What follows belongs to an exercise in optimizing a design on an open flow for small area and a short achievable clock period; a production flow would make more cautious choices. Some runs may be left out. An edit can pass the tests and still lose a function that they never use. Function was not checked in any run shown here: the RTL went through the layout flow alone. No activity file was given, so power comes from the tool's default toggle rates.

File: flow/flow/run.sh
#!/bin/bash
# The standard layout, with plain buffers on the ports instead of the
# delay cells buffer_ports picks by default. Each tool's log stays in orfs/logs;
# make's own output goes to standard.log.
set -euo pipefail
export BUFFER_PORTS_ARGS="-buffer_cell sky130_fd_sc_hd__buf_2"
export CTS_ARGS="-sink_clustering_enable -repair_clock_nets -dont_use_dummy_load -sink_clustering_size 20 -sink_clustering_max_diameter 100"
bash standard.sh > standard.log 2>&1
File: flow/standard.sh
#!/bin/bash
# synth_recipe.tcl (not shown) runs the flow's synth.tcl, then flattens the netlist and writes it again
# the make line also repeats each setting of config.mk as NAME=value (left out here)
make -C /OpenROAD-flow-scripts/flow DESIGN_CONFIG=/design/flow/config.mk WORK_HOME=/design/flow/orfs CLKGATE_MAP_FILE= SYNTH_SCRIPT=/design/flow/synth_recipe.tcl "${@:-finish}"
File: flow/config.mk
export PLATFORM = sky130hd
export DESIGN_NAME = Convolution_with_pipeline
export DESIGN_NICKNAME = Convolution_with_pipeline
export VERILOG_FILES = /design/flow/design.v
export SDC_FILE = /design/flow/constraint.sdc
export NUM_CORES = 4
export LEC_CHECK = 0
export CAP_MARGIN = 20
export CORE_MARGIN = 2
export CORE_UTILIZATION = 60
export PLACE_DENSITY = 0.75
export SETUP_SLACK_MARGIN = 1.7
export SLEW_MARGIN = 20
export SYNTH_HIERARCHICAL = 1
File: flow/constraint.sdc
create_clock -name core_clock -period 5.0 [get_ports {clk}]
set_input_delay 1.0000 -clock core_clock [delete_from_list [all_inputs] [get_ports {clk}]]
set_output_delay 1.0000 -clock core_clock [all_outputs]
set_load 0.01 [all_outputs]
File: flow/design.v
module Convolution_with_pipeline(clk, rst_n, in_valid, weight_valid, In_IFM_1, In_IFM_2, In_IFM_3, In_IFM_4, In_IFM_5, In_IFM_6, In_IFM_7, In_IFM_8, In_IFM_9, In_Weight_1, In_Weight_2, In_Weight_3, In_Weight_4, In_Weight_5, In_Weight_6, In_Weight_7, In_Weight_8, In_Weight_9, out_valid, Out_OFM);
input clk, rst_n, in_valid, weight_valid;
input [7:0] In_IFM_1;
input [7:0] In_IFM_2;
input [7:0] In_IFM_3;
input [7:0] In_IFM_4;
input [7:0] In_IFM_5;
input [7:0] In_IFM_6;
input [7:0] In_IFM_7;
input [7:0] In_IFM_8;
input [7:0] In_IFM_9;
input [7:0] In_Weight_1;
input [7:0] In_Weight_2;
input [7:0] In_Weight_3;
input [7:0] In_Weight_4;
input [7:0] In_Weight_5;
input [7:0] In_Weight_6;
input [7:0] In_Weight_7;
input [7:0] In_Weight_8;
input [7:0] In_Weight_9;
output out_valid;
output [20:0] Out_OFM;
reg v1, v2, v3;
always @(posedge clk or negedge rst_n)
  if (!rst_n) begin v1 <= 1'b0; v2 <= 1'b0; v3 <= 1'b0; end
  else begin v1 <= in_valid; v2 <= v1; v3 <= v2; end
assign out_valid = v3;
wire s1, c2;
wire s3, c4;
wire s5, c6;
wire s7, c8;
wire s9, c10;
wire s11, c12;
wire s13, c14;
wire s15, c16;
wire s17, c18;
wire s19, c20;
wire s21, c22;
wire s23, c24;
wire s25, c26;
wire s27, c28;
wire s29, c30;
wire s31, c32;
wire s33, c34;
wire s35, c36;
wire s37, c38;
wire s39, c40;
wire s41, c42;
wire s43, c44;
wire s45, c46;
wire s47, c48;
wire s49, c50;
wire s51, c52;
wire s53, c54;
wire s55, c56;
wire s57, c58;
wire s59, c60;
wire s61, c62;
wire s63, c64;
wire s65, c66;
wire s67, c68;
wire s69, c70;
wire s71, c72;
wire s73, c74;
wire s75, c76;
wire s77, c78;
wire s79, c80;
wire s81, c82;
wire s83, c84;
wire s85, c86;
wire s87, c88;
wire s89, c90;
wire s91, c92;
wire s93, c94;
wire s95, c96;
wire s97, c98;
wire s99, c100;
wire s101, c102;
wire s103, c104;
wire s105, c106;
wire s107, c108;
wire s109, c110;
wire s111, c112;
wire s113, c114;
wire s115, c116;
wire s117, c118;
wire s119, c120;
wire s121, c122;
wire s123, c124;
wire s125, c126;
wire s127, c128;
wire s129, c130;
wire s131, c132;
wire s133, c134;
wire s135, c136;
wire s137, c138;
wire s139, c140;
wire s141, c142;
wire s143, c144;
wire s145, c146;
wire s147, c148;
wire s149, c150;
wire s151, c152;
wire s153, c154;
wire s155, c156;
wire s157, c158;
wire s159, c160;
wire s161, c162;
wire s163, c164;
wire s165, c166;
wire s167, c168;
wire s169, c170;
wire s171, c172;
wire s173, c174;
wire s175, c176;
wire s177, c178;
wire s179, c180;
wire s181, c182;
wire s183, c184;
wire s185, c186;
wire s187, c188;
wire s189, c190;
wire s191, c192;
wire s193, c194;
wire s195, c196;
wire s197, c198;
wire s199, c200;
wire s201, c202;
wire s203, c204;
wire s205, c206;
wire s207, c208;
wire s209, c210;
wire s211, c212;
wire s213, c214;
wire s215, c216;
wire s217, c218;
wire s219, c220;
wire s221, c222;
wire s223, c224;
wire s225, c226;
wire s227, c228;
wire s229, c230;
wire s231, c232;
wire s233, c234;
wire s235, c236;
wire s237, c238;
wire s239, c240;
wire s241, c242;
wire s243, c244;
wire s245, c246;
wire s247, c248;
wire s249, c250;
wire s251, c252;
wire s253, c254;
wire s255, c256;
wire s257, c258;
wire s259, c260;
wire s261, c262;
wire s263, c264;
wire s265, c266;
wire s267, c268;
wire s269, c270;
wire s271, c272;
wire s273, c274;
wire s275, c276;
wire s277, c278;
wire s279, c280;
wire s281, c282;
wire s283, c284;
wire s285, c286;
wire s287, c288;
wire s289, c290;
wire s291, c292;
wire s293, c294;
wire s295, c296;
wire s297, c298;
wire s299, c300;
wire s301, c302;
wire s303, c304;
wire s305, c306;
wire s307, c308;
wire s309, c310;
wire s311, c312;
wire s313, c314;
wire s315, c316;
wire s317, c318;
wire s319, c320;
wire s321, c322;
wire s323, c324;
wire s325, c326;
wire s327, c328;
wire s329, c330;
wire s331, c332;
wire s333, c334;
wire s335, c336;
wire s337, c338;
wire s339, c340;
wire s341, c342;
wire s343, c344;
wire s345, c346;
wire s347, c348;
wire s349, c350;
wire s351, c352;
wire s353, c354;
wire s355, c356;
wire s357, c358;
wire s359, c360;
wire s361, c362;
wire s363, c364;
wire s365, c366;
wire s367, c368;
wire s369, c370;
wire s371, c372;
wire s373, c374;
wire s375, c376;
wire s377, c378;
wire s379, c380;
wire s381, c382;
wire s383, c384;
wire s385, c386;
wire s387, c388;
wire s389, c390;
wire s391, c392;
wire s393, c394;
wire s395, c396;
wire s397, c398;
wire s399, c400;
wire s401, c402;
wire s403, c404;
wire s405, c406;
wire s407, c408;
wire s409, c410;
wire s411, c412;
wire s413, c414;
wire s415, c416;
wire s417, c418;
wire s419, c420;
wire s421, c422;
wire s423, c424;
wire s425, c426;
wire s427, c428;
wire s429, c430;
wire s431, c432;
wire s433, c434;
wire s435, c436;
wire s437, c438;
wire s439, c440;
wire s441, c442;
wire s443, c444;
wire s445, c446;
wire s447, c448;
wire s449, c450;
wire s451, c452;
wire s453, c454;
wire s455, c456;
wire s457, c458;
wire s459, c460;
wire s461, c462;
wire s463, c464;
wire s465, c466;
wire s467, c468;
wire s469, c470;
wire s471, c472;
wire s473, c474;
wire s475, c476;
wire s477, c478;
wire s479, c480;
wire s481, c482;
wire s483, c484;
wire s485, c486;
wire s487, c488;
wire s489, c490;
wire s491, c492;
wire s493, c494;
wire s495, c496;
wire s497, c498;
wire s499, c500;
wire s501, c502;
wire s503, c504;
wire s505, c506;
wire s507, c508;
wire s509, c510;
wire s511, c512;
wire s513, c514;
wire s515, c516;
wire s517, c518;
wire s519, c520;
wire s521, c522;
wire s523, c524;
wire s525, c526;
wire s527, c528;
wire s529, c530;
wire s531, c532;
wire s533, c534;
wire s535, c536;
wire s537, c538;
wire s539, c540;
wire s541, c542;
wire s543, c544;
wire s545, c546;
wire s547, c548;
wire s549, c550;
wire s551, c552;
wire s553, c554;
wire s555, c556;
wire s557, c558;
wire s559, c560;
wire s561, c562;
wire s563, c564;
wire s565, c566;
wire s567, c568;
wire s569, c570;
wire s571, c572;
wire s573, c574;
wire s575, c576;
wire s577, c578;
wire s579, c580;
wire s581, c582;
wire s583, c584;
wire s585, c586;
wire s587, c588;
wire s589, c590;
wire s591, c592;
wire s593, c594;
wire s595, c596;
wire s597, c598;
wire s599, c600;
wire s601, c602;
wire s603, c604;
wire s605, c606;
wire s607, c608;
wire s609, c610;
wire s611, c612;
wire s613, c614;
wire s615, c616;
wire s617, c618;
wire s619, c620;
wire s621, c622;
wire s623, c624;
wire s625, c626;
wire s627, c628;
wire s629, c630;
wire s631, c632;
wire s633, c634;
wire s635, c636;
wire s637, c638;
wire s639, c640;
wire s641, c642;
wire s643, c644;
wire s645, c646;
wire s647, c648;
wire s649, c650;
wire s651, c652;
wire s653, c654;
wire s655, c656;
wire s657, c658;
wire s659, c660;
wire s661, c662;
wire s663, c664;
wire s665, c666;
wire s667, c668;
wire s669, c670;
wire s671, c672;
wire s673, c674;
wire s675, c676;
wire s677, c678;
wire s679, c680;
wire s681, c682;
wire s683, c684;
wire s685, c686;
wire s687, c688;
wire s689, c690;
wire s691, c692;
wire s693, c694;
wire s695, c696;
wire s697, c698;
wire s699, c700;
wire s701, c702;
wire s703, c704;
wire s705, c706;
wire s707, c708;
wire s709, c710;
wire s711, c712;
wire s713, c714;
wire s715, c716;
wire s717, c718;
wire s719, c720;
wire s721, c722;
wire s723, c724;
wire s725, c726;
wire s727, c728;
wire s729, c730;
wire s731, c732;
wire s733, c734;
wire s735, c736;
wire s737, c738;
wire s739, c740;
wire s741, c742;
wire s743, c744;
wire s745, c746;
wire s747, c748;
wire s749, c750;
wire s751, c752;
wire s753, c754;
wire s755, c756;
wire s757, c758;
wire s759, c760;
wire s761, c762;
wire s763, c764;
wire s765, c766;
wire s767, c768;
wire s769, c770;
wire s771, c772;
wire s773, c774;
wire s775, c776;
wire s777, c778;
wire s779, c780;
wire s781, c782;
wire s783, c784;
wire s785, c786;
wire s787, c788;
wire s789, c790;
wire s791, c792;
wire s793, c794;
wire s795, c796;
wire s797, c798;
wire s799, c800;
wire s801, c802;
wire s803, c804;
wire s805, c806;
wire s807, c808;
wire s809, c810;
wire s811, c812;
wire s813, c814;
wire s815, c816;
wire s817, c818;
wire s819, c820;
wire s821, c822;
wire s823, c824;
wire s825, c826;
wire s827, c828;
wire s829, c830;
wire s831, c832;
wire s833, c834;
wire s835, c836;
wire s837, c838;
wire s839, c840;
wire s841, c842;
wire s843, c844;
wire s845, c846;
wire s847, c848;
wire s849, c850;
wire s851, c852;
wire s853, c854;
wire s855, c856;
wire s857, c858;
wire s859, c860;
wire s861, c862;
wire s863, c864;
wire s865, c866;
wire s867, c868;
wire s869, c870;
wire s871, c872;
wire s873, c874;
wire s875, c876;
wire s877, c878;
wire s879, c880;
wire s881, c882;
wire s883, c884;
wire s885, c886;
wire s887, c888;
wire s889, c890;
wire s891, c892;
wire s893, c894;
wire s895, c896;
wire s897, c898;
wire s899, c900;
wire s901, c902;
wire s903, c904;
wire s905, c906;
wire s907, c908;
wire s909, c910;
wire s911, c912;
wire s913, c914;
wire s915, c916;
wire s917, c918;
wire s919, c920;
wire s921, c922;
wire s923, c924;
wire s925, c926;
wire s927, c928;
wire s929, c930;
wire s931, c932;
wire s933, c934;
wire s935, c936;
wire s937, c938;
wire s939, c940;
wire s941, c942;
wire s943, c944;
wire s945, c946;
wire s947, c948;
wire s949, c950;
wire s951, c952;
wire s953, c954;
wire s955, c956;
wire s957, c958;
wire s959, c960;
wire s961, c962;
wire s963, c964;
wire s965, c966;
wire s967, c968;
wire s969, c970;
wire s971, c972;
wire s973, c974;
wire s975, c976;
wire s977, c978;
wire s979, c980;
wire s981, c982;
wire s983, c984;
wire s985, c986;
wire s987, c988;
wire s989, c990;
wire s991, c992;
wire s993, c994;
wire s995, c996;
wire s997, c998;
wire s999, c1000;
wire s1001, c1002;
wire s1003, c1004;
wire s1005, c1006;
wire s1007, c1008;
wire s1009, c1010;
wire s1011, c1012;
wire s1013, c1014;
wire s1015, c1016;
wire s1017, c1018;
wire s1019, c1020;
wire s1021, c1022;
wire s1023, c1024;
wire s1025, c1026;
wire s1027, c1028;
wire s1029, c1030;
wire s1031, c1032;
wire s1033, c1034;
wire s1035, c1036;
wire s1037, c1038;
wire s1039, c1040;
wire s1041, c1042;
wire s1043, c1044;
wire s1045, c1046;
wire s1047, c1048;
wire s1049, c1050;
wire s1051, c1052;
wire s1053, c1054;
wire s1055, c1056;
wire s1057, c1058;
wire s1059, c1060;
wire s1061, c1062;
wire s1063, c1064;
wire s1065, c1066;
wire s1067, c1068;
wire s1069, c1070;
wire s1071, c1072;
wire s1073, c1074;
wire s1075, c1076;
wire s1077, c1078;
wire s1079, c1080;
wire s1081, c1082;
wire s1083, c1084;
wire s1085, c1086;
wire s1087, c1088;
wire s1089, c1090;
wire s1091, c1092;
wire s1093, c1094;
wire s1095, c1096;
wire s1097, c1098;
reg [7:0] w0, w1, w2, w3, w4, w5, w6, w7, w8;
always @(posedge clk) if (weight_valid) begin
  w0 <= In_Weight_1;
  w1 <= In_Weight_2;
  w2 <= In_Weight_3;
  w3 <= In_Weight_4;
  w4 <= In_Weight_5;
  w5 <= In_Weight_6;
  w6 <= In_Weight_7;
  w7 <= In_Weight_8;
  w8 <= In_Weight_9;
end
reg [7:0] x0, x1, x2, x3, x4, x5, x6, x7, x8;
always @(posedge clk) begin
  x0 <= In_IFM_1;
  x1 <= In_IFM_2;
  x2 <= In_IFM_3;
  x3 <= In_IFM_4;
  x4 <= In_IFM_5;
  x5 <= In_IFM_6;
  x6 <= In_IFM_7;
  x7 <= In_IFM_8;
  x8 <= In_IFM_9;
end
wire p0_0_0 = ~(x0[0] & w0[0]);
wire p0_0_1 = ~(x0[0] & w0[1]);
wire p0_0_2 = ~(x0[0] & w0[2]);
wire p0_0_3 = ~(x0[0] & w0[3]);
wire p0_0_4 = ~(x0[0] & w0[4]);
wire p0_0_5 = ~(x0[0] & w0[5]);
wire p0_0_6 = ~(x0[0] & w0[6]);
wire p0_0_7 = ~(x0[0] & w0[7]);
wire p0_1_0 = ~(x0[1] & w0[0]);
wire p0_1_1 = ~(x0[1] & w0[1]);
wire p0_1_2 = ~(x0[1] & w0[2]);
wire p0_1_3 = ~(x0[1] & w0[3]);
wire p0_1_4 = ~(x0[1] & w0[4]);
wire p0_1_5 = ~(x0[1] & w0[5]);
wire p0_1_6 = ~(x0[1] & w0[6]);
wire p0_1_7 = ~(x0[1] & w0[7]);
wire p0_2_0 = ~(x0[2] & w0[0]);
wire p0_2_1 = ~(x0[2] & w0[1]);
wire p0_2_2 = ~(x0[2] & w0[2]);
wire p0_2_3 = ~(x0[2] & w0[3]);
wire p0_2_4 = ~(x0[2] & w0[4]);
wire p0_2_5 = ~(x0[2] & w0[5]);
wire p0_2_6 = ~(x0[2] & w0[6]);
wire p0_2_7 = ~(x0[2] & w0[7]);
wire p0_3_0 = ~(x0[3] & w0[0]);
wire p0_3_1 = ~(x0[3] & w0[1]);
wire p0_3_2 = ~(x0[3] & w0[2]);
wire p0_3_3 = ~(x0[3] & w0[3]);
wire p0_3_4 = ~(x0[3] & w0[4]);
wire p0_3_5 = ~(x0[3] & w0[5]);
wire p0_3_6 = ~(x0[3] & w0[6]);
wire p0_3_7 = ~(x0[3] & w0[7]);
wire p0_4_0 = ~(x0[4] & w0[0]);
wire p0_4_1 = ~(x0[4] & w0[1]);
wire p0_4_2 = ~(x0[4] & w0[2]);
wire p0_4_3 = ~(x0[4] & w0[3]);
wire p0_4_4 = ~(x0[4] & w0[4]);
wire p0_4_5 = ~(x0[4] & w0[5]);
wire p0_4_6 = ~(x0[4] & w0[6]);
wire p0_4_7 = ~(x0[4] & w0[7]);
wire p0_5_0 = ~(x0[5] & w0[0]);
wire p0_5_1 = ~(x0[5] & w0[1]);
wire p0_5_2 = ~(x0[5] & w0[2]);
wire p0_5_3 = ~(x0[5] & w0[3]);
wire p0_5_4 = ~(x0[5] & w0[4]);
wire p0_5_5 = ~(x0[5] & w0[5]);
wire p0_5_6 = ~(x0[5] & w0[6]);
wire p0_5_7 = ~(x0[5] & w0[7]);
wire p0_6_0 = ~(x0[6] & w0[0]);
wire p0_6_1 = ~(x0[6] & w0[1]);
wire p0_6_2 = ~(x0[6] & w0[2]);
wire p0_6_3 = ~(x0[6] & w0[3]);
wire p0_6_4 = ~(x0[6] & w0[4]);
wire p0_6_5 = ~(x0[6] & w0[5]);
wire p0_6_6 = ~(x0[6] & w0[6]);
wire p0_6_7 = ~(x0[6] & w0[7]);
wire p0_7_0 = ~(x0[7] & w0[0]);
wire p0_7_1 = ~(x0[7] & w0[1]);
wire p0_7_2 = ~(x0[7] & w0[2]);
wire p0_7_3 = ~(x0[7] & w0[3]);
wire p0_7_4 = ~(x0[7] & w0[4]);
wire p0_7_5 = ~(x0[7] & w0[5]);
wire p0_7_6 = ~(x0[7] & w0[6]);
wire p0_7_7 = ~(x0[7] & w0[7]);
wire p1_0_0 = ~(x1[0] & w1[0]);
wire p1_0_1 = ~(x1[0] & w1[1]);
wire p1_0_2 = ~(x1[0] & w1[2]);
wire p1_0_3 = ~(x1[0] & w1[3]);
wire p1_0_4 = ~(x1[0] & w1[4]);
wire p1_0_5 = ~(x1[0] & w1[5]);
wire p1_0_6 = ~(x1[0] & w1[6]);
wire p1_0_7 = ~(x1[0] & w1[7]);
wire p1_1_0 = ~(x1[1] & w1[0]);
wire p1_1_1 = ~(x1[1] & w1[1]);
wire p1_1_2 = ~(x1[1] & w1[2]);
wire p1_1_3 = ~(x1[1] & w1[3]);
wire p1_1_4 = ~(x1[1] & w1[4]);
wire p1_1_5 = ~(x1[1] & w1[5]);
wire p1_1_6 = ~(x1[1] & w1[6]);
wire p1_1_7 = ~(x1[1] & w1[7]);
wire p1_2_0 = ~(x1[2] & w1[0]);
wire p1_2_1 = ~(x1[2] & w1[1]);
wire p1_2_2 = ~(x1[2] & w1[2]);
wire p1_2_3 = ~(x1[2] & w1[3]);
wire p1_2_4 = ~(x1[2] & w1[4]);
wire p1_2_5 = ~(x1[2] & w1[5]);
wire p1_2_6 = ~(x1[2] & w1[6]);
wire p1_2_7 = ~(x1[2] & w1[7]);
wire p1_3_0 = ~(x1[3] & w1[0]);
wire p1_3_1 = ~(x1[3] & w1[1]);
wire p1_3_2 = ~(x1[3] & w1[2]);
wire p1_3_3 = ~(x1[3] & w1[3]);
wire p1_3_4 = ~(x1[3] & w1[4]);
wire p1_3_5 = ~(x1[3] & w1[5]);
wire p1_3_6 = ~(x1[3] & w1[6]);
wire p1_3_7 = ~(x1[3] & w1[7]);
wire p1_4_0 = ~(x1[4] & w1[0]);
wire p1_4_1 = ~(x1[4] & w1[1]);
wire p1_4_2 = ~(x1[4] & w1[2]);
wire p1_4_3 = ~(x1[4] & w1[3]);
wire p1_4_4 = ~(x1[4] & w1[4]);
wire p1_4_5 = ~(x1[4] & w1[5]);
wire p1_4_6 = ~(x1[4] & w1[6]);
wire p1_4_7 = ~(x1[4] & w1[7]);
wire p1_5_0 = ~(x1[5] & w1[0]);
wire p1_5_1 = ~(x1[5] & w1[1]);
wire p1_5_2 = ~(x1[5] & w1[2]);
wire p1_5_3 = ~(x1[5] & w1[3]);
wire p1_5_4 = ~(x1[5] & w1[4]);
wire p1_5_5 = ~(x1[5] & w1[5]);
wire p1_5_6 = ~(x1[5] & w1[6]);
wire p1_5_7 = ~(x1[5] & w1[7]);
wire p1_6_0 = ~(x1[6] & w1[0]);
wire p1_6_1 = ~(x1[6] & w1[1]);
wire p1_6_2 = ~(x1[6] & w1[2]);
wire p1_6_3 = ~(x1[6] & w1[3]);
wire p1_6_4 = ~(x1[6] & w1[4]);
wire p1_6_5 = ~(x1[6] & w1[5]);
wire p1_6_6 = ~(x1[6] & w1[6]);
wire p1_6_7 = ~(x1[6] & w1[7]);
wire p1_7_0 = ~(x1[7] & w1[0]);
wire p1_7_1 = ~(x1[7] & w1[1]);
wire p1_7_2 = ~(x1[7] & w1[2]);
wire p1_7_3 = ~(x1[7] & w1[3]);
wire p1_7_4 = ~(x1[7] & w1[4]);
wire p1_7_5 = ~(x1[7] & w1[5]);
wire p1_7_6 = ~(x1[7] & w1[6]);
wire p1_7_7 = ~(x1[7] & w1[7]);
wire p2_0_0 = ~(x2[0] & w2[0]);
wire p2_0_1 = ~(x2[0] & w2[1]);
wire p2_0_2 = ~(x2[0] & w2[2]);
wire p2_0_3 = ~(x2[0] & w2[3]);
wire p2_0_4 = ~(x2[0] & w2[4]);
wire p2_0_5 = ~(x2[0] & w2[5]);
wire p2_0_6 = ~(x2[0] & w2[6]);
wire p2_0_7 = ~(x2[0] & w2[7]);
wire p2_1_0 = ~(x2[1] & w2[0]);
wire p2_1_1 = ~(x2[1] & w2[1]);
wire p2_1_2 = ~(x2[1] & w2[2]);
wire p2_1_3 = ~(x2[1] & w2[3]);
wire p2_1_4 = ~(x2[1] & w2[4]);
wire p2_1_5 = ~(x2[1] & w2[5]);
wire p2_1_6 = ~(x2[1] & w2[6]);
wire p2_1_7 = ~(x2[1] & w2[7]);
wire p2_2_0 = ~(x2[2] & w2[0]);
wire p2_2_1 = ~(x2[2] & w2[1]);
wire p2_2_2 = ~(x2[2] & w2[2]);
wire p2_2_3 = ~(x2[2] & w2[3]);
wire p2_2_4 = ~(x2[2] & w2[4]);
wire p2_2_5 = ~(x2[2] & w2[5]);
wire p2_2_6 = ~(x2[2] & w2[6]);
wire p2_2_7 = ~(x2[2] & w2[7]);
wire p2_3_0 = ~(x2[3] & w2[0]);
wire p2_3_1 = ~(x2[3] & w2[1]);
wire p2_3_2 = ~(x2[3] & w2[2]);
wire p2_3_3 = ~(x2[3] & w2[3]);
wire p2_3_4 = ~(x2[3] & w2[4]);
wire p2_3_5 = ~(x2[3] & w2[5]);
wire p2_3_6 = ~(x2[3] & w2[6]);
wire p2_3_7 = ~(x2[3] & w2[7]);
wire p2_4_0 = ~(x2[4] & w2[0]);
wire p2_4_1 = ~(x2[4] & w2[1]);
wire p2_4_2 = ~(x2[4] & w2[2]);
wire p2_4_3 = ~(x2[4] & w2[3]);
wire p2_4_4 = ~(x2[4] & w2[4]);
wire p2_4_5 = ~(x2[4] & w2[5]);
wire p2_4_6 = ~(x2[4] & w2[6]);
wire p2_4_7 = ~(x2[4] & w2[7]);
wire p2_5_0 = ~(x2[5] & w2[0]);
wire p2_5_1 = ~(x2[5] & w2[1]);
wire p2_5_2 = ~(x2[5] & w2[2]);
wire p2_5_3 = ~(x2[5] & w2[3]);
wire p2_5_4 = ~(x2[5] & w2[4]);
wire p2_5_5 = ~(x2[5] & w2[5]);
wire p2_5_6 = ~(x2[5] & w2[6]);
wire p2_5_7 = ~(x2[5] & w2[7]);
wire p2_6_0 = ~(x2[6] & w2[0]);
wire p2_6_1 = ~(x2[6] & w2[1]);
wire p2_6_2 = ~(x2[6] & w2[2]);
wire p2_6_3 = ~(x2[6] & w2[3]);
wire p2_6_4 = ~(x2[6] & w2[4]);
wire p2_6_5 = ~(x2[6] & w2[5]);
wire p2_6_6 = ~(x2[6] & w2[6]);
wire p2_6_7 = ~(x2[6] & w2[7]);
wire p2_7_0 = ~(x2[7] & w2[0]);
wire p2_7_1 = ~(x2[7] & w2[1]);
wire p2_7_2 = ~(x2[7] & w2[2]);
wire p2_7_3 = ~(x2[7] & w2[3]);
wire p2_7_4 = ~(x2[7] & w2[4]);
wire p2_7_5 = ~(x2[7] & w2[5]);
wire p2_7_6 = ~(x2[7] & w2[6]);
wire p2_7_7 = ~(x2[7] & w2[7]);
wire p3_0_0 = ~(x3[0] & w3[0]);
wire p3_0_1 = ~(x3[0] & w3[1]);
wire p3_0_2 = ~(x3[0] & w3[2]);
wire p3_0_3 = ~(x3[0] & w3[3]);
wire p3_0_4 = ~(x3[0] & w3[4]);
wire p3_0_5 = ~(x3[0] & w3[5]);
wire p3_0_6 = ~(x3[0] & w3[6]);
wire p3_0_7 = ~(x3[0] & w3[7]);
wire p3_1_0 = ~(x3[1] & w3[0]);
wire p3_1_1 = ~(x3[1] & w3[1]);
wire p3_1_2 = ~(x3[1] & w3[2]);
wire p3_1_3 = ~(x3[1] & w3[3]);
wire p3_1_4 = ~(x3[1] & w3[4]);
wire p3_1_5 = ~(x3[1] & w3[5]);
wire p3_1_6 = ~(x3[1] & w3[6]);
wire p3_1_7 = ~(x3[1] & w3[7]);
wire p3_2_0 = ~(x3[2] & w3[0]);
wire p3_2_1 = ~(x3[2] & w3[1]);
wire p3_2_2 = ~(x3[2] & w3[2]);
wire p3_2_3 = ~(x3[2] & w3[3]);
wire p3_2_4 = ~(x3[2] & w3[4]);
wire p3_2_5 = ~(x3[2] & w3[5]);
wire p3_2_6 = ~(x3[2] & w3[6]);
wire p3_2_7 = ~(x3[2] & w3[7]);
wire p3_3_0 = ~(x3[3] & w3[0]);
wire p3_3_1 = ~(x3[3] & w3[1]);
wire p3_3_2 = ~(x3[3] & w3[2]);
wire p3_3_3 = ~(x3[3] & w3[3]);
wire p3_3_4 = ~(x3[3] & w3[4]);
wire p3_3_5 = ~(x3[3] & w3[5]);
wire p3_3_6 = ~(x3[3] & w3[6]);
wire p3_3_7 = ~(x3[3] & w3[7]);
wire p3_4_0 = ~(x3[4] & w3[0]);
wire p3_4_1 = ~(x3[4] & w3[1]);
wire p3_4_2 = ~(x3[4] & w3[2]);
wire p3_4_3 = ~(x3[4] & w3[3]);
wire p3_4_4 = ~(x3[4] & w3[4]);
wire p3_4_5 = ~(x3[4] & w3[5]);
wire p3_4_6 = ~(x3[4] & w3[6]);
wire p3_4_7 = ~(x3[4] & w3[7]);
wire p3_5_0 = ~(x3[5] & w3[0]);
wire p3_5_1 = ~(x3[5] & w3[1]);
wire p3_5_2 = ~(x3[5] & w3[2]);
wire p3_5_3 = ~(x3[5] & w3[3]);
wire p3_5_4 = ~(x3[5] & w3[4]);
wire p3_5_5 = ~(x3[5] & w3[5]);
wire p3_5_6 = ~(x3[5] & w3[6]);
wire p3_5_7 = ~(x3[5] & w3[7]);
wire p3_6_0 = ~(x3[6] & w3[0]);
wire p3_6_1 = ~(x3[6] & w3[1]);
wire p3_6_2 = ~(x3[6] & w3[2]);
wire p3_6_3 = ~(x3[6] & w3[3]);
wire p3_6_4 = ~(x3[6] & w3[4]);
wire p3_6_5 = ~(x3[6] & w3[5]);
wire p3_6_6 = ~(x3[6] & w3[6]);
wire p3_6_7 = ~(x3[6] & w3[7]);
wire p3_7_0 = ~(x3[7] & w3[0]);
wire p3_7_1 = ~(x3[7] & w3[1]);
wire p3_7_2 = ~(x3[7] & w3[2]);
wire p3_7_3 = ~(x3[7] & w3[3]);
wire p3_7_4 = ~(x3[7] & w3[4]);
wire p3_7_5 = ~(x3[7] & w3[5]);
wire p3_7_6 = ~(x3[7] & w3[6]);
wire p3_7_7 = ~(x3[7] & w3[7]);
wire p4_0_0 = ~(x4[0] & w4[0]);
wire p4_0_1 = ~(x4[0] & w4[1]);
wire p4_0_2 = ~(x4[0] & w4[2]);
wire p4_0_3 = ~(x4[0] & w4[3]);
wire p4_0_4 = ~(x4[0] & w4[4]);
wire p4_0_5 = ~(x4[0] & w4[5]);
wire p4_0_6 = ~(x4[0] & w4[6]);
wire p4_0_7 = ~(x4[0] & w4[7]);
wire p4_1_0 = ~(x4[1] & w4[0]);
wire p4_1_1 = ~(x4[1] & w4[1]);
wire p4_1_2 = ~(x4[1] & w4[2]);
wire p4_1_3 = ~(x4[1] & w4[3]);
wire p4_1_4 = ~(x4[1] & w4[4]);
wire p4_1_5 = ~(x4[1] & w4[5]);
wire p4_1_6 = ~(x4[1] & w4[6]);
wire p4_1_7 = ~(x4[1] & w4[7]);
wire p4_2_0 = ~(x4[2] & w4[0]);
wire p4_2_1 = ~(x4[2] & w4[1]);
wire p4_2_2 = ~(x4[2] & w4[2]);
wire p4_2_3 = ~(x4[2] & w4[3]);
wire p4_2_4 = ~(x4[2] & w4[4]);
wire p4_2_5 = ~(x4[2] & w4[5]);
wire p4_2_6 = ~(x4[2] & w4[6]);
wire p4_2_7 = ~(x4[2] & w4[7]);
wire p4_3_0 = ~(x4[3] & w4[0]);
wire p4_3_1 = ~(x4[3] & w4[1]);
wire p4_3_2 = ~(x4[3] & w4[2]);
wire p4_3_3 = ~(x4[3] & w4[3]);
wire p4_3_4 = ~(x4[3] & w4[4]);
wire p4_3_5 = ~(x4[3] & w4[5]);
wire p4_3_6 = ~(x4[3] & w4[6]);
wire p4_3_7 = ~(x4[3] & w4[7]);
wire p4_4_0 = ~(x4[4] & w4[0]);
wire p4_4_1 = ~(x4[4] & w4[1]);
wire p4_4_2 = ~(x4[4] & w4[2]);
wire p4_4_3 = ~(x4[4] & w4[3]);
wire p4_4_4 = ~(x4[4] & w4[4]);
wire p4_4_5 = ~(x4[4] & w4[5]);
wire p4_4_6 = ~(x4[4] & w4[6]);
wire p4_4_7 = ~(x4[4] & w4[7]);
wire p4_5_0 = ~(x4[5] & w4[0]);
wire p4_5_1 = ~(x4[5] & w4[1]);
wire p4_5_2 = ~(x4[5] & w4[2]);
wire p4_5_3 = ~(x4[5] & w4[3]);
wire p4_5_4 = ~(x4[5] & w4[4]);
wire p4_5_5 = ~(x4[5] & w4[5]);
wire p4_5_6 = ~(x4[5] & w4[6]);
wire p4_5_7 = ~(x4[5] & w4[7]);
wire p4_6_0 = ~(x4[6] & w4[0]);
wire p4_6_1 = ~(x4[6] & w4[1]);
wire p4_6_2 = ~(x4[6] & w4[2]);
wire p4_6_3 = ~(x4[6] & w4[3]);
wire p4_6_4 = ~(x4[6] & w4[4]);
wire p4_6_5 = ~(x4[6] & w4[5]);
wire p4_6_6 = ~(x4[6] & w4[6]);
wire p4_6_7 = ~(x4[6] & w4[7]);
wire p4_7_0 = ~(x4[7] & w4[0]);
wire p4_7_1 = ~(x4[7] & w4[1]);
wire p4_7_2 = ~(x4[7] & w4[2]);
wire p4_7_3 = ~(x4[7] & w4[3]);
wire p4_7_4 = ~(x4[7] & w4[4]);
wire p4_7_5 = ~(x4[7] & w4[5]);
wire p4_7_6 = ~(x4[7] & w4[6]);
wire p4_7_7 = ~(x4[7] & w4[7]);
wire p5_0_0 = ~(x5[0] & w5[0]);
wire p5_0_1 = ~(x5[0] & w5[1]);
wire p5_0_2 = ~(x5[0] & w5[2]);
wire p5_0_3 = ~(x5[0] & w5[3]);
wire p5_0_4 = ~(x5[0] & w5[4]);
wire p5_0_5 = ~(x5[0] & w5[5]);
wire p5_0_6 = ~(x5[0] & w5[6]);
wire p5_0_7 = ~(x5[0] & w5[7]);
wire p5_1_0 = ~(x5[1] & w5[0]);
wire p5_1_1 = ~(x5[1] & w5[1]);
wire p5_1_2 = ~(x5[1] & w5[2]);
wire p5_1_3 = ~(x5[1] & w5[3]);
wire p5_1_4 = ~(x5[1] & w5[4]);
wire p5_1_5 = ~(x5[1] & w5[5]);
wire p5_1_6 = ~(x5[1] & w5[6]);
wire p5_1_7 = ~(x5[1] & w5[7]);
wire p5_2_0 = ~(x5[2] & w5[0]);
wire p5_2_1 = ~(x5[2] & w5[1]);
wire p5_2_2 = ~(x5[2] & w5[2]);
wire p5_2_3 = ~(x5[2] & w5[3]);
wire p5_2_4 = ~(x5[2] & w5[4]);
wire p5_2_5 = ~(x5[2] & w5[5]);
wire p5_2_6 = ~(x5[2] & w5[6]);
wire p5_2_7 = ~(x5[2] & w5[7]);
wire p5_3_0 = ~(x5[3] & w5[0]);
wire p5_3_1 = ~(x5[3] & w5[1]);
wire p5_3_2 = ~(x5[3] & w5[2]);
wire p5_3_3 = ~(x5[3] & w5[3]);
wire p5_3_4 = ~(x5[3] & w5[4]);
wire p5_3_5 = ~(x5[3] & w5[5]);
wire p5_3_6 = ~(x5[3] & w5[6]);
wire p5_3_7 = ~(x5[3] & w5[7]);
wire p5_4_0 = ~(x5[4] & w5[0]);
wire p5_4_1 = ~(x5[4] & w5[1]);
wire p5_4_2 = ~(x5[4] & w5[2]);
wire p5_4_3 = ~(x5[4] & w5[3]);
wire p5_4_4 = ~(x5[4] & w5[4]);
wire p5_4_5 = ~(x5[4] & w5[5]);
wire p5_4_6 = ~(x5[4] & w5[6]);
wire p5_4_7 = ~(x5[4] & w5[7]);
wire p5_5_0 = ~(x5[5] & w5[0]);
wire p5_5_1 = ~(x5[5] & w5[1]);
wire p5_5_2 = ~(x5[5] & w5[2]);
wire p5_5_3 = ~(x5[5] & w5[3]);
wire p5_5_4 = ~(x5[5] & w5[4]);
wire p5_5_5 = ~(x5[5] & w5[5]);
wire p5_5_6 = ~(x5[5] & w5[6]);
wire p5_5_7 = ~(x5[5] & w5[7]);
wire p5_6_0 = ~(x5[6] & w5[0]);
wire p5_6_1 = ~(x5[6] & w5[1]);
wire p5_6_2 = ~(x5[6] & w5[2]);
wire p5_6_3 = ~(x5[6] & w5[3]);
wire p5_6_4 = ~(x5[6] & w5[4]);
wire p5_6_5 = ~(x5[6] & w5[5]);
wire p5_6_6 = ~(x5[6] & w5[6]);
wire p5_6_7 = ~(x5[6] & w5[7]);
wire p5_7_0 = ~(x5[7] & w5[0]);
wire p5_7_1 = ~(x5[7] & w5[1]);
wire p5_7_2 = ~(x5[7] & w5[2]);
wire p5_7_3 = ~(x5[7] & w5[3]);
wire p5_7_4 = ~(x5[7] & w5[4]);
wire p5_7_5 = ~(x5[7] & w5[5]);
wire p5_7_6 = ~(x5[7] & w5[6]);
wire p5_7_7 = ~(x5[7] & w5[7]);
wire p6_0_0 = ~(x6[0] & w6[0]);
wire p6_0_1 = ~(x6[0] & w6[1]);
wire p6_0_2 = ~(x6[0] & w6[2]);
wire p6_0_3 = ~(x6[0] & w6[3]);
wire p6_0_4 = ~(x6[0] & w6[4]);
wire p6_0_5 = ~(x6[0] & w6[5]);
wire p6_0_6 = ~(x6[0] & w6[6]);
wire p6_0_7 = ~(x6[0] & w6[7]);
wire p6_1_0 = ~(x6[1] & w6[0]);
wire p6_1_1 = ~(x6[1] & w6[1]);
wire p6_1_2 = ~(x6[1] & w6[2]);
wire p6_1_3 = ~(x6[1] & w6[3]);
wire p6_1_4 = ~(x6[1] & w6[4]);
wire p6_1_5 = ~(x6[1] & w6[5]);
wire p6_1_6 = ~(x6[1] & w6[6]);
wire p6_1_7 = ~(x6[1] & w6[7]);
wire p6_2_0 = ~(x6[2] & w6[0]);
wire p6_2_1 = ~(x6[2] & w6[1]);
wire p6_2_2 = ~(x6[2] & w6[2]);
wire p6_2_3 = ~(x6[2] & w6[3]);
wire p6_2_4 = ~(x6[2] & w6[4]);
wire p6_2_5 = ~(x6[2] & w6[5]);
wire p6_2_6 = ~(x6[2] & w6[6]);
wire p6_2_7 = ~(x6[2] & w6[7]);
wire p6_3_0 = ~(x6[3] & w6[0]);
wire p6_3_1 = ~(x6[3] & w6[1]);
wire p6_3_2 = ~(x6[3] & w6[2]);
wire p6_3_3 = ~(x6[3] & w6[3]);
wire p6_3_4 = ~(x6[3] & w6[4]);
wire p6_3_5 = ~(x6[3] & w6[5]);
wire p6_3_6 = ~(x6[3] & w6[6]);
wire p6_3_7 = ~(x6[3] & w6[7]);
wire p6_4_0 = ~(x6[4] & w6[0]);
wire p6_4_1 = ~(x6[4] & w6[1]);
wire p6_4_2 = ~(x6[4] & w6[2]);
wire p6_4_3 = ~(x6[4] & w6[3]);
wire p6_4_4 = ~(x6[4] & w6[4]);
wire p6_4_5 = ~(x6[4] & w6[5]);
wire p6_4_6 = ~(x6[4] & w6[6]);
wire p6_4_7 = ~(x6[4] & w6[7]);
wire p6_5_0 = ~(x6[5] & w6[0]);
wire p6_5_1 = ~(x6[5] & w6[1]);
wire p6_5_2 = ~(x6[5] & w6[2]);
wire p6_5_3 = ~(x6[5] & w6[3]);
wire p6_5_4 = ~(x6[5] & w6[4]);
wire p6_5_5 = ~(x6[5] & w6[5]);
wire p6_5_6 = ~(x6[5] & w6[6]);
wire p6_5_7 = ~(x6[5] & w6[7]);
wire p6_6_0 = ~(x6[6] & w6[0]);
wire p6_6_1 = ~(x6[6] & w6[1]);
wire p6_6_2 = ~(x6[6] & w6[2]);
wire p6_6_3 = ~(x6[6] & w6[3]);
wire p6_6_4 = ~(x6[6] & w6[4]);
wire p6_6_5 = ~(x6[6] & w6[5]);
wire p6_6_6 = ~(x6[6] & w6[6]);
wire p6_6_7 = ~(x6[6] & w6[7]);
wire p6_7_0 = ~(x6[7] & w6[0]);
wire p6_7_1 = ~(x6[7] & w6[1]);
wire p6_7_2 = ~(x6[7] & w6[2]);
wire p6_7_3 = ~(x6[7] & w6[3]);
wire p6_7_4 = ~(x6[7] & w6[4]);
wire p6_7_5 = ~(x6[7] & w6[5]);
wire p6_7_6 = ~(x6[7] & w6[6]);
wire p6_7_7 = ~(x6[7] & w6[7]);
wire p7_0_0 = ~(x7[0] & w7[0]);
wire p7_0_1 = ~(x7[0] & w7[1]);
wire p7_0_2 = ~(x7[0] & w7[2]);
wire p7_0_3 = ~(x7[0] & w7[3]);
wire p7_0_4 = ~(x7[0] & w7[4]);
wire p7_0_5 = ~(x7[0] & w7[5]);
wire p7_0_6 = ~(x7[0] & w7[6]);
wire p7_0_7 = ~(x7[0] & w7[7]);
wire p7_1_0 = ~(x7[1] & w7[0]);
wire p7_1_1 = ~(x7[1] & w7[1]);
wire p7_1_2 = ~(x7[1] & w7[2]);
wire p7_1_3 = ~(x7[1] & w7[3]);
wire p7_1_4 = ~(x7[1] & w7[4]);
wire p7_1_5 = ~(x7[1] & w7[5]);
wire p7_1_6 = ~(x7[1] & w7[6]);
wire p7_1_7 = ~(x7[1] & w7[7]);
wire p7_2_0 = ~(x7[2] & w7[0]);
wire p7_2_1 = ~(x7[2] & w7[1]);
wire p7_2_2 = ~(x7[2] & w7[2]);
wire p7_2_3 = ~(x7[2] & w7[3]);
wire p7_2_4 = ~(x7[2] & w7[4]);
wire p7_2_5 = ~(x7[2] & w7[5]);
wire p7_2_6 = ~(x7[2] & w7[6]);
wire p7_2_7 = ~(x7[2] & w7[7]);
wire p7_3_0 = ~(x7[3] & w7[0]);
wire p7_3_1 = ~(x7[3] & w7[1]);
wire p7_3_2 = ~(x7[3] & w7[2]);
wire p7_3_3 = ~(x7[3] & w7[3]);
wire p7_3_4 = ~(x7[3] & w7[4]);
wire p7_3_5 = ~(x7[3] & w7[5]);
wire p7_3_6 = ~(x7[3] & w7[6]);
wire p7_3_7 = ~(x7[3] & w7[7]);
wire p7_4_0 = ~(x7[4] & w7[0]);
wire p7_4_1 = ~(x7[4] & w7[1]);
wire p7_4_2 = ~(x7[4] & w7[2]);
wire p7_4_3 = ~(x7[4] & w7[3]);
wire p7_4_4 = ~(x7[4] & w7[4]);
wire p7_4_5 = ~(x7[4] & w7[5]);
wire p7_4_6 = ~(x7[4] & w7[6]);
wire p7_4_7 = ~(x7[4] & w7[7]);
wire p7_5_0 = ~(x7[5] & w7[0]);
wire p7_5_1 = ~(x7[5] & w7[1]);
wire p7_5_2 = ~(x7[5] & w7[2]);
wire p7_5_3 = ~(x7[5] & w7[3]);
wire p7_5_4 = ~(x7[5] & w7[4]);
wire p7_5_5 = ~(x7[5] & w7[5]);
wire p7_5_6 = ~(x7[5] & w7[6]);
wire p7_5_7 = ~(x7[5] & w7[7]);
wire p7_6_0 = ~(x7[6] & w7[0]);
wire p7_6_1 = ~(x7[6] & w7[1]);
wire p7_6_2 = ~(x7[6] & w7[2]);
wire p7_6_3 = ~(x7[6] & w7[3]);
wire p7_6_4 = ~(x7[6] & w7[4]);
wire p7_6_5 = ~(x7[6] & w7[5]);
wire p7_6_6 = ~(x7[6] & w7[6]);
wire p7_6_7 = ~(x7[6] & w7[7]);
wire p7_7_0 = ~(x7[7] & w7[0]);
wire p7_7_1 = ~(x7[7] & w7[1]);
wire p7_7_2 = ~(x7[7] & w7[2]);
wire p7_7_3 = ~(x7[7] & w7[3]);
wire p7_7_4 = ~(x7[7] & w7[4]);
wire p7_7_5 = ~(x7[7] & w7[5]);
wire p7_7_6 = ~(x7[7] & w7[6]);
wire p7_7_7 = ~(x7[7] & w7[7]);
wire p8_0_0 = ~(x8[0] & w8[0]);
wire p8_0_1 = ~(x8[0] & w8[1]);
wire p8_0_2 = ~(x8[0] & w8[2]);
wire p8_0_3 = ~(x8[0] & w8[3]);
wire p8_0_4 = ~(x8[0] & w8[4]);
wire p8_0_5 = ~(x8[0] & w8[5]);
wire p8_0_6 = ~(x8[0] & w8[6]);
wire p8_0_7 = ~(x8[0] & w8[7]);
wire p8_1_0 = ~(x8[1] & w8[0]);
wire p8_1_1 = ~(x8[1] & w8[1]);
wire p8_1_2 = ~(x8[1] & w8[2]);
wire p8_1_3 = ~(x8[1] & w8[3]);
wire p8_1_4 = ~(x8[1] & w8[4]);
wire p8_1_5 = ~(x8[1] & w8[5]);
wire p8_1_6 = ~(x8[1] & w8[6]);
wire p8_1_7 = ~(x8[1] & w8[7]);
wire p8_2_0 = ~(x8[2] & w8[0]);
wire p8_2_1 = ~(x8[2] & w8[1]);
wire p8_2_2 = ~(x8[2] & w8[2]);
wire p8_2_3 = ~(x8[2] & w8[3]);
wire p8_2_4 = ~(x8[2] & w8[4]);
wire p8_2_5 = ~(x8[2] & w8[5]);
wire p8_2_6 = ~(x8[2] & w8[6]);
wire p8_2_7 = ~(x8[2] & w8[7]);
wire p8_3_0 = ~(x8[3] & w8[0]);
wire p8_3_1 = ~(x8[3] & w8[1]);
wire p8_3_2 = ~(x8[3] & w8[2]);
wire p8_3_3 = ~(x8[3] & w8[3]);
wire p8_3_4 = ~(x8[3] & w8[4]);
wire p8_3_5 = ~(x8[3] & w8[5]);
wire p8_3_6 = ~(x8[3] & w8[6]);
wire p8_3_7 = ~(x8[3] & w8[7]);
wire p8_4_0 = ~(x8[4] & w8[0]);
wire p8_4_1 = ~(x8[4] & w8[1]);
wire p8_4_2 = ~(x8[4] & w8[2]);
wire p8_4_3 = ~(x8[4] & w8[3]);
wire p8_4_4 = ~(x8[4] & w8[4]);
wire p8_4_5 = ~(x8[4] & w8[5]);
wire p8_4_6 = ~(x8[4] & w8[6]);
wire p8_4_7 = ~(x8[4] & w8[7]);
wire p8_5_0 = ~(x8[5] & w8[0]);
wire p8_5_1 = ~(x8[5] & w8[1]);
wire p8_5_2 = ~(x8[5] & w8[2]);
wire p8_5_3 = ~(x8[5] & w8[3]);
wire p8_5_4 = ~(x8[5] & w8[4]);
wire p8_5_5 = ~(x8[5] & w8[5]);
wire p8_5_6 = ~(x8[5] & w8[6]);
wire p8_5_7 = ~(x8[5] & w8[7]);
wire p8_6_0 = ~(x8[6] & w8[0]);
wire p8_6_1 = ~(x8[6] & w8[1]);
wire p8_6_2 = ~(x8[6] & w8[2]);
wire p8_6_3 = ~(x8[6] & w8[3]);
wire p8_6_4 = ~(x8[6] & w8[4]);
wire p8_6_5 = ~(x8[6] & w8[5]);
wire p8_6_6 = ~(x8[6] & w8[6]);
wire p8_6_7 = ~(x8[6] & w8[7]);
wire p8_7_0 = ~(x8[7] & w8[0]);
wire p8_7_1 = ~(x8[7] & w8[1]);
wire p8_7_2 = ~(x8[7] & w8[2]);
wire p8_7_3 = ~(x8[7] & w8[3]);
wire p8_7_4 = ~(x8[7] & w8[4]);
wire p8_7_5 = ~(x8[7] & w8[5]);
wire p8_7_6 = ~(x8[7] & w8[6]);
wire p8_7_7 = ~(x8[7] & w8[7]);
cv_fa u1 (.a(p0_0_0), .b(p1_0_0), .c(p2_0_0), .s(s1), .co(c2));
cv_fa u3 (.a(p3_0_0), .b(p4_0_0), .c(p5_0_0), .s(s3), .co(c4));
cv_fa u5 (.a(p6_0_0), .b(p7_0_0), .c(p8_0_0), .s(s5), .co(c6));
cv_fa u7 (.a(s1), .b(s3), .c(s5), .s(s7), .co(c8));
cv_fa u9 (.a(p0_0_1), .b(p0_1_0), .c(p1_0_1), .s(s9), .co(c10));
cv_fa u11 (.a(p1_1_0), .b(p2_0_1), .c(p2_1_0), .s(s11), .co(c12));
cv_fa u13 (.a(p3_0_1), .b(p3_1_0), .c(p4_0_1), .s(s13), .co(c14));
cv_fa u15 (.a(p4_1_0), .b(p5_0_1), .c(p5_1_0), .s(s15), .co(c16));
cv_fa u17 (.a(p6_0_1), .b(p6_1_0), .c(p7_0_1), .s(s17), .co(c18));
cv_fa u19 (.a(p7_1_0), .b(p8_0_1), .c(p8_1_0), .s(s19), .co(c20));
cv_fa u21 (.a(c2), .b(c4), .c(c6), .s(s21), .co(c22));
cv_fa u23 (.a(s9), .b(s11), .c(s13), .s(s23), .co(c24));
cv_fa u25 (.a(s15), .b(s17), .c(s19), .s(s25), .co(c26));
cv_fa u27 (.a(c8), .b(s21), .c(s23), .s(s27), .co(c28));
cv_fa u29 (.a(p0_0_2), .b(p0_1_1), .c(p0_2_0), .s(s29), .co(c30));
cv_fa u31 (.a(p1_0_2), .b(p1_1_1), .c(p1_2_0), .s(s31), .co(c32));
cv_fa u33 (.a(p2_0_2), .b(p2_1_1), .c(p2_2_0), .s(s33), .co(c34));
cv_fa u35 (.a(p3_0_2), .b(p3_1_1), .c(p3_2_0), .s(s35), .co(c36));
cv_fa u37 (.a(p4_0_2), .b(p4_1_1), .c(p4_2_0), .s(s37), .co(c38));
cv_fa u39 (.a(p5_0_2), .b(p5_1_1), .c(p5_2_0), .s(s39), .co(c40));
cv_fa u41 (.a(p6_0_2), .b(p6_1_1), .c(p6_2_0), .s(s41), .co(c42));
cv_fa u43 (.a(p7_0_2), .b(p7_1_1), .c(p7_2_0), .s(s43), .co(c44));
cv_fa u45 (.a(p8_0_2), .b(p8_1_1), .c(p8_2_0), .s(s45), .co(c46));
cv_fa u47 (.a(c10), .b(c12), .c(c14), .s(s47), .co(c48));
cv_fa u49 (.a(c16), .b(c18), .c(c20), .s(s49), .co(c50));
cv_fa u51 (.a(s29), .b(s31), .c(s33), .s(s51), .co(c52));
cv_fa u53 (.a(s35), .b(s37), .c(s39), .s(s53), .co(c54));
cv_fa u55 (.a(s41), .b(s43), .c(s45), .s(s55), .co(c56));
cv_fa u57 (.a(c22), .b(c24), .c(c26), .s(s57), .co(c58));
cv_fa u59 (.a(s47), .b(s49), .c(s51), .s(s59), .co(c60));
cv_fa u61 (.a(s53), .b(s55), .c(c28), .s(s61), .co(c62));
cv_fa u63 (.a(s57), .b(s59), .c(s61), .s(s63), .co(c64));
cv_fa u65 (.a(p0_0_3), .b(p0_1_2), .c(p0_2_1), .s(s65), .co(c66));
cv_fa u67 (.a(p0_3_0), .b(p1_0_3), .c(p1_1_2), .s(s67), .co(c68));
cv_fa u69 (.a(p1_2_1), .b(p1_3_0), .c(p2_0_3), .s(s69), .co(c70));
cv_fa u71 (.a(p2_1_2), .b(p2_2_1), .c(p2_3_0), .s(s71), .co(c72));
cv_fa u73 (.a(p3_0_3), .b(p3_1_2), .c(p3_2_1), .s(s73), .co(c74));
cv_fa u75 (.a(p3_3_0), .b(p4_0_3), .c(p4_1_2), .s(s75), .co(c76));
cv_fa u77 (.a(p4_2_1), .b(p4_3_0), .c(p5_0_3), .s(s77), .co(c78));
cv_fa u79 (.a(p5_1_2), .b(p5_2_1), .c(p5_3_0), .s(s79), .co(c80));
cv_fa u81 (.a(p6_0_3), .b(p6_1_2), .c(p6_2_1), .s(s81), .co(c82));
cv_fa u83 (.a(p6_3_0), .b(p7_0_3), .c(p7_1_2), .s(s83), .co(c84));
cv_fa u85 (.a(p7_2_1), .b(p7_3_0), .c(p8_0_3), .s(s85), .co(c86));
cv_fa u87 (.a(p8_1_2), .b(p8_2_1), .c(p8_3_0), .s(s87), .co(c88));
cv_fa u89 (.a(c30), .b(c32), .c(c34), .s(s89), .co(c90));
cv_fa u91 (.a(c36), .b(c38), .c(c40), .s(s91), .co(c92));
cv_fa u93 (.a(c42), .b(c44), .c(c46), .s(s93), .co(c94));
cv_fa u95 (.a(s65), .b(s67), .c(s69), .s(s95), .co(c96));
cv_fa u97 (.a(s71), .b(s73), .c(s75), .s(s97), .co(c98));
cv_fa u99 (.a(s77), .b(s79), .c(s81), .s(s99), .co(c100));
cv_fa u101 (.a(s83), .b(s85), .c(s87), .s(s101), .co(c102));
cv_fa u103 (.a(c48), .b(c50), .c(c52), .s(s103), .co(c104));
cv_fa u105 (.a(c54), .b(c56), .c(s89), .s(s105), .co(c106));
cv_fa u107 (.a(s91), .b(s93), .c(s95), .s(s107), .co(c108));
cv_fa u109 (.a(s97), .b(s99), .c(s101), .s(s109), .co(c110));
cv_fa u111 (.a(c58), .b(c60), .c(s103), .s(s111), .co(c112));
cv_fa u113 (.a(s105), .b(s107), .c(s109), .s(s113), .co(c114));
cv_fa u115 (.a(c62), .b(s111), .c(s113), .s(s115), .co(c116));
cv_fa u117 (.a(p0_0_4), .b(p0_1_3), .c(p0_2_2), .s(s117), .co(c118));
cv_fa u119 (.a(p0_3_1), .b(p0_4_0), .c(p1_0_4), .s(s119), .co(c120));
cv_fa u121 (.a(p1_1_3), .b(p1_2_2), .c(p1_3_1), .s(s121), .co(c122));
cv_fa u123 (.a(p1_4_0), .b(p2_0_4), .c(p2_1_3), .s(s123), .co(c124));
cv_fa u125 (.a(p2_2_2), .b(p2_3_1), .c(p2_4_0), .s(s125), .co(c126));
cv_fa u127 (.a(p3_0_4), .b(p3_1_3), .c(p3_2_2), .s(s127), .co(c128));
cv_fa u129 (.a(p3_3_1), .b(p3_4_0), .c(p4_0_4), .s(s129), .co(c130));
cv_fa u131 (.a(p4_1_3), .b(p4_2_2), .c(p4_3_1), .s(s131), .co(c132));
cv_fa u133 (.a(p4_4_0), .b(p5_0_4), .c(p5_1_3), .s(s133), .co(c134));
cv_fa u135 (.a(p5_2_2), .b(p5_3_1), .c(p5_4_0), .s(s135), .co(c136));
cv_fa u137 (.a(p6_0_4), .b(p6_1_3), .c(p6_2_2), .s(s137), .co(c138));
cv_fa u139 (.a(p6_3_1), .b(p6_4_0), .c(p7_0_4), .s(s139), .co(c140));
cv_fa u141 (.a(p7_1_3), .b(p7_2_2), .c(p7_3_1), .s(s141), .co(c142));
cv_fa u143 (.a(p7_4_0), .b(p8_0_4), .c(p8_1_3), .s(s143), .co(c144));
cv_fa u145 (.a(p8_2_2), .b(p8_3_1), .c(p8_4_0), .s(s145), .co(c146));
cv_fa u147 (.a(c66), .b(c68), .c(c70), .s(s147), .co(c148));
cv_fa u149 (.a(c72), .b(c74), .c(c76), .s(s149), .co(c150));
cv_fa u151 (.a(c78), .b(c80), .c(c82), .s(s151), .co(c152));
cv_fa u153 (.a(c84), .b(c86), .c(c88), .s(s153), .co(c154));
cv_fa u155 (.a(s117), .b(s119), .c(s121), .s(s155), .co(c156));
cv_fa u157 (.a(s123), .b(s125), .c(s127), .s(s157), .co(c158));
cv_fa u159 (.a(s129), .b(s131), .c(s133), .s(s159), .co(c160));
cv_fa u161 (.a(s135), .b(s137), .c(s139), .s(s161), .co(c162));
cv_fa u163 (.a(s141), .b(s143), .c(s145), .s(s163), .co(c164));
cv_fa u165 (.a(c90), .b(c92), .c(c94), .s(s165), .co(c166));
cv_fa u167 (.a(c96), .b(c98), .c(c100), .s(s167), .co(c168));
cv_fa u169 (.a(c102), .b(s147), .c(s149), .s(s169), .co(c170));
cv_fa u171 (.a(s151), .b(s153), .c(s155), .s(s171), .co(c172));
cv_fa u173 (.a(s157), .b(s159), .c(s161), .s(s173), .co(c174));
cv_fa u175 (.a(s163), .b(c104), .c(c106), .s(s175), .co(c176));
cv_fa u177 (.a(c108), .b(c110), .c(s165), .s(s177), .co(c178));
cv_fa u179 (.a(s167), .b(s169), .c(s171), .s(s179), .co(c180));
cv_fa u181 (.a(s173), .b(c112), .c(c114), .s(s181), .co(c182));
cv_fa u183 (.a(s175), .b(s177), .c(s179), .s(s183), .co(c184));
cv_fa u185 (.a(p0_0_5), .b(p0_1_4), .c(p0_2_3), .s(s185), .co(c186));
cv_fa u187 (.a(p0_3_2), .b(p0_4_1), .c(p0_5_0), .s(s187), .co(c188));
cv_fa u189 (.a(p1_0_5), .b(p1_1_4), .c(p1_2_3), .s(s189), .co(c190));
cv_fa u191 (.a(p1_3_2), .b(p1_4_1), .c(p1_5_0), .s(s191), .co(c192));
cv_fa u193 (.a(p2_0_5), .b(p2_1_4), .c(p2_2_3), .s(s193), .co(c194));
cv_fa u195 (.a(p2_3_2), .b(p2_4_1), .c(p2_5_0), .s(s195), .co(c196));
cv_fa u197 (.a(p3_0_5), .b(p3_1_4), .c(p3_2_3), .s(s197), .co(c198));
cv_fa u199 (.a(p3_3_2), .b(p3_4_1), .c(p3_5_0), .s(s199), .co(c200));
cv_fa u201 (.a(p4_0_5), .b(p4_1_4), .c(p4_2_3), .s(s201), .co(c202));
cv_fa u203 (.a(p4_3_2), .b(p4_4_1), .c(p4_5_0), .s(s203), .co(c204));
cv_fa u205 (.a(p5_0_5), .b(p5_1_4), .c(p5_2_3), .s(s205), .co(c206));
cv_fa u207 (.a(p5_3_2), .b(p5_4_1), .c(p5_5_0), .s(s207), .co(c208));
cv_fa u209 (.a(p6_0_5), .b(p6_1_4), .c(p6_2_3), .s(s209), .co(c210));
cv_fa u211 (.a(p6_3_2), .b(p6_4_1), .c(p6_5_0), .s(s211), .co(c212));
cv_fa u213 (.a(p7_0_5), .b(p7_1_4), .c(p7_2_3), .s(s213), .co(c214));
cv_fa u215 (.a(p7_3_2), .b(p7_4_1), .c(p7_5_0), .s(s215), .co(c216));
cv_fa u217 (.a(p8_0_5), .b(p8_1_4), .c(p8_2_3), .s(s217), .co(c218));
cv_fa u219 (.a(p8_3_2), .b(p8_4_1), .c(p8_5_0), .s(s219), .co(c220));
cv_fa u221 (.a(c118), .b(c120), .c(c122), .s(s221), .co(c222));
cv_fa u223 (.a(c124), .b(c126), .c(c128), .s(s223), .co(c224));
cv_fa u225 (.a(c130), .b(c132), .c(c134), .s(s225), .co(c226));
cv_fa u227 (.a(c136), .b(c138), .c(c140), .s(s227), .co(c228));
cv_fa u229 (.a(c142), .b(c144), .c(c146), .s(s229), .co(c230));
cv_fa u231 (.a(s185), .b(s187), .c(s189), .s(s231), .co(c232));
cv_fa u233 (.a(s191), .b(s193), .c(s195), .s(s233), .co(c234));
cv_fa u235 (.a(s197), .b(s199), .c(s201), .s(s235), .co(c236));
cv_fa u237 (.a(s203), .b(s205), .c(s207), .s(s237), .co(c238));
cv_fa u239 (.a(s209), .b(s211), .c(s213), .s(s239), .co(c240));
cv_fa u241 (.a(s215), .b(s217), .c(s219), .s(s241), .co(c242));
cv_fa u243 (.a(c148), .b(c150), .c(c152), .s(s243), .co(c244));
cv_fa u245 (.a(c154), .b(c156), .c(c158), .s(s245), .co(c246));
cv_fa u247 (.a(c160), .b(c162), .c(c164), .s(s247), .co(c248));
cv_fa u249 (.a(s221), .b(s223), .c(s225), .s(s249), .co(c250));
cv_fa u251 (.a(s227), .b(s229), .c(s231), .s(s251), .co(c252));
cv_fa u253 (.a(s233), .b(s235), .c(s237), .s(s253), .co(c254));
cv_fa u255 (.a(s239), .b(s241), .c(c166), .s(s255), .co(c256));
cv_fa u257 (.a(c168), .b(c170), .c(c172), .s(s257), .co(c258));
cv_fa u259 (.a(c174), .b(s243), .c(s245), .s(s259), .co(c260));
cv_fa u261 (.a(s247), .b(s249), .c(s251), .s(s261), .co(c262));
cv_fa u263 (.a(s253), .b(s255), .c(c176), .s(s263), .co(c264));
cv_fa u265 (.a(c178), .b(c180), .c(s257), .s(s265), .co(c266));
cv_fa u267 (.a(p0_0_6), .b(p0_1_5), .c(p0_2_4), .s(s267), .co(c268));
cv_fa u269 (.a(p0_3_3), .b(p0_4_2), .c(p0_5_1), .s(s269), .co(c270));
cv_fa u271 (.a(p0_6_0), .b(p1_0_6), .c(p1_1_5), .s(s271), .co(c272));
cv_fa u273 (.a(p1_2_4), .b(p1_3_3), .c(p1_4_2), .s(s273), .co(c274));
cv_fa u275 (.a(p1_5_1), .b(p1_6_0), .c(p2_0_6), .s(s275), .co(c276));
cv_fa u277 (.a(p2_1_5), .b(p2_2_4), .c(p2_3_3), .s(s277), .co(c278));
cv_fa u279 (.a(p2_4_2), .b(p2_5_1), .c(p2_6_0), .s(s279), .co(c280));
cv_fa u281 (.a(p3_0_6), .b(p3_1_5), .c(p3_2_4), .s(s281), .co(c282));
cv_fa u283 (.a(p3_3_3), .b(p3_4_2), .c(p3_5_1), .s(s283), .co(c284));
cv_fa u285 (.a(p3_6_0), .b(p4_0_6), .c(p4_1_5), .s(s285), .co(c286));
cv_fa u287 (.a(p4_2_4), .b(p4_3_3), .c(p4_4_2), .s(s287), .co(c288));
cv_fa u289 (.a(p4_5_1), .b(p4_6_0), .c(p5_0_6), .s(s289), .co(c290));
cv_fa u291 (.a(p5_1_5), .b(p5_2_4), .c(p5_3_3), .s(s291), .co(c292));
cv_fa u293 (.a(p5_4_2), .b(p5_5_1), .c(p5_6_0), .s(s293), .co(c294));
cv_fa u295 (.a(p6_0_6), .b(p6_1_5), .c(p6_2_4), .s(s295), .co(c296));
cv_fa u297 (.a(p6_3_3), .b(p6_4_2), .c(p6_5_1), .s(s297), .co(c298));
cv_fa u299 (.a(p6_6_0), .b(p7_0_6), .c(p7_1_5), .s(s299), .co(c300));
cv_fa u301 (.a(p7_2_4), .b(p7_3_3), .c(p7_4_2), .s(s301), .co(c302));
cv_fa u303 (.a(p7_5_1), .b(p7_6_0), .c(p8_0_6), .s(s303), .co(c304));
cv_fa u305 (.a(p8_1_5), .b(p8_2_4), .c(p8_3_3), .s(s305), .co(c306));
cv_fa u307 (.a(p8_4_2), .b(p8_5_1), .c(p8_6_0), .s(s307), .co(c308));
cv_fa u309 (.a(c186), .b(c188), .c(c190), .s(s309), .co(c310));
cv_fa u311 (.a(c192), .b(c194), .c(c196), .s(s311), .co(c312));
cv_fa u313 (.a(c198), .b(c200), .c(c202), .s(s313), .co(c314));
cv_fa u315 (.a(c204), .b(c206), .c(c208), .s(s315), .co(c316));
cv_fa u317 (.a(c210), .b(c212), .c(c214), .s(s317), .co(c318));
cv_fa u319 (.a(c216), .b(c218), .c(c220), .s(s319), .co(c320));
cv_fa u321 (.a(s267), .b(s269), .c(s271), .s(s321), .co(c322));
cv_fa u323 (.a(s273), .b(s275), .c(s277), .s(s323), .co(c324));
cv_fa u325 (.a(s279), .b(s281), .c(s283), .s(s325), .co(c326));
cv_fa u327 (.a(s285), .b(s287), .c(s289), .s(s327), .co(c328));
cv_fa u329 (.a(s291), .b(s293), .c(s295), .s(s329), .co(c330));
cv_fa u331 (.a(s297), .b(s299), .c(s301), .s(s331), .co(c332));
cv_fa u333 (.a(s303), .b(s305), .c(s307), .s(s333), .co(c334));
cv_fa u335 (.a(c222), .b(c224), .c(c226), .s(s335), .co(c336));
cv_fa u337 (.a(c228), .b(c230), .c(c232), .s(s337), .co(c338));
cv_fa u339 (.a(c234), .b(c236), .c(c238), .s(s339), .co(c340));
cv_fa u341 (.a(c240), .b(c242), .c(s309), .s(s341), .co(c342));
cv_fa u343 (.a(s311), .b(s313), .c(s315), .s(s343), .co(c344));
cv_fa u345 (.a(s317), .b(s319), .c(s321), .s(s345), .co(c346));
cv_fa u347 (.a(s323), .b(s325), .c(s327), .s(s347), .co(c348));
cv_fa u349 (.a(s329), .b(s331), .c(s333), .s(s349), .co(c350));
cv_fa u351 (.a(c244), .b(c246), .c(c248), .s(s351), .co(c352));
cv_fa u353 (.a(c250), .b(c252), .c(c254), .s(s353), .co(c354));
cv_fa u355 (.a(s335), .b(s337), .c(s339), .s(s355), .co(c356));
cv_fa u357 (.a(s341), .b(s343), .c(s345), .s(s357), .co(c358));
cv_fa u359 (.a(s347), .b(s349), .c(c256), .s(s359), .co(c360));
cv_fa u361 (.a(c258), .b(c260), .c(c262), .s(s361), .co(c362));
cv_fa u363 (.a(s351), .b(s353), .c(s355), .s(s363), .co(c364));
cv_fa u365 (.a(p0_0_7), .b(p0_1_6), .c(p0_2_5), .s(s365), .co(c366));
cv_fa u367 (.a(p0_3_4), .b(p0_4_3), .c(p0_5_2), .s(s367), .co(c368));
cv_fa u369 (.a(p0_6_1), .b(p0_7_0), .c(p1_0_7), .s(s369), .co(c370));
cv_fa u371 (.a(p1_1_6), .b(p1_2_5), .c(p1_3_4), .s(s371), .co(c372));
cv_fa u373 (.a(p1_4_3), .b(p1_5_2), .c(p1_6_1), .s(s373), .co(c374));
cv_fa u375 (.a(p1_7_0), .b(p2_0_7), .c(p2_1_6), .s(s375), .co(c376));
cv_fa u377 (.a(p2_2_5), .b(p2_3_4), .c(p2_4_3), .s(s377), .co(c378));
cv_fa u379 (.a(p2_5_2), .b(p2_6_1), .c(p2_7_0), .s(s379), .co(c380));
cv_fa u381 (.a(p3_0_7), .b(p3_1_6), .c(p3_2_5), .s(s381), .co(c382));
cv_fa u383 (.a(p3_3_4), .b(p3_4_3), .c(p3_5_2), .s(s383), .co(c384));
cv_fa u385 (.a(p3_6_1), .b(p3_7_0), .c(p4_0_7), .s(s385), .co(c386));
cv_fa u387 (.a(p4_1_6), .b(p4_2_5), .c(p4_3_4), .s(s387), .co(c388));
cv_fa u389 (.a(p4_4_3), .b(p4_5_2), .c(p4_6_1), .s(s389), .co(c390));
cv_fa u391 (.a(p4_7_0), .b(p5_0_7), .c(p5_1_6), .s(s391), .co(c392));
cv_fa u393 (.a(p5_2_5), .b(p5_3_4), .c(p5_4_3), .s(s393), .co(c394));
cv_fa u395 (.a(p5_5_2), .b(p5_6_1), .c(p5_7_0), .s(s395), .co(c396));
cv_fa u397 (.a(p6_0_7), .b(p6_1_6), .c(p6_2_5), .s(s397), .co(c398));
cv_fa u399 (.a(p6_3_4), .b(p6_4_3), .c(p6_5_2), .s(s399), .co(c400));
cv_fa u401 (.a(p6_6_1), .b(p6_7_0), .c(p7_0_7), .s(s401), .co(c402));
cv_fa u403 (.a(p7_1_6), .b(p7_2_5), .c(p7_3_4), .s(s403), .co(c404));
cv_fa u405 (.a(p7_4_3), .b(p7_5_2), .c(p7_6_1), .s(s405), .co(c406));
cv_fa u407 (.a(p7_7_0), .b(p8_0_7), .c(p8_1_6), .s(s407), .co(c408));
cv_fa u409 (.a(p8_2_5), .b(p8_3_4), .c(p8_4_3), .s(s409), .co(c410));
cv_fa u411 (.a(p8_5_2), .b(p8_6_1), .c(p8_7_0), .s(s411), .co(c412));
cv_fa u413 (.a(c268), .b(c270), .c(c272), .s(s413), .co(c414));
cv_fa u415 (.a(c274), .b(c276), .c(c278), .s(s415), .co(c416));
cv_fa u417 (.a(c280), .b(c282), .c(c284), .s(s417), .co(c418));
cv_fa u419 (.a(c286), .b(c288), .c(c290), .s(s419), .co(c420));
cv_fa u421 (.a(c292), .b(c294), .c(c296), .s(s421), .co(c422));
cv_fa u423 (.a(c298), .b(c300), .c(c302), .s(s423), .co(c424));
cv_fa u425 (.a(c304), .b(c306), .c(c308), .s(s425), .co(c426));
cv_fa u427 (.a(s365), .b(s367), .c(s369), .s(s427), .co(c428));
cv_fa u429 (.a(s371), .b(s373), .c(s375), .s(s429), .co(c430));
cv_fa u431 (.a(s377), .b(s379), .c(s381), .s(s431), .co(c432));
cv_fa u433 (.a(s383), .b(s385), .c(s387), .s(s433), .co(c434));
cv_fa u435 (.a(s389), .b(s391), .c(s393), .s(s435), .co(c436));
cv_fa u437 (.a(s395), .b(s397), .c(s399), .s(s437), .co(c438));
cv_fa u439 (.a(s401), .b(s403), .c(s405), .s(s439), .co(c440));
cv_fa u441 (.a(s407), .b(s409), .c(s411), .s(s441), .co(c442));
cv_fa u443 (.a(c310), .b(c312), .c(c314), .s(s443), .co(c444));
cv_fa u445 (.a(c316), .b(c318), .c(c320), .s(s445), .co(c446));
cv_fa u447 (.a(c322), .b(c324), .c(c326), .s(s447), .co(c448));
cv_fa u449 (.a(c328), .b(c330), .c(c332), .s(s449), .co(c450));
cv_fa u451 (.a(c334), .b(s413), .c(s415), .s(s451), .co(c452));
cv_fa u453 (.a(s417), .b(s419), .c(s421), .s(s453), .co(c454));
cv_fa u455 (.a(s423), .b(s425), .c(s427), .s(s455), .co(c456));
cv_fa u457 (.a(s429), .b(s431), .c(s433), .s(s457), .co(c458));
cv_fa u459 (.a(s435), .b(s437), .c(s439), .s(s459), .co(c460));
cv_fa u461 (.a(s441), .b(c336), .c(c338), .s(s461), .co(c462));
cv_fa u463 (.a(c340), .b(c342), .c(c344), .s(s463), .co(c464));
cv_fa u465 (.a(c346), .b(c348), .c(c350), .s(s465), .co(c466));
cv_fa u467 (.a(s443), .b(s445), .c(s447), .s(s467), .co(c468));
cv_fa u469 (.a(s449), .b(s451), .c(s453), .s(s469), .co(c470));
cv_fa u471 (.a(s455), .b(s457), .c(s459), .s(s471), .co(c472));
cv_fa u473 (.a(c352), .b(c354), .c(c356), .s(s473), .co(c474));
cv_fa u475 (.a(c358), .b(s461), .c(s463), .s(s475), .co(c476));
cv_fa u477 (.a(s465), .b(s467), .c(s469), .s(s477), .co(c478));
cv_fa u479 (.a(p0_1_7), .b(p0_2_6), .c(p0_3_5), .s(s479), .co(c480));
cv_fa u481 (.a(p0_4_4), .b(p0_5_3), .c(p0_6_2), .s(s481), .co(c482));
cv_fa u483 (.a(p0_7_1), .b(p1_1_7), .c(p1_2_6), .s(s483), .co(c484));
cv_fa u485 (.a(p1_3_5), .b(p1_4_4), .c(p1_5_3), .s(s485), .co(c486));
cv_fa u487 (.a(p1_6_2), .b(p1_7_1), .c(p2_1_7), .s(s487), .co(c488));
cv_fa u489 (.a(p2_2_6), .b(p2_3_5), .c(p2_4_4), .s(s489), .co(c490));
cv_fa u491 (.a(p2_5_3), .b(p2_6_2), .c(p2_7_1), .s(s491), .co(c492));
cv_fa u493 (.a(p3_1_7), .b(p3_2_6), .c(p3_3_5), .s(s493), .co(c494));
cv_fa u495 (.a(p3_4_4), .b(p3_5_3), .c(p3_6_2), .s(s495), .co(c496));
cv_fa u497 (.a(p3_7_1), .b(p4_1_7), .c(p4_2_6), .s(s497), .co(c498));
cv_fa u499 (.a(p4_3_5), .b(p4_4_4), .c(p4_5_3), .s(s499), .co(c500));
cv_fa u501 (.a(p4_6_2), .b(p4_7_1), .c(p5_1_7), .s(s501), .co(c502));
cv_fa u503 (.a(p5_2_6), .b(p5_3_5), .c(p5_4_4), .s(s503), .co(c504));
cv_fa u505 (.a(p5_5_3), .b(p5_6_2), .c(p5_7_1), .s(s505), .co(c506));
cv_fa u507 (.a(p6_1_7), .b(p6_2_6), .c(p6_3_5), .s(s507), .co(c508));
cv_fa u509 (.a(p6_4_4), .b(p6_5_3), .c(p6_6_2), .s(s509), .co(c510));
cv_fa u511 (.a(p6_7_1), .b(p7_1_7), .c(p7_2_6), .s(s511), .co(c512));
cv_fa u513 (.a(p7_3_5), .b(p7_4_4), .c(p7_5_3), .s(s513), .co(c514));
cv_fa u515 (.a(p7_6_2), .b(p7_7_1), .c(p8_1_7), .s(s515), .co(c516));
cv_fa u517 (.a(p8_2_6), .b(p8_3_5), .c(p8_4_4), .s(s517), .co(c518));
cv_fa u519 (.a(p8_5_3), .b(p8_6_2), .c(p8_7_1), .s(s519), .co(c520));
cv_fa u521 (.a(c366), .b(c368), .c(c370), .s(s521), .co(c522));
cv_fa u523 (.a(c372), .b(c374), .c(c376), .s(s523), .co(c524));
cv_fa u525 (.a(c378), .b(c380), .c(c382), .s(s525), .co(c526));
cv_fa u527 (.a(c384), .b(c386), .c(c388), .s(s527), .co(c528));
cv_fa u529 (.a(c390), .b(c392), .c(c394), .s(s529), .co(c530));
cv_fa u531 (.a(c396), .b(c398), .c(c400), .s(s531), .co(c532));
cv_fa u533 (.a(c402), .b(c404), .c(c406), .s(s533), .co(c534));
cv_fa u535 (.a(c408), .b(c410), .c(c412), .s(s535), .co(c536));
cv_fa u537 (.a(s479), .b(s481), .c(s483), .s(s537), .co(c538));
cv_fa u539 (.a(s485), .b(s487), .c(s489), .s(s539), .co(c540));
cv_fa u541 (.a(s491), .b(s493), .c(s495), .s(s541), .co(c542));
cv_fa u543 (.a(s497), .b(s499), .c(s501), .s(s543), .co(c544));
cv_fa u545 (.a(s503), .b(s505), .c(s507), .s(s545), .co(c546));
cv_fa u547 (.a(s509), .b(s511), .c(s513), .s(s547), .co(c548));
cv_fa u549 (.a(s515), .b(s517), .c(s519), .s(s549), .co(c550));
cv_fa u551 (.a(c414), .b(c416), .c(c418), .s(s551), .co(c552));
cv_fa u553 (.a(c420), .b(c422), .c(c424), .s(s553), .co(c554));
cv_fa u555 (.a(c426), .b(c428), .c(c430), .s(s555), .co(c556));
cv_fa u557 (.a(c432), .b(c434), .c(c436), .s(s557), .co(c558));
cv_fa u559 (.a(c438), .b(c440), .c(c442), .s(s559), .co(c560));
cv_fa u561 (.a(s521), .b(s523), .c(s525), .s(s561), .co(c562));
cv_fa u563 (.a(s527), .b(s529), .c(s531), .s(s563), .co(c564));
cv_fa u565 (.a(s533), .b(s535), .c(s537), .s(s565), .co(c566));
cv_fa u567 (.a(s539), .b(s541), .c(s543), .s(s567), .co(c568));
cv_fa u569 (.a(s545), .b(s547), .c(s549), .s(s569), .co(c570));
cv_fa u571 (.a(c444), .b(c446), .c(c448), .s(s571), .co(c572));
cv_fa u573 (.a(c450), .b(c452), .c(c454), .s(s573), .co(c574));
cv_fa u575 (.a(c456), .b(c458), .c(c460), .s(s575), .co(c576));
cv_fa u577 (.a(s551), .b(s553), .c(s555), .s(s577), .co(c578));
cv_fa u579 (.a(s557), .b(s559), .c(s561), .s(s579), .co(c580));
cv_fa u581 (.a(s563), .b(s565), .c(s567), .s(s581), .co(c582));
cv_fa u583 (.a(s569), .b(c462), .c(c464), .s(s583), .co(c584));
cv_fa u585 (.a(c466), .b(c468), .c(c470), .s(s585), .co(c586));
cv_fa u587 (.a(c472), .b(s571), .c(s573), .s(s587), .co(c588));
cv_fa u589 (.a(s575), .b(s577), .c(s579), .s(s589), .co(c590));
cv_fa u591 (.a(p0_2_7), .b(p0_3_6), .c(p0_4_5), .s(s591), .co(c592));
cv_fa u593 (.a(p0_5_4), .b(p0_6_3), .c(p0_7_2), .s(s593), .co(c594));
cv_fa u595 (.a(p1_2_7), .b(p1_3_6), .c(p1_4_5), .s(s595), .co(c596));
cv_fa u597 (.a(p1_5_4), .b(p1_6_3), .c(p1_7_2), .s(s597), .co(c598));
cv_fa u599 (.a(p2_2_7), .b(p2_3_6), .c(p2_4_5), .s(s599), .co(c600));
cv_fa u601 (.a(p2_5_4), .b(p2_6_3), .c(p2_7_2), .s(s601), .co(c602));
cv_fa u603 (.a(p3_2_7), .b(p3_3_6), .c(p3_4_5), .s(s603), .co(c604));
cv_fa u605 (.a(p3_5_4), .b(p3_6_3), .c(p3_7_2), .s(s605), .co(c606));
cv_fa u607 (.a(p4_2_7), .b(p4_3_6), .c(p4_4_5), .s(s607), .co(c608));
cv_fa u609 (.a(p4_5_4), .b(p4_6_3), .c(p4_7_2), .s(s609), .co(c610));
cv_fa u611 (.a(p5_2_7), .b(p5_3_6), .c(p5_4_5), .s(s611), .co(c612));
cv_fa u613 (.a(p5_5_4), .b(p5_6_3), .c(p5_7_2), .s(s613), .co(c614));
cv_fa u615 (.a(p6_2_7), .b(p6_3_6), .c(p6_4_5), .s(s615), .co(c616));
cv_fa u617 (.a(p6_5_4), .b(p6_6_3), .c(p6_7_2), .s(s617), .co(c618));
cv_fa u619 (.a(p7_2_7), .b(p7_3_6), .c(p7_4_5), .s(s619), .co(c620));
cv_fa u621 (.a(p7_5_4), .b(p7_6_3), .c(p7_7_2), .s(s621), .co(c622));
cv_fa u623 (.a(p8_2_7), .b(p8_3_6), .c(p8_4_5), .s(s623), .co(c624));
cv_fa u625 (.a(p8_5_4), .b(p8_6_3), .c(p8_7_2), .s(s625), .co(c626));
cv_fa u627 (.a(c480), .b(c482), .c(c484), .s(s627), .co(c628));
cv_fa u629 (.a(c486), .b(c488), .c(c490), .s(s629), .co(c630));
cv_fa u631 (.a(c492), .b(c494), .c(c496), .s(s631), .co(c632));
cv_fa u633 (.a(c498), .b(c500), .c(c502), .s(s633), .co(c634));
cv_fa u635 (.a(c504), .b(c506), .c(c508), .s(s635), .co(c636));
cv_fa u637 (.a(c510), .b(c512), .c(c514), .s(s637), .co(c638));
cv_fa u639 (.a(c516), .b(c518), .c(c520), .s(s639), .co(c640));
cv_fa u641 (.a(s591), .b(s593), .c(s595), .s(s641), .co(c642));
cv_fa u643 (.a(s597), .b(s599), .c(s601), .s(s643), .co(c644));
cv_fa u645 (.a(s603), .b(s605), .c(s607), .s(s645), .co(c646));
cv_fa u647 (.a(s609), .b(s611), .c(s613), .s(s647), .co(c648));
cv_fa u649 (.a(s615), .b(s617), .c(s619), .s(s649), .co(c650));
cv_fa u651 (.a(s621), .b(s623), .c(s625), .s(s651), .co(c652));
cv_fa u653 (.a(c522), .b(c524), .c(c526), .s(s653), .co(c654));
cv_fa u655 (.a(c528), .b(c530), .c(c532), .s(s655), .co(c656));
cv_fa u657 (.a(c534), .b(c536), .c(c538), .s(s657), .co(c658));
cv_fa u659 (.a(c540), .b(c542), .c(c544), .s(s659), .co(c660));
cv_fa u661 (.a(c546), .b(c548), .c(c550), .s(s661), .co(c662));
cv_fa u663 (.a(s627), .b(s629), .c(s631), .s(s663), .co(c664));
cv_fa u665 (.a(s633), .b(s635), .c(s637), .s(s665), .co(c666));
cv_fa u667 (.a(s639), .b(s641), .c(s643), .s(s667), .co(c668));
cv_fa u669 (.a(s645), .b(s647), .c(s649), .s(s669), .co(c670));
cv_fa u671 (.a(s651), .b(c552), .c(c554), .s(s671), .co(c672));
cv_fa u673 (.a(c556), .b(c558), .c(c560), .s(s673), .co(c674));
cv_fa u675 (.a(c562), .b(c564), .c(c566), .s(s675), .co(c676));
cv_fa u677 (.a(c568), .b(c570), .c(s653), .s(s677), .co(c678));
cv_fa u679 (.a(s655), .b(s657), .c(s659), .s(s679), .co(c680));
cv_fa u681 (.a(s661), .b(s663), .c(s665), .s(s681), .co(c682));
cv_fa u683 (.a(s667), .b(s669), .c(c572), .s(s683), .co(c684));
cv_fa u685 (.a(c574), .b(c576), .c(c578), .s(s685), .co(c686));
cv_fa u687 (.a(c580), .b(c582), .c(s671), .s(s687), .co(c688));
cv_fa u689 (.a(s673), .b(s675), .c(s677), .s(s689), .co(c690));
cv_fa u691 (.a(p0_3_7), .b(p0_4_6), .c(p0_5_5), .s(s691), .co(c692));
cv_fa u693 (.a(p0_6_4), .b(p0_7_3), .c(p1_3_7), .s(s693), .co(c694));
cv_fa u695 (.a(p1_4_6), .b(p1_5_5), .c(p1_6_4), .s(s695), .co(c696));
cv_fa u697 (.a(p1_7_3), .b(p2_3_7), .c(p2_4_6), .s(s697), .co(c698));
cv_fa u699 (.a(p2_5_5), .b(p2_6_4), .c(p2_7_3), .s(s699), .co(c700));
cv_fa u701 (.a(p3_3_7), .b(p3_4_6), .c(p3_5_5), .s(s701), .co(c702));
cv_fa u703 (.a(p3_6_4), .b(p3_7_3), .c(p4_3_7), .s(s703), .co(c704));
cv_fa u705 (.a(p4_4_6), .b(p4_5_5), .c(p4_6_4), .s(s705), .co(c706));
cv_fa u707 (.a(p4_7_3), .b(p5_3_7), .c(p5_4_6), .s(s707), .co(c708));
cv_fa u709 (.a(p5_5_5), .b(p5_6_4), .c(p5_7_3), .s(s709), .co(c710));
cv_fa u711 (.a(p6_3_7), .b(p6_4_6), .c(p6_5_5), .s(s711), .co(c712));
cv_fa u713 (.a(p6_6_4), .b(p6_7_3), .c(p7_3_7), .s(s713), .co(c714));
cv_fa u715 (.a(p7_4_6), .b(p7_5_5), .c(p7_6_4), .s(s715), .co(c716));
cv_fa u717 (.a(p7_7_3), .b(p8_3_7), .c(p8_4_6), .s(s717), .co(c718));
cv_fa u719 (.a(p8_5_5), .b(p8_6_4), .c(p8_7_3), .s(s719), .co(c720));
cv_fa u721 (.a(c592), .b(c594), .c(c596), .s(s721), .co(c722));
cv_fa u723 (.a(c598), .b(c600), .c(c602), .s(s723), .co(c724));
cv_fa u725 (.a(c604), .b(c606), .c(c608), .s(s725), .co(c726));
cv_fa u727 (.a(c610), .b(c612), .c(c614), .s(s727), .co(c728));
cv_fa u729 (.a(c616), .b(c618), .c(c620), .s(s729), .co(c730));
cv_fa u731 (.a(c622), .b(c624), .c(c626), .s(s731), .co(c732));
cv_fa u733 (.a(s691), .b(s693), .c(s695), .s(s733), .co(c734));
cv_fa u735 (.a(s697), .b(s699), .c(s701), .s(s735), .co(c736));
cv_fa u737 (.a(s703), .b(s705), .c(s707), .s(s737), .co(c738));
cv_fa u739 (.a(s709), .b(s711), .c(s713), .s(s739), .co(c740));
cv_fa u741 (.a(s715), .b(s717), .c(s719), .s(s741), .co(c742));
cv_fa u743 (.a(c628), .b(c630), .c(c632), .s(s743), .co(c744));
cv_fa u745 (.a(c634), .b(c636), .c(c638), .s(s745), .co(c746));
cv_fa u747 (.a(c640), .b(c642), .c(c644), .s(s747), .co(c748));
cv_fa u749 (.a(c646), .b(c648), .c(c650), .s(s749), .co(c750));
cv_fa u751 (.a(c652), .b(s721), .c(s723), .s(s751), .co(c752));
cv_fa u753 (.a(s725), .b(s727), .c(s729), .s(s753), .co(c754));
cv_fa u755 (.a(s731), .b(s733), .c(s735), .s(s755), .co(c756));
cv_fa u757 (.a(s737), .b(s739), .c(s741), .s(s757), .co(c758));
cv_fa u759 (.a(c654), .b(c656), .c(c658), .s(s759), .co(c760));
cv_fa u761 (.a(c660), .b(c662), .c(c664), .s(s761), .co(c762));
cv_fa u763 (.a(c666), .b(c668), .c(c670), .s(s763), .co(c764));
cv_fa u765 (.a(s743), .b(s745), .c(s747), .s(s765), .co(c766));
cv_fa u767 (.a(s749), .b(s751), .c(s753), .s(s767), .co(c768));
cv_fa u769 (.a(s755), .b(s757), .c(c672), .s(s769), .co(c770));
cv_fa u771 (.a(c674), .b(c676), .c(c678), .s(s771), .co(c772));
cv_fa u773 (.a(c680), .b(c682), .c(s759), .s(s773), .co(c774));
cv_fa u775 (.a(s761), .b(s763), .c(s765), .s(s775), .co(c776));
cv_fa u777 (.a(p0_4_7), .b(p0_5_6), .c(p0_6_5), .s(s777), .co(c778));
cv_fa u779 (.a(p0_7_4), .b(p1_4_7), .c(p1_5_6), .s(s779), .co(c780));
cv_fa u781 (.a(p1_6_5), .b(p1_7_4), .c(p2_4_7), .s(s781), .co(c782));
cv_fa u783 (.a(p2_5_6), .b(p2_6_5), .c(p2_7_4), .s(s783), .co(c784));
cv_fa u785 (.a(p3_4_7), .b(p3_5_6), .c(p3_6_5), .s(s785), .co(c786));
cv_fa u787 (.a(p3_7_4), .b(p4_4_7), .c(p4_5_6), .s(s787), .co(c788));
cv_fa u789 (.a(p4_6_5), .b(p4_7_4), .c(p5_4_7), .s(s789), .co(c790));
cv_fa u791 (.a(p5_5_6), .b(p5_6_5), .c(p5_7_4), .s(s791), .co(c792));
cv_fa u793 (.a(p6_4_7), .b(p6_5_6), .c(p6_6_5), .s(s793), .co(c794));
cv_fa u795 (.a(p6_7_4), .b(p7_4_7), .c(p7_5_6), .s(s795), .co(c796));
cv_fa u797 (.a(p7_6_5), .b(p7_7_4), .c(p8_4_7), .s(s797), .co(c798));
cv_fa u799 (.a(p8_5_6), .b(p8_6_5), .c(p8_7_4), .s(s799), .co(c800));
cv_fa u801 (.a(c692), .b(c694), .c(c696), .s(s801), .co(c802));
cv_fa u803 (.a(c698), .b(c700), .c(c702), .s(s803), .co(c804));
cv_fa u805 (.a(c704), .b(c706), .c(c708), .s(s805), .co(c806));
cv_fa u807 (.a(c710), .b(c712), .c(c714), .s(s807), .co(c808));
cv_fa u809 (.a(c716), .b(c718), .c(c720), .s(s809), .co(c810));
cv_fa u811 (.a(s777), .b(s779), .c(s781), .s(s811), .co(c812));
cv_fa u813 (.a(s783), .b(s785), .c(s787), .s(s813), .co(c814));
cv_fa u815 (.a(s789), .b(s791), .c(s793), .s(s815), .co(c816));
cv_fa u817 (.a(s795), .b(s797), .c(s799), .s(s817), .co(c818));
cv_fa u819 (.a(c722), .b(c724), .c(c726), .s(s819), .co(c820));
cv_fa u821 (.a(c728), .b(c730), .c(c732), .s(s821), .co(c822));
cv_fa u823 (.a(c734), .b(c736), .c(c738), .s(s823), .co(c824));
cv_fa u825 (.a(c740), .b(c742), .c(s801), .s(s825), .co(c826));
cv_fa u827 (.a(s803), .b(s805), .c(s807), .s(s827), .co(c828));
cv_fa u829 (.a(s809), .b(s811), .c(s813), .s(s829), .co(c830));
cv_fa u831 (.a(s815), .b(s817), .c(c744), .s(s831), .co(c832));
cv_fa u833 (.a(c746), .b(c748), .c(c750), .s(s833), .co(c834));
cv_fa u835 (.a(c752), .b(c754), .c(c756), .s(s835), .co(c836));
cv_fa u837 (.a(c758), .b(s819), .c(s821), .s(s837), .co(c838));
cv_fa u839 (.a(s823), .b(s825), .c(s827), .s(s839), .co(c840));
cv_fa u841 (.a(s829), .b(s831), .c(c760), .s(s841), .co(c842));
cv_fa u843 (.a(c762), .b(c764), .c(c766), .s(s843), .co(c844));
cv_fa u845 (.a(c768), .b(s833), .c(s835), .s(s845), .co(c846));
cv_fa u847 (.a(p0_5_7), .b(p0_6_6), .c(p0_7_5), .s(s847), .co(c848));
cv_fa u849 (.a(p1_5_7), .b(p1_6_6), .c(p1_7_5), .s(s849), .co(c850));
cv_fa u851 (.a(p2_5_7), .b(p2_6_6), .c(p2_7_5), .s(s851), .co(c852));
cv_fa u853 (.a(p3_5_7), .b(p3_6_6), .c(p3_7_5), .s(s853), .co(c854));
cv_fa u855 (.a(p4_5_7), .b(p4_6_6), .c(p4_7_5), .s(s855), .co(c856));
cv_fa u857 (.a(p5_5_7), .b(p5_6_6), .c(p5_7_5), .s(s857), .co(c858));
cv_fa u859 (.a(p6_5_7), .b(p6_6_6), .c(p6_7_5), .s(s859), .co(c860));
cv_fa u861 (.a(p7_5_7), .b(p7_6_6), .c(p7_7_5), .s(s861), .co(c862));
cv_fa u863 (.a(p8_5_7), .b(p8_6_6), .c(p8_7_5), .s(s863), .co(c864));
cv_fa u865 (.a(c778), .b(c780), .c(c782), .s(s865), .co(c866));
cv_fa u867 (.a(c784), .b(c786), .c(c788), .s(s867), .co(c868));
cv_fa u869 (.a(c790), .b(c792), .c(c794), .s(s869), .co(c870));
cv_fa u871 (.a(c796), .b(c798), .c(c800), .s(s871), .co(c872));
cv_fa u873 (.a(s847), .b(s849), .c(s851), .s(s873), .co(c874));
cv_fa u875 (.a(s853), .b(s855), .c(s857), .s(s875), .co(c876));
cv_fa u877 (.a(s859), .b(s861), .c(s863), .s(s877), .co(c878));
cv_fa u879 (.a(c802), .b(c804), .c(c806), .s(s879), .co(c880));
cv_fa u881 (.a(c808), .b(c810), .c(c812), .s(s881), .co(c882));
cv_fa u883 (.a(c814), .b(c816), .c(c818), .s(s883), .co(c884));
cv_fa u885 (.a(s865), .b(s867), .c(s869), .s(s885), .co(c886));
cv_fa u887 (.a(s871), .b(s873), .c(s875), .s(s887), .co(c888));
cv_fa u889 (.a(s877), .b(c820), .c(c822), .s(s889), .co(c890));
cv_fa u891 (.a(c824), .b(c826), .c(c828), .s(s891), .co(c892));
cv_fa u893 (.a(c830), .b(s879), .c(s881), .s(s893), .co(c894));
cv_fa u895 (.a(s883), .b(s885), .c(s887), .s(s895), .co(c896));
cv_fa u897 (.a(c832), .b(c834), .c(c836), .s(s897), .co(c898));
cv_fa u899 (.a(c838), .b(c840), .c(s889), .s(s899), .co(c900));
cv_fa u901 (.a(s891), .b(s893), .c(s895), .s(s901), .co(c902));
cv_fa u903 (.a(p0_6_7), .b(p0_7_6), .c(p1_6_7), .s(s903), .co(c904));
cv_fa u905 (.a(p1_7_6), .b(p2_6_7), .c(p2_7_6), .s(s905), .co(c906));
cv_fa u907 (.a(p3_6_7), .b(p3_7_6), .c(p4_6_7), .s(s907), .co(c908));
cv_fa u909 (.a(p4_7_6), .b(p5_6_7), .c(p5_7_6), .s(s909), .co(c910));
cv_fa u911 (.a(p6_6_7), .b(p6_7_6), .c(p7_6_7), .s(s911), .co(c912));
cv_fa u913 (.a(p7_7_6), .b(p8_6_7), .c(p8_7_6), .s(s913), .co(c914));
cv_fa u915 (.a(c848), .b(c850), .c(c852), .s(s915), .co(c916));
cv_fa u917 (.a(c854), .b(c856), .c(c858), .s(s917), .co(c918));
cv_fa u919 (.a(c860), .b(c862), .c(c864), .s(s919), .co(c920));
cv_fa u921 (.a(s903), .b(s905), .c(s907), .s(s921), .co(c922));
cv_fa u923 (.a(s909), .b(s911), .c(s913), .s(s923), .co(c924));
cv_fa u925 (.a(c866), .b(c868), .c(c870), .s(s925), .co(c926));
cv_fa u927 (.a(c872), .b(c874), .c(c876), .s(s927), .co(c928));
cv_fa u929 (.a(c878), .b(s915), .c(s917), .s(s929), .co(c930));
cv_fa u931 (.a(s919), .b(s921), .c(s923), .s(s931), .co(c932));
cv_fa u933 (.a(c880), .b(c882), .c(c884), .s(s933), .co(c934));
cv_fa u935 (.a(c886), .b(c888), .c(s925), .s(s935), .co(c936));
cv_fa u937 (.a(s927), .b(s929), .c(s931), .s(s937), .co(c938));
cv_fa u939 (.a(c890), .b(c892), .c(c894), .s(s939), .co(c940));
cv_fa u941 (.a(c896), .b(s933), .c(s935), .s(s941), .co(c942));
cv_fa u943 (.a(p0_7_7), .b(p1_7_7), .c(p2_7_7), .s(s943), .co(c944));
cv_fa u945 (.a(p3_7_7), .b(p4_7_7), .c(p5_7_7), .s(s945), .co(c946));
cv_fa u947 (.a(p6_7_7), .b(p7_7_7), .c(p8_7_7), .s(s947), .co(c948));
cv_fa u949 (.a(c904), .b(c906), .c(c908), .s(s949), .co(c950));
cv_fa u951 (.a(c910), .b(c912), .c(c914), .s(s951), .co(c952));
cv_fa u953 (.a(s943), .b(s945), .c(s947), .s(s953), .co(c954));
cv_fa u955 (.a(c916), .b(c918), .c(c920), .s(s955), .co(c956));
cv_fa u957 (.a(c922), .b(c924), .c(s949), .s(s957), .co(c958));
cv_fa u959 (.a(s951), .b(s953), .c(c926), .s(s959), .co(c960));
cv_fa u961 (.a(c928), .b(c930), .c(c932), .s(s961), .co(c962));
cv_fa u963 (.a(s955), .b(s957), .c(s959), .s(s963), .co(c964));
cv_fa u965 (.a(c934), .b(c936), .c(c938), .s(s965), .co(c966));
cv_fa u967 (.a(c944), .b(c946), .c(c948), .s(s967), .co(c968));
cv_fa u969 (.a(c950), .b(c952), .c(c954), .s(s969), .co(c970));
cv_fa u971 (.a(s967), .b(c956), .c(c958), .s(s971), .co(c972));
cv_fa u973 (.a(s969), .b(c960), .c(c962), .s(s973), .co(c974));
cv_fa u975 (.a(c968), .b(c970), .c(c972), .s(s975), .co(c976));
reg [87:0] r2;
always @(posedge clk) begin
  r2[0] <= s7;
  r2[1] <= s25;
  r2[2] <= s27;
  r2[3] <= s63;
  r2[4] <= c64;
  r2[5] <= s115;
  r2[6] <= c116;
  r2[7] <= s181;
  r2[8] <= s183;
  r2[9] <= s259;
  r2[10] <= s261;
  r2[11] <= s263;
  r2[12] <= c182;
  r2[13] <= c184;
  r2[14] <= s265;
  r2[15] <= s357;
  r2[16] <= s359;
  r2[17] <= c264;
  r2[18] <= c266;
  r2[19] <= s361;
  r2[20] <= s363;
  r2[21] <= s471;
  r2[22] <= c360;
  r2[23] <= c362;
  r2[24] <= c364;
  r2[25] <= s473;
  r2[26] <= s475;
  r2[27] <= s477;
  r2[28] <= s581;
  r2[29] <= c474;
  r2[30] <= c476;
  r2[31] <= c478;
  r2[32] <= s583;
  r2[33] <= s585;
  r2[34] <= s587;
  r2[35] <= s589;
  r2[36] <= s679;
  r2[37] <= s681;
  r2[38] <= s683;
  r2[39] <= c584;
  r2[40] <= c586;
  r2[41] <= c588;
  r2[42] <= c590;
  r2[43] <= s685;
  r2[44] <= s687;
  r2[45] <= s689;
  r2[46] <= s767;
  r2[47] <= c684;
  r2[48] <= s769;
  r2[49] <= c686;
  r2[50] <= c688;
  r2[51] <= c690;
  r2[52] <= s771;
  r2[53] <= s773;
  r2[54] <= s775;
  r2[55] <= s837;
  r2[56] <= s839;
  r2[57] <= c770;
  r2[58] <= s841;
  r2[59] <= c772;
  r2[60] <= c774;
  r2[61] <= c776;
  r2[62] <= s843;
  r2[63] <= s845;
  r2[64] <= c842;
  r2[65] <= c844;
  r2[66] <= c846;
  r2[67] <= s897;
  r2[68] <= s899;
  r2[69] <= s901;
  r2[70] <= s937;
  r2[71] <= c898;
  r2[72] <= c900;
  r2[73] <= c902;
  r2[74] <= s939;
  r2[75] <= s941;
  r2[76] <= s961;
  r2[77] <= s963;
  r2[78] <= c940;
  r2[79] <= c942;
  r2[80] <= s965;
  r2[81] <= s971;
  r2[82] <= c964;
  r2[83] <= c966;
  r2[84] <= s973;
  r2[85] <= c974;
  r2[86] <= s975;
  r2[87] <= c976;
end
cv_fa u977 (.a(r2[6]), .b(r2[7]), .c(r2[8]), .s(s977), .co(c978));
cv_fa u979 (.a(r2[9]), .b(r2[10]), .c(r2[11]), .s(s979), .co(c980));
cv_fa u981 (.a(r2[12]), .b(r2[13]), .c(r2[14]), .s(s981), .co(c982));
cv_fa u983 (.a(c978), .b(s979), .c(s981), .s(s983), .co(c984));
cv_fa u985 (.a(r2[15]), .b(r2[16]), .c(r2[17]), .s(s985), .co(c986));
cv_fa u987 (.a(r2[18]), .b(r2[19]), .c(r2[20]), .s(s987), .co(c988));
cv_fa u989 (.a(c980), .b(c982), .c(s985), .s(s989), .co(c990));
cv_fa u991 (.a(s987), .b(c984), .c(s989), .s(s991), .co(c992));
cv_fa u993 (.a(r2[21]), .b(r2[22]), .c(r2[23]), .s(s993), .co(c994));
cv_fa u995 (.a(r2[24]), .b(r2[25]), .c(r2[26]), .s(s995), .co(c996));
cv_fa u997 (.a(r2[27]), .b(c986), .c(c988), .s(s997), .co(c998));
cv_fa u999 (.a(s993), .b(s995), .c(c990), .s(s999), .co(c1000));
cv_fa u1001 (.a(s997), .b(s999), .c(c992), .s(s1001), .co(c1002));
cv_fa u1003 (.a(r2[28]), .b(r2[29]), .c(r2[30]), .s(s1003), .co(c1004));
cv_fa u1005 (.a(r2[31]), .b(r2[32]), .c(r2[33]), .s(s1005), .co(c1006));
cv_fa u1007 (.a(r2[34]), .b(r2[35]), .c(c994), .s(s1007), .co(c1008));
cv_fa u1009 (.a(c996), .b(s1003), .c(s1005), .s(s1009), .co(c1010));
cv_fa u1011 (.a(s1007), .b(c998), .c(s1009), .s(s1011), .co(c1012));
cv_fa u1013 (.a(c1000), .b(s1011), .c(c1002), .s(s1013), .co(c1014));
cv_fa u1015 (.a(r2[36]), .b(r2[37]), .c(r2[38]), .s(s1015), .co(c1016));
cv_fa u1017 (.a(r2[39]), .b(r2[40]), .c(r2[41]), .s(s1017), .co(c1018));
cv_fa u1019 (.a(r2[42]), .b(r2[43]), .c(r2[44]), .s(s1019), .co(c1020));
cv_fa u1021 (.a(r2[45]), .b(c1004), .c(c1006), .s(s1021), .co(c1022));
cv_fa u1023 (.a(s1015), .b(s1017), .c(s1019), .s(s1023), .co(c1024));
cv_fa u1025 (.a(c1008), .b(c1010), .c(s1021), .s(s1025), .co(c1026));
cv_fa u1027 (.a(s1023), .b(c1012), .c(s1025), .s(s1027), .co(c1028));
cv_fa u1029 (.a(r2[46]), .b(r2[47]), .c(r2[48]), .s(s1029), .co(c1030));
cv_fa u1031 (.a(r2[49]), .b(r2[50]), .c(r2[51]), .s(s1031), .co(c1032));
cv_fa u1033 (.a(r2[52]), .b(r2[53]), .c(r2[54]), .s(s1033), .co(c1034));
cv_fa u1035 (.a(c1016), .b(c1018), .c(c1020), .s(s1035), .co(c1036));
cv_fa u1037 (.a(s1029), .b(s1031), .c(s1033), .s(s1037), .co(c1038));
cv_fa u1039 (.a(c1022), .b(c1024), .c(s1035), .s(s1039), .co(c1040));
cv_fa u1041 (.a(s1037), .b(c1026), .c(s1039), .s(s1041), .co(c1042));
cv_fa u1043 (.a(r2[55]), .b(r2[56]), .c(r2[57]), .s(s1043), .co(c1044));
cv_fa u1045 (.a(r2[58]), .b(r2[59]), .c(r2[60]), .s(s1045), .co(c1046));
cv_fa u1047 (.a(r2[61]), .b(r2[62]), .c(r2[63]), .s(s1047), .co(c1048));
cv_fa u1049 (.a(c1030), .b(c1032), .c(c1034), .s(s1049), .co(c1050));
cv_fa u1051 (.a(s1043), .b(s1045), .c(s1047), .s(s1051), .co(c1052));
cv_fa u1053 (.a(c1036), .b(c1038), .c(s1049), .s(s1053), .co(c1054));
cv_fa u1055 (.a(s1051), .b(c1040), .c(s1053), .s(s1055), .co(c1056));
cv_fa u1057 (.a(r2[64]), .b(r2[65]), .c(r2[66]), .s(s1057), .co(c1058));
cv_fa u1059 (.a(r2[67]), .b(r2[68]), .c(r2[69]), .s(s1059), .co(c1060));
cv_fa u1061 (.a(c1044), .b(c1046), .c(c1048), .s(s1061), .co(c1062));
cv_fa u1063 (.a(s1057), .b(s1059), .c(c1050), .s(s1063), .co(c1064));
cv_fa u1065 (.a(c1052), .b(s1061), .c(s1063), .s(s1065), .co(c1066));
cv_fa u1067 (.a(r2[70]), .b(r2[71]), .c(r2[72]), .s(s1067), .co(c1068));
cv_fa u1069 (.a(r2[73]), .b(r2[74]), .c(r2[75]), .s(s1069), .co(c1070));
cv_fa u1071 (.a(c1058), .b(c1060), .c(s1067), .s(s1071), .co(c1072));
cv_fa u1073 (.a(s1069), .b(c1062), .c(s1071), .s(s1073), .co(c1074));
cv_fa u1075 (.a(c1064), .b(s1073), .c(c1066), .s(s1075), .co(c1076));
cv_fa u1077 (.a(r2[76]), .b(r2[77]), .c(r2[78]), .s(s1077), .co(c1078));
cv_fa u1079 (.a(r2[79]), .b(r2[80]), .c(c1068), .s(s1079), .co(c1080));
cv_fa u1081 (.a(c1070), .b(s1077), .c(s1079), .s(s1081), .co(c1082));
cv_fa u1083 (.a(c1072), .b(s1081), .c(c1074), .s(s1083), .co(c1084));
cv_fa u1085 (.a(r2[81]), .b(r2[82]), .c(r2[83]), .s(s1085), .co(c1086));
cv_fa u1087 (.a(r2[84]), .b(c1078), .c(s1085), .s(s1087), .co(c1088));
cv_fa u1089 (.a(c1080), .b(s1087), .c(c1082), .s(s1089), .co(c1090));
cv_fa u1091 (.a(r2[85]), .b(r2[86]), .c(c1086), .s(s1091), .co(c1092));
cv_fa u1093 (.a(s1091), .b(c1088), .c(c1090), .s(s1093), .co(c1094));
cv_fa u1095 (.a(c1054), .b(s1065), .c(c1056), .s(s1095), .co(c1096));
cv_fa u1097 (.a(r2[87]), .b(c1092), .c(c1094), .s(s1097), .co(c1098));
reg [26:0] r3;
always @(posedge clk) begin
  r3[0] <= r2[0];
  r3[1] <= r2[1];
  r3[2] <= r2[2];
  r3[3] <= r2[3];
  r3[4] <= r2[4];
  r3[5] <= r2[5];
  r3[6] <= s977;
  r3[7] <= s983;
  r3[8] <= s991;
  r3[9] <= s1001;
  r3[10] <= s1013;
  r3[11] <= c1014;
  r3[12] <= s1027;
  r3[13] <= c1028;
  r3[14] <= s1041;
  r3[15] <= c1042;
  r3[16] <= s1055;
  r3[17] <= s1095;
  r3[18] <= s1075;
  r3[19] <= c1096;
  r3[20] <= c1076;
  r3[21] <= s1083;
  r3[22] <= c1084;
  r3[23] <= s1089;
  r3[24] <= s1093;
  r3[25] <= s1097;
  r3[26] <= c1098;
end
wire [19:0] sum1099 = ~{1'b1, r3[26], r3[25], r3[24], r3[22], r3[20], r3[18], r3[17], r3[15], r3[13], r3[11], r3[10], r3[9], r3[8], r3[7], r3[6], r3[4], r3[3], r3[1], r3[0]} + ~{1'b1, 1'b1, 1'b1, 1'b1, r3[23], r3[21], r3[19], 1'b1, r3[16], r3[14], r3[12], 1'b1, 1'b1, 1'b1, 1'b1, 1'b1, r3[5], 1'b1, r3[2], 1'b1};
assign Out_OFM = {1'b0, sum1099};
endmodule
module cv_fa(input a, input b, input c, output s, output co);
assign s = a ^ b ^ c;
assign co = (a & b) | (a & c) | (b & c);
endmodule
Figure 1. Cells by drive strength (run 1).
Drawn at 2 px/um.
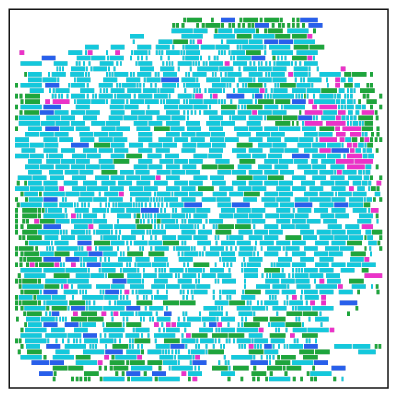
_6 and larger -> blue  # cells 58, share 3.2%
_2 cells -> green  # cells 310, share 17%
_0 and _1 cells -> cyan  # cells 1334, share 75%
_3 and _4 cells -> magenta  # cells 84, share 4.7%

Figure 2. Routing view (run 1).
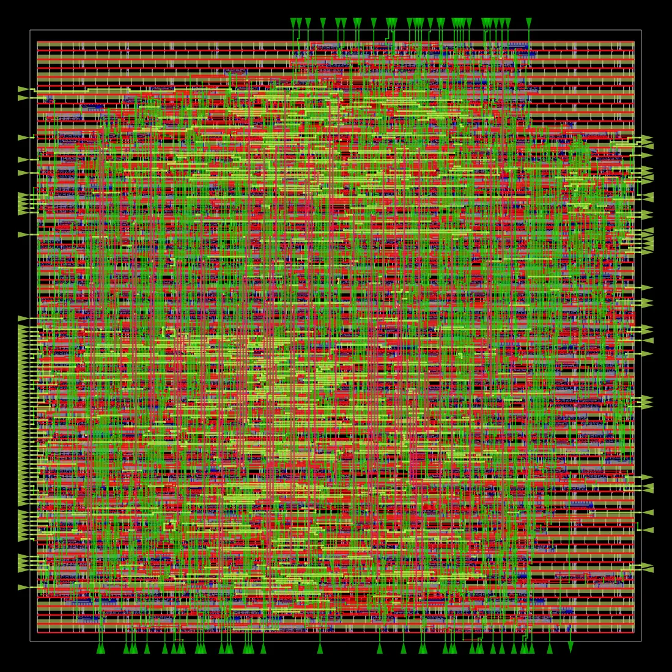
M1 WL: 19300 um
metal3 WL: 6170 um
WL final: 56800 um
DR vias: 13200
WL met2: 27400 um

==> qor.csv, run 1 <==
metric;value;unit
CTS tree;done;
maximum vdd drop;0.000663;V
final net count;2494;
register-to-register setup slack;1650;ps
Synth Cell Area;0.0204;sq mm
FILL cells;2307;
vias in the first global route;14400;
Max Cap Viol;0;
number of buffers created by CTS;17;
GRT Util Overall;33.3;%
Placement Setup Slack;1490;ps
Hold Vio Cnt, Final;0;
Starting Density;61.0;%
Post-synth ARST share;1.15;%
Post-DP Area;0.0213;sq mm
Core Footprint;0.0335;sq mm
Avg Cell Area, Syn;12.4;sq um
drt drc;0;
crit start category;register;
Antenna Cells;0;
synth warn;7;
Mapped Cells;1644;
synthesized flop and latch total;262;
io pins;170;
top cells by area, synth;fa_1, dfxtp_1, nand2_1, edfxtp_1, clkbuf_1;
worst min path class;primary input to asynchronous set/reset pin;
Worst Setup Path Type;register to register;
Worst Path Required;5390;ps
P_leak;0.00852;uW
Distinct cells, synth;49;
status;timing/DRC/antenna clean;
# setup viols final;0;
H-tree level count;1;
post-route ant nets;0;
ys flop type;dfxtp_1;
worst-margin pin slew;759;ps
Slew Viols, Final;0;
GRT Residual Overflow;0;
Crit Path Max Fanout;4;
Tcrit/Tclk final;67.0;%
R2R depth;7;
Sequential Area;0.00607;sq mm
GPL Wtd Cong;1.00;
full die area;0.0356;sq mm
initial antenna violation count;1;
area of the multi-input gates;0.0142;sq mm
root buf cell;clkbuf_16;
largest net degree at the start of global routing;46;
worst endpoint data arrival time;3740;ps
Slew headroom;49.4;%
quantity of I/O buffers inserted on ports;168;
DPL Wire Length;46500;um
PD cells;617;mW/mm^2
WL/cell;25.4;um
Syn Nets;2350;
Worst-Skew Late Latency;510;ps
CP Capture Type;register;
most frequent cells after synthesis;nand2_1, fa_1, dfxtp_1;
Reg clk slew, reported paths;90;ps
Longest Clk Path Bufs;3;
min Tclk post-route;3350;ps
top cell type's share of synthesized area;53.8;%
worst hold slack;268;ps
die width;189;um
DRT Pass-1 Iters;6;
share of cells above drive strength 1;25.3;%
setup_tns;0;ps
Final Skew;45.0;ps
Yosys top cell by area;fa_1;
TritonCTS Sinks;262;
most common cell in the synthesized netlist;nand2_1;
Area growth, synth to finish;14.6;%
Post-synth EDFFs;72;
worst flop-to-flop path endpoint;r2[63]$_DFF_P_;
first-pass GRT wire length;85400;um
Reg-to-Reg Start;w1[6]$_DFFE_PP_;
RSZ-0062 raised after global routing;true;
sequential share of the synthesized area;29.3;%
worst setup margin;1650;ps
DR vias/cell;5.89;
highest clock rate;0.298;GHz
Die H;189;um
post-cts hold buffer count;0;
1st-iter DRT viols;1357;
Figure 3. Full-chip view from the flow's report step (run 1).
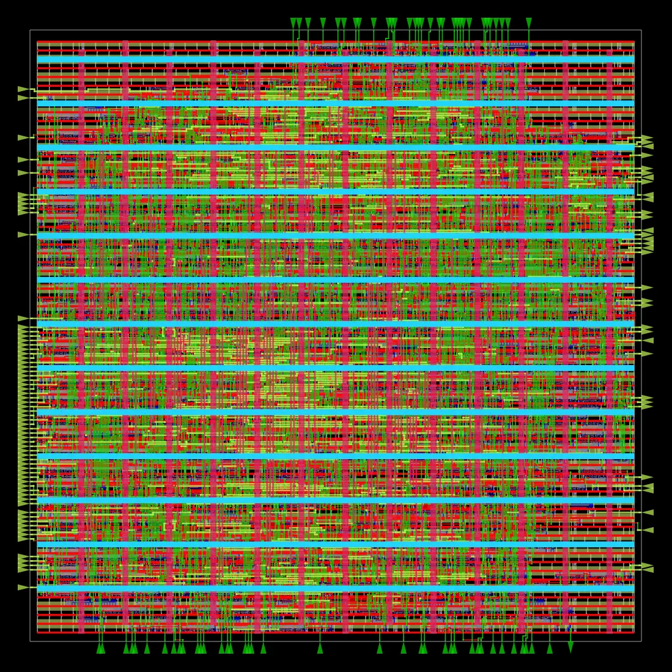
post-route design area: 0.0234 sq mm
Core Rows: 67
fin util: 69.9%

[run 1: area by class of cell]
cell class                 instances  share of cell area (%)
clock buffer                      17                    1.82
inverter                          23                   0.368
multi-input combinational       1212                    60.6
sequential                       262                    25.9
tap                              448                    2.39
timing repair buffer             272                    8.93
[run 1: Yosys stat by module (local to each module, per instance)]
module | cells inside | cell area [sq um] | times used | flip-flops and latches
cv_fa | 1 | 20.0 | 549 | 0
Convolution_with_pipeline | 1095 | 9450 | 1 | 262
[run 1: critical path: stages (launching register included)]
cell      delay [ps]
edfxtp_1         530
buf_4            180
nand2_1           80
fa_1             580
fa_2             500
fa_1             430
fa_1             510
fa_1             420
[run 1: layer usage]
layer  global-route usage, %  routed length [um]  up-vias
met5                       0                   0        -
met1                    44.3               19300     6787
met3                    6.15                6170      171
met4                    17.7                3950        0
li1                        -                   -     5218
met2                    53.1               27400      976
[run 1: cells in the final DEF (no fill, tap or decap), types with 2 or more instances in the layout]
master / Yosys / layout
a21oi_2: 0 / 2
fa_2: 0 / 56
nor2_1: 7 / 7
dfxtp_2: 0 / 66
o31ai_1: 2 / 2
nor3_2: 0 / 2
a21oi_4: 0 / 3
or3_1: 3 / 2
dfrtp_1: 3 / 3
buf_4: 1 / 64
inv_2: 0 / 6
buf_12: 0 / 36
nand2_2: 0 / 3
o211ai_1: 2 / 2
edfxtp_1: 72 / 72
xnor2_1: 7 / 6
nand2_1: 583 / 578
buf_6: 1 / 5
dfxtp_1: 187 / 120
nand2_4: 0 / 2
ha_4: 0 / 7
inv_1: 23 / 17
o221ai_1: 3 / 2
clkbuf_16: 0 / 17
o21ai_0: 2 / 2
nand3_1: 2 / 2
fa_1: 549 / 493
xor2_1: 5 / 5
buf_2: 0 / 167
a21oi_1: 7 / 2
nor3_1: 4 / 2
[run 1: sequential cells by signal, summed over array words and instances (netlist names)]
signal,cells
v2,1
x6,8
w2,8
w6,8
x0,8
w5,8
x7,8
w4,8
x1,8
r2,88
x4,8
w0,8
w1,8
x5,8
w3,8
v3,1
x2,8
x8,8
w7,8
v1,1
x3,8
w8,8
r3,27
[run 1: metrics by stage]
stage,power [uW],utilization [%],cells
global route,15500,69.9,2234
global placement,11700,63.5,2114
finish,14500,69.9,2234
CTS,13900,67.9,2197
detailed placement,12200,63.5,2114
floorplan,8770,-,1644
[run 1: where the power goes]
| part | total [uW] | switching (uW) | leakage [uW] | internal [uW] |
|---|---|---|---|---|
| registers | 3440 | 428 | 0.00232 | 3010 |
| clock network | 1330 | 724 | 0.000209 | 607 |
| logic | 9700 | 5200 | 0.00599 | 4500 |
| total | 14500 | 6350 | 0.00852 | 8120 |
[run 1: cells by family after synthesis]
kind of cell	count (synthesis)	synth area share, %
simple gates	616	11.8
fa+ha+maj	558	54.3
flops	262	29.3
buf+inv	170	3.18
compound gates	25	0.875
xor+xnor	12	0.514
other cells	1	0.0183
[run 1: timing repair]
item / 4_1_cts / 5_1_grt
buffers inserted: 66 / 37
cloned: 0 / 0
resized for setup: 79 / 99
setup endpoints to repair: 44 / 52
pin swaps: 14 / 60
[run 1: worst max path at each step]
| stage | from | endpoint | slack (ps) |
|---|---|---|---|
| detailed placement | w1[6]$_DFFE_PP_ | r2[35]$_DFF_P_ | 1490 |
| CTS | w0[0]$_DFFE_PP_ | r2[35]$_DFF_P_ | 1680 |
| floorplan | w3[2]$_DFFE_PP_ | r2[5]$_DFF_P_ | 1830 |
| global placement | w0[7]$_DFFE_PP_ | r2[34]$_DFF_P_ | 1540 |
| global route | w1[6]$_DFFE_PP_ | r2[63]$_DFF_P_ | 1580 |
| finish | w1[6]$_DFFE_PP_ | r2[63]$_DFF_P_ | 1650 |
Figure 4. Placement density heat map (run 1).
Drawn at 2 px/um. 19 x 19 tiles, from dark purple (low) to yellow (high), 0 to 100% covered.
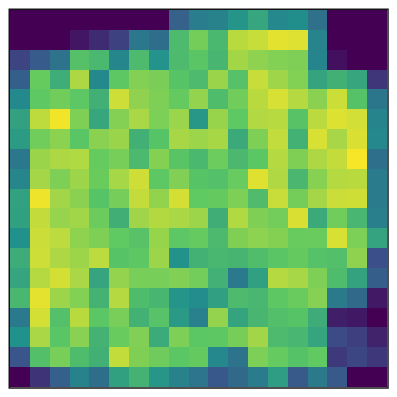

==> run 2, diff against run 1 <==
--- a/flow/config.mk
+++ b/flow/config.mk
@@ -11,3 +11,3 @@
 export PLACE_DENSITY = 0.75
-export SETUP_SLACK_MARGIN = 1.7
+export SETUP_SLACK_MARGIN = 1.9
 export SLEW_MARGIN = 20
Figure 5. Placement density heat map (run 2).
Drawn at 2 px/um. 19 x 19 tiles, from dark purple (low) to yellow (high), 0 to 100% covered.
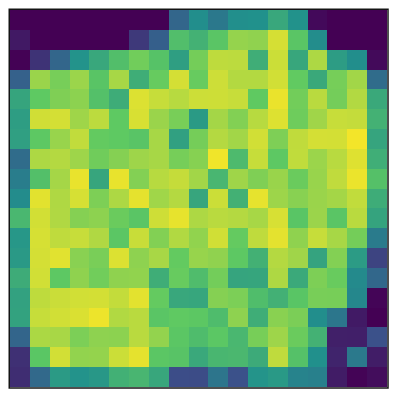
tiles over 75% full = 55%
nearly empty tiles = 6.4%
mean over tiles = 68%
fullest tile = 99%

Figure 6. Full-chip view from the flow's report step (run 2).
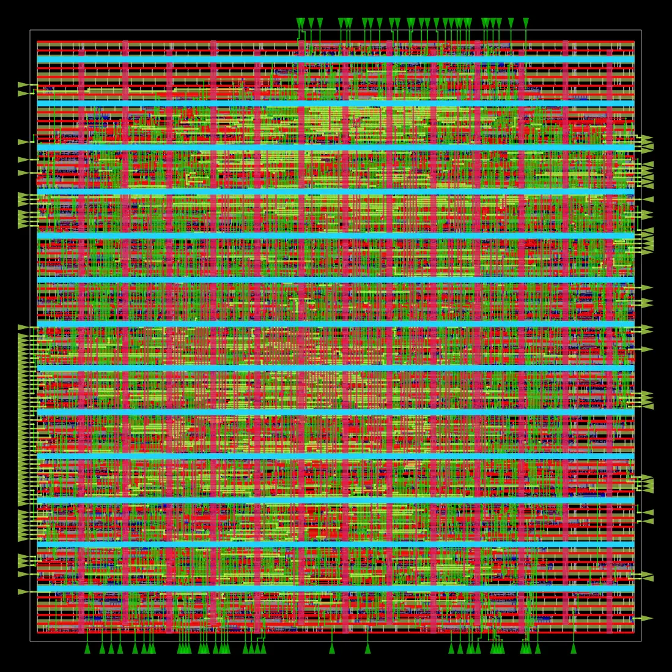
post-route design area: 0.0248 sq mm
io pins: 170
Die H: 189 um
full die area: 0.0356 sq mm
WL final: 62100 um

==> run 2 against run 1 <==
  * Clock power about the same
  * Cell area rose by 5.8%
  * Via count rose by 3.6%
  * Sequential power increased by 1%
  * Register-to-register slack got worse by 40 ps
  * Cell count rose by 1.6%
  * Combinational power rose by 8%
  * Critical path type is now register to output pin
  * Largest cell class unchanged
==> qor.csv, run 2 <==
metric;value;unit;change
status;timing/DRC/antenna clean;;unchanged
DRT Pass-1 Iters;8;;was 6
top cells by area, synth;fa_1, dfxtp_1, nand2_1, edfxtp_1, clkbuf_1;;unchanged
switch share;43.9;%;about the same
post-cts hold buffer count;0;;unchanged
Most flops, register;r2;;unchanged
DR vias;13600;;was 13200
fin util;73.9;%;was 69.9%
PD cells;618;mW/mm^2;was 617 mW/mm^2
Worst-Skew Late Latency;520;ps;was 510 ps
Sequential Area;0.00612;sq mm;was 0.00607 sq mm
delay of the slowest critical-path stage;400;ps;was 580 ps
RSZ-0062 raised after global routing;true;;unchanged
GRT busiest layer;met2;;unchanged
commonest non-fill, non-tap cell in the layout;nand2_1;;unchanged
setup_tns;0;ps;unchanged
Distinct cells, synth;49;;unchanged
Synth Cell Area;0.0204;sq mm;unchanged
most frequent cells in the layout;nand2_1, fa_1, fa_2, buf_2, dfxtp_1;;was nand2_1, fa_1, buf_2, dfxtp_1, edfxtp_1
CTS tree;done;;unchanged
Logic pwr share;68.6;%;was 67.0%
GRT Util Overall;34.5;%;was 33.3%
Post-synth ARST share;1.15;%;unchanged
cell count after placement;2114;;unchanged
FILL cells;1998;;was 2307
Final Skew;33.5;ps;was 45.0 ps
Slowest cell on crit path;dfxtp_4;;was fa_1
grt met1 use;43.5;%;was 44.3%
synthesized flop and latch total;262;;unchanged
Syn Nets;2350;;unchanged
Worst Path Required;4000;ps;was 5390 ps
worst min path class;primary input to asynchronous set/reset pin;;unchanged
vias in the first global route;15100;;was 14400
Reg-to-Reg Start;w5[2]$_DFFE_PP_;;was w1[6]$_DFFE_PP_
sequential share of the synthesized area;29.3;%;unchanged
quantity of I/O buffers inserted on ports;168;;unchanged
critical-path cell list;inv_2 > ha_4 > buf_6 > inv_2 > o32ai_4 > buf_6 > or3_1 > o221ai_1 > buf_2;;was buf_4 > nand2_1 > fa_1 > fa_2 > fa_1 > fa_1 > fa_1
H-tree level count;1;;unchanged
WL/cell;27.4;um;was 25.4 um
Post-synth EDFFs;72;;unchanged
Slew Viols, Final;0;;unchanged
Finished Layout Cells;2269;;was 2234
Core Rows;67;;unchanged
Antenna Cells;0;;unchanged
P_leak;0.00884;uW;was 0.00852 uW
CP Capture Type;output pin;;was register
number of buffers created by CTS;17;;unchanged
Post-DP Area;0.0213;sq mm;unchanged
most common cell in the synthesized netlist;nand2_1;;unchanged
Core Footprint;0.0335;sq mm;unchanged
GPL Wtd Cong;0.997;;was 1.00
TritonCTS Sinks;262;;unchanged
Seq pwr share;22.7;%;was 23.8%
Avg Cell Area, Syn;12.4;sq um;unchanged
synth warn;7;;unchanged
Starting Density;61.0;%;unchanged
Pint;8590;uW;was 8120 uW
Slew headroom;41.5;%;was 49.4%
die width;189;um;unchanged
DPL Wire Length;45900;um;was 46500 um
initial antenna violation count;0;;was 1
# setup viols final;0;;unchanged
Tcrit/Tclk final;67.9;%;was 67.0%
Placement Setup Slack;1570;ps;was 1490 ps
ys flop type;dfxtp_1;;unchanged
Top Registers;r2 (88), r3 (27);;unchanged
crit start category;register;;unchanged
Crit. Startpoint;r3[23]$_DFF_P_;;was w1[6]$_DFFE_PP_
min Tclk post-route;3390;ps;was 3350 ps
met3 usage;7.17;%;was 6.15%
Yosys top cell by area;fa_1;;unchanged
DR vias/cell;6.01;;was 5.89
most frequent cells after synthesis;nand2_1, fa_1, dfxtp_1;;unchanged
worst-margin pin slew;878;ps;was 759 ps
clock group share of total power;8.7;%;was 9.2%
Max Cap Viol;0;;unchanged
root buf cell;clkbuf_16;;unchanged
==> run 2: cell counts after synthesis <==
No cell type changed its count.
==> run 2: metrics by stage <==
stage	hold slack (ps)	total power, uW
final	263	15300
after global routing	263	16400
after CTS	248	14300
after detailed placement	312	12100
after global placement	312	11700
after floorplan	310	8790
==> run 2: logic make-up after synthesis <==
| family | after synthesis | synth area share, % |
|---|---|---|
| AND/OR/NAND/NOR | 616 | 11.8 |
| other | 1 | 0.0183 |
| flip-flops | 262 | 29.3 |
| adder cells (fa/ha/maj) | 558 | 54.3 |
| AO/OA/AOI/OAI | 25 | 0.875 |
| buffers and inverters | 170 | 3.18 |
| XOR/XNOR | 12 | 0.514 |
==> run 2: what timing repair did <==
item / CTS / global route
endpoints found under the setup margin: 87 / 76
gates cloned: 0 / 0
setup buffers: 110 / 28
resized for setup: 308 / 234
endpoints found under the hold margin: 0 / 0
pin swaps: 131 / 174
==> run 2: final cells by class <==
| type | instances | area share (%) |
|---|---|---|
| repair buffers | 307 | 10.2 |
| inverters | 23 | 0.348 |
| well taps | 448 | 2.26 |
| flip-flops and latches | 262 | 24.7 |
| clock buffers | 17 | 1.72 |
| multi-input cells | 1212 | 60.8 |
==> run 2: routing by layer <==
layer,wire [um],vias to the layer above
li1,-,5294
met1,20000,6961
met2,29800,1093
met3,6980,280
met4,5270,0
met5,0,-
==> run 2: critical path: cells and delay by family (launching register included) <==
family / cells / cell delay [ps]
AO/OA/AOI/OAI: 2 / 310
adder cells (fa/ha/maj): 1 / 250
flip-flops: 1 / 400
buffers and inverters: 5 / 590
AND/OR/NAND/NOR: 1 / 340
==> run 2: Yosys stat by module (local to each module, per instance) <==
module | times used | flops+latches | cells
cv_fa | 549 | 0 | 1
Convolution_with_pipeline | 1 | 262 | 1095
==> run 2: path summary, 6_finish.rpt <==
kind	to	slack [ps]	cells after the start
worst min-delay path	v1$_DFF_PN0_	260	1
max in group asynchronous	v3$_DFF_PN0_	4630	1
worst max-delay path	Out_OFM[16]	1610	9
worst max register to register	r2[27]$_DFF_P_	1610	6
worst min register to register	r3[5]$_DFF_P_	330	0
min in group core_clock	r3[5]$_DFF_P_	330	0
==> run 2: power by group through the flow <==
stage	clock network, uW	registers, uW	logic (uW)
finish	1330	3480	10500
global route	1410	3520	11500
floorplan	0	3250	5530
global placement	0	3520	8130
detailed placement	0	3550	8520
CTS	1340	3420	9550
Figure 7. Routing view (run 2).
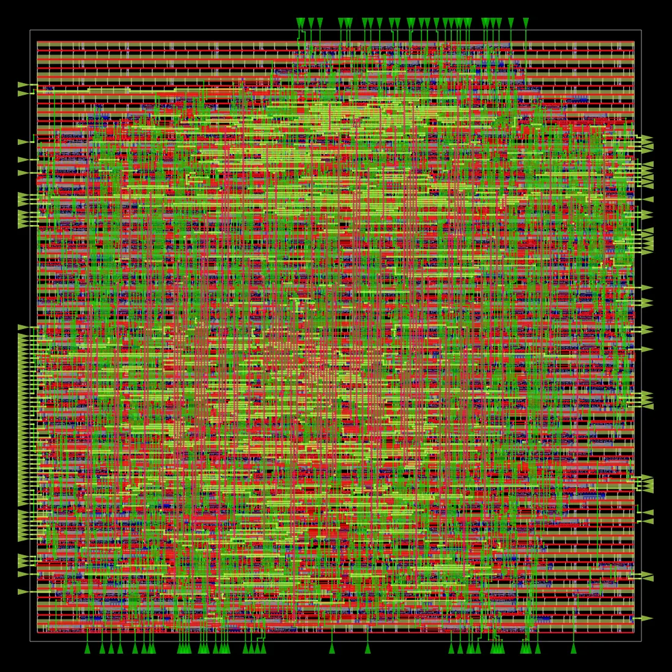

## Run 3: large edit since run 2, in outline
flow/design.v: 1853 -> 3030 lines; modules unchanged: 0
  Convolution_with_pipeline: edited, 1849 -> 3030 lines
  removed: cv_fa
==> flow/run.sh (new file) <==
#!/bin/bash
# synth_recipe.tcl (not shown) runs the flow's synth.tcl, then flattens the netlist and writes it again
# the make line also repeats each setting of config.mk as NAME=value (left out here)
make -C /OpenROAD-flow-scripts/flow DESIGN_CONFIG=/design/flow/config.mk WORK_HOME=/design/flow/orfs CLKGATE_MAP_FILE= SYNTH_SCRIPT=/design/flow/synth_recipe.tcl finish
--- a/flow/config.mk
+++ b/flow/config.mk
@@ -8,7 +8,4 @@
 export CAP_MARGIN = 20
 export CORE_MARGIN = 2
-export CORE_UTILIZATION = 60
-export PLACE_DENSITY = 0.75
-export SETUP_SLACK_MARGIN = 1.9
+export CORE_UTILIZATION = 40
 export SLEW_MARGIN = 20
-export SYNTH_HIERARCHICAL = 1
removed: flow/flow/run.sh
removed: flow/standard.sh
Figure 8. Routing view (run 3).
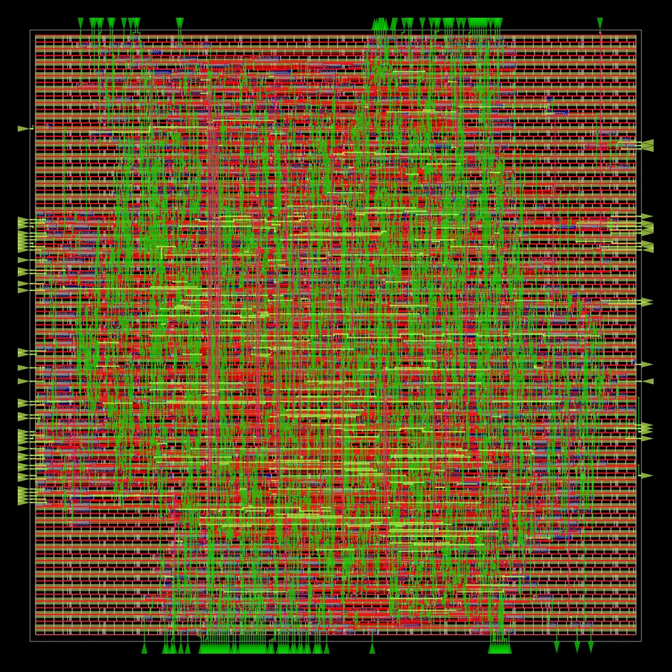
metal3 WL: 3900 um
WL final: 71400 um

Figure 9. Cells by drive strength (run 3).
Drawn at 2 px/um.
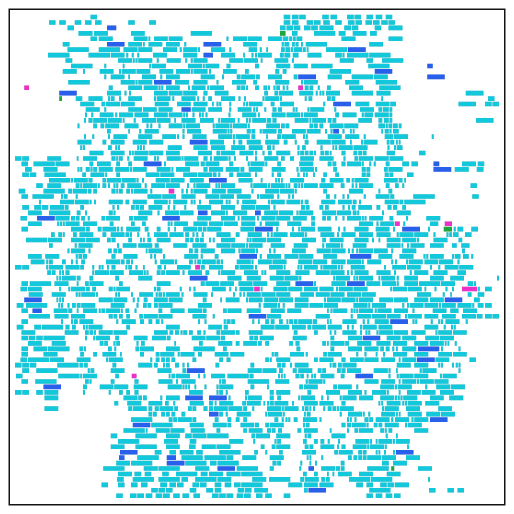
_2 cells -> green  # cells 4, share 0.18%
_3 and _4 cells -> magenta  # cells 9, share 0.40%
_6 and larger -> blue  # cells 54, share 2.4%
_0 and _1 cells -> cyan  # cells 2195, share 97%

==> run 3 against run 2 <==
  * Still clean on timing, DRC and antenna
  * Register-to-register slack improved by 40 ps
  * Sequential share of layout area rose by 0.11 points
  * Clock-buffer cell count rose by 35
  * Clock skew fell by 4.8 ps
  * Sequential cell count rose by 42
  * Global-route usage fell by 9.7 points
  * Sequential power rose by 16%
  * Critical path depth rose by 1
  * Wire length rose by 15%
  * Critical path type unchanged
  * Largest cell class unchanged
  * Highest routed layer unchanged
==> qor.csv, run 3 <==
metric;value;unit;change
final net count;2940;;was 2529
GRT Residual Overflow;0;;unchanged
total power;17200;uW;was 15300 uW
io pins;170;;unchanged
top cell type's share of synthesized area;46.6;%;was 53.8%
worst min path class;register to register;;was primary input to asynchronous set/reset pin
synthesized flop and latch total;304;;was 262
most common cell in the synthesized netlist;fa_1;;was nand2_1
Worst-Skew Late Latency;580;ps;was 520 ps
Area growth, synth to finish;16.5;%;was 21.2%
H-tree level count;2;;was 1
DR vias;14300;;was 13600
Max Cap Viol;0;;unchanged
setup_tns;0;ps;unchanged
vias in the first global route;16300;;was 15100
Post-synth ARST share;0.987;%;was 1.15%
worst flop-to-flop path endpoint;r2[55]$_DFF_P_;;was r2[27]$_DFF_P_
crit start category;register;;unchanged
WL/cell;23.5;um;was 27.4 um
top cells by area, synth;fa_1, dfxtp_1, and2_1, edfxtp_1, inv_1;;was fa_1, dfxtp_1, nand2_1, edfxtp_1, clkbuf_1
Core Rows;89;;was 67
post-cts hold buffer count;0;;unchanged
worst-margin pin slew;686;ps;was 878 ps
Tcrit/Tclk final;93.3;%;was 67.9%
Crit Path Max Fanout;3;;was 7
Most flops, register;r2;;unchanged
Placement Setup Slack;922;ps;was 1570 ps
status;timing/DRC/antenna clean;;unchanged
register-to-register setup slack;1650;ps;was 1610 ps
DPL Wire Length;59800;um;was 45900 um
Slew headroom;54.3;%;was 41.5%
Yosys top cell by area;fa_1;;unchanged
min Tclk post-route;4660;ps;was 3390 ps
Post-synth EDFFs;72;;unchanged
Syn Nets;2734;;was 2350
CTS tree;done;;unchanged
root buf cell;clkbuf_16;;unchanged
most frequent cells in the layout;fa_1, inv_1, and2_1, dfxtp_1, clkdlybuf4s50_1;;was nand2_1, fa_1, fa_2, buf_2, dfxtp_1
Avg Cell Area, Syn;11.6;sq um;was 12.4 sq um
post-CTS setup repair buffer count;0;;was 110
first-pass GRT wire length;107000;um;was 88900 um
post-route ant nets;0;;unchanged
worst setup margin;337;ps;was 1610 ps
highest clock rate;0.214;GHz;was 0.295 GHz
DRT Pass-1 Iters;5;;was 8
Top Registers;r2 (124), r3 (33);;was r2 (88), r3 (27)
Worst Path Required;4000;ps;about the same
Final Skew;28.7;ps;was 33.5 ps
ys flop type;dfxtp_1;;unchanged
Slew Viols, Final;0;;unchanged
RSZ-0062 raised after global routing;false;;was true
GRT Util Overall;24.8;%;was 34.5%
Reg clk slew, reported paths;60;ps;was 80 ps
DR vias/cell;4.71;;was 6.01
synth warn;1;;was 7
Synth Cell Area;0.0236;sq mm;was 0.0204 sq mm
Worst Setup Path Type;register to output pin;;unchanged
drt drc;0;;unchanged
P_leak;0.0124;uW;was 0.00884 uW
initial antenna violation count;0;;unchanged
# setup viols final;0;;unchanged
maximum vdd drop;0.000545;V;was 0.000862 V
R2R depth;8;;was 6
most frequent cells after synthesis;fa_1, inv_1, and2_1;;was nand2_1, fa_1, dfxtp_1
TritonCTS Sinks;304;;was 262
quantity of I/O buffers inserted on ports;168;;unchanged
share of cells above drive strength 1;2.96;%;was 43.1%
sequential share of the synthesized area;28.9;%;was 29.3%
post_cts resized;0;;was 308
number of buffers created by CTS;37;;was 17
largest net degree at the start of global routing;44;;was 53
max reg flops;124;;was 88
worst endpoint data arrival time;3660;ps;was 2390 ps
PD cells;624;mW/mm^2;was 618 mW/mm^2
Starting Density;40.2;%;was 61.0%
commonest non-fill, non-tap cell in the layout;fa_1;;was nand2_1
die width;247;um;was 189 um
CP endpoint;Out_OFM[17];;was Out_OFM[16]
Die H;247;um;was 189 um
fin util;46.9;%;was 73.9%
Crit. Startpoint;r3[16]$_DFF_P_;;was r3[23]$_DFF_P_
1st-iter DRT viols;910;;was 1582
Reg-to-Reg Start;w3[2]$_DFFE_PP_;;was w5[2]$_DFFE_PP_
Longest Clk Path Bufs;3;;unchanged
full die area;0.0610;sq mm;was 0.0356 sq mm
GPL Wtd Cong;0.975;;was 0.997
Distinct cells, synth;33;;was 49
FILL cells;5297;;was 1998
CP Capture Type;output pin;;unchanged
Hold Vio Cnt, Final;0;;unchanged
worst hold slack;328;ps;was 263 ps
Core Footprint;0.0587;sq mm;was 0.0335 sq mm
Mapped Cells;2028;;was 1644
Hold Startpoint;r2[0]$_DFF_P_;;
## run 3: worst min path at each step
stage | to | depth (start not counted)
after floorplan | r3[0]$_DFF_P_ | 0
after global placement | r3[2]$_DFF_P_ | 0
after detailed placement | r3[0]$_DFF_P_ | 0
after CTS | r3[0]$_DFF_P_ | 0
after global routing | r3[0]$_DFF_P_ | 0
final | r3[0]$_DFF_P_ | 0
## run 3: cell type report
type | instances | area (sq um) | area share (%)
inverters | 526 | 1970 | 7.18
clock buffers | 52 | 1090 | 3.98
flip-flops and latches | 304 | 6820 | 24.8
well taps | 773 | 967 | 3.52
repair buffers | 169 | 1690 | 6.13
diodes | 1 | 2.50 | 0.00910
clock inverters | 15 | 163 | 0.591
multi-input cells | 1196 | 14800 | 53.8
## run 3: worst max-delay path: stages (launching register included)
cell and delay, ps:
dfxtp_1 320, fa_1 430, fa_1 370, inv_1 60, ha_1 260, nor2b_1 160, and3_1 170, a311o_1 400
a22o_1 250, xnor2_1 130, clkdlybuf4s50_1 550
## run 3: per-stage QoR
step	instance area, sq um	cells
2_1_floorplan	23600	2028
3_3_place_gp	26200	2968
3_5_place_dp	26200	2968
4_1_cts	27500	3035
5_1_grt	27500	3035
6_report	27500	3036
## run 3: report_power, final
part,internal (uW),switching [uW],total (uW),leakage [uW]
sequential,3490,533,4030,0.00267
combinational,4530,5790,10300,0.00916
clock,1650,1150,2800,0.000610
total,9670,7480,17200,0.0124
## run 3: routing by layer
layer	wire length [um]	part of all wire, %	global-route usage, %	vias to the layer above
met4	2850	4.0	9.21	0
met1	29100	41	32.1	7637
met2	35600	50	42.3	405
met3	3900	5.5	3.83	107
li1	-	-	-	6138
met5	0	0	0	-
## run 3: logic make-up after synthesis
logic type | count (synthesis) | share of synthesized area, %
simple gates | 603 | 14.5
flops | 304 | 28.9
xor+xnor | 16 | 0.594
buf+inv | 528 | 8.43
fa+ha+maj | 558 | 47.0
other cells | 1 | 0.0159
compound gates | 18 | 0.509
Figure 10. Port wiring (run 3).
Drawn at 2 px/um.
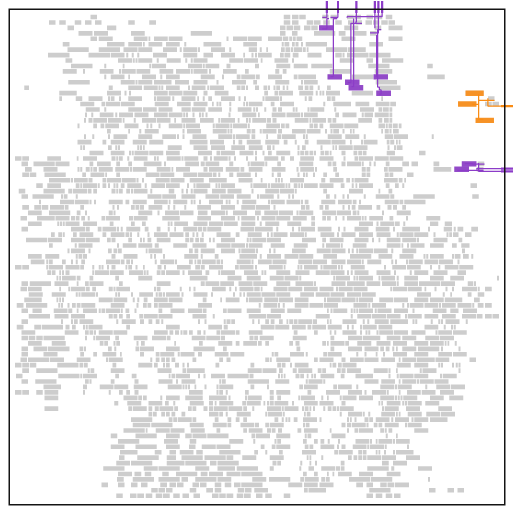

--- run 4: outline of the changes from run 3 ---
flow/design.v: 3030 -> 3030 lines; modules unchanged: 0
  Convolution_with_pipeline: edited, 3030 -> 3030 lines
Figure 11. Port wiring (run 4).
Drawn at 2 px/um.
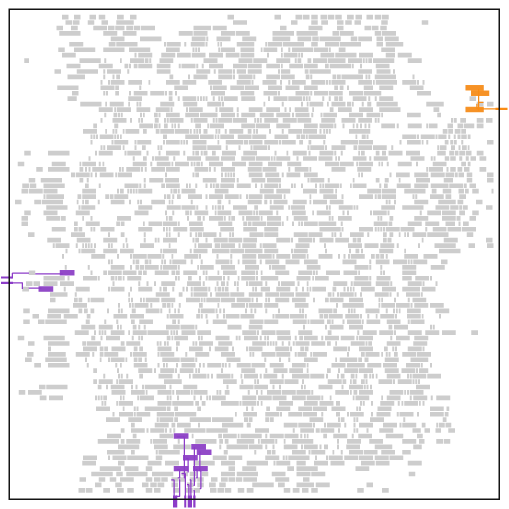
`rst_n` -> orange  # bits 1, direction input, end cells 3, buffers 1, wire 26.1 um
`In_IFM_5` -> purple  # bits 8, direction input, end cells 8, buffers 8, wire 179 um
quantity of I/O buffers inserted on ports: 168

==> run 4 against run 3 <==
  * Still clean on timing, DRC and antenna
  * Utilization is 0.15 points higher
  * Register-to-register slack better by 140 ps
  * Setup slack better by 230 ps
  * Fmax is 5.3% higher
  * Global-route usage is 1.5 points lower
  * Cell area is 1.9% lower
  * Critical path depth is 3 lower
  * Wire length is 7.6% lower
  * Total power is 2.0% higher
  * Critical path type unchanged
  * Largest power group unchanged
  * Highest routed layer unchanged
==> qor.csv, run 4 <==
metric;value;unit;change
Worst Setup Path Type;register to output pin;;unchanged
RSZ-0062 raised after global routing;false;;unchanged
Reg-to-Reg Start;w3[5]$_DFFE_PP_;;was w3[2]$_DFFE_PP_
worst-margin pin slew;598;ps;was 686 ps
TritonCTS Sinks;304;;unchanged
Core Footprint;0.0574;sq mm;was 0.0587 sq mm
first-pass GRT wire length;102000;um;was 107000 um
max reg flops;124;;unchanged
DRT Pass-1 Iters;5;;unchanged
Hold Startpoint;r2[2]$_DFF_P_;;was r2[0]$_DFF_P_
Reg clk slew, reported paths;60;ps;about the same
commonest non-fill, non-tap cell in the layout;fa_1;;unchanged
Slowest cell on crit path;clkdlybuf4s50_1;;unchanged
highest clock rate;0.226;GHz;was 0.214 GHz
Mapped Cells;2036;;was 2028
post_cts resized;0;;unchanged
Slew Viols, Final;0;;unchanged
full die area;0.0597;sq mm;was 0.0610 sq mm
most frequent cells in the layout;fa_1, inv_1, nand2_1, dfxtp_1, and2_1;;was fa_1, inv_1, and2_1, dfxtp_1, clkdlybuf4s50_1
GRT Residual Overflow;0;;unchanged
vias in the first global route;16500;;was 16300
# setup viols final;0;;unchanged
top cell type's share of synthesized area;47.6;%;was 46.6%
most frequent cells after synthesis;fa_1, inv_1, nand2_1;;was fa_1, inv_1, and2_1
largest net degree at the start of global routing;38;;was 44
Top Registers;r2 (124), r3 (33);;unchanged
min Tclk post-route;4430;ps;was 4660 ps
DPL Wire Length;57600;um;was 59800 um
register-to-register setup slack;1790;ps;was 1650 ps
share of cells above drive strength 1;3.32;%;was 2.96%
R2R depth;7;;was 8
Area growth, synth to finish;16.8;%;was 16.5%
crit path buf inv count;1;;was 2
critical-path cell list;fa_1 > ha_1 > nand2_1 > or4b_4 > a31oi_1 > xnor2_1 > clkdlybuf4s50_1;;was fa_1 > fa_1 > inv_1 > ha_1 > nor2b_1 > and3_1 > a311o_1 > a22o_1 > xnor2_1 > clkdlybuf4s50_1
GPL Wtd Cong;0.904;;was 0.975
Longest Clk Path Bufs;3;;unchanged
maximum vdd drop;0.000736;V;was 0.000545 V
DR vias;14300;;about the same
fin util;47.0;%;was 46.9%
Hold Vio Cnt, Final;0;;unchanged
status;timing/DRC/antenna clean;;unchanged
ys flop type;dfxtp_1;;unchanged
Post-synth ARST share;0.987;%;unchanged
Max Cap Viol;0;;unchanged
Tcrit/Tclk final;88.6;%;was 93.3%
Syn Nets;2742;;was 2734
WL/cell;21.8;um;was 23.5 um
most common cell in the synthesized netlist;fa_1;;unchanged
worst endpoint data arrival time;3430;ps;was 3660 ps
top cells by area, synth;fa_1, dfxtp_1, edfxtp_1, inv_1, nand2_1;;was fa_1, dfxtp_1, and2_1, edfxtp_1, inv_1
Crit path max-delay family;adder cells;;unchanged
Slew headroom;60.1;%;was 54.3%
Synth Cell Area;0.0231;sq mm;was 0.0236 sq mm
io pins;170;;unchanged
Yosys top cell by area;fa_1;;unchanged
Worst Path Required;4000;ps;about the same
delay of the slowest critical-path stage;580;ps;was 550 ps
post-cts hold buffer count;0;;unchanged
synth warn;1;;unchanged
setup_tns;0;ps;unchanged
Worst-Skew Late Latency;560;ps;was 580 ps
1st-iter DRT viols;810;;was 910
post-route ant nets;0;;unchanged
synthesized flop and latch total;304;;unchanged
post-CTS setup repair buffer count;0;;unchanged
Post-synth EDFFs;72;;unchanged
hold worst-path end;r3[2]$_DFF_P_;;was r3[0]$_DFF_P_
worst min path class;register to register;;unchanged
drt drc;0;;unchanged
crit start category;register;;unchanged
initial antenna violation count;2;;was 0
sequential share of the synthesized area;29.5;%;was 28.9%
final net count;2934;;was 2940
Antenna Cells;0;;was 1
PD cells;649;mW/mm^2;was 624 mW/mm^2
Final Skew;11.6;ps;was 28.7 ps
Starting Density;40.3;%;was 40.2%
root buf cell;clkbuf_16;;unchanged
number of buffers created by CTS;37;;unchanged
Core Rows;88;;was 89
Most flops, register;r2;;unchanged
Distinct cells, synth;44;;was 33
DR vias/cell;4.73;;was 4.71
P_leak;0.0122;uW;was 0.0124 uW
H-tree level count;2;;unchanged
worst flop-to-flop path endpoint;r2[40]$_DFF_P_;;was r2[55]$_DFF_P_
CTS tree;done;;unchanged
GRT Util Overall;23.4;%;was 24.8%
Avg Cell Area, Syn;11.3;sq um;was 11.6 sq um
Crit Path Max Fanout;7;;was 3
CP Capture Type;output pin;;unchanged
hold depth;0;;unchanged
Figure 12. Full-chip view from the flow's report step (run 4).
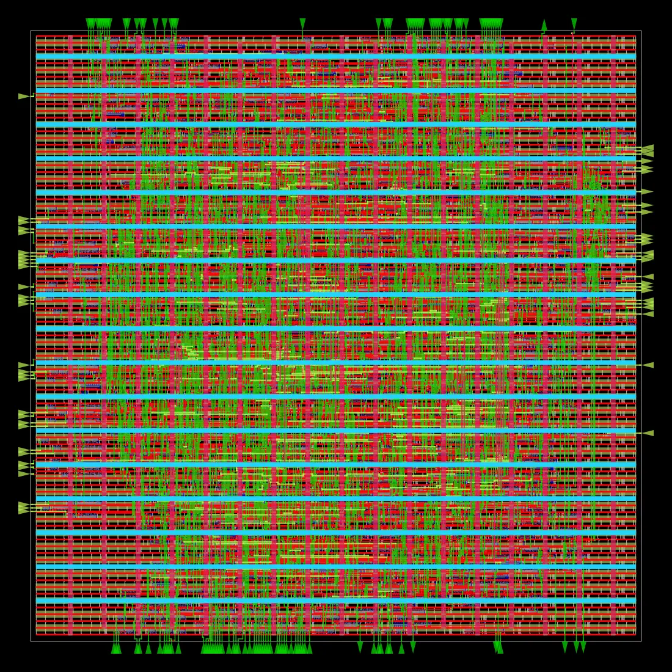
Die H: 244 um
WL final: 66000 um
die width: 244 um
post-route design area: 0.0270 sq mm

==> run 4: changes by cell type in the layout (fill, tap and decap cells not counted), moves of 3 or more <==
cell	change
and2_1	-239
nor2_1	-6
a21o_2	+3
inv_6	-3
nand2_1	+239
nand3_1	+3
inv_1	-11
clkbuf_8	+5
a21o_1	-3
==> run 4: area by class of cell <==
class                      instances  area, sq um
fill                            5321        30400
multi-input combinational       1201        14300
sequential                       304         6820
inverter                         515         1930
timing repair buffer             169         1690
clock buffer                      55         1160
tap                              765          957
clock inverter                    13          156
==> run 4: worst max path at each step <==
stage                        start           to  slack, ps  depth (start not counted)
finish              r3[16]$_DFF_P_  Out_OFM[17]        570                          7
global route        r3[16]$_DFF_P_  Out_OFM[18]        390                          8
CTS                 r3[16]$_DFF_P_  Out_OFM[17]        510                          7
detailed placement  r3[16]$_DFF_P_  Out_OFM[17]       1130                          7
global placement    r3[16]$_DFF_P_  Out_OFM[17]       1160                          7
floorplan           r3[16]$_DFF_P_  Out_OFM[18]       1800                          9
==> run 4: where the power goes <==
group,internal [uW],switching (uW)
combinational,4630,5950
clock,1760,1110
sequential,3490,547
==> run 4: stage by stage <==
| step | cell area (sq um) | hold WS (ps) | power [uW] | setup slack (ps) | instances |
|---|---|---|---|---|---|
| floorplan | 23100 | 310 | 10300 | 1800 | 2036 |
| global placement | 25700 | 317 | 14700 | 1160 | 2954 |
| detailed placement | 25700 | 312 | 14900 | 1130 | 2954 |
| CTS | 27000 | 325 | 17800 | 507 | 3022 |
| global route | 27000 | 333 | 19300 | 392 | 3022 |
| finish | 27000 | 325 | 17500 | 572 | 3022 |
==> run 4: cells by family (layout without fill, tap and decap cells) <==
logic type | count (synthesis) | in the layout | share of synthesized area [%]
other | 1 | 1 | 0.0162
AO/OA/AOI/OAI | 28 | 28 | 0.910
buffers and inverters | 531 | 752 | 8.69
flip-flops | 304 | 304 | 29.5
AND/OR/NAND/NOR | 599 | 599 | 12.2
XOR/XNOR | 15 | 15 | 0.569
adder cells (fa/ha/maj) | 558 | 558 | 48.1
==> run 4: per-layer routing <==
layer	part of all wire (%)	track usage, %	up-vias
met1	41	30.6	7546
met3	5.8	3.63	114
met5	0	0	-
met4	2.7	6.46	0
li1	-	-	6151
met2	50	40.4	490

-- static timing again, ports no longer ideal --
The results above use ideal ports. As a check the final layouts listed here were re-extracted and re-timed, cells and wires unchanged.
Step 1 assumes that a clkbuf_16 drives the clock port and a buf_2 every other input.
Step 2 also shifts input and output timing later by t, the mid clock arrival at the registers, as if the neighbouring blocks saw the same clock.
Three values: no drivers, after step 1, after step 2; two values: the first two.
| run | shift t [ns] | setup slack, ns | clock arrival spread, ns | worst register clock-pin slew, ns |
|---|---|---|---|---|
| run 1 | 0.540 | 1.648 / 1.648 / 1.648 | 0.045 / 0.045 | 0.09 / 0.09 |
| run 2 | 0.558 | 1.606 / 1.552 / 1.610 | 0.033 / 0.034 | 0.09 / 0.09 |
| run 3 | 0.631 | 0.337 / 0.276 / 0.908 | 0.029 / 0.029 | 0.07 / 0.07 |
| run 4 | 0.615 | 0.572 / 0.511 / 1.126 | 0.011 / 0.012 | 0.06 / 0.06 |
After both steps every run listed still meets setup and hold.
